Background: an optimization exercise with open tools, aiming at a short achievable clock period and low power. Do not read the settings as production practice.
Where RTL was checked, it was by simulation tests only, not by an equivalence proof against the original.
The series may have gaps, and a smaller design here may also do less where the tests do not look.
The RTL of runs 7, 8 and 13 to 16 was laid out without a check of its function.

Figure 1. Met2 routing (run 1).
Scale bar: 100 µm.
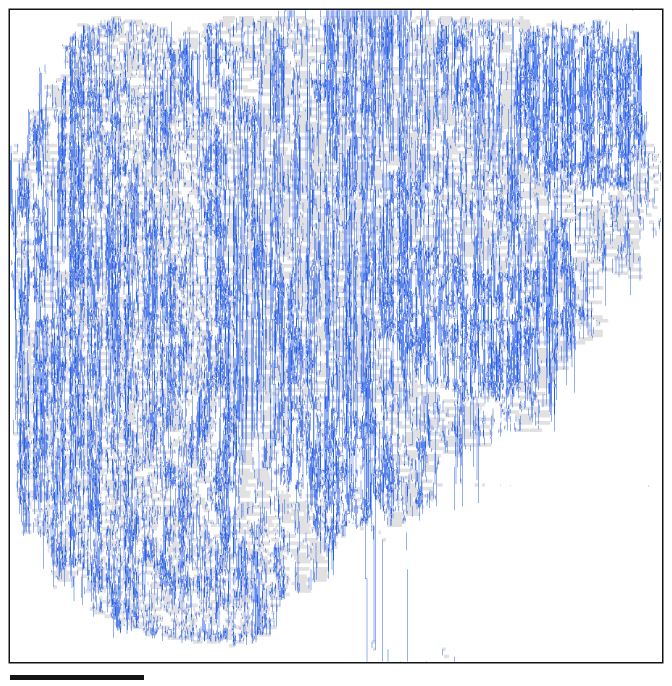
Figure 2. Placement by cell class (run 1).
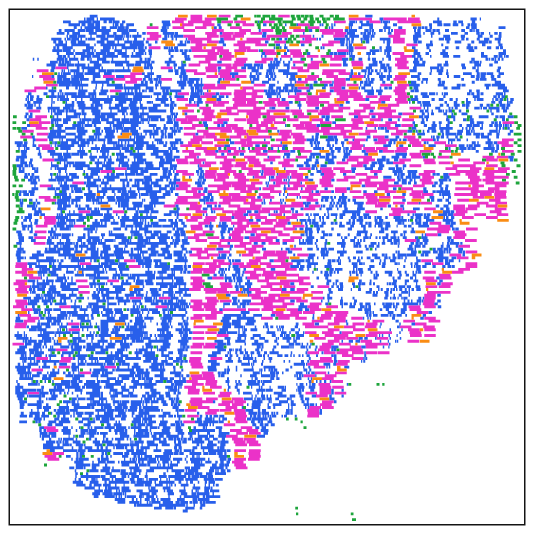
Figure 3. Flops by top-level scope (run 1).
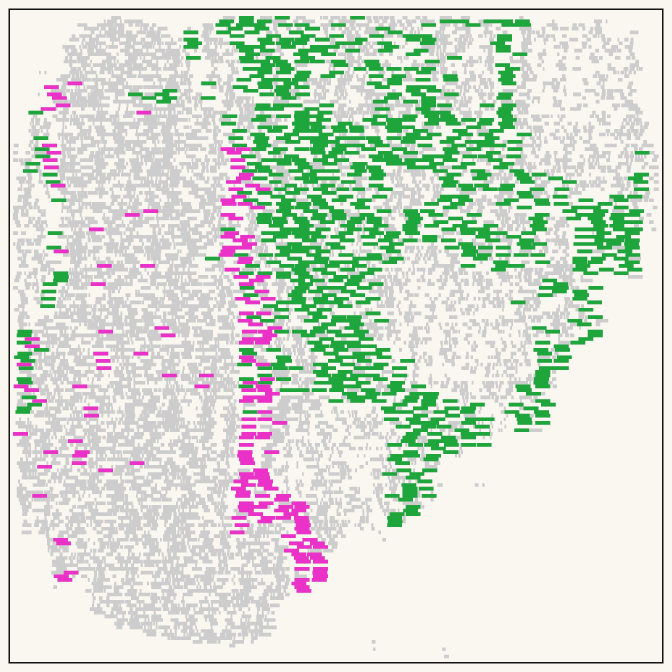
===== flow/run.sh =====
#!/bin/bash
# synth_recipe.tcl (not shown) runs the flow's synth.tcl, then flattens the netlist and writes it again
# the make line also repeats each setting of config.mk as NAME=value (left out here)
make -C /OpenROAD-flow-scripts/flow DESIGN_CONFIG=/design/flow/config.mk WORK_HOME=/design/flow/orfs CLKGATE_MAP_FILE= SYNTH_SCRIPT=/design/flow/synth_recipe.tcl finish

===== flow/config.mk =====
export PLATFORM = sky130hd
export DESIGN_NAME = bn_mac_unit
export DESIGN_NICKNAME = bn_mac_unit
export VERILOG_FILES = /design/flow/design.v
export SDC_FILE = /design/flow/constraint.sdc
export NUM_CORES = 4
export LEC_CHECK = 0
export CAP_MARGIN = 20
export CORE_MARGIN = 2
export CORE_UTILIZATION = 40
export SLEW_MARGIN = 20

===== flow/constraint.sdc =====
create_clock -name core_clock -period 9.0 [get_ports {aclk}]
set_input_delay 1.8000 -clock core_clock [delete_from_list [all_inputs] [get_ports {aclk}]]
set_output_delay 1.8000 -clock core_clock [all_outputs]
set_load 0.01 [all_outputs]

===== flow/design.v =====
`timescale 1ns / 1ps
module signed_mul #(
	parameter integer op_a_width = 16,  
	parameter integer op_b_width = 16,  
	parameter integer output_width = 32,  
	parameter en_in_reg = "false",  
	parameter en_out_reg = "false",  
	parameter real simulation_delay = 1  
)(
	input wire clk,
	input wire ce_in_reg,
	input wire ce_mul,
	input wire ce_out_reg,
	input wire signed[op_a_width-1:0] op_a,
	input wire signed[op_b_width-1:0] op_b,
	output wire signed[output_width-1:0] res
);
	reg signed[op_a_width-1:0] op_a_r;
	reg signed[op_b_width-1:0] op_b_r;
	always @(posedge clk)
	begin
		if(ce_in_reg)
		begin
			op_a_r <= op_a;
			op_b_r <= op_b;
		end
	end
	wire signed[op_a_width-1:0] mul_in1;
	wire signed[op_b_width-1:0] mul_in2;
	reg signed[(op_a_width+op_b_width)-1:0] mul_res;
	assign mul_in1 = (en_in_reg == "false") ? op_a:op_a_r;
	assign mul_in2 = (en_in_reg == "false") ? op_b:op_b_r;
	always @(posedge clk)
	begin
		if(ce_mul)
			mul_res <= mul_in1 * mul_in2;
	end
	reg signed[(op_a_width+op_b_width)-1:0] res_r;
	assign res = (en_out_reg == "false") ? mul_res:res_r;
	always @(posedge clk)
	begin
		if(ce_out_reg)
			res_r <= mul_res;
	end
endmodule
`timescale 1ns / 1ps
module batch_nml_mac_cell #(
	parameter INT16_SUPPORTED = 1'b0,  
	parameter INT32_SUPPORTED = 1'b1,  
	parameter FP32_SUPPORTED = 1'b1,  
	parameter integer INFO_ALONG_WIDTH = 1,  
	parameter real SIM_DELAY = 1  
)(
	input wire aclk,
	input wire aresetn,
	input wire aclken,
	input wire bypass,  
	input wire[1:0] bn_calfmt,  
	input wire[4:0] fixed_point_quat_accrc,  
	input wire[31:0] mac_cell_i_op_a,  
	input wire[31:0] mac_cell_i_op_x,  
	input wire[31:0] mac_cell_i_op_b,  
	input wire mac_cell_i_is_a_eq_1,  
	input wire mac_cell_i_is_b_eq_0,  
	input wire[INFO_ALONG_WIDTH-1:0] mac_cell_i_info_along,  
	input wire mac_cell_i_vld,
	output wire[31:0] mac_cell_o_res,  
	output wire[INFO_ALONG_WIDTH-1:0] mac_cell_o_info_along,  
	output wire mac_cell_o_vld,
	output wire mul_clk,
	output wire[(INT16_SUPPORTED ? 4*18:(INT32_SUPPORTED ? 32:25))-1:0] mul_op_a,  
	output wire[(INT16_SUPPORTED ? 4*18:(INT32_SUPPORTED ? 32:25))-1:0] mul_op_b,  
	output wire[(INT16_SUPPORTED ? 4:3)-1:0] mul_ce,  
	input wire[(INT16_SUPPORTED ? 4*36:(INT32_SUPPORTED ? 64:50))-1:0] mul_res  
);
	localparam BN_CAL_FMT_INT16 = 2'b00;
	localparam BN_CAL_FMT_INT32 = 2'b01;
	localparam BN_CAL_FMT_FP32 = 2'b10;
	localparam BN_CAL_FMT_NONE = 2'b11;
	wire[1:0] bn_calfmt_inner;
	assign bn_calfmt_inner = 
		(INT16_SUPPORTED & (bn_calfmt == BN_CAL_FMT_INT16)) ? BN_CAL_FMT_INT16:
		(INT32_SUPPORTED & (bn_calfmt == BN_CAL_FMT_INT32)) ? BN_CAL_FMT_INT32:
		(FP32_SUPPORTED & (bn_calfmt == BN_CAL_FMT_FP32))   ? BN_CAL_FMT_FP32:
		                                                      BN_CAL_FMT_NONE;
	wire[17:0] int_mac_mul_op_a[3:0];
	wire[17:0] int_mac_mul_op_b[3:0];
	wire[3:0] int_mac_mul_ce;
	wire[17:0] fp_mac_mul_op_a[3:0];
	wire[17:0] fp_mac_mul_op_b[3:0];
	wire[3:0] fp_mac_mul_ce;
	reg[17:0] mul_op_a_r[3:0];
	reg[17:0] mul_op_b_r[3:0];
	reg[3:0] mul_in_vld_r;
	assign mul_clk = aclk;
	assign mul_op_a = 
		INT16_SUPPORTED ? 
			{mul_op_a_r[3], mul_op_a_r[2], mul_op_a_r[1], mul_op_a_r[0]}:
			{mul_op_a_r[2][(INT32_SUPPORTED ? 16:9)-1:0], mul_op_a_r[0][15:0]};
	assign mul_op_b = 
		INT16_SUPPORTED ? 
			{mul_op_b_r[3], mul_op_b_r[2], mul_op_b_r[1], mul_op_b_r[0]}:
			{mul_op_b_r[1][(INT32_SUPPORTED ? 16:9)-1:0], mul_op_b_r[0][15:0]};
	genvar mul_in_i;
	generate
		for(mul_in_i = 0;mul_in_i < 4;mul_in_i = mul_in_i + 1)
		begin:mul_in_blk
			always @(posedge aclk)
			begin
				if(
					aclken & 
					(
						(bn_calfmt_inner == BN_CAL_FMT_FP32) ? 
							fp_mac_mul_ce[mul_in_i]:
							int_mac_mul_ce[mul_in_i]
					)
				)
				begin
					mul_op_a_r[mul_in_i] <= 
						(bn_calfmt_inner == BN_CAL_FMT_FP32) ? 
							fp_mac_mul_op_a[mul_in_i]:
							int_mac_mul_op_a[mul_in_i];
					mul_op_b_r[mul_in_i] <= 
						(bn_calfmt_inner == BN_CAL_FMT_FP32) ? 
							fp_mac_mul_op_b[mul_in_i]:
							int_mac_mul_op_b[mul_in_i];
				end
			end
			always @(posedge aclk or negedge aresetn)
			begin
				if(~aresetn)
					mul_in_vld_r[mul_in_i] <= 1'b0;
				else if(aclken)
					mul_in_vld_r[mul_in_i] <= 
						(bn_calfmt_inner == BN_CAL_FMT_FP32) ? 
							fp_mac_mul_ce[mul_in_i]:
							int_mac_mul_ce[mul_in_i];
			end
		end
	endgenerate
	wire signed[31:0] int_mac_add_op_a;
	wire signed[31:0] int_mac_add_op_b;
	wire signed[31:0] fp_mac_add_op_a;
	wire signed[31:0] fp_mac_add_op_b;
	wire signed[31:0] shared_adder0_op_a;
	wire signed[31:0] shared_adder0_op_b;
	wire signed[32:0] shared_adder0_res;
	assign shared_adder0_op_a = 
		(bn_calfmt_inner == BN_CAL_FMT_FP32) ? 
			fp_mac_add_op_a:
			int_mac_add_op_a;
	assign shared_adder0_op_b = 
		(bn_calfmt_inner == BN_CAL_FMT_FP32) ? 
			fp_mac_add_op_b:
			int_mac_add_op_b;
	assign shared_adder0_res = 
		{shared_adder0_op_a[31], shared_adder0_op_a} + 
		{shared_adder0_op_b[31], shared_adder0_op_b};
	wire signed[31:0] shared_sh0_op_a;
	wire[4:0] shared_sh0_op_b;
	wire signed[31:0] shared_sh0_res;
	assign shared_sh0_res = $signed(shared_sh0_op_a) >>> shared_sh0_op_b;
	reg[8:1] mac_cell_i_vld_delayed;  
	always @(posedge aclk or negedge aresetn)
	begin
		if(~aresetn)
			mac_cell_i_vld_delayed <= 8'b00000000;
		else if(aclken)
			mac_cell_i_vld_delayed <= {mac_cell_i_vld_delayed[7:1], mac_cell_i_vld};
	end
	reg[6:1] mac_cell_i_is_a_eq_1_delayed;  
	reg[6:1] mac_cell_i_is_b_eq_0_delayed;  
	always @(posedge aclk)
	begin
		if(aclken & mac_cell_i_vld)
			mac_cell_i_is_a_eq_1_delayed[1] <= mac_cell_i_is_a_eq_1;
	end
	always @(posedge aclk)
	begin
		if(aclken & mac_cell_i_vld_delayed[1])
			mac_cell_i_is_a_eq_1_delayed[2] <= mac_cell_i_is_a_eq_1_delayed[1];
	end
	always @(posedge aclk)
	begin
		if(aclken & mac_cell_i_vld_delayed[2])
			mac_cell_i_is_a_eq_1_delayed[3] <= mac_cell_i_is_a_eq_1_delayed[2];
	end
	always @(posedge aclk)
	begin
		if(aclken & mac_cell_i_vld_delayed[3])
			mac_cell_i_is_a_eq_1_delayed[4] <= mac_cell_i_is_a_eq_1_delayed[3];
	end
	always @(posedge aclk)
	begin
		if(aclken & mac_cell_i_vld_delayed[4])
			mac_cell_i_is_a_eq_1_delayed[5] <= mac_cell_i_is_a_eq_1_delayed[4];
	end
	always @(posedge aclk)
	begin
		if(aclken & mac_cell_i_vld_delayed[5])
			mac_cell_i_is_a_eq_1_delayed[6] <= mac_cell_i_is_a_eq_1_delayed[5];
	end
	always @(posedge aclk)
	begin
		if(aclken & mac_cell_i_vld)
			mac_cell_i_is_b_eq_0_delayed[1] <= mac_cell_i_is_b_eq_0;
	end
	always @(posedge aclk)
	begin
		if(aclken & mac_cell_i_vld_delayed[1])
			mac_cell_i_is_b_eq_0_delayed[2] <= mac_cell_i_is_b_eq_0_delayed[1];
	end
	always @(posedge aclk)
	begin
		if(aclken & mac_cell_i_vld_delayed[2])
			mac_cell_i_is_b_eq_0_delayed[3] <= mac_cell_i_is_b_eq_0_delayed[2];
	end
	always @(posedge aclk)
	begin
		if(aclken & mac_cell_i_vld_delayed[3])
			mac_cell_i_is_b_eq_0_delayed[4] <= mac_cell_i_is_b_eq_0_delayed[3];
	end
	always @(posedge aclk)
	begin
		if(aclken & mac_cell_i_vld_delayed[4])
			mac_cell_i_is_b_eq_0_delayed[5] <= mac_cell_i_is_b_eq_0_delayed[4];
	end
	always @(posedge aclk)
	begin
		if(aclken & mac_cell_i_vld_delayed[5])
			mac_cell_i_is_b_eq_0_delayed[6] <= mac_cell_i_is_b_eq_0_delayed[5];
	end
	reg signed[31:0] mac_cell_i_op_x_delayed[1:4];  
	reg signed[31:0] mac_cell_i_op_b_delayed[1:6];  
	always @(posedge aclk)
	begin
		if(aclken & mac_cell_i_vld)
			mac_cell_i_op_x_delayed[1] <= mac_cell_i_op_x;
	end
	always @(posedge aclk)
	begin
		if(aclken & mac_cell_i_vld_delayed[1])
			mac_cell_i_op_x_delayed[2] <= mac_cell_i_op_x_delayed[1];
	end
	always @(posedge aclk)
	begin
		if(aclken & mac_cell_i_vld_delayed[2])
			mac_cell_i_op_x_delayed[3] <= mac_cell_i_op_x_delayed[2];
	end
	always @(posedge aclk)
	begin
		if(aclken & mac_cell_i_vld_delayed[3])
			mac_cell_i_op_x_delayed[4] <= mac_cell_i_op_x_delayed[3];
	end
	always @(posedge aclk)
	begin
		if(aclken & mac_cell_i_vld & (~mac_cell_i_is_b_eq_0))
			mac_cell_i_op_b_delayed[1] <= mac_cell_i_op_b;
	end
	always @(posedge aclk)
	begin
		if(aclken & mac_cell_i_vld_delayed[1] & (~mac_cell_i_is_b_eq_0_delayed[1]))
			mac_cell_i_op_b_delayed[2] <= mac_cell_i_op_b_delayed[1];
	end
	always @(posedge aclk)
	begin
		if(aclken & mac_cell_i_vld_delayed[2] & (~mac_cell_i_is_b_eq_0_delayed[2]))
			mac_cell_i_op_b_delayed[3] <= mac_cell_i_op_b_delayed[2];
	end
	always @(posedge aclk)
	begin
		if(aclken & mac_cell_i_vld_delayed[3] & (~mac_cell_i_is_b_eq_0_delayed[3]))
			mac_cell_i_op_b_delayed[4] <= mac_cell_i_op_b_delayed[3];
	end
	always @(posedge aclk)
	begin
		if(aclken & mac_cell_i_vld_delayed[4] & (~mac_cell_i_is_b_eq_0_delayed[4]))
			mac_cell_i_op_b_delayed[5] <= mac_cell_i_op_b_delayed[4];
	end
	always @(posedge aclk)
	begin
		if(aclken & mac_cell_i_vld_delayed[5] & (~mac_cell_i_is_b_eq_0_delayed[5]))
			mac_cell_i_op_b_delayed[6] <= mac_cell_i_op_b_delayed[5];
	end
	reg[INFO_ALONG_WIDTH-1:0] mac_cell_i_info_along_delayed[1:8];
	always @(posedge aclk)
	begin
		if(aclken & mac_cell_i_vld)
			mac_cell_i_info_along_delayed[1] <= mac_cell_i_info_along;
	end
	always @(posedge aclk)
	begin
		if(aclken & mac_cell_i_vld_delayed[1])
			mac_cell_i_info_along_delayed[2] <= mac_cell_i_info_along_delayed[1];
	end
	always @(posedge aclk)
	begin
		if(aclken & mac_cell_i_vld_delayed[2])
			mac_cell_i_info_along_delayed[3] <= mac_cell_i_info_along_delayed[2];
	end
	always @(posedge aclk)
	begin
		if(aclken & mac_cell_i_vld_delayed[3])
			mac_cell_i_info_along_delayed[4] <= mac_cell_i_info_along_delayed[3];
	end
	always @(posedge aclk)
	begin
		if(aclken & mac_cell_i_vld_delayed[4])
			mac_cell_i_info_along_delayed[5] <= mac_cell_i_info_along_delayed[4];
	end
	always @(posedge aclk)
	begin
		if(aclken & mac_cell_i_vld_delayed[5])
			mac_cell_i_info_along_delayed[6] <= mac_cell_i_info_along_delayed[5];
	end
	always @(posedge aclk)
	begin
		if(aclken & mac_cell_i_vld_delayed[6])
			mac_cell_i_info_along_delayed[7] <= mac_cell_i_info_along_delayed[6];
	end
	always @(posedge aclk)
	begin
		if(aclken & mac_cell_i_vld_delayed[7])
			mac_cell_i_info_along_delayed[8] <= mac_cell_i_info_along_delayed[7];
	end
	wire partial_product_adder_in_vld;
	wire partial_product_adder_in_vld_d1;
	wire partial_product_adder_out_vld;
	wire partial_product_adder_in_mask;
	wire partial_product_adder_in_mask_d1;
	wire[31:0] partial_product_arr[3:0];  
	reg[31:0] partial_product_d1[3:0];  
	reg[31:0] partial_product_d2[3:0];  
	reg[47:0] partial_product_add_0;  
	reg[47:0] partial_product_add_1;  
	wire signed[63:0] partial_product_add_res;  
	assign mul_ce = 
		INT16_SUPPORTED ? 
			({4{aclken}} & mul_in_vld_r):
			(
				{3{aclken}} & 
				{
					partial_product_adder_in_vld_d1 & (~partial_product_adder_in_mask_d1),
					partial_product_adder_in_vld & (~partial_product_adder_in_mask),
					mul_in_vld_r[0]
				}
			);
	assign partial_product_adder_in_vld = mac_cell_i_vld_delayed[2];
	assign partial_product_adder_in_vld_d1 = mac_cell_i_vld_delayed[3];
	assign partial_product_adder_out_vld = mac_cell_i_vld_delayed[4];
	assign partial_product_adder_in_mask = (bn_calfmt_inner == BN_CAL_FMT_INT16) | mac_cell_i_is_a_eq_1_delayed[2];
	assign partial_product_adder_in_mask_d1 = (bn_calfmt_inner == BN_CAL_FMT_INT16) | mac_cell_i_is_a_eq_1_delayed[3];
	assign partial_product_arr[0] = INT16_SUPPORTED ? mul_res[0*36+31:0*36]:32'dx;
	assign partial_product_arr[1] = INT16_SUPPORTED ? mul_res[1*36+31:1*36]:32'dx;
	assign partial_product_arr[2] = INT16_SUPPORTED ? mul_res[2*36+31:2*36]:32'dx;
	assign partial_product_arr[3] = INT16_SUPPORTED ? mul_res[3*36+31:3*36]:32'dx;
	assign partial_product_add_res = 
		INT16_SUPPORTED ? 
			(
				(bn_calfmt_inner == BN_CAL_FMT_INT16) ? 
					{{32{partial_product_d2[0][31]}}, partial_product_d2[0][31:0]}:
					{partial_product_add_1[47:0], partial_product_d2[0][15:0]}
			):
			{
				INT32_SUPPORTED ? 
					mul_res[63:50]:
					{14{mul_res[49]}},
				mul_res[49:0]
			};
	always @(posedge aclk)
	begin
		if(aclken & partial_product_adder_in_vld & (~partial_product_adder_in_mask))
		begin
			partial_product_d1[0] <= partial_product_arr[0];
			partial_product_d1[1] <= partial_product_arr[1];
			partial_product_d1[2] <= partial_product_arr[2];
			partial_product_d1[3] <= partial_product_arr[3];
		end
	end
	always @(posedge aclk)
	begin
		if(aclken & partial_product_adder_in_vld_d1 & (~partial_product_adder_in_mask_d1))
		begin
			partial_product_d2[0] <= partial_product_d1[0];
			partial_product_d2[1] <= partial_product_d1[1];
			partial_product_d2[2] <= partial_product_d1[2];
			partial_product_d2[3] <= partial_product_d1[3];
		end
	end
	always @(posedge aclk)
	begin
		if(aclken & partial_product_adder_in_vld & (~partial_product_adder_in_mask))
			partial_product_add_0 <= 
				{partial_product_arr[3][31:0], partial_product_arr[0][31:16]} + 
				{{16{partial_product_arr[1][31]}}, partial_product_arr[1][31:0]};
	end
	always @(posedge aclk)
	begin
		if(aclken & partial_product_adder_in_vld_d1 & (~partial_product_adder_in_mask_d1))
			partial_product_add_1 <= 
				partial_product_add_0[47:0] + 
				{{16{partial_product_d1[2][31]}}, partial_product_d1[2][31:0]};
	end
	wire int_mac_dec_pt_align_in_vld;
	wire int_mac_dec_pt_align_in_is_a_eq_1;
	wire signed[31:0] int_mac_dec_pt_align_in_op_x;
	wire signed[63:0] int_mac_dec_pt_align_in_mul_res;
	wire signed[63:0] int_mac_dec_pt_align_in_mul_res_shifted;
	reg signed[63:0] int_mac_amx;
	wire int_mac_amx_lmt_in_vld;
	wire signed[63:0] int_mac_amx_lmt_in_amx;
	wire int_mac_amx_lmt_amx_up_ovf;
	wire int_mac_amx_lmt_amx_down_ovf;
	reg signed[31:0] int_mac_amx_lmt_res;
	wire int_mac_final_in_vld;
	wire int_mac_final_in_is_b_eq_0;
	wire int_mac_final_out_vld;
	wire[INFO_ALONG_WIDTH-1:0] int_mac_final_out_info_along;
	wire int_mac_final_add_res_up_ovf;
	wire int_mac_final_add_res_down_ovf;
	reg signed[31:0] int_mac_final_res;
	assign int_mac_mul_op_a[0] = {{2{(bn_calfmt_inner == BN_CAL_FMT_INT16) & mac_cell_i_op_a[15]}}, mac_cell_i_op_a[15:0]};
	assign int_mac_mul_op_b[0] = {{2{(bn_calfmt_inner == BN_CAL_FMT_INT16) & mac_cell_i_op_x[15]}}, mac_cell_i_op_x[15:0]};
	assign int_mac_mul_op_a[1] = {2'b00, mac_cell_i_op_a[15:0]};
	assign int_mac_mul_op_b[1] = {{2{mac_cell_i_op_x[31]}}, mac_cell_i_op_x[31:16]};
	assign int_mac_mul_op_a[2] = {{2{mac_cell_i_op_a[31]}}, mac_cell_i_op_a[31:16]};
	assign int_mac_mul_op_b[2] = {2'b00, mac_cell_i_op_x[15:0]};
	assign int_mac_mul_op_a[3] = {{2{mac_cell_i_op_a[31]}}, mac_cell_i_op_a[31:16]};
	assign int_mac_mul_op_b[3] = {{2{mac_cell_i_op_x[31]}}, mac_cell_i_op_x[31:16]};
	assign int_mac_mul_ce = {4{mac_cell_i_vld & (~mac_cell_i_is_a_eq_1)}} & {{3{bn_calfmt_inner != BN_CAL_FMT_INT16}}, 1'b1};
	assign int_mac_add_op_a = 
		int_mac_final_in_vld ? 
			int_mac_amx_lmt_res:
			32'h0000_0000;
	assign int_mac_add_op_b = 
		(int_mac_final_in_vld & (~int_mac_final_in_is_b_eq_0)) ? 
			mac_cell_i_op_b_delayed[6]:
			32'h0000_0000;
	assign int_mac_dec_pt_align_in_vld = mac_cell_i_vld_delayed[4];
	assign int_mac_dec_pt_align_in_is_a_eq_1 = mac_cell_i_is_a_eq_1_delayed[4];
	assign int_mac_dec_pt_align_in_op_x = mac_cell_i_op_x_delayed[4];
	assign int_mac_dec_pt_align_in_mul_res = partial_product_add_res;
	assign int_mac_dec_pt_align_in_mul_res_shifted = $signed(int_mac_dec_pt_align_in_mul_res) >>> fixed_point_quat_accrc;
	assign int_mac_amx_lmt_in_vld = mac_cell_i_vld_delayed[5];
	assign int_mac_amx_lmt_in_amx = int_mac_amx;
	assign int_mac_amx_lmt_amx_up_ovf = (~int_mac_amx_lmt_in_amx[63]) & (|int_mac_amx_lmt_in_amx[63:31]);
	assign int_mac_amx_lmt_amx_down_ovf = int_mac_amx_lmt_in_amx[63] & (~(&int_mac_amx_lmt_in_amx[63:31]));
	assign int_mac_final_in_vld = mac_cell_i_vld_delayed[6];
	assign int_mac_final_in_is_b_eq_0 = mac_cell_i_is_b_eq_0_delayed[6];
	assign int_mac_final_out_vld = mac_cell_i_vld_delayed[7];
	assign int_mac_final_out_info_along = mac_cell_i_info_along_delayed[7];
	assign int_mac_final_add_res_up_ovf = 
		(bn_calfmt_inner == BN_CAL_FMT_INT16) ? 
			((~shared_adder0_res[32]) & (|shared_adder0_res[32:15])):
			((~shared_adder0_res[32]) & shared_adder0_res[31]);
	assign int_mac_final_add_res_down_ovf = 
		(bn_calfmt_inner == BN_CAL_FMT_INT16) ? 
			(shared_adder0_res[32] & (~(&shared_adder0_res[32:15]))):
			(shared_adder0_res[32] & (~shared_adder0_res[31]));
	always @(posedge aclk)
	begin
		if(aclken & int_mac_dec_pt_align_in_vld)
			int_mac_amx <= 
				int_mac_dec_pt_align_in_is_a_eq_1 ? 
					{{32{int_mac_dec_pt_align_in_op_x[31]}}, int_mac_dec_pt_align_in_op_x}:
					int_mac_dec_pt_align_in_mul_res_shifted;
	end
	always @(posedge aclk)
	begin
		if(aclken & int_mac_amx_lmt_in_vld)
			int_mac_amx_lmt_res <= 
				{
					int_mac_amx_lmt_in_amx[63],
					{31{~int_mac_amx_lmt_amx_down_ovf}} & ({31{int_mac_amx_lmt_amx_up_ovf}} | int_mac_amx_lmt_in_amx[30:0])
				};
	end
	always @(posedge aclk)
	begin
		if(aclken & int_mac_final_in_vld)
			int_mac_final_res <= 
				{
					shared_adder0_res[32],
					{31{~int_mac_final_add_res_down_ovf}} & ({31{int_mac_final_add_res_up_ovf}} | shared_adder0_res[30:0])
				};
	end
	wire fp_mac_i_op_a_s;  
	wire[7:0] fp_mac_i_op_a_ec;  
	wire signed[7:0] fp_mac_i_op_a_exp;  
	wire[22:0] fp_mac_i_op_a_m;  
	wire signed[24:0] fp_mac_i_op_a_f;  
	wire fp_mac_i_op_x_s;  
	wire[7:0] fp_mac_i_op_x_ec;  
	wire signed[7:0] fp_mac_i_op_x_exp;  
	wire[22:0] fp_mac_i_op_x_m;  
	wire signed[24:0] fp_mac_i_op_x_f;  
	reg signed[24:0] fp_mac_i_op_x_f_delayed[1:4];  
	wire fp_mac_i_op_b_s;  
	wire[4:1] fp_mac_i_op_b_s_delayed;  
	wire[7:0] fp_mac_i_op_b_ec;  
	wire[7:0] fp_mac_i_op_b_ec_delayed[1:4];  
	wire signed[7:0] fp_mac_i_op_b_exp;  
	wire signed[7:0] fp_mac_i_op_b_exp_delayed[1:4];  
	wire[22:0] fp_mac_i_op_b_m;  
	wire[22:0] fp_mac_i_op_b_m_delayed[1:4];  
	wire signed[24:0] fp_mac_i_op_b_f;  
	wire signed[24:0] fp_mac_i_op_b_f_delayed[1:4];  
	wire fp_mac_exp_alignment_in_vld;
	wire fp_mac_exp_alignment_in_is_b_eq_0;
	wire[5:1] fp_mac_exp_alignment_in_vld_delayed;
	wire fp_mac_is_exp_of_ax_gth_b;  
	reg[4:2] fp_mac_is_exp_of_ax_gth_b_delayed;  
	wire signed[8:0] fp_mac_exp_aligned;  
	reg signed[8:0] fp_mac_exp_aligned_delayed[2:7];  
	wire[8:0] fp_mac_exp_abs_diff;  
	reg[8:0] fp_mac_exp_abs_diff_delayed[2:4];  
	wire fp_mac_exp_algm_rsh_in_vld;
	wire fp_mac_exp_algm_rsh_in_is_b_eq_0;
	reg signed[31:0] fp_mac_ax_f_after_exp_algm;  
	reg signed[31:0] fp_mac_b_f_after_exp_algm;  
	wire fp_mac_ax_exp_in_vld;
	wire[3:1] fp_mac_ax_exp_in_vld_delayed;
	wire fp_mac_ax_exp_in_is_a_eq_1;
	wire[4:1] fp_mac_ax_exp_in_is_a_eq_1_delayed;
	reg signed[8:0] fp_mac_ax_exp_res;  
	wire signed[48:0] fp_mac_ax_f;  
	wire fp_mac_f_add_in_vld;
	wire fp_mac_f_add_in_is_b_eq_0;
	reg signed[32:0] fp_mac_f_added;  
	wire signed[32:0] fp_mac_f_added_rvs;
	wire fp_mac_nml_in_vld;
	wire fp_mac_nml_in_is_a_eq_1;
	wire fp_mac_nml_in_is_b_eq_0;
	wire[31:0] fp_mac_nml_shift_n_onehot;
	reg signed[32:0] fp_mac_nml_res;  
	reg signed[5:0] fp_mac_nml_exp_var;  
	wire fp_mac_pack_in_vld;
	wire fp_mac_pack_out_vld;
	wire[INFO_ALONG_WIDTH-1:0] fp_mac_pack_out_info_along;
	wire signed[9:0] fp_mac_pack_exp;  
	wire fp_mac_pack_underflow;  
	reg[31:0] fp_mac_fp32_packed;  
	assign fp_mac_mul_op_a[0] = {2'b00, fp_mac_i_op_a_f[15:0]};
	assign fp_mac_mul_op_b[0] = {2'b00, fp_mac_i_op_x_f[15:0]};
	assign fp_mac_mul_op_a[1] = {2'b00, fp_mac_i_op_a_f[15:0]};
	assign fp_mac_mul_op_b[1] = {{9{fp_mac_i_op_x_f[24]}}, fp_mac_i_op_x_f[24:16]};
	assign fp_mac_mul_op_a[2] = {{9{fp_mac_i_op_a_f[24]}}, fp_mac_i_op_a_f[24:16]};
	assign fp_mac_mul_op_b[2] = {2'b00, fp_mac_i_op_x_f[15:0]};
	assign fp_mac_mul_op_a[3] = {{9{fp_mac_i_op_a_f[24]}}, fp_mac_i_op_a_f[24:16]};
	assign fp_mac_mul_op_b[3] = {{9{fp_mac_i_op_x_f[24]}}, fp_mac_i_op_x_f[24:16]};
	assign fp_mac_mul_ce = {4{mac_cell_i_vld & (~mac_cell_i_is_a_eq_1)}};
	assign fp_mac_add_op_a = 
		fp_mac_f_add_in_vld ? 
			fp_mac_ax_f_after_exp_algm:
			32'h0000_0000;
	assign fp_mac_add_op_b = 
		(fp_mac_f_add_in_vld & (~fp_mac_f_add_in_is_b_eq_0)) ? 
			fp_mac_b_f_after_exp_algm:
			32'h0000_0000;
	assign shared_sh0_op_a = 
		fp_mac_exp_algm_rsh_in_vld ? 
			(
				fp_mac_is_exp_of_ax_gth_b_delayed[4] ? 
					{fp_mac_i_op_b_f_delayed[4][24], fp_mac_i_op_b_f_delayed[4][24:0], 6'd0}:
					fp_mac_ax_f[48:17]
			):
			32'h0000_0000;
	assign shared_sh0_op_b = 
		fp_mac_exp_algm_rsh_in_vld ? 
			fp_mac_exp_abs_diff_delayed[4][4:0]:
			5'd0;
	assign {fp_mac_i_op_a_s, fp_mac_i_op_a_ec, fp_mac_i_op_a_m} = mac_cell_i_op_a;
	assign {fp_mac_i_op_x_s, fp_mac_i_op_x_ec, fp_mac_i_op_x_m} = mac_cell_i_op_x;
	assign {fp_mac_i_op_b_s, fp_mac_i_op_b_ec, fp_mac_i_op_b_m} = mac_cell_i_op_b;
	assign fp_mac_i_op_a_exp = fp_mac_i_op_a_ec + {6'b100000, fp_mac_i_op_a_ec == 8'd0, fp_mac_i_op_a_ec != 8'd0};
	assign fp_mac_i_op_x_exp = fp_mac_i_op_x_ec + {6'b100000, fp_mac_i_op_x_ec == 8'd0, fp_mac_i_op_x_ec != 8'd0};
	assign fp_mac_i_op_b_exp = fp_mac_i_op_b_ec + {6'b100000, fp_mac_i_op_b_ec == 8'd0, fp_mac_i_op_b_ec != 8'd0};
	assign fp_mac_i_op_a_f = 
		({25{fp_mac_i_op_a_s}} ^ {1'b0, fp_mac_i_op_a_ec != 8'd0, fp_mac_i_op_a_m}) + fp_mac_i_op_a_s;
	assign fp_mac_i_op_x_f = 
		({25{fp_mac_i_op_x_s}} ^ {1'b0, fp_mac_i_op_x_ec != 8'd0, fp_mac_i_op_x_m}) + fp_mac_i_op_x_s;
	assign fp_mac_i_op_b_f = 
		({25{fp_mac_i_op_b_s}} ^ {1'b0, fp_mac_i_op_b_ec != 8'd0, fp_mac_i_op_b_m}) + fp_mac_i_op_b_s;
	genvar fp_mac_i_op_b_delay_i;
	generate
		for(fp_mac_i_op_b_delay_i = 1;fp_mac_i_op_b_delay_i <= 4;fp_mac_i_op_b_delay_i = fp_mac_i_op_b_delay_i + 1)
		begin:fp_mac_i_op_b_delay_blk
			assign {
				fp_mac_i_op_b_s_delayed[fp_mac_i_op_b_delay_i],
				fp_mac_i_op_b_ec_delayed[fp_mac_i_op_b_delay_i],
				fp_mac_i_op_b_m_delayed[fp_mac_i_op_b_delay_i]
			} = mac_cell_i_op_b_delayed[fp_mac_i_op_b_delay_i];
			assign fp_mac_i_op_b_exp_delayed[fp_mac_i_op_b_delay_i] = 
				fp_mac_i_op_b_ec_delayed[fp_mac_i_op_b_delay_i] + 
				{
					6'b100000,
					fp_mac_i_op_b_ec_delayed[fp_mac_i_op_b_delay_i] == 8'd0,
					fp_mac_i_op_b_ec_delayed[fp_mac_i_op_b_delay_i] != 8'd0
				};
			assign fp_mac_i_op_b_f_delayed[fp_mac_i_op_b_delay_i] = 
				(
					{25{fp_mac_i_op_b_s_delayed[fp_mac_i_op_b_delay_i]}} ^ 
					{1'b0, fp_mac_i_op_b_ec_delayed[fp_mac_i_op_b_delay_i] != 8'd0, fp_mac_i_op_b_m_delayed[fp_mac_i_op_b_delay_i]}
				) + fp_mac_i_op_b_s_delayed[fp_mac_i_op_b_delay_i];
		end
	endgenerate
	assign fp_mac_exp_alignment_in_vld = mac_cell_i_vld_delayed[1];
	assign fp_mac_exp_alignment_in_is_b_eq_0 = mac_cell_i_is_b_eq_0_delayed[1];
	assign fp_mac_exp_alignment_in_vld_delayed = 
		{
			mac_cell_i_vld_delayed[6],
			mac_cell_i_vld_delayed[5],
			mac_cell_i_vld_delayed[4],
			mac_cell_i_vld_delayed[3],
			mac_cell_i_vld_delayed[2]
		};
	assign fp_mac_is_exp_of_ax_gth_b = 
		fp_mac_exp_alignment_in_is_b_eq_0 | (fp_mac_ax_exp_res > fp_mac_i_op_b_exp_delayed[1]);
	assign fp_mac_exp_aligned = 
		fp_mac_is_exp_of_ax_gth_b ? 
			fp_mac_ax_exp_res:
			{fp_mac_i_op_b_exp_delayed[1][7], fp_mac_i_op_b_exp_delayed[1][7:0]};
	assign fp_mac_exp_abs_diff = 
		fp_mac_is_exp_of_ax_gth_b ? 
			(fp_mac_ax_exp_res - {fp_mac_i_op_b_exp_delayed[1][7], fp_mac_i_op_b_exp_delayed[1][7:0]}):
			({fp_mac_i_op_b_exp_delayed[1][7], fp_mac_i_op_b_exp_delayed[1][7:0]} - fp_mac_ax_exp_res);
	assign fp_mac_exp_algm_rsh_in_vld = mac_cell_i_vld_delayed[4];
	assign fp_mac_exp_algm_rsh_in_is_b_eq_0 = mac_cell_i_is_b_eq_0_delayed[4];
	assign fp_mac_ax_exp_in_vld = mac_cell_i_vld;
	assign fp_mac_ax_exp_in_vld_delayed = 
		{
			mac_cell_i_vld_delayed[3],
			mac_cell_i_vld_delayed[2],
			mac_cell_i_vld_delayed[1]
		};
	assign fp_mac_ax_exp_in_is_a_eq_1 = mac_cell_i_is_a_eq_1;
	assign fp_mac_ax_exp_in_is_a_eq_1_delayed = 
		{
			mac_cell_i_is_a_eq_1_delayed[4],
			mac_cell_i_is_a_eq_1_delayed[3],
			mac_cell_i_is_a_eq_1_delayed[2],
			mac_cell_i_is_a_eq_1_delayed[1]
		};
	assign fp_mac_ax_f = 
		fp_mac_ax_exp_in_is_a_eq_1_delayed[4] ? 
			{fp_mac_i_op_x_f_delayed[4][24], fp_mac_i_op_x_f_delayed[4][24:0], 23'd0}:
			partial_product_add_res[48:0];
	assign fp_mac_f_add_in_vld = mac_cell_i_vld_delayed[5];
	assign fp_mac_f_add_in_is_b_eq_0 = mac_cell_i_is_b_eq_0_delayed[5];
	assign fp_mac_f_added_rvs = 
		{
			fp_mac_f_added[0], fp_mac_f_added[1], fp_mac_f_added[2], fp_mac_f_added[3],
			fp_mac_f_added[4], fp_mac_f_added[5], fp_mac_f_added[6], fp_mac_f_added[7],
			fp_mac_f_added[8], fp_mac_f_added[9], fp_mac_f_added[10], fp_mac_f_added[11],
			fp_mac_f_added[12], fp_mac_f_added[13], fp_mac_f_added[14], fp_mac_f_added[15],
			fp_mac_f_added[16], fp_mac_f_added[17], fp_mac_f_added[18], fp_mac_f_added[19],
			fp_mac_f_added[20], fp_mac_f_added[21], fp_mac_f_added[22], fp_mac_f_added[23],
			fp_mac_f_added[24], fp_mac_f_added[25], fp_mac_f_added[26], fp_mac_f_added[27],
			fp_mac_f_added[28], fp_mac_f_added[29], fp_mac_f_added[30], fp_mac_f_added[31],
			fp_mac_f_added[32]
		};
	assign fp_mac_nml_in_vld = mac_cell_i_vld_delayed[6];
	assign fp_mac_nml_in_is_a_eq_1 = mac_cell_i_is_a_eq_1_delayed[6];
	assign fp_mac_nml_in_is_b_eq_0 = mac_cell_i_is_b_eq_0_delayed[6];
	assign fp_mac_nml_shift_n_onehot = 
		({32{fp_mac_f_added_rvs[0]}} ^ fp_mac_f_added_rvs[32:1]) & 
		((~({32{fp_mac_f_added_rvs[0]}} ^ fp_mac_f_added_rvs[32:1])) + 1'b1);
	assign fp_mac_pack_in_vld = mac_cell_i_vld_delayed[7];
	assign fp_mac_pack_out_vld = mac_cell_i_vld_delayed[8];
	assign fp_mac_pack_out_info_along = mac_cell_i_info_along_delayed[8];
	assign fp_mac_pack_exp = 
		{fp_mac_exp_aligned_delayed[7][8], fp_mac_exp_aligned_delayed[7][8:0]} + {{4{fp_mac_nml_exp_var[5]}}, fp_mac_nml_exp_var[5:0]};
	assign fp_mac_pack_underflow = 
		(fp_mac_pack_exp < -10'sd126) | 
		(fp_mac_nml_res[30:29] == 2'b00) | ((fp_mac_nml_res[30:29] == 2'b11) & (|fp_mac_nml_res[28:6]));  
	always @(posedge aclk)
	begin
		if(aclken & mac_cell_i_vld)
			fp_mac_i_op_x_f_delayed[1] <= fp_mac_i_op_x_f;
	end
	always @(posedge aclk)
	begin
		if(aclken & mac_cell_i_vld_delayed[1])
			fp_mac_i_op_x_f_delayed[2] <= fp_mac_i_op_x_f_delayed[1];
	end
	always @(posedge aclk)
	begin
		if(aclken & mac_cell_i_vld_delayed[2])
			fp_mac_i_op_x_f_delayed[3] <= fp_mac_i_op_x_f_delayed[2];
	end
	always @(posedge aclk)
	begin
		if(aclken & mac_cell_i_vld_delayed[3])
			fp_mac_i_op_x_f_delayed[4] <= fp_mac_i_op_x_f_delayed[3];
	end
	always @(posedge aclk)
	begin
		if(aclken & fp_mac_exp_alignment_in_vld)
		begin
			fp_mac_is_exp_of_ax_gth_b_delayed[2] <= fp_mac_is_exp_of_ax_gth_b;
			fp_mac_exp_aligned_delayed[2] <= fp_mac_exp_aligned;
			fp_mac_exp_abs_diff_delayed[2] <= fp_mac_exp_abs_diff;
		end
	end
	always @(posedge aclk)
	begin
		if(aclken & fp_mac_exp_alignment_in_vld_delayed[1])
		begin
			fp_mac_is_exp_of_ax_gth_b_delayed[3] <= fp_mac_is_exp_of_ax_gth_b_delayed[2];
			fp_mac_exp_aligned_delayed[3] <= fp_mac_exp_aligned_delayed[2];
			fp_mac_exp_abs_diff_delayed[3] <= fp_mac_exp_abs_diff_delayed[2];
		end
	end
	always @(posedge aclk)
	begin
		if(aclken & fp_mac_exp_alignment_in_vld_delayed[2])
		begin
			fp_mac_is_exp_of_ax_gth_b_delayed[4] <= fp_mac_is_exp_of_ax_gth_b_delayed[3];
			fp_mac_exp_aligned_delayed[4] <= fp_mac_exp_aligned_delayed[3];
			fp_mac_exp_abs_diff_delayed[4] <= fp_mac_exp_abs_diff_delayed[3];
		end
	end
	always @(posedge aclk)
	begin
		if(aclken & fp_mac_exp_alignment_in_vld_delayed[3])
		begin
			fp_mac_exp_aligned_delayed[5] <= fp_mac_exp_aligned_delayed[4];
		end
	end
	always @(posedge aclk)
	begin
		if(aclken & fp_mac_exp_alignment_in_vld_delayed[4])
		begin
			fp_mac_exp_aligned_delayed[6] <= fp_mac_exp_aligned_delayed[5];
		end
	end
	always @(posedge aclk)
	begin
		if(aclken & fp_mac_exp_alignment_in_vld_delayed[5])
		begin
			fp_mac_exp_aligned_delayed[7] <= fp_mac_exp_aligned_delayed[6];
		end
	end
	always @(posedge aclk)
	begin
		if(aclken & fp_mac_exp_algm_rsh_in_vld)
			fp_mac_ax_f_after_exp_algm <= 
				fp_mac_is_exp_of_ax_gth_b_delayed[4] ? 
					fp_mac_ax_f[48:17]:
					(
						(fp_mac_exp_abs_diff_delayed[4] >= 9'd32) ? 
							32'd0:
							shared_sh0_res[31:0]
					);
	end
	always @(posedge aclk)
	begin
		if(aclken & fp_mac_exp_algm_rsh_in_vld & (~fp_mac_exp_algm_rsh_in_is_b_eq_0))
			fp_mac_b_f_after_exp_algm <= 
				fp_mac_is_exp_of_ax_gth_b_delayed[4] ? 
					(
						(fp_mac_exp_abs_diff_delayed[4] >= 9'd32) ? 
							32'd0:
							shared_sh0_res[31:0]
					):
					{fp_mac_i_op_b_f_delayed[4][24], fp_mac_i_op_b_f_delayed[4][24:0], 6'd0};
	end
	always @(posedge aclk)
	begin
		if(aclken & fp_mac_ax_exp_in_vld)
			fp_mac_ax_exp_res <= 
				fp_mac_ax_exp_in_is_a_eq_1 ? 
					{fp_mac_i_op_x_exp[7], fp_mac_i_op_x_exp[7:0]}:
					(
						({9{~fp_mac_ax_exp_in_is_a_eq_1}} & {fp_mac_i_op_a_exp[7], fp_mac_i_op_a_exp[7:0]}) + 
						({9{~fp_mac_ax_exp_in_is_a_eq_1}} & {fp_mac_i_op_x_exp[7], fp_mac_i_op_x_exp[7:0]})
					);
	end
	always @(posedge aclk)
	begin
		if(aclken & fp_mac_f_add_in_vld)
			fp_mac_f_added <= shared_adder0_res;
	end
	always @(posedge aclk)
	begin
		if(aclken & fp_mac_nml_in_vld)
		begin
			fp_mac_nml_res <= 
				(fp_mac_nml_in_is_a_eq_1 & fp_mac_nml_in_is_b_eq_0) ? 
					fp_mac_f_added:
					(
						({33{fp_mac_nml_shift_n_onehot[0]}} & {{2{fp_mac_f_added[32]}}, fp_mac_f_added[32:2]}) |  
						({33{fp_mac_nml_shift_n_onehot[1]}} & {fp_mac_f_added[32], fp_mac_f_added[32:1]}) |  
						({33{fp_mac_nml_shift_n_onehot[2]}} & fp_mac_f_added) | 
						({33{fp_mac_nml_shift_n_onehot[3]}} & (fp_mac_f_added << 1)) | 
						({33{fp_mac_nml_shift_n_onehot[4]}} & (fp_mac_f_added << 2)) | 
						({33{fp_mac_nml_shift_n_onehot[5]}} & (fp_mac_f_added << 3)) | 
						({33{fp_mac_nml_shift_n_onehot[6]}} & (fp_mac_f_added << 4)) | 
						({33{fp_mac_nml_shift_n_onehot[7]}} & (fp_mac_f_added << 5)) | 
						({33{fp_mac_nml_shift_n_onehot[8]}} & (fp_mac_f_added << 6)) | 
						({33{fp_mac_nml_shift_n_onehot[9]}} & (fp_mac_f_added << 7)) | 
						({33{fp_mac_nml_shift_n_onehot[10]}} & (fp_mac_f_added << 8)) | 
						({33{fp_mac_nml_shift_n_onehot[11]}} & (fp_mac_f_added << 9)) | 
						({33{fp_mac_nml_shift_n_onehot[12]}} & (fp_mac_f_added << 10)) | 
						({33{fp_mac_nml_shift_n_onehot[13]}} & (fp_mac_f_added << 11)) | 
						({33{fp_mac_nml_shift_n_onehot[14]}} & (fp_mac_f_added << 12)) | 
						({33{fp_mac_nml_shift_n_onehot[15]}} & (fp_mac_f_added << 13)) | 
						({33{fp_mac_nml_shift_n_onehot[16]}} & (fp_mac_f_added << 14)) | 
						({33{fp_mac_nml_shift_n_onehot[17]}} & (fp_mac_f_added << 15)) | 
						({33{fp_mac_nml_shift_n_onehot[18]}} & (fp_mac_f_added << 16)) | 
						({33{fp_mac_nml_shift_n_onehot[19]}} & (fp_mac_f_added << 17)) | 
						({33{fp_mac_nml_shift_n_onehot[20]}} & (fp_mac_f_added << 18)) | 
						({33{fp_mac_nml_shift_n_onehot[21]}} & (fp_mac_f_added << 19)) | 
						({33{fp_mac_nml_shift_n_onehot[22]}} & (fp_mac_f_added << 20)) | 
						({33{fp_mac_nml_shift_n_onehot[23]}} & (fp_mac_f_added << 21)) | 
						({33{fp_mac_nml_shift_n_onehot[24]}} & (fp_mac_f_added << 22)) | 
						({33{fp_mac_nml_shift_n_onehot[25]}} & (fp_mac_f_added << 23)) | 
						({33{fp_mac_nml_shift_n_onehot[26]}} & (fp_mac_f_added << 24)) | 
						({33{fp_mac_nml_shift_n_onehot[27]}} & (fp_mac_f_added << 25)) | 
						({33{fp_mac_nml_shift_n_onehot[28]}} & (fp_mac_f_added << 26)) | 
						({33{fp_mac_nml_shift_n_onehot[29]}} & (fp_mac_f_added << 27)) | 
						({33{fp_mac_nml_shift_n_onehot[30]}} & (fp_mac_f_added << 28)) | 
						({33{fp_mac_nml_shift_n_onehot[31] | (~(|fp_mac_nml_shift_n_onehot))}} & (fp_mac_f_added << 29))
					);
			fp_mac_nml_exp_var <= 
				(fp_mac_nml_in_is_a_eq_1 & fp_mac_nml_in_is_b_eq_0) ? 
					6'b000000:
					(
						({6{fp_mac_nml_shift_n_onehot[0]}} & 6'b000010) |  
						({6{fp_mac_nml_shift_n_onehot[1]}} & 6'b000001) |  
						({6{fp_mac_nml_shift_n_onehot[2]}} & 6'b000000) |  
						({6{fp_mac_nml_shift_n_onehot[3]}} & 6'b111111) |  
						({6{fp_mac_nml_shift_n_onehot[4]}} & 6'b111110) |  
						({6{fp_mac_nml_shift_n_onehot[5]}} & 6'b111101) |  
						({6{fp_mac_nml_shift_n_onehot[6]}} & 6'b111100) |  
						({6{fp_mac_nml_shift_n_onehot[7]}} & 6'b111011) |  
						({6{fp_mac_nml_shift_n_onehot[8]}} & 6'b111010) |  
						({6{fp_mac_nml_shift_n_onehot[9]}} & 6'b111001) |  
						({6{fp_mac_nml_shift_n_onehot[10]}} & 6'b111000) |  
						({6{fp_mac_nml_shift_n_onehot[11]}} & 6'b110111) |  
						({6{fp_mac_nml_shift_n_onehot[12]}} & 6'b110110) |  
						({6{fp_mac_nml_shift_n_onehot[13]}} & 6'b110101) |  
						({6{fp_mac_nml_shift_n_onehot[14]}} & 6'b110100) |  
						({6{fp_mac_nml_shift_n_onehot[15]}} & 6'b110011) |  
						({6{fp_mac_nml_shift_n_onehot[16]}} & 6'b110010) |  
						({6{fp_mac_nml_shift_n_onehot[17]}} & 6'b110001) |  
						({6{fp_mac_nml_shift_n_onehot[18]}} & 6'b110000) |  
						({6{fp_mac_nml_shift_n_onehot[19]}} & 6'b101111) |  
						({6{fp_mac_nml_shift_n_onehot[20]}} & 6'b101110) |  
						({6{fp_mac_nml_shift_n_onehot[21]}} & 6'b101101) |  
						({6{fp_mac_nml_shift_n_onehot[22]}} & 6'b101100) |  
						({6{fp_mac_nml_shift_n_onehot[23]}} & 6'b101011) |  
						({6{fp_mac_nml_shift_n_onehot[24]}} & 6'b101010) |  
						({6{fp_mac_nml_shift_n_onehot[25]}} & 6'b101001) |  
						({6{fp_mac_nml_shift_n_onehot[26]}} & 6'b101000) |  
						({6{fp_mac_nml_shift_n_onehot[27]}} & 6'b100111) |  
						({6{fp_mac_nml_shift_n_onehot[28]}} & 6'b100110) |  
						({6{fp_mac_nml_shift_n_onehot[29]}} & 6'b100101) |  
						({6{fp_mac_nml_shift_n_onehot[30]}} & 6'b100100) |  
						({6{fp_mac_nml_shift_n_onehot[31] | (~(|fp_mac_nml_shift_n_onehot))}} & 6'b100011)  
					);
		end
	end
	always @(posedge aclk)
	begin
		if(aclken & fp_mac_pack_in_vld)
		begin
			fp_mac_fp32_packed[31] <= 
				fp_mac_nml_res[32];
			fp_mac_fp32_packed[30:23] <= 
				fp_mac_pack_underflow ? 
					8'h00:
					(
						fp_mac_pack_exp[7:0] + 
						(
							(fp_mac_nml_res[30:6] == {2'b10, 23'd0}) ?  
								8'd128:
								8'd127
						)
					);
			fp_mac_fp32_packed[22:0] <= 
				(
					{23{fp_mac_nml_res[32]}} ^ 
					(
						(fp_mac_pack_underflow | (fp_mac_nml_res[30:6] == {2'b10, 23'd0})) ? 
							23'd0:
							fp_mac_nml_res[28:6]
					)
				) + fp_mac_nml_res[32];
		end
	end
	reg[31:0] mac_cell_o_res_r;  
	reg[INFO_ALONG_WIDTH-1:0] mac_cell_o_info_along_r;  
	reg mac_cell_o_vld_r;
	assign mac_cell_o_res = mac_cell_o_res_r;
	assign mac_cell_o_info_along = mac_cell_o_info_along_r;
	assign mac_cell_o_vld = mac_cell_o_vld_r;
	always @(posedge aclk or negedge aresetn)
	begin
		if(~aresetn)
			mac_cell_o_vld_r <= 1'b0;
		else if(aclken)
			mac_cell_o_vld_r <= 
				bypass ? 
					mac_cell_i_vld:
					(
						(bn_calfmt_inner == BN_CAL_FMT_FP32) ? 
							fp_mac_pack_out_vld:
							int_mac_final_out_vld
					);
	end
	always @(posedge aclk)
	begin
		if(
			aclken & 
			(
				bypass ? 
					mac_cell_i_vld:
					(
						(bn_calfmt_inner == BN_CAL_FMT_FP32) ? 
							fp_mac_pack_out_vld:
							int_mac_final_out_vld
					)
			)
		)
		begin
			mac_cell_o_res_r <= 
				bypass ? 
					mac_cell_i_op_x:
					(
						(bn_calfmt_inner == BN_CAL_FMT_FP32) ? 
							fp_mac_fp32_packed:
							int_mac_final_res
					);
			mac_cell_o_info_along_r <= 
				bypass ? 
					mac_cell_i_info_along:
					(
						(bn_calfmt_inner == BN_CAL_FMT_FP32) ? 
							fp_mac_pack_out_info_along:
							int_mac_final_out_info_along
					);
		end
	end
endmodule
`timescale 1ns / 1ps
module bn_mac_unit (
	input wire aclk,
	input wire aresetn,
	input wire aclken,
	input wire bypass,
	input wire[1:0] bn_calfmt,
	input wire[4:0] fixed_point_quat_accrc,
	input wire[31:0] mac_cell_i_op_a,
	input wire[31:0] mac_cell_i_op_x,
	input wire[31:0] mac_cell_i_op_b,
	input wire mac_cell_i_is_a_eq_1,
	input wire mac_cell_i_is_b_eq_0,
	input wire[1:0] mac_cell_i_info_along,
	input wire mac_cell_i_vld,
	output wire[31:0] mac_cell_o_res,
	output wire[1:0] mac_cell_o_info_along,
	output wire mac_cell_o_vld
);
	wire mul_clk;
	wire[31:0] mul_op_a;
	wire[31:0] mul_op_b;
	wire[2:0] mul_ce;
	wire[63:0] mul_res;
	batch_nml_mac_cell #(
		.INT16_SUPPORTED(1'b0),
		.INT32_SUPPORTED(1'b1),
		.FP32_SUPPORTED(1'b1),
		.INFO_ALONG_WIDTH(2),
		.SIM_DELAY(0)
	)mac_cell_u(
		.aclk(aclk),
		.aresetn(aresetn),
		.aclken(aclken),
		.bypass(bypass),
		.bn_calfmt(bn_calfmt),
		.fixed_point_quat_accrc(fixed_point_quat_accrc),
		.mac_cell_i_op_a(mac_cell_i_op_a),
		.mac_cell_i_op_x(mac_cell_i_op_x),
		.mac_cell_i_op_b(mac_cell_i_op_b),
		.mac_cell_i_is_a_eq_1(mac_cell_i_is_a_eq_1),
		.mac_cell_i_is_b_eq_0(mac_cell_i_is_b_eq_0),
		.mac_cell_i_info_along(mac_cell_i_info_along),
		.mac_cell_i_vld(mac_cell_i_vld),
		.mac_cell_o_res(mac_cell_o_res),
		.mac_cell_o_info_along(mac_cell_o_info_along),
		.mac_cell_o_vld(mac_cell_o_vld),
		.mul_clk(mul_clk),
		.mul_op_a(mul_op_a),
		.mul_op_b(mul_op_b),
		.mul_ce(mul_ce),
		.mul_res(mul_res)
	);
	signed_mul #(
		.op_a_width(32),
		.op_b_width(32),
		.output_width(64),
		.en_in_reg("true"),
		.en_out_reg("true"),
		.simulation_delay(0)
	)mul_u(
		.clk(aclk),
		.ce_in_reg(mul_ce[0]),
		.ce_mul(mul_ce[1]),
		.ce_out_reg(mul_ce[2]),
		.op_a(mul_op_a),
		.op_b(mul_op_b),
		.res(mul_res)
	);
endmodule

==> results.tsv, run 1 <==
metric	value	unit
Arr. time, crit path	9.10	ns
synthesized area per cell	10.8	µm²
Reg clk slew, reported paths	0.06	ns
critical-path cell list	buf_4 -> nand2_1 -> fa_1 -> fa_1 -> fa_1 -> fa_1 -> inv_1 -> fa_1 -> fa_1 -> fa_1 -> fa_1 -> ha_1 -> and3_1 -> a221o_1 -> a311o_1 -> a21oi_1 -> o31a_1 -> o211ai_1 -> a31oi_1 -> o21ai_0 -> xor2_1	
uppermost layer routed	met4	
placed cells	11500	
# hold bufs at CTS	0	
later-pin clock latency in the skew report	0.80	ns
Final clock-cell share	0.0393	
Max clock buf depth	3	
Slew HR	0.242	
Seq/Total Area, Yosys	0.365	
post-synth top area share	0.362	
first-pass GRT wire length	442000	µm
Final WS setup	0.396	ns
Port Buf Inserts	146	
Synth Area in Adders	0.275	
met2 Use GR	0.410	
largest family of logic cells by synthesized area	adder cells	
nonclk inv count	1040	
nets	10000	
wire per inst	25.1	µm
DP Area	98100	µm²
Tap Cells	3026	
number of placed I/O pins	147	
Hold Vio Cnt, Final	0	
RSZ-0062 raised after global routing	false	
Vias/cell	5.67	
Critical Path RT	9.49	ns
top cells by area, synth	edfxtp_1 (36%), fa_1 (23%), nand2_1 (4.5%), inv_1 (4.2%), ha_1 (3.7%)	
Setup Slack @ Placement	0.405	ns
clock sink count	1130	
# clk buffers	152	
worst r2r path cells	21	
most frequent CP cell	fa_1	
count leader, synth	edfxtp_1	
antenna violations before repair	13	
max reg flops	192	
max_cap viols	0	
Most flops, register	mac_cell_u.mac_cell_i_op_b_delayed	
cts bufs inserted	119	
gr usage total	0.248	
n_diodes	9	
GP Congestion	0.944	
register area	33900	µm²
post-route ant nets	0	
postcts setup bufs	0	
Pre-antenna DRT Iters	8	
RR Endpoint	mul_u.mul_res[57]$_DFFE_PP_	
# DRC	0	
layer with the highest usage	met2	
fin crit share	0.956	
metal3 WL	20800	µm
fmax	116	MHz
htree depth	3	
status	timing/DRC/antenna clean	
largest net degree at the start of global routing	77	
Synthesized Nets	10100	
startpoint type of the worst setup path	flop	
CTS tree	done	
comb_multi_in	5863	
Gate Count Post-Synth	8600	
Crit Path Class	flop to flop	
Non-clock buffering overhead	0.0349	
layout cells sized above 1	0.0738	
Top class by area	multi-input gates	
clock skew	0.0532	ns
mux contribution to synthesized area	0.0322	
setup violators final	0	
Die H	486	µm
met2 wire len	141000	µm
largest registers	mac_cell_u.mac_cell_i_op_b_delayed (192), mac_cell_u.mac_cell_i_op_x_delayed (128), mac_cell_u.fp_mac_i_op_x_f_delayed (100)	
Post-Route M1 WL	122000	µm
Starting Density	0.403	
met3 Use GR	0.0368	
commonest non-fill, non-tap cells in the layout	edfxtp_1 (1,120), nand2_1 (1,113), fa_1 (1,088)	
post_cts resized	0	
Post-Synth XOR/XNOR Area	0.0275	
final WL	294000	µm
most frequently used flop master after synthesis	edfxtp_1	
number of global-route vias before repair	67700	
Post-Layout Cell Count	11700	
Synth area leader	edfxtp_1	
post-synthesis async set-or-reset flop share	0.00885	
clock root buffer	clkbuf_16	
HP Class	flop to flop	
crit-path leading delay family	adder cells	
fin crit period	8.60	ns
Initial DRC Count	7046	
reg-to-reg slack, setup	0.40	ns
Cell variety after synth	103	
Notes on Figure 1 above:
main direction: vertical
wire length on this layer: 141 mm
share of all routed wire: 48%
longest straight run: 185 µm

Notes on Figure 2 above:
[blue] combinational and other logic | cells: 6,903
[magenta] sequential cells | cells: 1,130
[green] remaining buffers and delay cells | cells: 415
[orange] clock drivers and dummy loads | cells: 221
post-route cell area: 102,000 µm²
Core ar.: 230,000 µm²
num rows: 176
Seq area share: 0.331

Notes on Figure 3 above:
[magenta] mul_u | sequential cells: 192
[green] mac_cell_u | sequential cells: 938

==> run 2: too many edits to list; what changed since run 1 <==
flow/design.v: 1014 -> 4086 lines; modules unchanged: 0
  bn_mul_tree: new, 3836 lines
  bn_mac_unit: edited, 69 -> 248 lines
  removed: signed_mul, batch_nml_mac_cell
==> module bn_mac_unit as of run 2 <==
module bn_mac_unit (
	input wire aclk,
	input wire aresetn,
	input wire aclken,
	input wire bypass,
	input wire[1:0] bn_calfmt,
	input wire[4:0] fixed_point_quat_accrc,
	input wire[31:0] mac_cell_i_op_a,
	input wire[31:0] mac_cell_i_op_x,
	input wire[31:0] mac_cell_i_op_b,
	input wire mac_cell_i_is_a_eq_1,
	input wire mac_cell_i_is_b_eq_0,
	input wire[1:0] mac_cell_i_info_along,
	input wire mac_cell_i_vld,
	output wire[31:0] mac_cell_o_res,
	output wire[1:0] mac_cell_o_info_along,
	output wire mac_cell_o_vld
);
	reg fp_m;
	reg[4:0] q_m;
	always @(posedge aclk)
	begin
		fp_m <= (bn_calfmt == 2'b10) & (~bypass);
		q_m <= fixed_point_quat_accrc;
	end
	reg[6:0] v;
	always @(posedge aclk or negedge aresetn)
	begin
		if(~aresetn)
			v <= 7'd0;
		else if(aclken)
			v <= {v[5:0], mac_cell_i_vld};
	end
	wire[6:0] en = {7{aclken}} & v;
	wire en_in = aclken & mac_cell_i_vld;
	wire fp_in = (bn_calfmt == 2'b10) & (~bypass);
	wire a1_in = mac_cell_i_is_a_eq_1 | bypass;
	wire b0_in = mac_cell_i_is_b_eq_0 | bypass;
	wire[31:0] ia = mac_cell_i_op_a;
	wire[31:0] ix = mac_cell_i_op_x;
	reg[31:0] A0;  
	reg[31:0] X0;
	reg[31:0] B0;
	reg F0;  
	reg a1_0, b0_0;
	reg[1:0] I0;
	always @(posedge aclk)
	begin
		if(en_in)
		begin
			A0 <=
				fp_in ?
					(a1_in ? {8'd127, 1'b1, 23'd0}:{ia[30:23], |ia[30:23], ia[22:0]}):
					(a1_in ? 32'd1:ia);
			X0 <= fp_in ? {ix[30:23], |ix[30:23], ix[22:0]}:ix;
			B0 <= b0_in ? 32'd0:mac_cell_i_op_b;
			F0 <= fp_in & (a1_in ? ix[31]:(ia[31] ^ ix[31]));
			a1_0 <= a1_in;
			b0_0 <= b0_in;
			I0 <= mac_cell_i_info_along;
		end
	end
	wire[31:0] mA = {A0[31:24] & {8{~fp_m}}, A0[23:0]};
	wire[31:0] mX = {X0[31:24] & {8{~fp_m}}, X0[23:0]};
	wire[63:0] tree_s;
	wire[63:0] tree_c;
	bn_mul_tree tree_u(
		.clk(aclk),
		.en(en[0]),
		.a(mA),
		.b(mX),
		.flip(F0),
		.s(tree_s),
		.c(tree_c)
	);
	wire[7:0] a_exp0 = A0[31:24] + {6'b100000, A0[31:24] == 8'd0, A0[31:24] != 8'd0};
	wire[7:0] x_exp0 = X0[31:24] + {6'b100000, X0[31:24] == 8'd0, X0[31:24] != 8'd0};
	wire[7:0] b_exp0 = B0[30:23] + {6'b100000, B0[30:23] == 8'd0, B0[30:23] != 8'd0};
	wire[24:0] b_f0 = ({25{B0[31]}} ^ {1'b0, B0[30:23] != 8'd0, B0[22:0]}) + B0[31];
	reg[8:0] AXE1;  
	reg[32:0] B1;  
	reg a1_1, b0_1;
	reg[1:0] I1;
	always @(posedge aclk)
	begin
		if(en[0])
		begin
			AXE1 <= {a_exp0[7], a_exp0} + {x_exp0[7], x_exp0};
			B1 <= fp_m ? {b_exp0, b_f0}:{1'b0, B0};
			a1_1 <= a1_0;
			b0_1 <= b0_0;
			I1 <= I0;
		end
	end
	reg[63:0] RS2;
	reg[63:0] RC2;
	reg[31:0] B2;  
	reg gth2;  
	reg[4:0] diff2;
	reg big2;  
	reg[8:0] E2;  
	reg a1_2, nn2;  
	reg[1:0] I2;
	wire signed[9:0] ed1 = {AXE1[8], AXE1} - {{2{B1[32]}}, B1[32:25]};
	wire gth1 = b0_1 | (~ed1[9] & (|ed1[8:0]));
	wire[9:0] adiff1 = gth1 ? ed1:(-ed1);
	always @(posedge aclk)
	begin
		if(en[1])
		begin
			RS2 <= tree_s;
			RC2 <= tree_c;
			B2 <= fp_m ? {{7{B1[24]}}, B1[24:0]}:B1[31:0];
			gth2 <= gth1;
			diff2 <= adiff1[4:0];
			big2 <= |adiff1[8:5];
			E2 <= gth1 ? AXE1:{B1[32], B1[32:25]};
			a1_2 <= a1_1;
			nn2 <= a1_1 & b0_1;
			I2 <= I1;
		end
	end
	reg[63:0] P3;
	reg[31:0] B3;  
	reg[5:0] sh3;  
	reg z3;  
	reg[8:0] E3;
	reg nn3;
	reg[1:0] I3;
	wire[31:0] b_q29 = {B2[24], B2[24:0], 6'd0};
	wire[31:0] b_sh2 = $signed(b_q29) >>> diff2;
	wire[31:0] b_al2 =
		gth2 ?
			(big2 ? 32'd0:b_sh2):
			b_q29;
	always @(posedge aclk)
	begin
		if(en[2])
		begin
			P3 <= RS2 + RC2;
			B3 <= fp_m ? b_al2:B2;
			sh3 <=
				fp_m ?
					(gth2 ? 6'd17:(6'd17 + {1'b0, diff2})):
					(a1_2 ? 6'd0:{1'b0, q_m});
			z3 <= fp_m & (~gth2) & big2;
			E3 <= E2;
			nn3 <= nn2;
			I3 <= I2;
		end
	end
	reg[31:0] AX4;
	reg[31:0] B4;
	reg[8:0] E4;
	reg nn4;
	reg[1:0] I4;
	wire[63:0] p_sh3 = $signed(P3) >>> sh3;
	wire[31:0] p_ne3 = P3[62:31] ^ {32{P3[63]}};
	wire[31:0] p_keep3 = {32{1'b1}} << sh3[4:0];
	wire ovf3 = |(p_ne3 & p_keep3);
	wire[31:0] amx3 = ovf3 ? {P3[63], {31{~P3[63]}}}:p_sh3[31:0];
	always @(posedge aclk)
	begin
		if(en[3])
		begin
			AX4 <= fp_m ? (z3 ? 32'd0:p_sh3[31:0]):amx3;
			B4 <= B3;
			E4 <= E3;
			nn4 <= nn3;
			I4 <= I3;
		end
	end
	reg[32:0] SUM5;
	reg[8:0] E5;
	reg nn5;
	reg[1:0] I5;
	always @(posedge aclk)
	begin
		if(en[4])
		begin
			SUM5 <= {AX4[31], AX4} + {B4[31], B4};
			E5 <= E4;
			nn5 <= nn4;
			I5 <= I4;
		end
	end
	wire[31:0] int_res5 =
		{
			SUM5[32],
			{31{~(SUM5[32] & (~SUM5[31]))}} & ({31{(~SUM5[32]) & SUM5[31]}} | SUM5[30:0])
		};
	wire[31:0] lsd5 = SUM5[31:0] ^ {32{SUM5[32]}};
	reg[4:0] j5;
	integer k;
	always @(*)
	begin
		j5 = 5'd31;
		for(k = 31;k >= 0;k = k - 1)
			if(lsd5[31 - k])
				j5 = k;
		if(nn5)
			j5 = 5'd2;
	end
	wire[34:0] nml_ext5 = {SUM5[32], SUM5[32], SUM5} << j5;
	wire[32:0] nml5 = nml_ext5[34:2];
	reg NS6;  
	reg[24:0] NM6;  
	reg[9:0] PE6;  
	reg[1:0] I6;
	always @(posedge aclk)
	begin
		if(en[5] & fp_m)
		begin
			NS6 <= nml5[32];
			NM6 <= nml5[30:6];
			PE6 <= {E5[8], E5} + 10'd2 - {5'd0, j5};
			I6 <= I5;
		end
	end
	wire uf6 =
		($signed(PE6) < -10'sd126) |
		(NM6[24:23] == 2'b00) | ((NM6[24:23] == 2'b11) & (|NM6[22:0]));
	wire neg2_6 = NM6 == {2'b10, 23'd0};
	wire[7:0] fe6 = uf6 ? 8'h00:(PE6[7:0] + (neg2_6 ? 8'd128:8'd127));
	wire[22:0] fm6 = ({23{NS6}} ^ ((uf6 | neg2_6) ? 23'd0:NM6[22:0])) + NS6;
	reg[31:0] res_r;
	reg[1:0] info_r;
	reg vld_r;
	wire out_vld = fp_m ? v[6]:v[5];
	assign mac_cell_o_res = res_r;
	assign mac_cell_o_info_along = info_r;
	assign mac_cell_o_vld = vld_r;
	always @(posedge aclk or negedge aresetn)
	begin
		if(~aresetn)
			vld_r <= 1'b0;
		else if(aclken)
			vld_r <= out_vld;
	end
	always @(posedge aclk)
	begin
		if(aclken & out_vld)
		begin
			res_r <= fp_m ? {NS6, fe6, fm6}:int_res5;
			info_r <= fp_m ? I6:I5;
		end
	end
endmodule
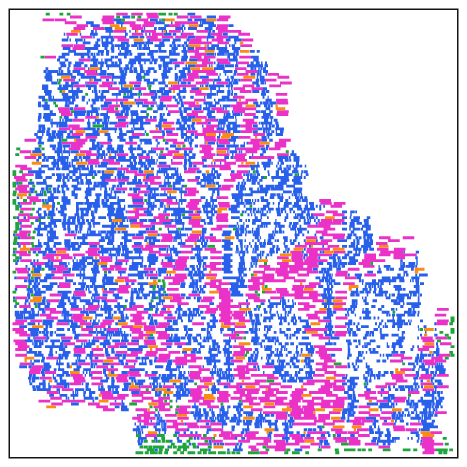
Figure 4: run 2, placement by cell class.
[green] remaining buffers and delay cells | cells: 268
[blue] combinational and other logic | cells: 5,045
[magenta] sequential cells | cells: 977
[orange] clock drivers and dummy loads | cells: 210
num rows: 154
Core ar.: 176,000 µm²
utilization after layout: 0.446

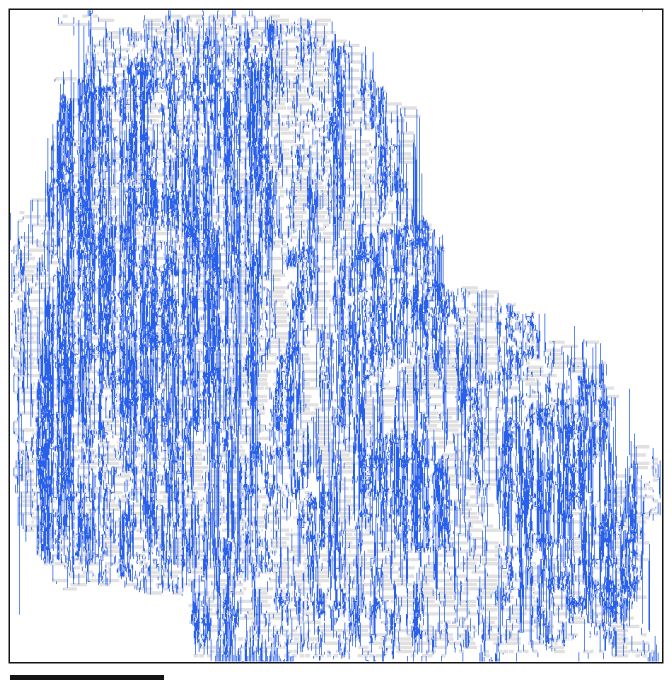
Figure 5: run 2, met2 routing.
Scale bar: 100 µm.
nets with wire on the layer: 5,973
wire length on this layer: 101 mm

==> results.tsv, run 2 <==
metric	value	unit
Starting Density	0.402	
first-pass GRT wire length	316000	µm
simple-gate share of the synthesized area	0.0766	
post_cts resized	0	
Slew HR	0.195	
Buffers excl. clock	268	
met2 wire len	101000	µm
Initial DRC Count	5096	
Hold Path Cell Cnt	0	
Final HPWL DP	147000	µm
number of placed I/O pins	147	
synthesized area per cell	10.9	µm²
WHS Endpoint	B2[22]$_DFFE_PP_	
post-synth top area share	0.409	
Seq/Total Area, Yosys	0.414	
RR Endpoint	res_r[22]$_DFFE_PP_	
clock root buffer	clkbuf_16	
clock skew	0.0853	ns
Setup Slack @ Placement	3.93	ns
met1 usage	0.295	
fin crit period	5.10	ns
fmax	196	MHz
Port Buf Inserts	146	
CP Buf/Inv Count	1	
HP Class	flop to flop	
Reg clk slew, reported paths	0.06	ns
# hold bufs at CTS	0	
top cells by area, synth	edfxtp_1 (41%), fa_1 (12%), xnor2_1 (6.5%), a22oi_1 (4.5%), inv_1 (3.7%)	
nets	7152	
comb_multi_in	4326	
CP Launch Point	NM6[17]$_DFFE_PP_	
mux contribution to synthesized area	0.0457	
max_cap viols	0	
most common cell after layout, fill and taps aside	edfxtp_1	
clock sink count	977	
Final Max Slew Viols	0	
Synth area leader	edfxtp_1	
later-pin clock latency in the skew report	0.80	ns
final WL	210000	µm
count leader, synth	edfxtp_1	
RSZ-0062 raised after global routing	false	
placed cells	8626	
Synth Cell Area	70600	µm²
Vias/cell	5.69	
via count	50300	
gr usage total	0.231	
commonest non-fill, non-tap cells in the layout	edfxtp_1 (963), inv_1 (703), xnor2_1 (510)	
worst r2r path cells	16	
met2 Use GR	0.384	
Hold WS	0.394	ns
largest registers	P3 (64), RS2 (64), RC2 (63)	
Final WS setup	3.90	ns
n_diodes	3	
reg-to-reg slack, setup	3.90	ns
fin crit share	0.567	
register bit total from synthesis	977	
Non-clock buffering overhead	0.0315	
Tap Cells	2340	
Setup crit end kind	flop	
sequential cells	977	
most frequently used flop master after synthesis	edfxtp_1	
# DRC	0	
commonest cells in the synthesized netlist	edfxtp_1 (963), inv_1 (705), xnor2_1 (522)	
EDFF count, synth	963	
Post-Route M1 WL	83900	µm
die width	424	µm
antenna violations before repair	2	
post-route cell area	78400	µm²
Pre-antenna DRT Iters	6	
layer with the highest usage	met2	
multi-input combinational area share	0.475	
htree depth	3	
FILL cells	16300	
Critical Path End	res_r[22]$_DFFE_PP_	
register area	29200	µm²
Synthesized Nets	7248	
worst flop-to-flop path startpoint	NM6[17]$_DFFE_PP_	
number of global-route vias before repair	50300	
Die H	424	µm
grt ovf	0	
largest family of logic cells by synthesized area	adder cells	
largest net degree at the start of global routing	182	
Layout area overhead	11.1	%
Max clock buf depth	3	
Seq area share	0.373	
setup violators final	0	
Critical Path Max Stage Delay	0.66	ns
status	timing/DRC/antenna clean	
Slowest-stage cell, CP	nor2_1	
metal3 WL	15200	µm
Crit Path Class	flop to flop	
postcts setup bufs	0	
Post-Layout Cell Count	8843	
most frequent CP cell	nand2_1	
die area	180000	µm²
nonclk inv count	719	
Top class by area	multi-input gates	
startpoint type of the worst setup path	flop	
number of synthesis warnings	2	
Worst-Margin Slew	1.20	ns
Hold Vio Cnt, Final	0	
DP Area	74500	µm²
uppermost layer routed	met5	
Critical Path Stages	16	
worst-path fanout max	19	
HP Start	B1[22]$_DFFE_PP_	
CTS tree	done	
critical-path cell list	nor3_1 -> nand4_1 -> o31a_1 -> xnor2_4 -> nor2_1 -> buf_4 -> nand2_1 -> xnor2_1 -> ha_1 -> nand2_1 -> o2bb2ai_2 -> nand2b_4 -> or2_1 -> a22o_1 -> a21oi_1 -> o21ai_1	
met3 Use GR	0.0371	
Cell variety after synth	103	
post-route ant nets	0	
setup_tns	0	ns
post-synthesis async set-or-reset flop share	0.00819	
compound-gate portion of the synthesized area	0.143	
Gate Count Post-Synth	6499	
Post-Synth XOR/XNOR Area	0.0965	
Arr. time, crit path	5.62	ns
Synth Area in Adders	0.159	
GP Congestion	0.924	
Critical Path RT	9.52	ns
Final clock-cell share	0.0492	
# clk buffers	124	
wire per inst	23.7	µm
cts bufs inserted	111	
crit-path leading delay family	simple AND/OR/NAND/NOR gates	
multi-input logic area	37200	µm²
layout cells sized above 1	0.0808	
## Run 3: what changed since run 2
--- a/flow/config.mk
+++ b/flow/config.mk
@@ -5,7 +5,9 @@
 export SDC_FILE = /design/flow/constraint.sdc
 export NUM_CORES = 4
 export LEC_CHECK = 0
+export ABC_CLOCK_PERIOD_IN_PS = 2500
 export CAP_MARGIN = 20
 export CORE_MARGIN = 2
 export CORE_UTILIZATION = 40
+export SETUP_SLACK_MARGIN = 5
 export SLEW_MARGIN = 20
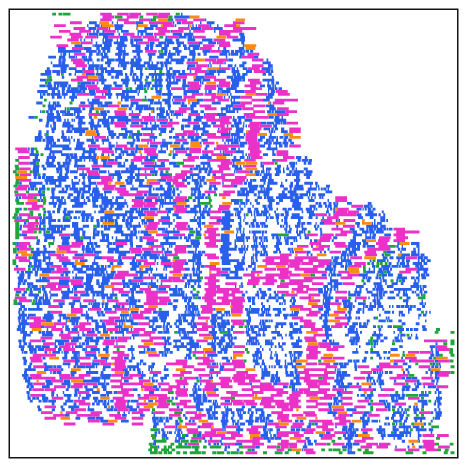
Figure 6: run 3, placement by cell class.
[magenta] sequential cells | cells: 977
[blue] combinational and other logic | cells: 5,049
[orange] clock drivers and dummy loads | cells: 207
[green] remaining buffers and delay cells | cells: 346
utilization after layout: 0.453
Seq area share: 0.367
post-route cell area: 79,600 µm²

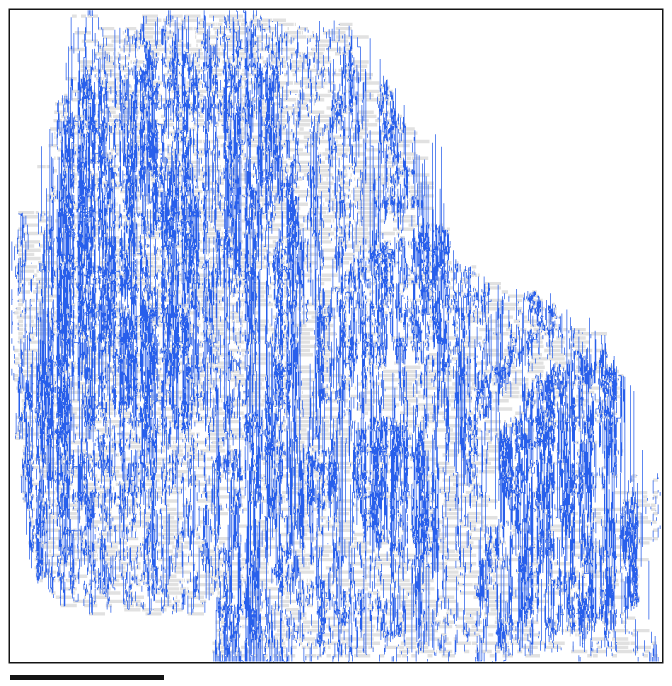
Figure 7: run 3, met2 routing.
Scale bar: 100 µm.
wire length on this layer: 105 mm
share of all routed wire: 48%
longest straight run: 156 µm
main direction: vertical

==> results.tsv, run 3 <==
metric	value	unit
most common cell after layout, fill and taps aside	edfxtp_1	
nets	7233	
comb_multi_in	4330	
Post-Layout Cell Count	8920	
# clk buffers	120	
layer with the highest usage	met2	
largest registers	P3 (64), RS2 (64), RC2 (63)	
postcts setup bufs	18	
Vias/cell	5.71	
metal3 WL	16800	µm
crit-path leading delay family	adder cells	
Slew HR	0.194	
simple-gate share of the synthesized area	0.0766	
Final WS setup	5.09	ns
Critical Path Stages	9	
number of placed I/O pins	147	
largest net degree at the start of global routing	171	
grt ovf	0	
largest family of logic cells by synthesized area	adder cells	
register bit total from synthesis	977	
die width	424	µm
Hold Path Cell Cnt	0	
cts bufs inserted	110	
most frequent CP cell	fa_1	
RSZ-0062 raised after global routing	true	
Gate Count Post-Synth	6499	
number of synthesis warnings	2	
compound-gate portion of the synthesized area	0.143	
top cells by area, synth	edfxtp_1 (41%), fa_1 (12%), xnor2_1 (6.5%), a22oi_1 (4.5%), inv_1 (3.7%)	
Post-Synth XOR/XNOR Area	0.0965	
register area	29200	µm²
HP Class	flop to flop	
Crit Path Class	flop to flop	
startpoint type of the worst setup path	flop	
DP Area	74600	µm²
layout cells sized above 1	0.101	
Pre-antenna DRT Iters	6	
Reg clk slew, reported paths	0.06	ns
CP Buf/Inv Count	4	
Synth Area in Adders	0.159	
number of global-route vias before repair	51200	
Setup Slack @ Placement	4.14	ns
worst-path fanout max	20	
first-pass GRT wire length	323000	µm
placed cells	8635	
Hold WS	0.378	ns
Worst-Margin Slew	1.21	ns
Starting Density	0.402	
fin crit period	3.91	ns
max_cap viols	0	
wire per inst	24.4	µm
reg-to-reg slack, setup	5.09	ns
# DRC	0	
GP Congestion	0.912	
Slowest-stage cell, CP	xnor2_4	
later-pin clock latency in the skew report	0.80	ns
critical-path cell list	buf_8 -> xnor2_4 -> buf_4 -> xor2_1 -> fa_1 -> inv_1 -> fa_1 -> inv_1 -> fa_1	
htree depth	3	
Tap Cells	2340	
post-route ant nets	0	
WHS Endpoint	B4[0]$_DFFE_PP_	
# hold bufs at CTS	0	
met2 wire len	105000	µm
post_cts resized	47	
fmax	256	MHz
Critical Path RT	9.47	ns
most frequently used flop master after synthesis	edfxtp_1	
sequential cells	977	
Non-clock buffering overhead	0.0396	
Initial DRC Count	5124	
n_diodes	1	
uppermost layer routed	met5	
Synth area leader	edfxtp_1	
RR Endpoint	tree_u.r3_s1033$_DFFE_PP_	
count leader, synth	edfxtp_1	
multi-input logic area	37700	µm²
FILL cells	16100	
gr usage total	0.236	
Port Buf Inserts	146	
Seq/Total Area, Yosys	0.414	
mux contribution to synthesized area	0.0457	
Critical Path End	tree_u.r3_s1033$_DFFE_PP_	
multi-input combinational area share	0.473	
clock root buffer	clkbuf_16	
clock skew	0.0785	ns
met1 usage	0.301	
synthesized area per cell	10.9	µm²
Buffers excl. clock	346	
setup_tns	0	ns
Layout area overhead	12.8	%
clock sink count	977	
worst r2r path cells	9	
Critical Path Max Stage Delay	0.65	ns
status	timing/DRC/antenna clean	
CP Launch Point	F0$_DFFE_PP_	
Final Max Slew Viols	0	
Cell variety after synth	103	
CTS tree	done	
final WL	218000	µm
via count	51000	
fin crit share	0.435	
met2 Use GR	0.398	
Max clock buf depth	3	
EDFF count, synth	963	
Top class by area	multi-input gates	
Final clock-cell share	0.0491	
Synth Cell Area	70600	µm²
die area	180000	µm²
nonclk inv count	719	
Final HPWL DP	151000	µm
antenna violations before repair	4	
post-synth top area share	0.409	
num rows	154	
HP Start	B3[0]$_DFFE_PP_	
## Run 4: what changed since run 3
--- a/flow/config.mk
+++ b/flow/config.mk
@@ -8,6 +8,7 @@
 export ABC_CLOCK_PERIOD_IN_PS = 2500
 export CAP_MARGIN = 20
 export CORE_MARGIN = 2
-export CORE_UTILIZATION = 40
+export CORE_UTILIZATION = 65
+export PLACE_DENSITY = 0.75
 export SETUP_SLACK_MARGIN = 5
 export SLEW_MARGIN = 20
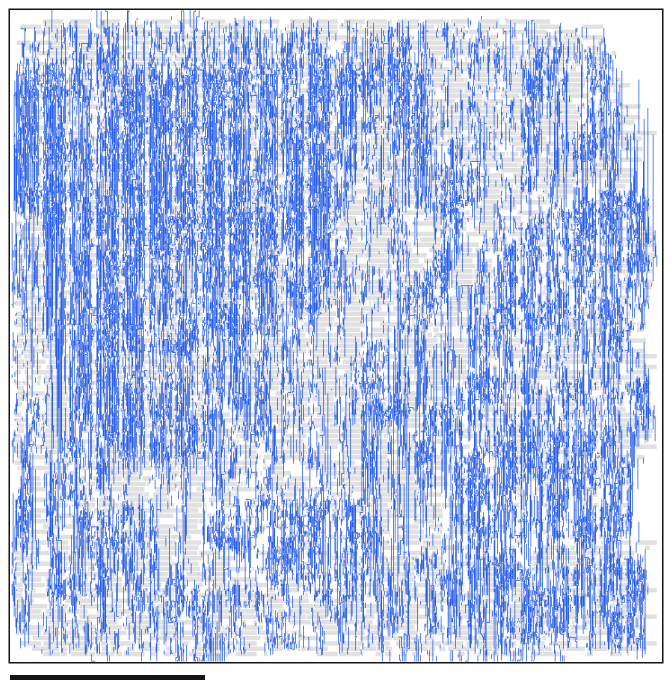
Figure 8: run 4, met2 routing.
Scale bar: 100 µm.
longest straight run: 116 µm
share of all routed wire: 43%
via count: 53,400
final WL: 217,000 µm
met2 Use GR: 0.557

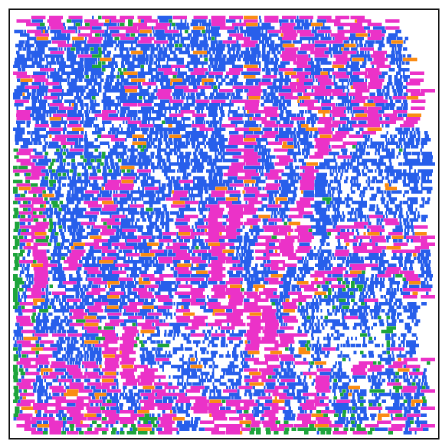
Figure 9: run 4, placement by cell class.
[blue] combinational and other logic | cells: 5,051
[magenta] sequential cells | cells: 977
[orange] clock drivers and dummy loads | cells: 197
[green] remaining buffers and delay cells | cells: 351
num rows: 120
Core ar.: 107,000 µm²
post-route cell area: 78,400 µm²
utilization after layout: 0.730
Seq area share: 0.373

==> results.tsv, run 4 <==
metric	value	unit
status	timing/DRC/antenna clean	
post-synthesis async set-or-reset flop share	0.00819	
Slowest-stage cell, CP	fa_1	
# DRC	0	
worst flop-to-flop path startpoint	F0$_DFFE_PP_	
multi-input logic area	37700	µm²
Setup Slack @ Placement	4.20	ns
post_cts resized	44	
WHS Endpoint	RC2[0]$_DFFE_PP_	
post-synth top area share	0.409	
Hold Path Cell Cnt	0	
Die H	334	µm
Synth area leader	edfxtp_1	
layer with the highest usage	met2	
met3 Use GR	0.119	
gr usage total	0.382	
uppermost layer routed	met5	
Port Buf Inserts	146	
FILL cells	7414	
Hold Vio Cnt, Final	0	
Layout area overhead	10.9	%
RR Endpoint	tree_u.r3_s1015$_DFFE_PP_	
first-pass GRT wire length	319000	µm
setup violators final	0	
Max clock buf depth	3	
nets	7235	
most frequently used flop master after synthesis	edfxtp_1	
Cell variety after synth	103	
RSZ-0062 raised after global routing	true	
grt ovf	0	
Pre-antenna DRT Iters	9	
synthesized area per cell	10.9	µm²
register area	29200	µm²
setup_tns	0	ns
Top class by area	multi-input gates	
Final clock-cell share	0.0476	
# clk buffers	112	
fin crit share	0.445	
Reg clk slew, reported paths	0.07	ns
multi-input combinational area share	0.481	
Post-Layout Cell Count	7982	
largest net degree at the start of global routing	165	
placed cells	7695	
clock sink count	977	
Tap Cells	1403	
most common cell after layout, fill and taps aside	edfxtp_1	
largest registers	P3 (64), RS2 (64), RC2 (63)	
startpoint type of the worst setup path	flop	
antenna violations before repair	17	
fin crit period	4.00	ns
Final HPWL DP	146000	µm
Final WS setup	5.00	ns
Non-clock buffering overhead	0.0412	
layout cells sized above 1	0.0995	
CP Buf/Inv Count	6	
register bit total from synthesis	977	
later-pin clock latency in the skew report	0.73	ns
most frequent CP cell	fa_1	
commonest non-fill, non-tap cells in the layout	edfxtp_1 (963), inv_1 (703), xnor2_1 (510)	
critical-path cell list	buf_4 -> buf_6 -> xnor2_1 -> buf_4 -> inv_4 -> xnor2_1 -> fa_1 -> inv_1 -> fa_1 -> inv_1 -> fa_1	
Gate Count Post-Synth	6499	
cts bufs inserted	105	
Critical Path End	tree_u.r3_s1015$_DFFE_PP_	
Final Max Slew Viols	0	
fmax	250	MHz
Hold WS	0.390	ns
Setup crit end kind	flop	
met1 usage	0.532	
simple-gate share of the synthesized area	0.0766	
met2 wire len	93000	µm
Synth Area in Adders	0.159	
Seq/Total Area, Yosys	0.414	
mux contribution to synthesized area	0.0457	
die width	334	µm
worst r2r path cells	11	
Vias/cell	6.69	
number of global-route vias before repair	51900	
number of synthesis warnings	2	
Arr. time, crit path	4.45	ns
Critical Path RT	9.45	ns
CTS tree	done	
DP Area	73500	µm²
post-route ant nets	0	
HP Class	flop to flop	
Starting Density	0.658	
Crit Path Class	flop to flop	
Critical Path Max Stage Delay	0.55	ns
Critical Path Stages	11	
top cells by area, synth	edfxtp_1 (41%), fa_1 (12%), xnor2_1 (6.5%), a22oi_1 (4.5%), inv_1 (3.7%)	
Slew HR	0.190	
Buffers excl. clock	351	
clock root buffer	clkbuf_16	
htree depth	3	
Post-Route M1 WL	82700	µm
number of placed I/O pins	147	
max_cap viols	0	
crit-path leading delay family	adder cells	
postcts setup bufs	22	
n_diodes	3	
largest family of logic cells by synthesized area	adder cells	
count leader, synth	edfxtp_1	
Synthesized Nets	7248	
Initial DRC Count	7694	
commonest cells in the synthesized netlist	edfxtp_1 (963), inv_1 (705), xnor2_1 (522)	
nonclk inv count	719	
GP Congestion	0.977	
EDFF count, synth	963	
## Run 5: what changed since run 4
--- a/flow/config.mk
+++ b/flow/config.mk
@@ -8,7 +8,8 @@
 export ABC_CLOCK_PERIOD_IN_PS = 2500
 export CAP_MARGIN = 20
 export CORE_MARGIN = 2
-export CORE_UTILIZATION = 65
-export PLACE_DENSITY = 0.75
+export CORE_UTILIZATION = 40
+export CTS_BUF_LIST = sky130_fd_sc_hd__clkbuf_4 sky130_fd_sc_hd__clkbuf_8
+export CTS_CLUSTER_SIZE = 20
 export SETUP_SLACK_MARGIN = 5
 export SLEW_MARGIN = 20
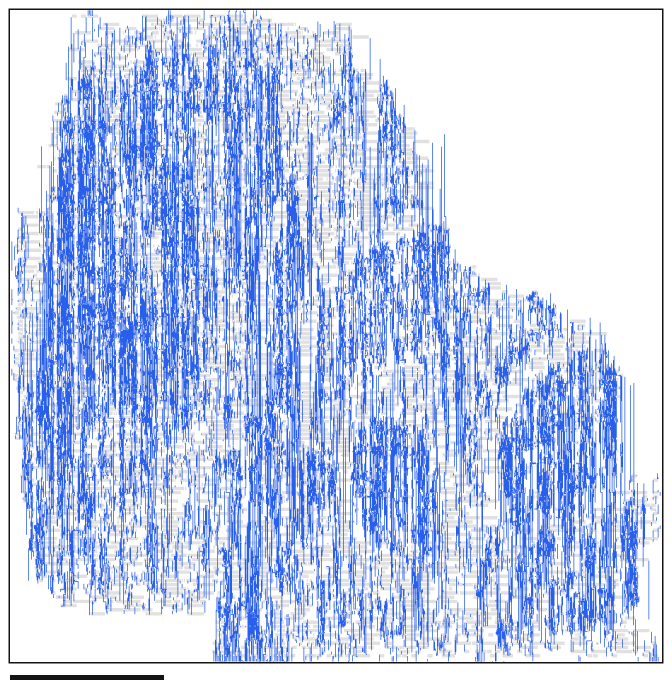
Figure 10: run 5, met2 routing.
Scale bar: 100 µm.
nets with wire on the layer: 6,058
wire length on this layer: 106 mm
longest straight run: 161 µm

==> results.tsv, run 5 <==
metric	value	unit
reg-to-reg slack, setup	5.09	ns
met2 Use GR	0.400	
antenna violations before repair	4	
Post-Synth XOR/XNOR Area	0.0965	
Max clock buf depth	3	
Port Buf Inserts	146	
Crit Path Class	flop to flop	
status	timing/DRC/antenna clean	
most frequently used flop master after synthesis	edfxtp_1	
post-synthesis async set-or-reset flop share	0.00819	
Synth Area in Adders	0.159	
compound-gate portion of the synthesized area	0.143	
Synthesized Nets	7248	
Hold WS	0.405	ns
Final HPWL DP	151000	µm
setup_tns	0	ns
via count	51300	
most frequent CP cell	fa_1	
register area	29200	µm²
Critical Path Stages	8	
CP Buf/Inv Count	2	
Top class by area	multi-input gates	
worst-path fanout max	9	
# hold bufs at CTS	0	
RSZ-0062 raised after global routing	false	
uppermost layer routed	met5	
simple-gate share of the synthesized area	0.0766	
Critical Path Max Stage Delay	0.75	ns
largest family of logic cells by synthesized area	adder cells	
Vias/cell	5.68	
count leader, synth	edfxtp_1	
Critical Path End	tree_u.r3_s1021$_DFFE_PP_	
Final Max Slew Viols	0	
HP Start	E4[1]$_DFFE_PP_	
# clk buffers	213	
first-pass GRT wire length	325000	µm
Starting Density	0.402	
Tap Cells	2340	
Worst-Margin Slew	1.24	ns
FILL cells	16200	
Core ar.	176000	µm²
WHS Endpoint	E5[1]$_DFFE_PP_	
Arr. time, crit path	4.57	ns
n_diodes	1	
post-route ant nets	0	
most common cell after layout, fill and taps aside	edfxtp_1	
register bit total from synthesis	977	
Synth Cell Area	70600	µm²
grt ovf	0	
fmax	256	MHz
CTS tree	done	
GP Congestion	0.912	
Final WS setup	5.09	ns
Cell variety after synth	103	
Synth area leader	edfxtp_1	
htree depth	4	
clock root buffer	clkbuf_8	
layout cells sized above 1	0.116	
max_cap viols	0	
Final clock-cell share	0.0471	
largest registers	P3 (64), RS2 (64), RC2 (63)	
startpoint type of the worst setup path	flop	
Setup Slack @ Placement	4.14	ns
post_cts resized	49	
RR Endpoint	tree_u.r3_s1021$_DFFE_PP_	
sequential cells	977	
later-pin clock latency in the skew report	0.97	ns
die area	180000	µm²
multi-input combinational area share	0.473	
die width	424	µm
gr usage total	0.238	
largest net degree at the start of global routing	171	
worst flop-to-flop path startpoint	A0[25]$_DFFE_PP_	
clock sink count	977	
comb_multi_in	4330	
Reg clk slew, reported paths	0.06	ns
DP Area	74600	µm²
wire per inst	24.3	µm
Post-Route M1 WL	86800	µm
cts bufs inserted	170	
setup violators final	0	
postcts setup bufs	16	
Non-clock buffering overhead	0.0407	
crit-path leading delay family	adder cells	
num rows	154	
Initial DRC Count	5225	
Hold Vio Cnt, Final	0	
EDFF count, synth	963	
Slew HR	0.174	
placed cells	8635	
Buffers excl. clock	359	
met1 usage	0.302	
Gate Count Post-Synth	6499	
Post-Layout Cell Count	9031	
post-synth top area share	0.409	
number of global-route vias before repair	51700	
Hold Path Cell Cnt	0	
clock skew	0.0663	ns
met3 Use GR	0.0473	
top cells by area, synth	edfxtp_1 (41%), fa_1 (12%), xnor2_1 (6.5%), a22oi_1 (4.5%), inv_1 (3.7%)	
fin crit share	0.434	
# DRC	0	
Setup crit end kind	flop	
mux contribution to synthesized area	0.0457	
critical-path cell list	nand2_1 -> o22ai_1 -> xnor2_1 -> fa_1 -> inv_1 -> fa_1 -> inv_1 -> fa_1	
multi-input logic area	37700	µm²
commonest non-fill, non-tap cells in the layout	edfxtp_1 (963), inv_1 (702), xnor2_1 (508)	
Slowest-stage cell, CP	edfxtp_1	
met2 wire len	106000	µm
Pre-antenna DRT Iters	6	
Critical Path RT	9.66	ns
worst r2r path cells	8	
nets	7307	
Layout area overhead	12.7	%
number of synthesis warnings	2	
synthesized area per cell	10.9	µm²
commonest cells in the synthesized netlist	edfxtp_1 (963), inv_1 (705), xnor2_1 (522)	
number of placed I/O pins	147	
Seq/Total Area, Yosys	0.414	
layer with the highest usage	met2	
fin crit period	3.91	ns
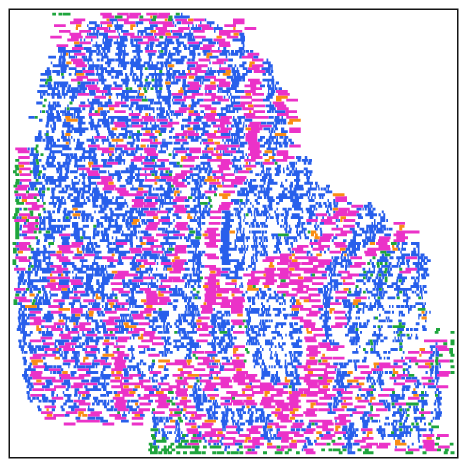
Figure 11: run 5, placement by cell class.
[green] remaining buffers and delay cells | cells: 359
[orange] clock drivers and dummy loads | cells: 304
[blue] combinational and other logic | cells: 5,050
[magenta] sequential cells | cells: 977
utilization after layout: 0.453
post-route cell area: 79,600 µm²
Seq area share: 0.368

## Run 6: what changed since run 5
--- a/flow/config.mk
+++ b/flow/config.mk
@@ -5,7 +5,7 @@
 export SDC_FILE = /design/flow/constraint.sdc
 export NUM_CORES = 4
 export LEC_CHECK = 0
-export ABC_CLOCK_PERIOD_IN_PS = 2500
+export ABC_AREA = 1
 export CAP_MARGIN = 20
 export CORE_MARGIN = 2
 export CORE_UTILIZATION = 40
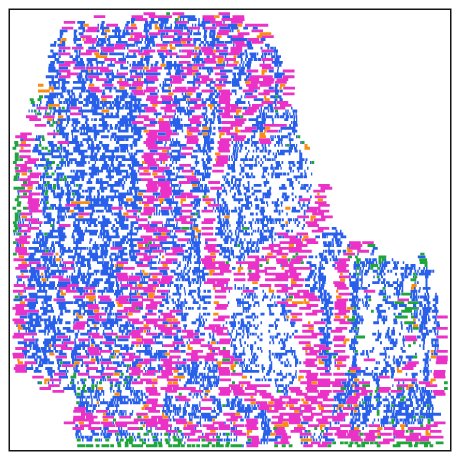
Figure 12: run 6, placement by cell class.
[blue] combinational and other logic | cells: 5,651
[orange] clock drivers and dummy loads | cells: 320
[magenta] sequential cells | cells: 977
[green] remaining buffers and delay cells | cells: 326

==> results.tsv, run 6 <==
metric	value	unit
Hold Path Cell Cnt	0	
Arr. time, crit path	5.06	ns
post-route ant nets	0	
Non-clock buffering overhead	0.0403	
Max clock buf depth	3	
Synth Area in Adders	0.164	
antenna violations before repair	5	
Synth area leader	edfxtp_1	
Final WS setup	4.75	ns
met1 usage	0.298	
multi-input logic area	35000	µm²
most frequent CP cell	nor2_1	
Starting Density	0.401	
nets	7877	
cts bufs inserted	172	
RSZ-0062 raised after global routing	true	
Reg clk slew, reported paths	0.06	ns
Synthesized Nets	7790	
nonclk inv count	1074	
worst-path fanout max	19	
CP Launch Point	SUM5[32]$_DFFE_PP_	
Hold Vio Cnt, Final	0	
largest family of logic cells by synthesized area	adder cells	
met3 Use GR	0.0559	
Cell variety after synth	65	
Critical Path Max Stage Delay	0.43	ns
commonest cells in the synthesized netlist	inv_1 (1,050), edfxtp_1 (963), nand2_1 (962)	
number of synthesis warnings	2	
Critical Path Stages	28	
uppermost layer routed	met4	
worst flop-to-flop path startpoint	SUM5[32]$_DFFE_PP_	
largest net degree at the start of global routing	186	
Seq/Total Area, Yosys	0.426	
number of global-route vias before repair	53500	
htree depth	4	
Slowest-stage cell, CP	edfxtp_1	
fin crit share	0.472	
DP Area	72500	µm²
status	timing/DRC/antenna clean	
Setup crit end kind	flop	
Buffers excl. clock	326	
most common cell after layout, fill and taps aside	inv_1	
commonest non-fill, non-tap cells in the layout	inv_1 (1,020), edfxtp_1 (963), nand2_1 (900)	
HP Class	flop to flop	
WHS Endpoint	E5[0]$_DFFE_PP_	
n_diodes	5	
reg-to-reg slack, setup	4.75	ns
metal3 WL	17200	µm
die area	175000	µm²
largest registers	P3 (64), RS2 (64), RC2 (63)	
Pre-antenna DRT Iters	6	
Post-Layout Cell Count	9512	
multi-input combinational area share	0.450	
most frequently used flop master after synthesis	edfxtp_1	
worst r2r path cells	28	
Final Max Slew Viols	0	
setup_tns	0	ns
utilization after layout	0.455	
Top class by area	multi-input gates	
Post-Route M1 WL	84800	µm
max_cap viols	0	
CTS tree	done	
EDFF count, synth	963	
number of placed I/O pins	147	
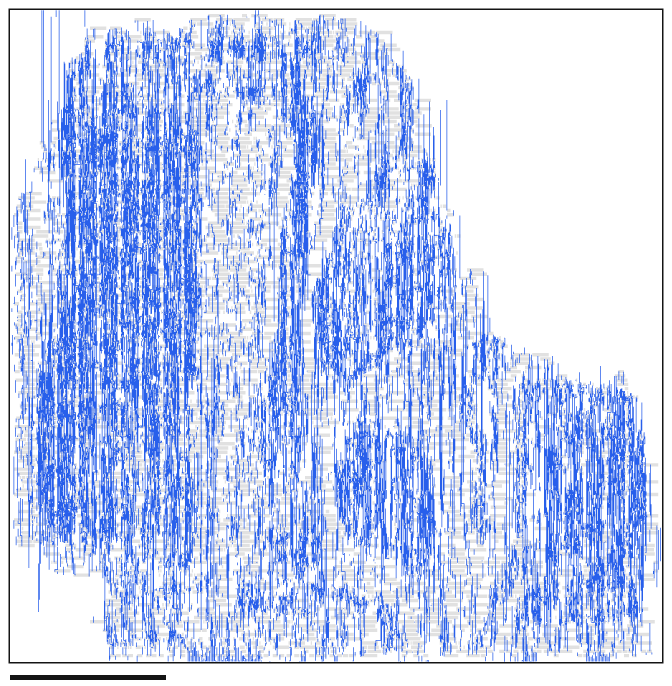
Figure 13: run 6, met2 routing.
Scale bar: 100 µm.
nets with wire on the layer: 6,491
share of all routed wire: 47%
wire length on this layer: 99.5 mm
main direction: vertical
met2 Use GR: 0.391
via count: 52,600
final WL: 212,000 µm

--- run 7: outline of the changes from run 6 ---
flow/design.v: 4086 -> 3320 lines; modules unchanged: 0
  bn_mul_tree: edited, 3836 -> 3079 lines
  bn_mac_unit: edited, 248 -> 239 lines
==> module bn_mac_unit as of run 7 <==
module bn_mac_unit (
	input wire aclk,
	input wire aresetn,
	input wire aclken,
	input wire bypass,
	input wire[1:0] bn_calfmt,
	input wire[4:0] fixed_point_quat_accrc,
	input wire[31:0] mac_cell_i_op_a,
	input wire[31:0] mac_cell_i_op_x,
	input wire[31:0] mac_cell_i_op_b,
	input wire mac_cell_i_is_a_eq_1,
	input wire mac_cell_i_is_b_eq_0,
	input wire[1:0] mac_cell_i_info_along,
	input wire mac_cell_i_vld,
	output wire[31:0] mac_cell_o_res,
	output wire[1:0] mac_cell_o_info_along,
	output wire mac_cell_o_vld
);
	reg fp_m;
	reg[4:0] q_m;
	always @(posedge aclk)
	begin
		fp_m <= (bn_calfmt == 2'b10) & (~bypass);
		q_m <= fixed_point_quat_accrc;
	end
	reg[4:0] v;
	always @(posedge aclk or negedge aresetn)
	begin
		if(~aresetn)
			v <= 5'd0;
		else if(aclken)
			v <= {v[3:0], mac_cell_i_vld};
	end
	wire[4:0] en = {5{aclken}} & v;
	wire en_in = aclken & mac_cell_i_vld;
	wire fp_in = (bn_calfmt == 2'b10) & (~bypass);
	wire a1_in = mac_cell_i_is_a_eq_1 | bypass;
	wire b0_in = mac_cell_i_is_b_eq_0 | bypass;
	wire[31:0] ia = mac_cell_i_op_a;
	wire[31:0] ix = mac_cell_i_op_x;
	wire[31:0] op_a =
		fp_in ?
			(a1_in ? {8'd0, 1'b1, 23'd0}:{8'd0, |ia[30:23], ia[22:0]}):
			(a1_in ? 32'd1:ia);
	wire[31:0] op_x = fp_in ? {8'd0, |ix[30:23], ix[22:0]}:ix;
	wire flip = fp_in & (a1_in ? ix[31]:(ia[31] ^ ix[31]));
	wire[32:0] op_x_ext = {op_x, 1'b0};
	reg[15:0] bd_one, bd_two, bd_neg;
	integer d;
	always @(*)
	begin
		for(d = 0;d < 16;d = d + 1)
		begin
			bd_one[d] = op_x_ext[2 * d + 1] ^ op_x_ext[2 * d];
			bd_two[d] =
				(op_x_ext[2 * d + 2] & (~op_x_ext[2 * d + 1]) & (~op_x_ext[2 * d])) |
				((~op_x_ext[2 * d + 2]) & op_x_ext[2 * d + 1] & op_x_ext[2 * d]);
			bd_neg[d] = op_x_ext[2 * d + 2] ^ flip;
		end
	end
	wire[7:0] a_exp_in = a1_in ? 8'd0:(ia[30:23] + {6'b100000, ia[30:23] == 8'd0, ia[30:23] != 8'd0});
	wire[7:0] x_exp_in = ix[30:23] + {6'b100000, ix[30:23] == 8'd0, ix[30:23] != 8'd0};
	reg[31:0] A0;
	reg[15:0] ONE0, TWO0, NEG0;
	reg[8:0] AXE0;  
	reg[31:0] B0;
	reg a1_0, b0_0;
	reg[1:0] I0;
	always @(posedge aclk)
	begin
		if(en_in)
		begin
			A0 <= op_a;
			ONE0 <= bd_one;
			TWO0 <= bd_two;
			NEG0 <= bd_neg;
			AXE0 <= {a_exp_in[7], a_exp_in} + {x_exp_in[7], x_exp_in};
			B0 <= b0_in ? 32'd0:mac_cell_i_op_b;
			a1_0 <= a1_in;
			b0_0 <= b0_in;
			I0 <= mac_cell_i_info_along;
		end
	end
	wire[63:0] tree_s;
	wire[63:0] tree_c;
	bn_mul_tree tree_u(
		.a(A0),
		.one(ONE0),
		.two(TWO0),
		.neg(NEG0),
		.s(tree_s),
		.c(tree_c)
	);
	wire[7:0] b_exp0 = B0[30:23] + {6'b100000, B0[30:23] == 8'd0, B0[30:23] != 8'd0};
	wire[24:0] b_f0 = ({25{B0[31]}} ^ {1'b0, B0[30:23] != 8'd0, B0[22:0]}) + B0[31];
	wire[9:0] ed0 = {AXE0[8], AXE0} - {{2{b_exp0[7]}}, b_exp0};
	wire gth0 = b0_0 | ((~ed0[9]) & (|ed0[8:0]));
	wire[9:0] adiff0 = gth0 ? ed0:(-ed0);
	reg[63:0] RS1;
	reg[63:0] RC1;
	reg[31:0] B1;  
	reg gth1;  
	reg[4:0] diff1;
	reg big1;  
	reg[8:0] E1;  
	reg a1_1, nn1;  
	reg[1:0] I1;
	always @(posedge aclk)
	begin
		if(en[0])
		begin
			RS1 <= tree_s;
			RC1 <= tree_c;
			B1 <= fp_m ? {{7{b_f0[24]}}, b_f0}:B0;
			gth1 <= gth0;
			diff1 <= adiff0[4:0];
			big1 <= |adiff0[8:5];
			E1 <= gth0 ? AXE0:{b_exp0[7], b_exp0};
			a1_1 <= a1_0;
			nn1 <= a1_0 & b0_0;
			I1 <= I0;
		end
	end
	wire[5:0] sh1 =
		fp_m ?
			(gth1 ? 6'd17:(6'd17 + {1'b0, diff1})):
			(a1_1 ? 6'd0:{1'b0, q_m});
	wire[63:0] p1 = RS1 + RC1;
	wire[63:0] p_hi1 = $signed(p1) >>> {sh1[5:3], 3'b000};
	wire[31:0] b_q29 = {B1[24], B1[24:0], 6'd0};
	wire[31:0] b_sh1 = $signed(b_q29) >>> diff1;
	wire[31:0] b_al1 =
		gth1 ?
			(big1 ? 32'd0:b_sh1):
			b_q29;
	reg[63:0] P2;
	reg[2:0] sh2;
	reg z2;  
	reg[31:0] B2;  
	reg[8:0] E2;
	reg nn2;
	reg[1:0] I2;
	always @(posedge aclk)
	begin
		if(en[1])
		begin
			P2 <= p_hi1;
			sh2 <= sh1[2:0];
			z2 <= fp_m & (~gth1) & big1;
			B2 <= fp_m ? b_al1:B1;
			E2 <= E1;
			nn2 <= nn1;
			I2 <= I1;
		end
	end
	wire[63:0] p_sh2 = $signed(P2) >>> sh2;
	wire[31:0] p_ne2 = P2[62:31] ^ {32{P2[63]}};
	wire[31:0] p_keep2 = {32{1'b1}} << sh2;
	wire ovf2 = |(p_ne2 & p_keep2);
	wire[31:0] ax2 =
		fp_m ?
			(z2 ? 32'd0:p_sh2[31:0]):
			(ovf2 ? {P2[63], {31{~P2[63]}}}:p_sh2[31:0]);
	reg[32:0] SUM3;
	reg[8:0] E3;
	reg nn3;
	reg[1:0] I3;
	always @(posedge aclk)
	begin
		if(en[2])
		begin
			SUM3 <= {ax2[31], ax2} + {B2[31], B2};
			E3 <= E2;
			nn3 <= nn2;
			I3 <= I2;
		end
	end
	wire[31:0] int_res3 =
		{
			SUM3[32],
			{31{~(SUM3[32] & (~SUM3[31]))}} & ({31{(~SUM3[32]) & SUM3[31]}} | SUM3[30:0])
		};
	wire[31:0] lsd3 = SUM3[31:0] ^ {32{SUM3[32]}};
	reg[4:0] j3;
	integer k;
	always @(*)
	begin
		j3 = 5'd31;
		for(k = 31;k >= 0;k = k - 1)
			if(lsd3[31 - k])
				j3 = k;
		if(nn3)
			j3 = 5'd2;
	end
	wire[34:0] nml_ext3 = {SUM3[32], SUM3[32], SUM3} << j3;
	wire[32:0] nml3 = nml_ext3[34:2];
	reg NS4;  
	reg[24:0] NM4;  
	reg[9:0] PE4;  
	reg[1:0] I4;
	always @(posedge aclk)
	begin
		if(en[3] & fp_m)
		begin
			NS4 <= nml3[32];
			NM4 <= nml3[30:6];
			PE4 <= {E3[8], E3} + 10'd2 - {5'd0, j3};
			I4 <= I3;
		end
	end
	wire uf4 =
		($signed(PE4) < -10'sd126) |
		(NM4[24:23] == 2'b00) | ((NM4[24:23] == 2'b11) & (|NM4[22:0]));
	wire neg2_4 = NM4 == {2'b10, 23'd0};
	wire[7:0] fe4 = uf4 ? 8'h00:(PE4[7:0] + (neg2_4 ? 8'd128:8'd127));
	wire[22:0] fm4 = ({23{NS4}} ^ ((uf4 | neg2_4) ? 23'd0:NM4[22:0])) + NS4;
	reg[31:0] res_r;
	reg[1:0] info_r;
	reg vld_r;
	wire out_vld = fp_m ? v[4]:v[3];
	assign mac_cell_o_res = res_r;
	assign mac_cell_o_info_along = info_r;
	assign mac_cell_o_vld = vld_r;
	always @(posedge aclk or negedge aresetn)
	begin
		if(~aresetn)
			vld_r <= 1'b0;
		else if(aclken)
			vld_r <= out_vld;
	end
	always @(posedge aclk)
	begin
		if(aclken & out_vld)
		begin
			res_r <= fp_m ? {NS4, fe4, fm4}:int_res3;
			info_r <= fp_m ? I4:I3;
		end
	end
endmodule
==> flow/config.mk (replaced) <==
export PLATFORM = sky130hd
export DESIGN_NAME = bn_mac_unit
export DESIGN_NICKNAME = bn_mac_unit
export VERILOG_FILES = /design/flow/design.v
export SDC_FILE = /design/flow/constraint.sdc
export NUM_CORES = 4
export LEC_CHECK = 0
export ABC_CLOCK_PERIOD_IN_PS = 2500
export CAP_MARGIN = 20
export CORE_MARGIN = 2
export CORE_UTILIZATION = 40
export SETUP_SLACK_MARGIN = 5
export SLEW_MARGIN = 20
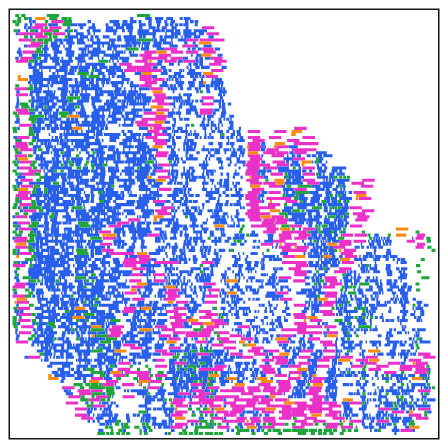
Figure 14: run 7, placement by cell class.
[magenta] sequential cells | cells: 544
[green] remaining buffers and delay cells | cells: 526
[orange] clock drivers and dummy loads | cells: 124
[blue] combinational and other logic | cells: 4,921
utilization after layout: 0.481
Seq area share: 0.238
num rows: 138
Core ar.: 142,000 µm²
post-route cell area: 68,100 µm²

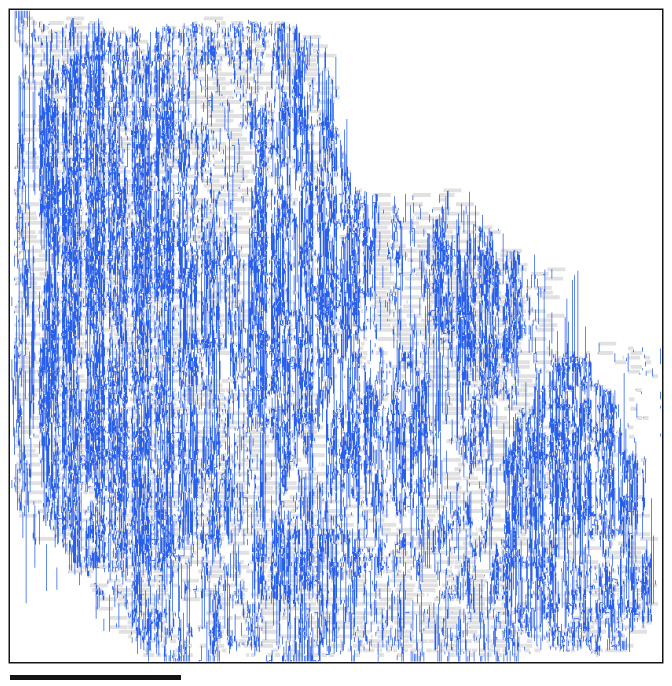
Figure 15: run 7, met2 routing.
Scale bar: 100 µm.
main direction: vertical
share of all routed wire: 46%
final WL: 202,000 µm
met2 Use GR: 0.436
via count: 48,600

==> results.tsv, run 7 <==
metric	value	unit
Post-Layout Cell Count	8005	
die area	146000	µm²
# DRC	0	
Final HPWL DP	132000	µm
fin crit share	0.503	
Cell variety after synth	106	
CP Buf/Inv Count	4	
Max clock buf depth	3	
fin crit period	4.53	ns
met2 wire len	93600	µm
fmax	221	MHz
wire per inst	25.2	µm
max reg flops	64	
largest family of logic cells by synthesized area	adder cells	
Non-clock buffering overhead	0.0833	
Buffers excl. clock	526	
# hold bufs at CTS	0	
status	timing/DRC/antenna clean	
sequential cells	544	
Initial DRC Count	5260	
n_diodes	0	
met1 usage	0.336	
count leader, synth	inv_1	
register bit total from synthesis	544	
layer with the highest usage	met2	
register area	16200	µm²
GP Congestion	0.959	
worst r2r path cells	25	
startpoint type of the worst setup path	flop	
RR Endpoint	SUM3[30]$_DFFE_PP_	
post-synth top area share	0.280	
top cells by area, synth	edfxtp_1 (28%), fa_1 (15%), a22oi_1 (6.7%), xnor2_1 (6.4%), xor2_1 (5.1%)	
setup_tns	0	ns
number of synthesis warnings	1	
CP Launch Point	sh2[1]$_DFFE_PP_	
layout cells sized above 1	0.198	
Starting Density	0.403	
Vias/cell	6.07	
cts bufs inserted	67	
antenna violations before repair	4	
Hold Path Cell Cnt	0	
CTS tree	done	
nonclk inv count	557	
worst-path fanout max	7	
Post-Synth XOR/XNOR Area	0.115	
clock root buffer	clkbuf_16	
Final clock-cell share	0.0348	
Port Buf Inserts	146	
clock skew	0.0484	ns
post_cts resized	455	
Crit Path Class	flop to flop	
RSZ-0062 raised after global routing	true	
most frequently used flop master after synthesis	edfxtp_1	
later-pin clock latency in the skew report	0.70	ns
Layout area overhead	19.5	%
WHS Endpoint	E3[5]$_DFFE_PP_	
Slew HR	0.306	
Most flops, register	P2	
uppermost layer routed	met5	
max_cap viols	0	
clock sink count	544	
Critical Path Max Stage Delay	0.42	ns
Slowest-stage cell, CP	a2111oi_4	
Reg clk slew, reported paths	0.06	ns
Die H	382	µm
nets	6806	
Tap Cells	1890	
commonest cells in the synthesized netlist	inv_1 (548), edfxtp_1 (532), a22oi_1 (508)	
FILL cells	13000	
Arr. time, crit path	4.96	ns
placed cells	7619	
setup violators final	0	
post-route ant nets	0	
met3 Use GR	0.0505	
comb_multi_in	4364	
htree depth	3	
Synth Cell Area	57000	µm²
Seq/Total Area, Yosys	0.285	
synthesized area per cell	9.56	µm²
multi-input logic area	39300	µm²
number of global-route vias before repair	48100	
Hold WS	0.416	ns
grt ovf	0	
EDFF count, synth	532	
simple-gate share of the synthesized area	0.0976	
Setup crit end kind	flop	
largest registers	P2 (64), RC1 (63), RS1 (63)	
DP Area	60300	µm²
most frequent CP cell	o21ai_2	
Worst-Margin Slew	1.04	ns
HP Class	flop to flop	
==> run 8: too many edits to list; what changed since run 7 <==
flow/design.v: 3320 -> 4015 lines; modules unchanged: 0
  bn_mul_tree: edited, 3079 -> 3741 lines
  bn_mac_unit: edited, 239 -> 272 lines
==> module bn_mac_unit as of run 8 <==
module bn_mac_unit (
	input wire aclk,
	input wire aresetn,
	input wire aclken,
	input wire bypass,
	input wire[1:0] bn_calfmt,
	input wire[4:0] fixed_point_quat_accrc,
	input wire[31:0] mac_cell_i_op_a,
	input wire[31:0] mac_cell_i_op_x,
	input wire[31:0] mac_cell_i_op_b,
	input wire mac_cell_i_is_a_eq_1,
	input wire mac_cell_i_is_b_eq_0,
	input wire[1:0] mac_cell_i_info_along,
	input wire mac_cell_i_vld,
	output wire[31:0] mac_cell_o_res,
	output wire[1:0] mac_cell_o_info_along,
	output wire mac_cell_o_vld
);
	reg fp_m;
	reg[4:0] q_m;
	always @(posedge aclk)
	begin
		fp_m <= (bn_calfmt == 2'b10) & (~bypass);
		q_m <= fixed_point_quat_accrc;
	end
	reg[5:0] v;
	always @(posedge aclk or negedge aresetn)
	begin
		if(~aresetn)
			v <= 6'd0;
		else if(aclken)
			v <= {v[4:0], mac_cell_i_vld};
	end
	wire[5:0] en = {6{aclken}} & v;
	wire en_in = aclken & mac_cell_i_vld;
	wire fp_in = (bn_calfmt == 2'b10) & (~bypass);
	wire a1_in = mac_cell_i_is_a_eq_1 | bypass;
	wire b0_in = mac_cell_i_is_b_eq_0 | bypass;
	wire[31:0] ia = mac_cell_i_op_a;
	wire[31:0] ix = mac_cell_i_op_x;
	wire[31:0] op_a =
		fp_in ?
			(a1_in ? {8'd0, 1'b1, 23'd0}:{8'd0, |ia[30:23], ia[22:0]}):
			(a1_in ? 32'd1:ia);
	wire[31:0] op_x = fp_in ? {8'd0, |ix[30:23], ix[22:0]}:ix;
	wire flip = fp_in & (a1_in ? ix[31]:(ia[31] ^ ix[31]));
	wire[32:0] op_x_ext = {op_x, 1'b0};
	reg[15:0] bd_one, bd_two, bd_neg;
	integer d;
	always @(*)
	begin
		for(d = 0;d < 16;d = d + 1)
		begin
			bd_one[d] = op_x_ext[2 * d + 1] ^ op_x_ext[2 * d];
			bd_two[d] =
				(op_x_ext[2 * d + 2] & (~op_x_ext[2 * d + 1]) & (~op_x_ext[2 * d])) |
				((~op_x_ext[2 * d + 2]) & op_x_ext[2 * d + 1] & op_x_ext[2 * d]);
			bd_neg[d] = op_x_ext[2 * d + 2] ^ flip;
		end
	end
	wire[7:0] a_exp_in = a1_in ? 8'd0:(ia[30:23] + {6'b100000, ia[30:23] == 8'd0, ia[30:23] != 8'd0});
	wire[7:0] x_exp_in = ix[30:23] + {6'b100000, ix[30:23] == 8'd0, ix[30:23] != 8'd0};
	reg[31:0] A0;
	reg[15:0] ONE0, TWO0, NEG0;
	reg[8:0] AXE0;  
	reg[31:0] B0;
	reg a1_0, b0_0;
	reg[1:0] I0;
	always @(posedge aclk)
	begin
		if(en_in)
		begin
			A0 <= op_a;
			ONE0 <= bd_one;
			TWO0 <= bd_two;
			NEG0 <= bd_neg;
			AXE0 <= {a_exp_in[7], a_exp_in} + {x_exp_in[7], x_exp_in};
			B0 <= b0_in ? 32'd0:mac_cell_i_op_b;
			a1_0 <= a1_in;
			b0_0 <= b0_in;
			I0 <= mac_cell_i_info_along;
		end
	end
	wire[63:0] tree_s;
	wire[63:0] tree_c;
	bn_mul_tree tree_u(
		.clk(aclk),
		.en(en[0]),
		.a(A0),
		.one(ONE0),
		.two(TWO0),
		.neg(NEG0),
		.s(tree_s),
		.c(tree_c)
	);
	wire[7:0] b_exp0 = B0[30:23] + {6'b100000, B0[30:23] == 8'd0, B0[30:23] != 8'd0};
	wire[24:0] b_f0 = ({25{B0[31]}} ^ {1'b0, B0[30:23] != 8'd0, B0[22:0]}) + B0[31];
	wire bz0 = B0[30:23] == 8'd0;
	wire b255 = &B0[30:23];
	wire[9:0] ed0 =
		b255 ?
			({AXE0[8], AXE0} + 10'd128):
			({AXE0[8], AXE0} - {2'b00, B0[30:23]} + 10'd127 - {9'd0, bz0});
	wire[9:0] edn0 =
		b255 ?
			(-10'd128 - {AXE0[8], AXE0}):
			({2'b00, B0[30:23]} - {AXE0[8], AXE0} - 10'd127 + {9'd0, bz0});
	wire gth0 = b0_0 | ((~ed0[9]) & (|ed0[8:0]));
	wire[9:0] adiff0 = gth0 ? ed0:edn0;
	reg[31:0] B1;  
	reg gth1;  
	reg[4:0] diff1;
	reg big1;  
	reg[8:0] E1;  
	reg a1_1, nn1;  
	reg[1:0] I1;
	always @(posedge aclk)
	begin
		if(en[0])
		begin
			B1 <= fp_m ? {{7{b_f0[24]}}, b_f0}:B0;
			gth1 <= gth0;
			diff1 <= adiff0[4:0];
			big1 <= |adiff0[8:5];
			E1 <= gth0 ? AXE0:{b_exp0[7], b_exp0};
			a1_1 <= a1_0;
			nn1 <= a1_0 & b0_0;
			I1 <= I0;
		end
	end
	wire[31:0] b_q29 = {B1[24], B1[24:0], 6'd0};
	wire[31:0] b_sh1 = $signed(b_q29) >>> diff1;
	wire[31:0] b_al1 =
		gth1 ?
			(big1 ? 32'd0:b_sh1):
			b_q29;
	wire[32:0] p_lo1 = {1'b0, tree_s[31:0]} + {1'b0, tree_c[31:0]};
	reg[31:0] RS2;
	reg[31:0] RC2;
	reg[32:0] PL2;  
	reg[31:0] B2;  
	reg[5:0] sh2;  
	reg z2;  
	reg[8:0] E2;
	reg nn2;
	reg[1:0] I2;
	always @(posedge aclk)
	begin
		if(en[1])
		begin
			RS2 <= tree_s[63:32];
			RC2 <= tree_c[63:32];
			PL2 <= p_lo1;
			B2 <= fp_m ? b_al1:B1;
			sh2 <=
				fp_m ?
					(gth1 ? 6'd17:(6'd17 + {1'b0, diff1})):
					(a1_1 ? 6'd0:{1'b0, q_m});
			z2 <= fp_m & (~gth1) & big1;
			E2 <= E1;
			nn2 <= nn1;
			I2 <= I1;
		end
	end
	wire[31:0] p_hi2 = RS2 + RC2 + {31'd0, PL2[32]};
	wire[63:0] p2 = {p_hi2, PL2[31:0]};
	wire[63:0] p_sh2 = $signed(p2) >>> sh2;
	wire[31:0] p_ne2 = p2[62:31] ^ {32{p2[63]}};
	wire[31:0] p_keep2 = {32{1'b1}} << sh2[4:0];
	wire ovf2 = (~fp_m) & (|(p_ne2 & p_keep2));
	reg[31:0] AX3;
	reg ovf3;
	reg ps3;  
	reg[31:0] B3;
	reg[8:0] E3;
	reg nn3;
	reg[1:0] I3;
	always @(posedge aclk)
	begin
		if(en[2])
		begin
			AX3 <= z2 ? 32'd0:p_sh2[31:0];
			ovf3 <= ovf2;
			ps3 <= p2[63];
			B3 <= B2;
			E3 <= E2;
			nn3 <= nn2;
			I3 <= I2;
		end
	end
	wire[32:0] sum3 = {AX3[31], AX3} + {B3[31], B3};
	wire[32:0] bx3 = {1'b0, ~B3[31], B3[30:0]};
	wire[32:0] sat_lo3 = {1'b1, ~B3[31], B3[30:0]};
	wire[32:0] sat_hi3 = bx3 - 33'd1;
	reg[32:0] SUM4;
	reg[8:0] E4;
	reg nn4;
	reg[1:0] I4;
	always @(posedge aclk)
	begin
		if(en[3])
		begin
			SUM4 <= ovf3 ? (ps3 ? sat_lo3:sat_hi3):sum3;
			E4 <= E3;
			nn4 <= nn3;
			I4 <= I3;
		end
	end
	wire[31:0] int_res4 =
		{
			SUM4[32],
			{31{~(SUM4[32] & (~SUM4[31]))}} & ({31{(~SUM4[32]) & SUM4[31]}} | SUM4[30:0])
		};
	wire[31:0] lsd4 = SUM4[31:0] ^ {32{SUM4[32]}};
	reg[4:0] j4;
	integer k;
	always @(*)
	begin
		j4 = 5'd31;
		for(k = 31;k >= 0;k = k - 1)
			if(lsd4[31 - k])
				j4 = k;
		if(nn4)
			j4 = 5'd2;
	end
	wire[34:0] nml_ext4 = {SUM4[32], SUM4[32], SUM4} << j4;
	wire[32:0] nml4 = nml_ext4[34:2];
	reg NS5;  
	reg[24:0] NM5;  
	reg[9:0] PE5;  
	reg[1:0] I5;
	always @(posedge aclk)
	begin
		if(en[4] & fp_m)
		begin
			NS5 <= nml4[32];
			NM5 <= nml4[30:6];
			PE5 <= {E4[8], E4} + 10'd2 - {5'd0, j4};
			I5 <= I4;
		end
	end
	wire uf5 =
		($signed(PE5) < -10'sd126) |
		(NM5[24:23] == 2'b00) | ((NM5[24:23] == 2'b11) & (|NM5[22:0]));
	wire neg2_5 = NM5 == {2'b10, 23'd0};
	wire[7:0] fe_raw5 = PE5[7:0] + (neg2_5 ? 8'd128:8'd127);
	wire[22:0] fm_raw5 = ({23{NS5}} ^ NM5[22:0]) + NS5;
	wire[7:0] fe5 = uf5 ? 8'h00:fe_raw5;
	wire[22:0] fm5 = (uf5 | neg2_5) ? 23'd0:fm_raw5;
	reg[31:0] res_r;
	reg[1:0] info_r;
	reg vld_r;
	wire out_vld = fp_m ? v[5]:v[4];
	assign mac_cell_o_res = res_r;
	assign mac_cell_o_info_along = info_r;
	assign mac_cell_o_vld = vld_r;
	always @(posedge aclk or negedge aresetn)
	begin
		if(~aresetn)
			vld_r <= 1'b0;
		else if(aclken)
			vld_r <= out_vld;
	end
	always @(posedge aclk)
	begin
		if(aclken & out_vld)
		begin
			res_r <= fp_m ? {NS5, fe5, fm5}:int_res4;
			info_r <= fp_m ? I5:I4;
		end
	end
endmodule
==> flow/flow/run.sh (new file) <==
#!/bin/bash
set -euo pipefail
bash standard.sh SETUP_SLACK_MARGIN=5.6 finish > standard_flow.log 2>&1
==> flow/standard.sh (new file) <==
#!/bin/bash
# synth_recipe.tcl (not shown) runs the flow's synth.tcl, then flattens the netlist and writes it again
# the make line also repeats each setting of config.mk as NAME=value (left out here)
make -C /OpenROAD-flow-scripts/flow DESIGN_CONFIG=/design/flow/config.mk WORK_HOME=/design/flow/orfs CLKGATE_MAP_FILE= SYNTH_SCRIPT=/design/flow/synth_recipe.tcl "${@:-finish}"
--- a/flow/config.mk
+++ b/flow/config.mk
@@ -10,4 +10,3 @@
 export CORE_MARGIN = 2
 export CORE_UTILIZATION = 40
-export SETUP_SLACK_MARGIN = 5
 export SLEW_MARGIN = 20
removed: flow/run.sh
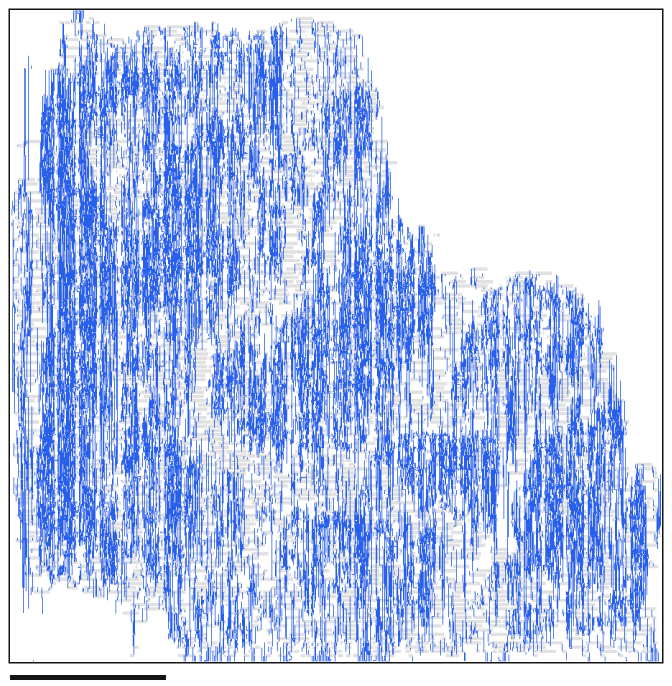
Figure 16: run 8, met2 routing.
Scale bar: 100 µm.
nets with wire on the layer: 6,319
share of all routed wire: 48%
via count: 53,200
final WL: 226,000 µm
met2 Use GR: 0.423

==> results.tsv, run 8 <==
metric	value	unit
status	timing/DRC/antenna clean	
Final clock-cell share	0.0426	
Cell variety after synth	102	
sequential cells	862	
nonclk inv count	770	
htree depth	3	
most frequently used flop master after synthesis	edfxtp_1	
CTS tree	done	
nets	7517	
# clk buffers	111	
antenna violations before repair	9	
Reg clk slew, reported paths	0.07	ns
# DRC	0	
simple-gate share of the synthesized area	0.0828	
Max clock buf depth	3	
first-pass GRT wire length	340000	µm
placed cells	8554	
post_cts resized	675	
synthesized area per cell	10.4	µm²
met2 wire len	108000	µm
gr usage total	0.255	
RR Endpoint	PL2[32]$_DFFE_PP_	
top cells by area, synth	edfxtp_1 (37%), fa_1 (13%), xnor2_1 (6.5%), a22oi_1 (5.6%), inv_1 (4.2%)	
Critical Path Max Stage Delay	0.52	ns
met3 Use GR	0.0464	
Final HPWL DP	144000	µm
post-synthesis async set-or-reset flop share	0.00812	
clock sink count	862	
Post-Synth XOR/XNOR Area	0.0991	
reg-to-reg slack, setup	4.38	ns
compound-gate portion of the synthesized area	0.155	
largest registers	PL2 (33), SUM4 (33)	
Final Max Slew Viols	0	
Crit Path Class	flop to flop	
cts bufs inserted	100	
WHS Endpoint	B3[21]$_DFFE_PP_	
setup violators final	0	
most common cell after layout, fill and taps aside	edfxtp_1	
num rows	151	
Synthesized Nets	7323	
Port Buf Inserts	146	
startpoint type of the worst setup path	flop	
grt ovf	0	
Critical Path Stages	19	
Hold Path Cell Cnt	0	
clock root buffer	clkbuf_16	
Tap Cells	2218	
Core ar.	170000	µm²
Buffers excl. clock	573	
count leader, synth	edfxtp_1	
fmax	216	MHz
commonest non-fill, non-tap cells in the layout	edfxtp_1 (849), inv_1 (730), a22oi_1 (501)	
clock skew	0.0418	ns
commonest cells in the synthesized netlist	edfxtp_1 (849), inv_1 (758), a22oi_1 (506), xnor2_1 (506), fa_1 (440)	
Top class by area	multi-input gates	
Arr. time, crit path	5.14	ns
Synth Area in Adders	0.170	
die area	174000	µm²
CP Buf/Inv Count	4	
CP Launch Point	tree_u.r3_c884$_DFFE_PP_	
multi-input combinational area share	0.507	
fin crit period	4.62	ns
Non-clock buffering overhead	0.0640	
Worst-Margin Slew	1.07	ns
Vias/cell	5.88	
mux contribution to synthesized area	0.0459	
Critical Path End	PL2[32]$_DFFE_PP_	
postcts setup bufs	203	
Pre-antenna DRT Iters	9	
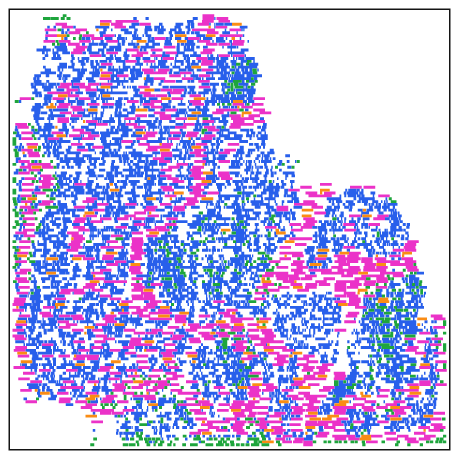
Figure 17: run 8, placement by cell class.
[magenta] sequential cells | cells: 862
[green] remaining buffers and delay cells | cells: 573
[blue] combinational and other logic | cells: 5,203
[orange] clock drivers and dummy loads | cells: 186
utilization after layout: 0.481
post-route cell area: 81,600 µm²

## Run 9: what changed since run 8
--- a/flow/design.v
+++ b/flow/design.v
@@ -3766,15 +3766,15 @@
 		fp_m <= (bn_calfmt == 2'b10) & (~bypass);
 		q_m <= fixed_point_quat_accrc;
 	end
-	reg[5:0] v;
+	reg[6:0] v;
 	always @(posedge aclk or negedge aresetn)
 	begin
 		if(~aresetn)
-			v <= 6'd0;
+			v <= 7'd0;
 		else if(aclken)
-			v <= {v[4:0], mac_cell_i_vld};
+			v <= {v[5:0], mac_cell_i_vld};
 	end
-	wire[5:0] en = {6{aclken}} & v;
+	wire[6:0] en = {7{aclken}} & v;
 	wire en_in = aclken & mac_cell_i_vld;
 	wire fp_in = (bn_calfmt == 2'b10) & (~bypass);
 	wire a1_in = mac_cell_i_is_a_eq_1 | bypass;
@@ -3838,162 +3838,156 @@
 	);
 	wire[7:0] b_exp0 = B0[30:23] + {6'b100000, B0[30:23] == 8'd0, B0[30:23] != 8'd0};
 	wire[24:0] b_f0 = ({25{B0[31]}} ^ {1'b0, B0[30:23] != 8'd0, B0[22:0]}) + B0[31];
-	wire bz0 = B0[30:23] == 8'd0;
-	wire b255 = &B0[30:23];
-	wire[9:0] ed0 =
-		b255 ?
-			({AXE0[8], AXE0} + 10'd128):
-			({AXE0[8], AXE0} - {2'b00, B0[30:23]} + 10'd127 - {9'd0, bz0});
-	wire[9:0] edn0 =
-		b255 ?
-			(-10'd128 - {AXE0[8], AXE0}):
-			({2'b00, B0[30:23]} - {AXE0[8], AXE0} - 10'd127 + {9'd0, bz0});
-	wire gth0 = b0_0 | ((~ed0[9]) & (|ed0[8:0]));
-	wire[9:0] adiff0 = gth0 ? ed0:edn0;
-	reg[31:0] B1;  
-	reg gth1;  
-	reg[4:0] diff1;
-	reg big1;  
-	reg[8:0] E1;  
-	reg a1_1, nn1;  
+	reg[8:0] AXE1;  
+	reg[32:0] B1;  
+	reg a1_1, b0_1;
 	reg[1:0] I1;
 	always @(posedge aclk)
 	begin
 		if(en[0])
 		begin
-			B1 <= fp_m ? {{7{b_f0[24]}}, b_f0}:B0;
-			gth1 <= gth0;
-			diff1 <= adiff0[4:0];
-			big1 <= |adiff0[8:5];
-			E1 <= gth0 ? AXE0:{b_exp0[7], b_exp0};
+			AXE1 <= AXE0;
+			B1 <= fp_m ? {b_exp0, b_f0}:{1'b0, B0};
 			a1_1 <= a1_0;
-			nn1 <= a1_0 & b0_0;
+			b0_1 <= b0_0;
 			I1 <= I0;
 		end
 	end
-	wire[31:0] b_q29 = {B1[24], B1[24:0], 6'd0};
-	wire[31:0] b_sh1 = $signed(b_q29) >>> diff1;
-	wire[31:0] b_al1 =
-		gth1 ?
-			(big1 ? 32'd0:b_sh1):
-			b_q29;
-	wire[32:0] p_lo1 = {1'b0, tree_s[31:0]} + {1'b0, tree_c[31:0]};
-	reg[31:0] RS2;
-	reg[31:0] RC2;
-	reg[32:0] PL2;  
+	reg[63:0] RS2;
+	reg[63:0] RC2;
 	reg[31:0] B2;  
-	reg[5:0] sh2;  
-	reg z2;  
-	reg[8:0] E2;
-	reg nn2;
+	reg gth2;  
+	reg[4:0] diff2;
+	reg big2;  
+	reg[8:0] E2;  
+	reg a1_2, nn2;  
 	reg[1:0] I2;
+	wire signed[9:0] ed1 = {AXE1[8], AXE1} - {{2{B1[32]}}, B1[32:25]};
+	wire gth1 = b0_1 | (~ed1[9] & (|ed1[8:0]));
+	wire[9:0] adiff1 = gth1 ? ed1:(-ed1);
 	always @(posedge aclk)
 	begin
 		if(en[1])
 		begin
-			RS2 <= tree_s[63:32];
-			RC2 <= tree_c[63:32];
-			PL2 <= p_lo1;
-			B2 <= fp_m ? b_al1:B1;
-			sh2 <=
-				fp_m ?
-					(gth1 ? 6'd17:(6'd17 + {1'b0, diff1})):
-					(a1_1 ? 6'd0:{1'b0, q_m});
-			z2 <= fp_m & (~gth1) & big1;
-			E2 <= E1;
-			nn2 <= nn1;
+			RS2 <= tree_s;
+			RC2 <= tree_c;
+			B2 <= fp_m ? {{7{B1[24]}}, B1[24:0]}:B1[31:0];
+			gth2 <= gth1;
+			diff2 <= adiff1[4:0];
+			big2 <= |adiff1[8:5];
+			E2 <= gth1 ? AXE1:{B1[32], B1[32:25]};
+			a1_2 <= a1_1;
+			nn2 <= a1_1 & b0_1;
 			I2 <= I1;
 		end
 	end
-	wire[31:0] p_hi2 = RS2 + RC2 + {31'd0, PL2[32]};
-	wire[63:0] p2 = {p_hi2, PL2[31:0]};
-	wire[63:0] p_sh2 = $signed(p2) >>> sh2;
-	wire[31:0] p_ne2 = p2[62:31] ^ {32{p2[63]}};
-	wire[31:0] p_keep2 = {32{1'b1}} << sh2[4:0];
-	wire ovf2 = (~fp_m) & (|(p_ne2 & p_keep2));
-	reg[31:0] AX3;
-	reg ovf3;
-	reg ps3;  
-	reg[31:0] B3;
+	reg[63:0] P3;
+	reg[31:0] B3;  
+	reg[5:0] sh3;  
+	reg z3;  
 	reg[8:0] E3;
 	reg nn3;
 	reg[1:0] I3;
+	wire[31:0] b_q29 = {B2[24], B2[24:0], 6'd0};
+	wire[31:0] b_sh2 = $signed(b_q29) >>> diff2;
+	wire[31:0] b_al2 =
+		gth2 ?
+			(big2 ? 32'd0:b_sh2):
+			b_q29;
 	always @(posedge aclk)
 	begin
 		if(en[2])
 		begin
-			AX3 <= z2 ? 32'd0:p_sh2[31:0];
-			ovf3 <= ovf2;
-			ps3 <= p2[63];
-			B3 <= B2;
+			P3 <= RS2 + RC2;
+			B3 <= fp_m ? b_al2:B2;
+			sh3 <=
+				fp_m ?
+					(gth2 ? 6'd17:(6'd17 + {1'b0, diff2})):
+					(a1_2 ? 6'd0:{1'b0, q_m});
+			z3 <= fp_m & (~gth2) & big2;
 			E3 <= E2;
 			nn3 <= nn2;
 			I3 <= I2;
 		end
 	end
-	wire[32:0] sum3 = {AX3[31], AX3} + {B3[31], B3};
-	wire[32:0] bx3 = {1'b0, ~B3[31], B3[30:0]};
-	wire[32:0] sat_lo3 = {1'b1, ~B3[31], B3[30:0]};
-	wire[32:0] sat_hi3 = bx3 - 33'd1;
-	reg[32:0] SUM4;
+	reg[31:0] AX4;
+	reg[31:0] B4;
 	reg[8:0] E4;
 	reg nn4;
 	reg[1:0] I4;
+	wire[63:0] p_sh3 = $signed(P3) >>> sh3;
+	wire[31:0] p_ne3 = P3[62:31] ^ {32{P3[63]}};
+	wire[31:0] p_keep3 = {32{1'b1}} << sh3[4:0];
+	wire ovf3 = |(p_ne3 & p_keep3);
+	wire[31:0] amx3 = ovf3 ? {P3[63], {31{~P3[63]}}}:p_sh3[31:0];
 	always @(posedge aclk)
 	begin
 		if(en[3])
 		begin
-			SUM4 <= ovf3 ? (ps3 ? sat_lo3:sat_hi3):sum3;
+			AX4 <= fp_m ? (z3 ? 32'd0:p_sh3[31:0]):amx3;
+			B4 <= B3;
 			E4 <= E3;
 			nn4 <= nn3;
 			I4 <= I3;
 		end
 	end
-	wire[31:0] int_res4 =
-		{
-			SUM4[32],
-			{31{~(SUM4[32] & (~SUM4[31]))}} & ({31{(~SUM4[32]) & SUM4[31]}} | SUM4[30:0])
-		};
-	wire[31:0] lsd4 = SUM4[31:0] ^ {32{SUM4[32]}};
-	reg[4:0] j4;
-	integer k;
-	always @(*)
-	begin
-		j4 = 5'd31;
-		for(k = 31;k >= 0;k = k - 1)
-			if(lsd4[31 - k])
-				j4 = k;
-		if(nn4)
-			j4 = 5'd2;
-	end
-	wire[34:0] nml_ext4 = {SUM4[32], SUM4[32], SUM4} << j4;
-	wire[32:0] nml4 = nml_ext4[34:2];
-	reg NS5;  
-	reg[24:0] NM5;  
-	reg[9:0] PE5;  
+	reg[32:0] SUM5;
+	reg[8:0] E5;
+	reg nn5;
 	reg[1:0] I5;
 	always @(posedge aclk)
 	begin
-		if(en[4] & fp_m)
+		if(en[4])
 		begin
-			NS5 <= nml4[32];
-			NM5 <= nml4[30:6];
-			PE5 <= {E4[8], E4} + 10'd2 - {5'd0, j4};
+			SUM5 <= {AX4[31], AX4} + {B4[31], B4};
+			E5 <= E4;
+			nn5 <= nn4;
 			I5 <= I4;
 		end
 	end
-	wire uf5 =
-		($signed(PE5) < -10'sd126) |
-		(NM5[24:23] == 2'b00) | ((NM5[24:23] == 2'b11) & (|NM5[22:0]));
-	wire neg2_5 = NM5 == {2'b10, 23'd0};
-	wire[7:0] fe_raw5 = PE5[7:0] + (neg2_5 ? 8'd128:8'd127);
-	wire[22:0] fm_raw5 = ({23{NS5}} ^ NM5[22:0]) + NS5;
-	wire[7:0] fe5 = uf5 ? 8'h00:fe_raw5;
-	wire[22:0] fm5 = (uf5 | neg2_5) ? 23'd0:fm_raw5;
+	wire[31:0] int_res5 =
+		{
+			SUM5[32],
+			{31{~(SUM5[32] & (~SUM5[31]))}} & ({31{(~SUM5[32]) & SUM5[31]}} | SUM5[30:0])
+		};
+	wire[31:0] lsd5 = SUM5[31:0] ^ {32{SUM5[32]}};
+	reg[4:0] j5;
+	integer k;
+	always @(*)
+	begin
+		j5 = 5'd31;
+		for(k = 31;k >= 0;k = k - 1)
+			if(lsd5[31 - k])
+				j5 = k;
+		if(nn5)
+			j5 = 5'd2;
+	end
+	wire[34:0] nml_ext5 = {SUM5[32], SUM5[32], SUM5} << j5;
+	wire[32:0] nml5 = nml_ext5[34:2];
+	reg NS6;  
+	reg[24:0] NM6;  
+	reg[9:0] PE6;  
+	reg[1:0] I6;
+	always @(posedge aclk)
+	begin
+		if(en[5] & fp_m)
+		begin
+			NS6 <= nml5[32];
+			NM6 <= nml5[30:6];
+			PE6 <= {E5[8], E5} + 10'd2 - {5'd0, j5};
+			I6 <= I5;
+		end
+	end
+	wire uf6 =
+		($signed(PE6) < -10'sd126) |
+		(NM6[24:23] == 2'b00) | ((NM6[24:23] == 2'b11) & (|NM6[22:0]));
+	wire neg2_6 = NM6 == {2'b10, 23'd0};
+	wire[7:0] fe6 = uf6 ? 8'h00:(PE6[7:0] + (neg2_6 ? 8'd128:8'd127));
+	wire[22:0] fm6 = ({23{NS6}} ^ ((uf6 | neg2_6) ? 23'd0:NM6[22:0])) + NS6;
 	reg[31:0] res_r;
 	reg[1:0] info_r;
 	reg vld_r;
-	wire out_vld = fp_m ? v[5]:v[4];
+	wire out_vld = fp_m ? v[6]:v[5];
 	assign mac_cell_o_res = res_r;
 	assign mac_cell_o_info_along = info_r;
 	assign mac_cell_o_vld = vld_r;
@@ -4008,8 +4002,8 @@
 	begin
 		if(aclken & out_vld)
 		begin
-			res_r <= fp_m ? {NS5, fe5, fm5}:int_res4;
-			info_r <= fp_m ? I5:I4;
+			res_r <= fp_m ? {NS6, fe6, fm6}:int_res5;
+			info_r <= fp_m ? I6:I5;
 		end
 	end
 endmodule
==> flow/run.sh (new file) <==
#!/bin/bash
# synth_recipe.tcl (not shown) runs the flow's synth.tcl, then flattens the netlist and writes it again
# the make line also repeats each setting of config.mk as NAME=value (left out here)
make -C /OpenROAD-flow-scripts/flow DESIGN_CONFIG=/design/flow/config.mk WORK_HOME=/design/flow/orfs CLKGATE_MAP_FILE= SYNTH_SCRIPT=/design/flow/synth_recipe.tcl finish
--- a/flow/config.mk
+++ b/flow/config.mk
@@ -9,4 +9,7 @@
 export CAP_MARGIN = 20
 export CORE_MARGIN = 2
 export CORE_UTILIZATION = 40
+export CTS_BUF_LIST = sky130_fd_sc_hd__clkbuf_4 sky130_fd_sc_hd__clkbuf_8
+export CTS_CLUSTER_SIZE = 20
+export SETUP_SLACK_MARGIN = 5
 export SLEW_MARGIN = 20
removed: flow/flow/run.sh
removed: flow/standard.sh
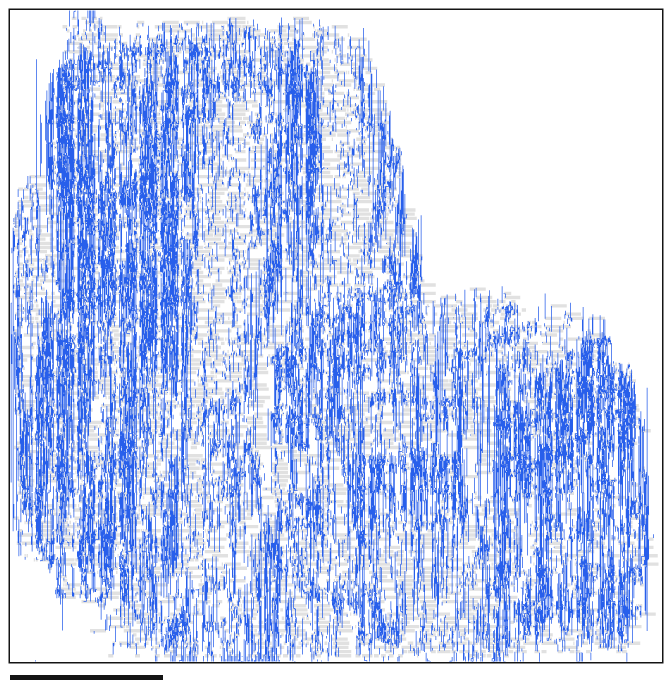
Figure 18: run 9, met2 routing.
Scale bar: 100 µm.
longest straight run: 198 µm
nets with wire on the layer: 6,077
via count: 52,400
met2 Use GR: 0.389
final WL: 220,000 µm

==> results.tsv, run 9 <==
metric	value	unit
status	timing/DRC/antenna clean	
Pre-antenna DRT Iters	7	
Port Buf Inserts	146	
htree depth	4	
Initial DRC Count	5787	
uppermost layer routed	met5	
FILL cells	16500	
Core ar.	176000	µm²
Synth Cell Area	71100	µm²
commonest cells in the synthesized netlist	edfxtp_1 (987), inv_1 (687), a22oi_1 (509)	
worst r2r path cells	18	
metal3 WL	17100	µm
Cell variety after synth	97	
met2 wire len	103000	µm
fmax	242	MHz
clock sink count	1001	
die width	426	µm
comb_multi_in	4361	
largest net degree at the start of global routing	183	
# DRC	0	
register bit total from synthesis	1001	
utilization after layout	0.455	
Post-Layout Cell Count	9105	
worst-path fanout max	9	
Non-clock buffering overhead	0.0436	
Seq area share	0.373	
CTS tree	done	
fin crit share	0.459	
Buffers excl. clock	379	
Critical Path RT	9.61	ns
met3 Use GR	0.0435	
Final HPWL DP	143000	µm
simple-gate share of the synthesized area	0.0754	
Final clock-cell share	0.0452	
HP Class	flop to flop	
most common cell after layout, fill and taps aside	edfxtp_1	
multi-input combinational area share	0.468	
worst flop-to-flop path startpoint	SUM5[32]$_DFFE_PP_	
clock skew	0.0831	ns
crit-path leading delay family	compound AO/OA/AOI/OAI gates	
grt ovf	0	
gr usage total	0.238	
Synthesized Nets	7300	
post-route cell area	80300	µm²
fin crit period	4.14	ns
Vias/cell	5.75	
largest family of logic cells by synthesized area	adder cells	
compound-gate portion of the synthesized area	0.152	
mux contribution to synthesized area	0.0365	
first-pass GRT wire length	329000	µm
Setup Slack @ Placement	3.65	ns
Arr. time, crit path	4.75	ns
count leader, synth	edfxtp_1	
nets	7371	
Critical Path Stages	18	
Layout area overhead	12.9	%
post-synth top area share	0.417	
most frequently used flop master after synthesis	edfxtp_1	
number of global-route vias before repair	52300	
setup violators final	0	
EDFF count, synth	987	
Seq/Total Area, Yosys	0.421	
layout cells sized above 1	0.117	
HP Start	E4[1]$_DFFE_PP_	
Hold WS	0.381	ns
layer with the highest usage	met2	
top cells by area, synth	edfxtp_1 (42%), fa_1 (12%), xnor2_1 (6.2%), a22oi_1 (5.4%), inv_1 (3.6%)	
DP Area	74700	µm²
Synth Area in Adders	0.158	
startpoint type of the worst setup path	flop	
Die H	426	µm
number of placed I/O pins	147	
antenna violations before repair	3	
critical-path cell list	buf_6 -> clkbuf_16 -> nor3_1 -> nand3_1 -> o21ai_2 -> nand2_1 -> a21boi_2 -> o21ba_4 -> clkinv_1 -> ha_1 -> ha_1 -> a21o_1 -> a21oi_2 -> o21bai_1 -> a21oi_1 -> o21bai_1 -> a21oi_1 -> xnor2_1	
commonest non-fill, non-tap cells in the layout	edfxtp_1 (987), inv_1 (680), a22oi_1 (508)	
met1 usage	0.310	
cts bufs inserted	180	
Hold Path Cell Cnt	0	
post-route ant nets	0	
RSZ-0062 raised after global routing	true	
register area	30000	µm²
reg-to-reg slack, setup	4.86	ns
Worst-Margin Slew	1.28	ns
Gate Count Post-Synth	6550	
Final Max Slew Viols	0	
multi-input logic area	37600	µm²
postcts setup bufs	43	
setup_tns	0	ns
GP Congestion	0.889	
Post-Route M1 WL	89300	µm
CP Buf/Inv Count	3	
Starting Density	0.403	
num rows	154	
n_diodes	2	
Max clock buf depth	3	
max_cap viols	0	
Reg clk slew, reported paths	0.06	ns
placed cells	8670	
post_cts resized	111	
wire per inst	24.2	µm
Critical Path End	PE6[8]$_DFFE_PP_	
sequential cells	1001	
Tap Cells	2340	
RR Endpoint	PE6[8]$_DFFE_PP_	
synthesized area per cell	10.9	µm²
Setup crit end kind	flop	
Crit Path Class	flop to flop	
Final WS setup	4.86	ns
number of synthesis warnings	2	
WHS Endpoint	E5[1]$_DFFE_PP_	
Top class by area	multi-input gates	
die area	181000	µm²
Critical Path Max Stage Delay	0.47	ns
Post-Synth XOR/XNOR Area	0.0928	
later-pin clock latency in the skew report	0.93	ns
# clk buffers	217	
# hold bufs at CTS	0	
Synth area leader	edfxtp_1	
Slew HR	0.145	
Hold Vio Cnt, Final	0	
nonclk inv count	698	
post-synthesis async set-or-reset flop share	0.00799	
largest registers	P3 (64), RS2 (64), RC2 (63)	
CP Launch Point	SUM5[32]$_DFFE_PP_	
Slowest-stage cell, CP	edfxtp_1	
clock root buffer	clkbuf_8	
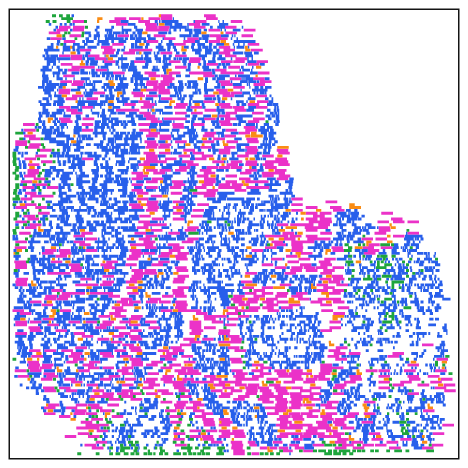
Figure 19: run 9, placement by cell class.
[magenta] sequential cells | cells: 1,001
[green] remaining buffers and delay cells | cells: 379
[orange] clock drivers and dummy loads | cells: 324
[blue] combinational and other logic | cells: 5,059

## Run 10: what changed since run 9
==> flow/config.mk (replaced) <==
export PLATFORM = sky130hd
export DESIGN_NAME = bn_mac_unit
export DESIGN_NICKNAME = bn_mac_unit
export VERILOG_FILES = /design/flow/design.v
export SDC_FILE = /design/flow/constraint.sdc
export NUM_CORES = 4
export LEC_CHECK = 0
export ABC_AREA = 1
export CAP_MARGIN = 20
export CORE_MARGIN = 2
export CORE_UTILIZATION = 40
export CTS_BUF_LIST = sky130_fd_sc_hd__clkbuf_8
export CTS_CLUSTER_DIAMETER = 80
export CTS_CLUSTER_SIZE = 16
export SETUP_SLACK_MARGIN = 5
export SLEW_MARGIN = 20
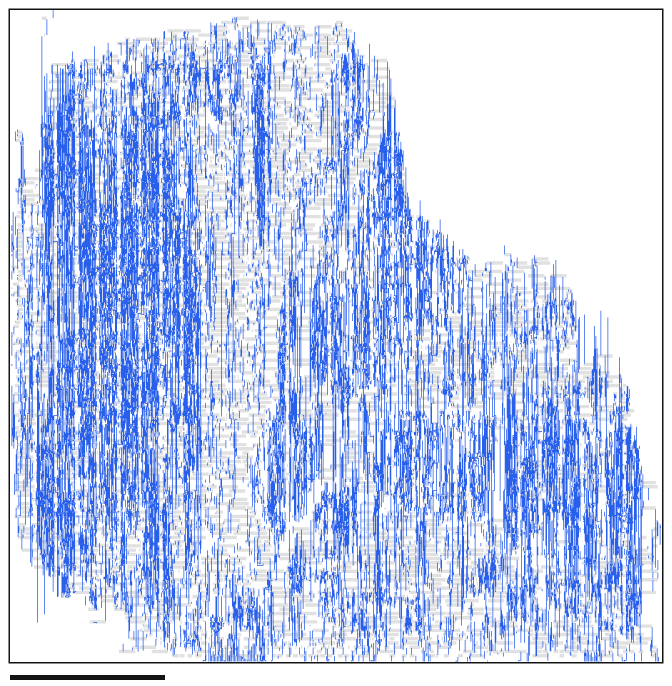
Figure 20: run 10, met2 routing.
Scale bar: 100 µm.
wire length on this layer: 101 mm
main direction: vertical
nets with wire on the layer: 6,311

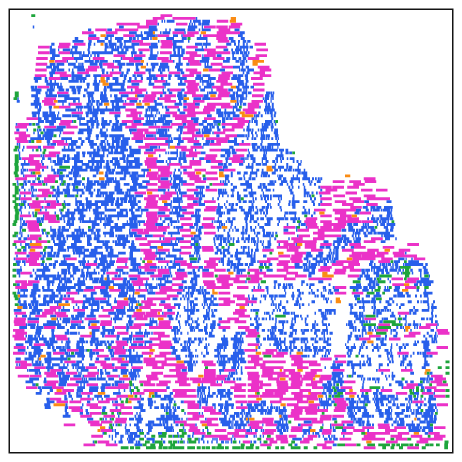
Figure 21: run 10, placement by cell class.
[orange] clock drivers and dummy loads | cells: 132
[magenta] sequential cells | cells: 1,001
[blue] combinational and other logic | cells: 5,612
[green] remaining buffers and delay cells | cells: 322
num rows: 152
Core ar.: 172,000 µm²
utilization after layout: 0.444

==> results.tsv, run 10 <==
metric	value	unit
status	timing/DRC/antenna clean	
placed cells	9174	
later-pin clock latency in the skew report	0.88	ns
Final HPWL DP	146000	µm
Synth area leader	edfxtp_1	
Starting Density	0.403	
Slowest-stage cell, CP	edfxtp_1	
Setup crit end kind	flop	
post-synth top area share	0.428	
Final Max Slew Viols	0	
commonest non-fill, non-tap cells in the layout	inv_1 (1,021), edfxtp_1 (987), nand2_1 (892)	
Synth Cell Area	69300	µm²
WHS Endpoint	nn3$_DFFE_PP_	
met2 Use GR	0.397	
critical-path cell list	buf_4 -> buf_4 -> bufbuf_16 -> xnor2_2 -> inv_1 -> nor2_1 -> nand3_2 -> inv_1 -> nand2_1 -> nor2_2 -> buf_6 -> clkinvlp_4 -> ha_1 -> ha_1 -> a21oi_2 -> inv_1 -> a21oi_2 -> nor2_1 -> o21ai_1 -> nand2_1 -> xor2_1	
cts bufs inserted	81	
post-route cell area	76300	µm²
Setup Slack @ Placement	3.85	ns
mux contribution to synthesized area	0.00999	
Non-clock buffering overhead	0.0420	
Hold WS	0.411	ns
comb_multi_in	4529	
register bit total from synthesis	1001	
setup_tns	0	ns
fin crit period	4.06	ns
multi-input logic area	34500	µm²
htree depth	3	
reg-to-reg slack, setup	4.94	ns
FILL cells	16300	
fin crit share	0.451	
Max clock buf depth	3	
number of placed I/O pins	147	
count leader, synth	inv_1	
Critical Path Max Stage Delay	0.41	ns
startpoint type of the worst setup path	flop	
Post-Route M1 WL	84800	µm
crit-path leading delay family	buffers and inverters	
Final clock-cell share	0.0213	
largest family of logic cells by synthesized area	adder cells	
Synthesized Nets	7777	
HP Class	flop to flop	
uppermost layer routed	met5	
clock sink count	1001	
sequential cells	1001	
met3 Use GR	0.0406	
post-synthesis async set-or-reset flop share	0.00799	
RR Endpoint	PE6[8]$_DFFE_PP_	
layout cells sized above 1	0.0740	
most frequently used flop master after synthesis	edfxtp_1	
# DRC	0	
Reg clk slew, reported paths	0.10	ns
worst flop-to-flop path startpoint	SUM5[32]$_DFFE_PP_	
Hold Path Cell Cnt	0	
# clk buffers	81	
Synth Area in Adders	0.162	
first-pass GRT wire length	320000	µm
Pre-antenna DRT Iters	6	
Crit Path Class	flop to flop	
Final WS setup	4.94	ns
register area	30000	µm²
CP Buf/Inv Count	8	
Critical Path Stages	21	
final WL	213000	µm
Top class by area	multi-input gates	
most common cell after layout, fill and taps aside	inv_1	
nets	7768	
Gate Count Post-Synth	7027	
Die H	420	µm
met1 usage	0.299	
die width	420	µm
Seq area share	0.393	
simple-gate share of the synthesized area	0.102	
nonclk inv count	1083	
Buffers excl. clock	322	
metal3 WL	15800	µm
## Run 11: what changed since run 10
--- a/flow/config.mk
+++ b/flow/config.mk
@@ -8,9 +8,9 @@
 export ABC_AREA = 1
 export CAP_MARGIN = 20
 export CORE_MARGIN = 2
-export CORE_UTILIZATION = 40
-export CTS_BUF_LIST = sky130_fd_sc_hd__clkbuf_8
-export CTS_CLUSTER_DIAMETER = 80
-export CTS_CLUSTER_SIZE = 16
+export CORE_UTILIZATION = 50
+export CTS_BUF_LIST = sky130_fd_sc_hd__clkbuf_8 sky130_fd_sc_hd__clkbuf_16
+export CTS_CLUSTER_DIAMETER = 100
+export CTS_CLUSTER_SIZE = 25
 export SETUP_SLACK_MARGIN = 5
 export SLEW_MARGIN = 20
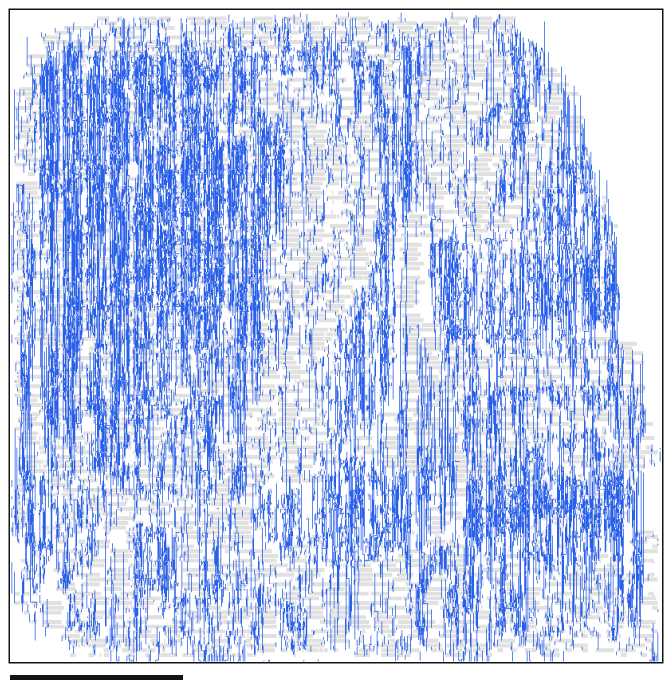
Figure 22: run 11, met2 routing.
Scale bar: 100 µm.
longest straight run: 90.3 µm
share of all routed wire: 44%
wire length on this layer: 92.2 mm

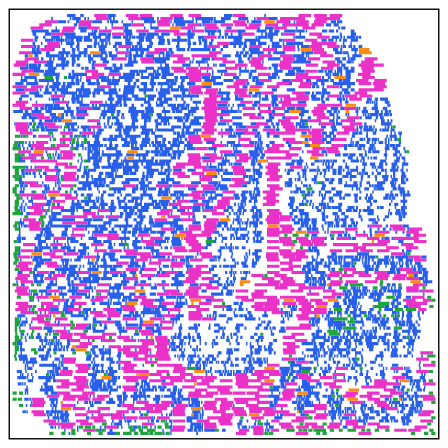
Figure 23: run 11, placement by cell class.
[green] remaining buffers and delay cells | cells: 295
[blue] combinational and other logic | cells: 5,611
[magenta] sequential cells | cells: 1,001
[orange] clock drivers and dummy loads | cells: 80
post-route cell area: 75,300 µm²
utilization after layout: 0.548
num rows: 136

==> results.tsv, run 11 <==
metric	value	unit
status	timing/DRC/antenna clean	
uppermost layer routed	met5	
most common cell after layout, fill and taps aside	inv_1	
worst-path fanout max	6	
Setup crit end kind	flop	
fmax	244	MHz
final WL	211000	µm
Initial DRC Count	5753	
largest net degree at the start of global routing	165	
DP Area	72400	µm²
Reg clk slew, reported paths	0.10	ns
max_cap viols	0	
CP Buf/Inv Count	6	
met2 wire len	92200	µm
HP Start	B3[31]$_DFFE_PP_	
Critical Path End	PE6[9]$_DFFE_PP_	
metal3 WL	22200	µm
Slew HR	0.211	
Hold Vio Cnt, Final	0	
Hold Path Cell Cnt	0	
Final clock-cell share	0.0199	
n_diodes	3	
clock root buffer	clkbuf_16	
largest registers	P3 (64), RS2 (64), RC2 (63)	
# clk buffers	52	
reg-to-reg slack, setup	4.90	ns
startpoint type of the worst setup path	flop	
grt ovf	0	
Final HPWL DP	146000	µm
via count	51800	
Crit Path Class	flop to flop	
Slowest-stage cell, CP	edfxtp_1	
first-pass GRT wire length	316000	µm
Critical Path Stages	46	
die width	376	µm
cts bufs inserted	49	
Post-Layout Cell Count	8784	
met3 Use GR	0.0800	
layout cells sized above 1	0.0688	
htree depth	2	
largest family of logic cells by synthesized area	adder cells	
postcts setup bufs	18	
worst r2r path cells	46	
compound-gate portion of the synthesized area	0.113	
register bit total from synthesis	1001	
number of global-route vias before repair	51100	
EDFF count, synth	987	
CP Launch Point	SUM5[32]$_DFFE_PP_	
Top class by area	multi-input gates	
Starting Density	0.504	
mux contribution to synthesized area	0.00999	
most frequent CP cell	nand2_1	
nonclk inv count	1083	
Layout area overhead	8.72	%
Post-Route M1 WL	88400	µm
Critical Path RT	9.55	ns
## Run 12: what changed since run 11
--- a/flow/config.mk
+++ b/flow/config.mk
@@ -8,7 +8,7 @@
 export ABC_AREA = 1
 export CAP_MARGIN = 20
 export CORE_MARGIN = 2
-export CORE_UTILIZATION = 50
+export CORE_UTILIZATION = 40
 export CTS_BUF_LIST = sky130_fd_sc_hd__clkbuf_8 sky130_fd_sc_hd__clkbuf_16
 export CTS_CLUSTER_DIAMETER = 100
 export CTS_CLUSTER_SIZE = 25
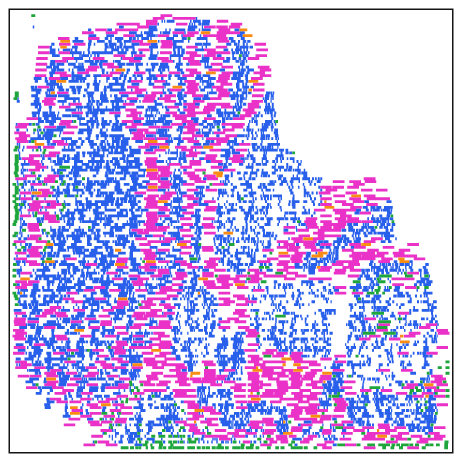
Figure 24: run 12, placement by cell class.
[orange] clock drivers and dummy loads | cells: 78
[magenta] sequential cells | cells: 1,001
[green] remaining buffers and delay cells | cells: 317
[blue] combinational and other logic | cells: 5,612

==> results.tsv, run 12 <==
metric	value	unit
register area	30000	µm²
die area	176000	µm²
first-pass GRT wire length	318000	µm
cts bufs inserted	51	
Final clock-cell share	0.0208	
fmax	246	MHz
post_cts resized	87	
Critical Path Max Stage Delay	0.54	ns
gr usage total	0.236	
post-route cell area	76100	µm²
Synthesized Nets	7777	
Cell variety after synth	65	
most common cell after layout, fill and taps aside	inv_1	
clock root buffer	clkbuf_16	
final WL	212000	µm
utilization after layout	0.443	
worst r2r path cells	20	
wire per inst	22.7	µm
grt ovf	0	
top cells by area, synth	edfxtp_1 (43%), fa_1 (13%), xor2_1 (8.5%), inv_1 (5.7%), nand2_1 (5.0%)	
Gate Count Post-Synth	7027	
clock sink count	1001	
Pre-antenna DRT Iters	6	
commonest cells in the synthesized netlist	inv_1 (1,058), edfxtp_1 (987), nand2_1 (917)	
n_diodes	0	
post-synthesis async set-or-reset flop share	0.00799	
startpoint type of the worst setup path	flop	
commonest non-fill, non-tap cells in the layout	inv_1 (1,008), edfxtp_1 (987), nand2_1 (897)	
HP Class	flop to flop	
Post-Route M1 WL	84600	µm
worst-path fanout max	13	
setup violators final	0	
Seq area share	0.394	
Layout area overhead	9.86	%
HP Start	tree_u.r3_neg_0$_DFFE_PP_	
Critical Path RT	9.45	ns
RR Endpoint	PE6[8]$_DFFE_PP_	
met1 usage	0.299	
status	timing/DRC/antenna clean	
uppermost layer routed	met5	
WHS Endpoint	RC2[0]$_DFFE_PP_	
num rows	152	
placed cells	9174	
simple-gate share of the synthesized area	0.102	
htree depth	2	
Post-Layout Cell Count	9318	
metal3 WL	15500	µm
compound-gate portion of the synthesized area	0.113	
later-pin clock latency in the skew report	0.72	ns
Max clock buf depth	3	
crit-path leading delay family	buffers and inverters	
Starting Density	0.403	
most frequently used flop master after synthesis	edfxtp_1	
Tap Cells	2310	
critical-path cell list	buf_4 -> bufbuf_16 -> xnor2_1 -> inv_1 -> nor2_1 -> nand3_2 -> inv_1 -> nand2_1 -> nor2_2 -> buf_6 -> clkinvlp_4 -> ha_1 -> ha_1 -> a21oi_2 -> inv_1 -> a21oi_2 -> nor2_1 -> o21ai_1 -> nand2_1 -> xor2_1	
largest registers	P3 (64), RS2 (64), RC2 (63)	
fin crit period	4.06	ns
# hold bufs at CTS	0	
Crit Path Class	flop to flop	
postcts setup bufs	34	
Setup Slack @ Placement	3.85	ns
Non-clock buffering overhead	0.0404	
number of global-route vias before repair	51600	
Synth Area in Adders	0.162	
FILL cells	16300	
Critical Path Stages	20	
Buffers excl. clock	317	
comb_multi_in	4529	
fin crit share	0.451	
Die H	420	µm
# DRC	0	
worst flop-to-flop path startpoint	SUM5[32]$_DFFE_PP_	
mux contribution to synthesized area	0.00999	
# clk buffers	51	
Hold Vio Cnt, Final	0	
Initial DRC Count	5164	
Top class by area	multi-input gates	
clock skew	0.0873	ns
register bit total from synthesis	1001	
Slowest-stage cell, CP	edfxtp_1	
setup_tns	0	ns
EDFF count, synth	987	
most frequent CP cell	inv_1	
Arr. time, crit path	4.51	ns
synthesized area per cell	9.86	µm²
Setup crit end kind	flop	
number of synthesis warnings	2	
nets	7733	
multi-input combinational area share	0.453	
CTS tree	done	
die width	420	µm
largest net degree at the start of global routing	168	
nonclk inv count	1083	
Vias/cell	5.52	
met2 wire len	101000	µm
CP Launch Point	SUM5[32]$_DFFE_PP_	
max_cap viols	0	
number of placed I/O pins	147	
largest family of logic cells by synthesized area	adder cells	
Synth area leader	edfxtp_1	
met3 Use GR	0.0385	
Final WS setup	4.94	ns
post-synth top area share	0.428	
Hold WS	0.418	ns
reg-to-reg slack, setup	4.94	ns
count leader, synth	inv_1	
Reg clk slew, reported paths	0.10	ns
sequential cells	1001	
Seq/Total Area, Yosys	0.433	
multi-input logic area	34500	µm²
DP Area	73100	µm²
Core ar.	172000	µm²
via count	51400	
layout cells sized above 1	0.0674	
Final Max Slew Viols	0	
Worst-Margin Slew	1.29	ns
Post-Synth XOR/XNOR Area	0.0974	
Final HPWL DP	146000	µm
CP Buf/Inv Count	7	
post-route ant nets	0	
Port Buf Inserts	146	
Critical Path End	PE6[8]$_DFFE_PP_	
Synth Cell Area	69300	µm²
Slew HR	0.132	
layer with the highest usage	met2	
Hold Path Cell Cnt	0	
RSZ-0062 raised after global routing	true	
met2 Use GR	0.397	
GP Congestion	0.893	
antenna violations before repair	9	
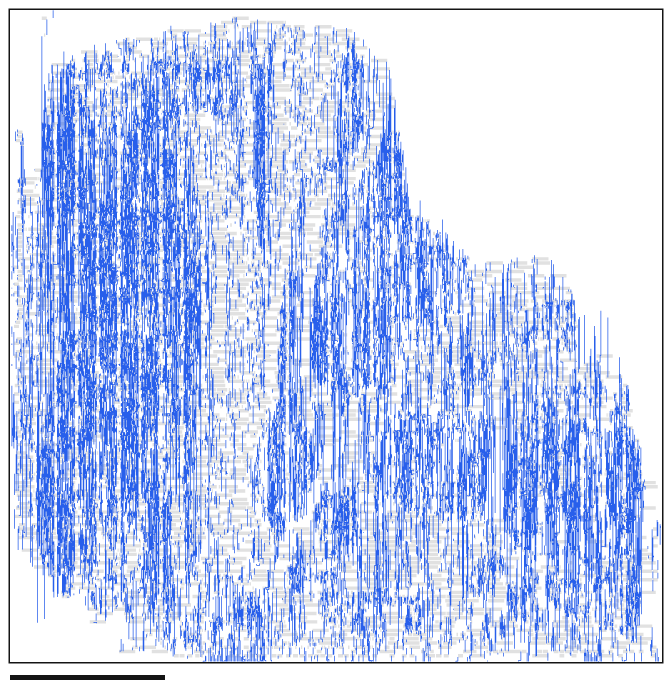
Figure 25: run 12, met2 routing.
Scale bar: 100 µm.
main direction: vertical
longest straight run: 168 µm
nets with wire on the layer: 6,281
share of all routed wire: 48%
wire length on this layer: 101 mm

## Run 13: what changed since run 12
--- a/flow/design.v
+++ b/flow/design.v
@@ -3805,7 +3805,7 @@
 	wire[7:0] x_exp_in = ix[30:23] + {6'b100000, ix[30:23] == 8'd0, ix[30:23] != 8'd0};
 	reg[31:0] A0;
 	reg[15:0] ONE0, TWO0, NEG0;
-	reg[8:0] AXE0;  
+	reg[7:0] AE0, XE0;  
 	reg[31:0] B0;
 	reg a1_0, b0_0;
 	reg[1:0] I0;
@@ -3817,7 +3817,8 @@
 			ONE0 <= bd_one;
 			TWO0 <= bd_two;
 			NEG0 <= bd_neg;
-			AXE0 <= {a_exp_in[7], a_exp_in} + {x_exp_in[7], x_exp_in};
+			AE0 <= a_exp_in;
+			XE0 <= x_exp_in;
 			B0 <= b0_in ? 32'd0:mac_cell_i_op_b;
 			a1_0 <= a1_in;
 			b0_0 <= b0_in;
@@ -3846,7 +3847,7 @@
 	begin
 		if(en[0])
 		begin
-			AXE1 <= AXE0;
+			AXE1 <= {AE0[7], AE0} + {XE0[7], XE0};
 			B1 <= fp_m ? {b_exp0, b_f0}:{1'b0, B0};
 			a1_1 <= a1_0;
 			b0_1 <= b0_0;
@@ -3932,7 +3933,7 @@
 		end
 	end
 	reg[32:0] SUM5;
-	reg[8:0] E5;
+	reg[9:0] E5;  
 	reg nn5;
 	reg[1:0] I5;
 	always @(posedge aclk)
@@ -3940,7 +3941,7 @@
 		if(en[4])
 		begin
 			SUM5 <= {AX4[31], AX4} + {B4[31], B4};
-			E5 <= E4;
+			E5 <= {E4[8], E4} + 10'd2;
 			nn5 <= nn4;
 			I5 <= I4;
 		end
@@ -3964,6 +3965,9 @@
 	end
 	wire[34:0] nml_ext5 = {SUM5[32], SUM5[32], SUM5} << j5;
 	wire[32:0] nml5 = nml_ext5[34:2];
+	wire[9:0] e_ext5 = E5;
+	wire[5:0] pe_lo5 = {1'b0, e_ext5[4:0]} - {1'b0, j5};
+	wire[4:0] pe_hi5 = pe_lo5[5] ? (e_ext5[9:5] - 5'd1):e_ext5[9:5];
 	reg NS6;  
 	reg[24:0] NM6;  
 	reg[9:0] PE6;  
@@ -3974,7 +3978,7 @@
 		begin
 			NS6 <= nml5[32];
 			NM6 <= nml5[30:6];
-			PE6 <= {E5[8], E5} + 10'd2 - {5'd0, j5};
+			PE6 <= {pe_hi5, pe_lo5[4:0]};
 			I6 <= I5;
 		end
 	end
@@ -3982,8 +3986,10 @@
 		($signed(PE6) < -10'sd126) |
 		(NM6[24:23] == 2'b00) | ((NM6[24:23] == 2'b11) & (|NM6[22:0]));
 	wire neg2_6 = NM6 == {2'b10, 23'd0};
-	wire[7:0] fe6 = uf6 ? 8'h00:(PE6[7:0] + (neg2_6 ? 8'd128:8'd127));
-	wire[22:0] fm6 = ({23{NS6}} ^ ((uf6 | neg2_6) ? 23'd0:NM6[22:0])) + NS6;
+	wire[7:0] fe_raw6 = PE6[7:0] + (neg2_6 ? 8'd128:8'd127);
+	wire[22:0] fm_raw6 = ({23{NS6}} ^ NM6[22:0]) + NS6;
+	wire[7:0] fe6 = uf6 ? 8'h00:fe_raw6;
+	wire[22:0] fm6 = (uf6 | neg2_6) ? 23'd0:fm_raw6;
 	reg[31:0] res_r;
 	reg[1:0] info_r;
 	reg vld_r;
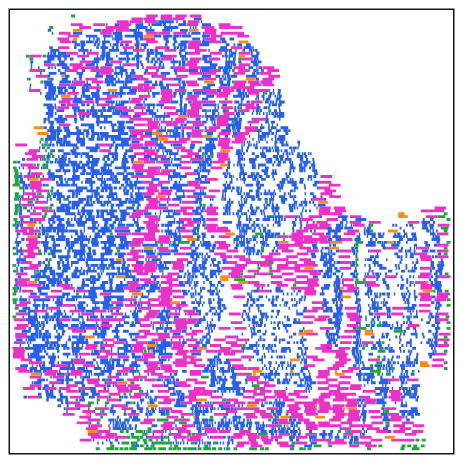
Figure 26: run 13, placement by cell class.
[blue] combinational and other logic | cells: 5,577
[green] remaining buffers and delay cells | cells: 306
[orange] clock drivers and dummy loads | cells: 85
[magenta] sequential cells | cells: 1,009
post-route cell area: 75,900 µm²
utilization after layout: 0.442
Seq area share: 0.398
num rows: 152

==> results.tsv, run 13 <==
metric	value	unit
met3 Use GR	0.0432	
Non-clock buffering overhead	0.0380	
setup_tns	0	ns
max_cap viols	0	
Tap Cells	2310	
Critical Path End	PE6[8]$_DFFE_PP_	
die area	177000	µm²
synthesized area per cell	9.93	µm²
RSZ-0062 raised after global routing	true	
Hold WS	0.423	ns
# clk buffers	54	
gr usage total	0.235	
Synth Area in Adders	0.161	
later-pin clock latency in the skew report	0.74	ns
Post-Route M1 WL	83200	µm
Final clock-cell share	0.0223	
Synth Cell Area	69400	µm²
Post-Synth XOR/XNOR Area	0.0972	
RR Endpoint	PE6[8]$_DFFE_PP_	
grt ovf	0	
Layout area overhead	9.40	%
met2 wire len	99000	µm
clock root buffer	clkbuf_16	
fin crit period	3.98	ns
HP Class	flop to flop	
fin crit share	0.442	
compound-gate portion of the synthesized area	0.112	
post-synthesis async set-or-reset flop share	0.00793	
Gate Count Post-Synth	6989	
most frequently used flop master after synthesis	edfxtp_1	
number of placed I/O pins	147	
placed cells	9150	
Top class by area	multi-input gates	
largest net degree at the start of global routing	183	
Synth area leader	edfxtp_1	
Synthesized Nets	7733	
Port Buf Inserts	146	
reg-to-reg slack, setup	5.02	ns
Crit Path Class	flop to flop	
Initial DRC Count	5019	
layout cells sized above 1	0.0563	
cts bufs inserted	54	
Final WS setup	5.02	ns
Starting Density	0.404	
WHS Endpoint	B2[8]$_DFFE_PP_	
metal3 WL	17100	µm
Post-Layout Cell Count	9287	
top cells by area, synth	edfxtp_1 (43%), fa_1 (13%), xor2_1 (8.4%), inv_1 (5.8%), nand2_1 (4.9%)	
Pre-antenna DRT Iters	6	
startpoint type of the worst setup path	flop	
status	timing/DRC/antenna clean	
critical-path cell list	buf_12 -> buf_4 -> xnor2_4 -> nand2_1 -> nor4_1 -> nand2_2 -> nor2_4 -> inv_1 -> ha_1 -> a21oi_2 -> buf_4 -> nand4_1 -> xnor2_1	
Core ar.	172000	µm²
# hold bufs at CTS	0	
met1 usage	0.295	
Critical Path Max Stage Delay	0.44	ns
layer with the highest usage	met2	
Final Max Slew Viols	0	
Max clock buf depth	3	
nets	7692	
clock sink count	1009	
worst-path fanout max	11	
post-route ant nets	0	
FILL cells	16300	
met2 Use GR	0.390	
post_cts resized	32	
number of synthesis warnings	2	
count leader, synth	inv_1	
Reg clk slew, reported paths	0.10	ns
first-pass GRT wire length	318000	µm
EDFF count, synth	995	
Arr. time, crit path	4.46	ns
antenna violations before repair	4	
register area	30200	µm²
mux contribution to synthesized area	0.0120	
die width	421	µm
multi-input logic area	34100	µm²
Critical Path RT	9.48	ns
Slew HR	0.206	
CP Buf/Inv Count	4	
Hold Path Cell Cnt	0	
HP Start	B1[8]$_DFFE_PP_	
worst r2r path cells	13	
Critical Path Stages	13	
crit-path leading delay family	simple AND/OR/NAND/NOR gates	
worst flop-to-flop path startpoint	SUM5[32]$_DFFE_PP_	
largest registers	P3 (64), RS2 (64), RC2 (63)	
n_diodes	0	
Final HPWL DP	148000	µm
htree depth	2	
fmax	251	MHz
Vias/cell	5.54	
multi-input combinational area share	0.450	
Slowest-stage cell, CP	edfxtp_1	
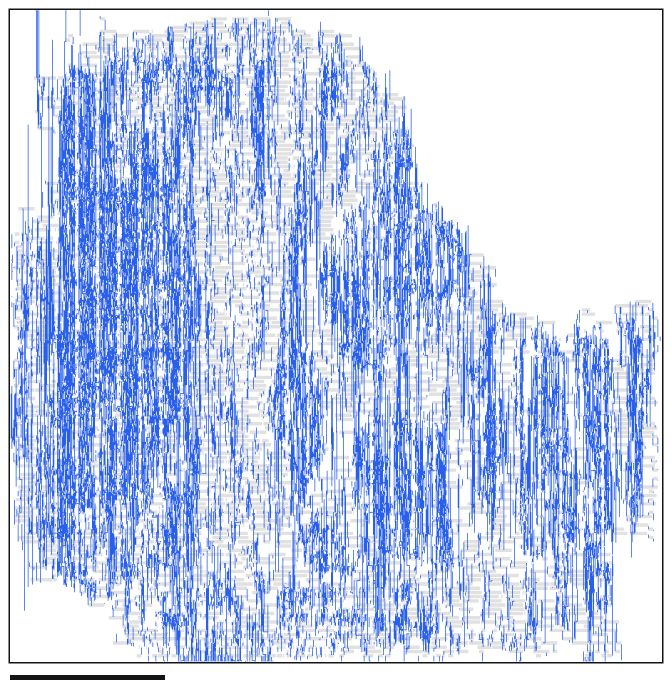
Figure 27: run 13, met2 routing.
Scale bar: 100 µm.
main direction: vertical
share of all routed wire: 47%

## Run 14: what changed since run 13
--- a/flow/config.mk
+++ b/flow/config.mk
@@ -10,7 +10,7 @@
 export CORE_MARGIN = 2
 export CORE_UTILIZATION = 40
 export CTS_BUF_LIST = sky130_fd_sc_hd__clkbuf_8 sky130_fd_sc_hd__clkbuf_16
-export CTS_CLUSTER_DIAMETER = 100
-export CTS_CLUSTER_SIZE = 25
+export CTS_CLUSTER_DIAMETER = 90
+export CTS_CLUSTER_SIZE = 30
 export SETUP_SLACK_MARGIN = 5
 export SLEW_MARGIN = 20
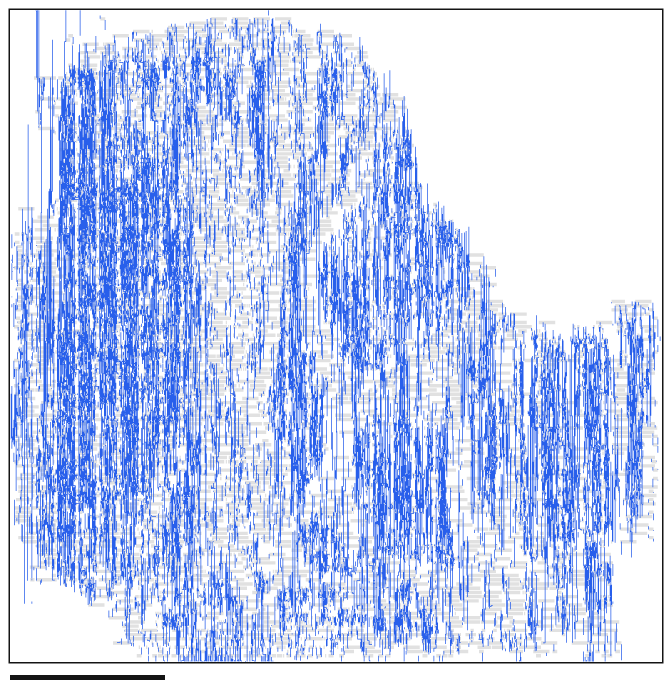
Figure 28: run 14, met2 routing.
Scale bar: 100 µm.
longest straight run: 176 µm
main direction: vertical

==> results.tsv, run 14 <==
metric	value	unit
status	timing/DRC/antenna clean	
nonclk inv count	1085	
htree depth	2	
wire per inst	22.8	µm
# hold bufs at CTS	0	
Max clock buf depth	3	
critical-path cell list	buf_12 -> buf_4 -> xnor2_4 -> nand2_1 -> nor4_2 -> nand2_2 -> nor2_4 -> inv_1 -> ha_1 -> a21oi_2 -> nand2_2 -> nor3_2 -> xor2_1	
uppermost layer routed	met5	
metal3 WL	17600	µm
first-pass GRT wire length	318000	µm
met2 wire len	99600	µm
Slew HR	0.276	
Seq/Total Area, Yosys	0.435	
CP Launch Point	SUM5[32]$_DFFE_PP_	
Critical Path Max Stage Delay	0.52	ns
Gate Count Post-Synth	6989	
cts bufs inserted	58	
post_cts resized	30	
gr usage total	0.236	
sequential cells	1009	
number of placed I/O pins	147	
Synth Cell Area	69400	µm²
reg-to-reg slack, setup	5.03	ns
Critical Path RT	9.51	ns
Top class by area	multi-input gates	
Buffers excl. clock	305	
clock root buffer	clkbuf_16	
Worst-Margin Slew	1.08	ns
via count	51700	
most frequent CP cell	nand2_2	
HP Class	flop to flop	
final WL	212000	µm
die area	177000	µm²
max_cap viols	0	
Arr. time, crit path	4.49	ns
DP Area	73200	µm²
setup_tns	0	ns
Slowest-stage cell, CP	edfxtp_1	
fin crit share	0.442	
utilization after layout	0.447	
commonest cells in the synthesized netlist	inv_1 (1,065), edfxtp_1 (995), nand2_1 (897)	
crit-path leading delay family	simple AND/OR/NAND/NOR gates	
Post-Synth XOR/XNOR Area	0.0972	
Setup Slack @ Placement	3.77	ns
Initial DRC Count	5030	
Crit Path Class	flop to flop	
num rows	152	
RR Endpoint	PE6[9]$_DFFE_PP_	
fin crit period	3.97	ns
Core ar.	172000	µm²
Hold Vio Cnt, Final	0	
FILL cells	16200	
largest net degree at the start of global routing	183	
worst flop-to-flop path startpoint	SUM5[32]$_DFFE_PP_	
grt ovf	0	
most common cell after layout, fill and taps aside	inv_1	
# clk buffers	58	
top cells by area, synth	edfxtp_1 (43%), fa_1 (13%), xor2_1 (8.4%), inv_1 (5.8%), nand2_1 (4.9%)	
Hold Path Cell Cnt	0	
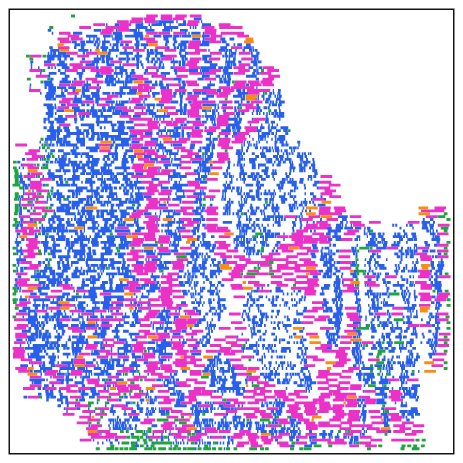
Figure 29: run 14, placement by cell class.
[magenta] sequential cells | cells: 1,009
[green] remaining buffers and delay cells | cells: 305
[blue] combinational and other logic | cells: 5,580
[orange] clock drivers and dummy loads | cells: 107

## Run 15: what changed since run 14
--- a/flow/config.mk
+++ b/flow/config.mk
@@ -9,8 +9,8 @@
 export CAP_MARGIN = 20
 export CORE_MARGIN = 2
 export CORE_UTILIZATION = 40
-export CTS_BUF_LIST = sky130_fd_sc_hd__clkbuf_8 sky130_fd_sc_hd__clkbuf_16
-export CTS_CLUSTER_DIAMETER = 90
-export CTS_CLUSTER_SIZE = 30
+export CTS_BUF_LIST = sky130_fd_sc_hd__clkbuf_16
+export CTS_CLUSTER_DIAMETER = 100
+export CTS_CLUSTER_SIZE = 24
 export SETUP_SLACK_MARGIN = 5
 export SLEW_MARGIN = 20
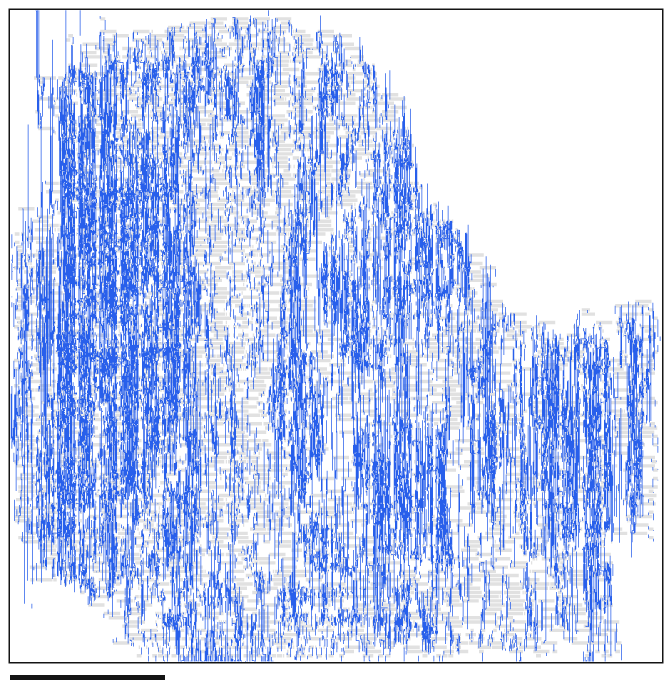
Figure 30: run 15, met2 routing.
Scale bar: 100 µm.
main direction: vertical
share of all routed wire: 47%
nets with wire on the layer: 6,325
wire length on this layer: 100 mm
longest straight run: 176 µm
final WL: 213,000 µm
via count: 51,600
met2 Use GR: 0.393

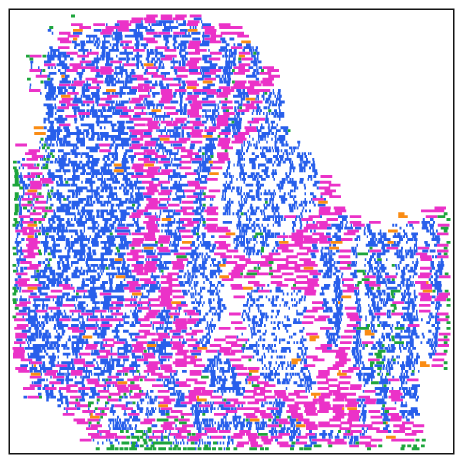
Figure 31: run 15, placement by cell class.
[orange] clock drivers and dummy loads | cells: 84
[blue] combinational and other logic | cells: 5,579
[green] remaining buffers and delay cells | cells: 322
[magenta] sequential cells | cells: 1,009
post-route cell area: 76,800 µm²
Core ar.: 172,000 µm²

==> results.tsv, run 15 <==
metric	value	unit
status	timing/DRC/antenna clean	
Vias/cell	5.55	
Post-Synth XOR/XNOR Area	0.0972	
nets	7711	
setup violators final	0	
multi-input logic area	34800	µm²
Seq area share	0.393	
htree depth	2	
commonest cells in the synthesized netlist	inv_1 (1,065), edfxtp_1 (995), nand2_1 (897)	
Setup Slack @ Placement	3.77	ns
Initial DRC Count	4952	
fmax	249	MHz
Synth area leader	edfxtp_1	
Critical Path Stages	7	
Max clock buf depth	3	
top cells by area, synth	edfxtp_1 (43%), fa_1 (13%), xor2_1 (8.4%), inv_1 (5.8%), nand2_1 (4.9%)	
clock sink count	1009	
setup_tns	0	ns
Top class by area	multi-input gates	
met3 Use GR	0.0444	
comb_multi_in	4494	
Synth Area in Adders	0.161	
startpoint type of the worst setup path	flop	
sequential cells	1009	
cts bufs inserted	55	
utilization after layout	0.447	
# clk buffers	55	
RR Endpoint	tree_u.r3_s973$_DFFE_PP_	
Critical Path Max Stage Delay	0.83	ns
placed cells	9150	
Final clock-cell share	0.0222	
Critical Path End	tree_u.r3_s973$_DFFE_PP_	
Reg clk slew, reported paths	0.09	ns
most common cell after layout, fill and taps aside	inv_1	
met2 wire len	100000	µm
layout cells sized above 1	0.0761	
commonest non-fill, non-tap cells in the layout	inv_1 (1,043), edfxtp_1 (995), nand2_1 (845)	
Buffers excl. clock	322	
Synthesized Nets	7733	
Post-Route M1 WL	83100	µm
fin crit period	4.02	ns
mux contribution to synthesized area	0.0120	
WHS Endpoint	B4[22]$_DFFE_PP_	
simple-gate share of the synthesized area	0.101	
worst flop-to-flop path startpoint	NEG0[2]$_DFFE_PP_	
clock skew	0.0913	ns
Hold WS	0.410	ns
register bit total from synthesis	1009	
Post-Layout Cell Count	9305	
largest family of logic cells by synthesized area	adder cells	
Final HPWL DP	148000	µm
compound-gate portion of the synthesized area	0.112	
# DRC	0	
Final Max Slew Viols	0	
HP Start	B3[22]$_DFFE_PP_	
fin crit share	0.447	
post-synth top area share	0.430	
most frequent CP cell	fa_1	
post_cts resized	38	
Gate Count Post-Synth	6989	
GP Congestion	0.905	
Synth Cell Area	69400	µm²
Die H	421	µm
Pre-antenna DRT Iters	8	
n_diodes	1	
later-pin clock latency in the skew report	0.75	ns
Hold Path Cell Cnt	0	
Layout area overhead	10.7	%
Tap Cells	2310	
Slowest-stage cell, CP	clkinv_1	
# hold bufs at CTS	0	
==> run 16: too many edits to list; what changed since run 15 <==
flow/design.v: 4015 -> 3829 lines; modules unchanged: 1
  bn_mul_tree: edited, 3741 -> 3555 lines
--- a/flow/config.mk
+++ b/flow/config.mk
@@ -10,7 +10,7 @@
 export CORE_MARGIN = 2
 export CORE_UTILIZATION = 40
-export CTS_BUF_LIST = sky130_fd_sc_hd__clkbuf_16
+export CTS_BUF_LIST = sky130_fd_sc_hd__clkbuf_8 sky130_fd_sc_hd__clkbuf_16
 export CTS_CLUSTER_DIAMETER = 100
-export CTS_CLUSTER_SIZE = 24
+export CTS_CLUSTER_SIZE = 25
 export SETUP_SLACK_MARGIN = 5
 export SLEW_MARGIN = 20
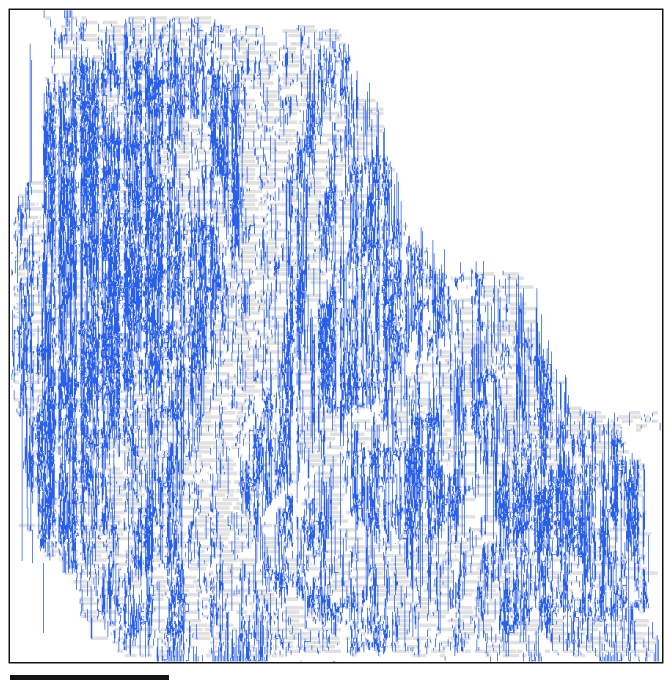
Figure 32: run 16, met2 routing.
Scale bar: 100 µm.
wire length on this layer: 91.9 mm
main direction: vertical
share of all routed wire: 46%
final WL: 198,000 µm
met2 Use GR: 0.374
via count: 49,500

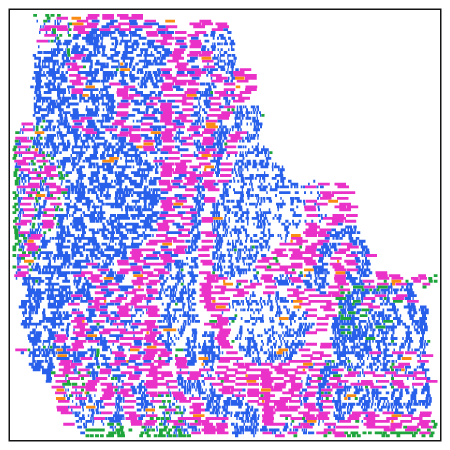
Figure 33: run 16, placement by cell class.
[blue] combinational and other logic | cells: 5,312
[green] remaining buffers and delay cells | cells: 323
[orange] clock drivers and dummy loads | cells: 83
[magenta] sequential cells | cells: 916
num rows: 148
post-route cell area: 72,600 µm²
utilization after layout: 0.446
Core ar.: 163,000 µm²
Seq area share: 0.378

==> results.tsv, run 16 <==
metric	value	unit
status	timing/DRC/antenna clean	
Layout area overhead	10.6	%
RR Endpoint	PE6[8]$_DFFE_PP_	
Critical Path Stages	19	
Buffers excl. clock	323	
CTS tree	done	
Worst-Margin Slew	1.12	ns
RSZ-0062 raised after global routing	true	
die width	409	µm
Post-Synth XOR/XNOR Area	0.104	
commonest non-fill, non-tap cells in the layout	edfxtp_1 (902), nand2_1 (812), inv_1 (800)	
# hold bufs at CTS	0	
Synth Cell Area	65600	µm²
Slew HR	0.250	
layout cells sized above 1	0.0788	
commonest cells in the synthesized netlist	edfxtp_1 (902), nand2_1 (857), inv_1 (808)	
antenna violations before repair	1	
compound-gate portion of the synthesized area	0.118	
CP Launch Point	SUM5[32]$_DFFE_PP_	
Synth Area in Adders	0.170	
count leader, synth	edfxtp_1	
WHS Endpoint	B4[27]$_DFFE_PP_	
Synthesized Nets	7376	
Setup Slack @ Placement	3.77	ns
fin crit share	0.454	
setup violators final	0	
worst r2r path cells	19	
fmax	245	MHz
layer with the highest usage	met2	
Arr. time, crit path	4.54	ns
startpoint type of the worst setup path	flop	
Tap Cells	2175	
Initial DRC Count	5394	
uppermost layer routed	met4	
gr usage total	0.229	
multi-input combinational area share	0.477	
cts bufs inserted	48	
post-route ant nets	0	
multi-input logic area	34600	µm²
CP Buf/Inv Count	5	
grt ovf	0	
metal3 WL	15400	µm
Reg clk slew, reported paths	0.10	ns
wire per inst	22.5	µm
critical-path cell list	buf_12 -> buf_4 -> xnor2_1 -> nand2_1 -> nor2_1 -> a21boi_0 -> o31ai_1 -> a21oi_2 -> buf_12 -> clkinv_8 -> ha_4 -> nand2_1 -> nor2_4 -> a211oi_2 -> o21bai_1 -> a21oi_2 -> buf_4 -> nand4_1 -> xnor2_1	
clock skew	0.0567	ns
Crit Path Class	flop to flop	
Vias/cell	5.62	
reg-to-reg slack, setup	4.92	ns
crit-path leading delay family	compound AO/OA/AOI/OAI gates	
Critical Path End	PE6[8]$_DFFE_PP_	
number of global-route vias before repair	48900	
postcts setup bufs	12	
Hold Path Cell Cnt	0	
EDFF count, synth	902	
clock sink count	916	
die area	167000	µm²
post_cts resized	43	
largest family of logic cells by synthesized area	adder cells	
n_diodes	0	

[port drivers added, routing unchanged]
The results above use ideal ports. As a check the final layouts listed here were re-extracted and re-timed, cells and wires unchanged.
Step 1 sets driving cells, clkbuf_16 on the clock port and buf_2 on the other inputs (assumed; they add their load-dependent delay and slew).
Step 2, shift: input delay + t, output delay - t, t = (earliest + latest rising clock arrival at the registers) / 2. This alone moves slack from input paths to output paths.
Slacks: ideal / step 1 / step 2; pairs: ideal / step 1.
run	t, ns	slack for setup (ns)	worst register clock-pin slew, ns
run 1	0.860	0.396 / 0.396 / 0.396	0.08 / 0.08
run 2	0.846	3.897 / 3.897 / 3.897	0.07 / 0.07
run 3	0.847	5.087 / 5.087 / 4.401	0.07 / 0.07
run 4	0.788	4.999 / 4.999 / 4.397	0.07 / 0.07
run 5	1.018	5.093 / 5.093 / 4.175	0.07 / 0.07
run 6	1.018	4.748 / 4.748 / 3.977	0.08 / 0.08
run 7	0.768	4.474 / 4.474 / 4.227	0.07 / 0.07
run 8	0.836	4.379 / 4.379 / 4.379	0.07 / 0.07
run 9	0.973	4.865 / 4.865 / 4.072	0.07 / 0.07
run 10	0.930	4.938 / 4.938 / 4.363	0.12 / 0.12
run 11	0.762	4.896 / 4.896 / 4.418	0.11 / 0.11
run 12	0.761	4.940 / 4.940 / 4.430	0.11 / 0.11
run 13	0.787	5.020 / 5.020 / 4.607	0.12 / 0.12
run 14	0.797	5.026 / 5.026 / 4.402	0.12 / 0.12
run 15	0.790	4.980 / 4.980 / 4.317	0.11 / 0.11
run 16	0.760	4.916 / 4.916 / 4.545	0.11 / 0.11
After both steps every run listed still meets setup and hold. The setup slack of run 5, which loses most, moves by 0.000 ns with the drivers and by -0.918 ns with both steps.
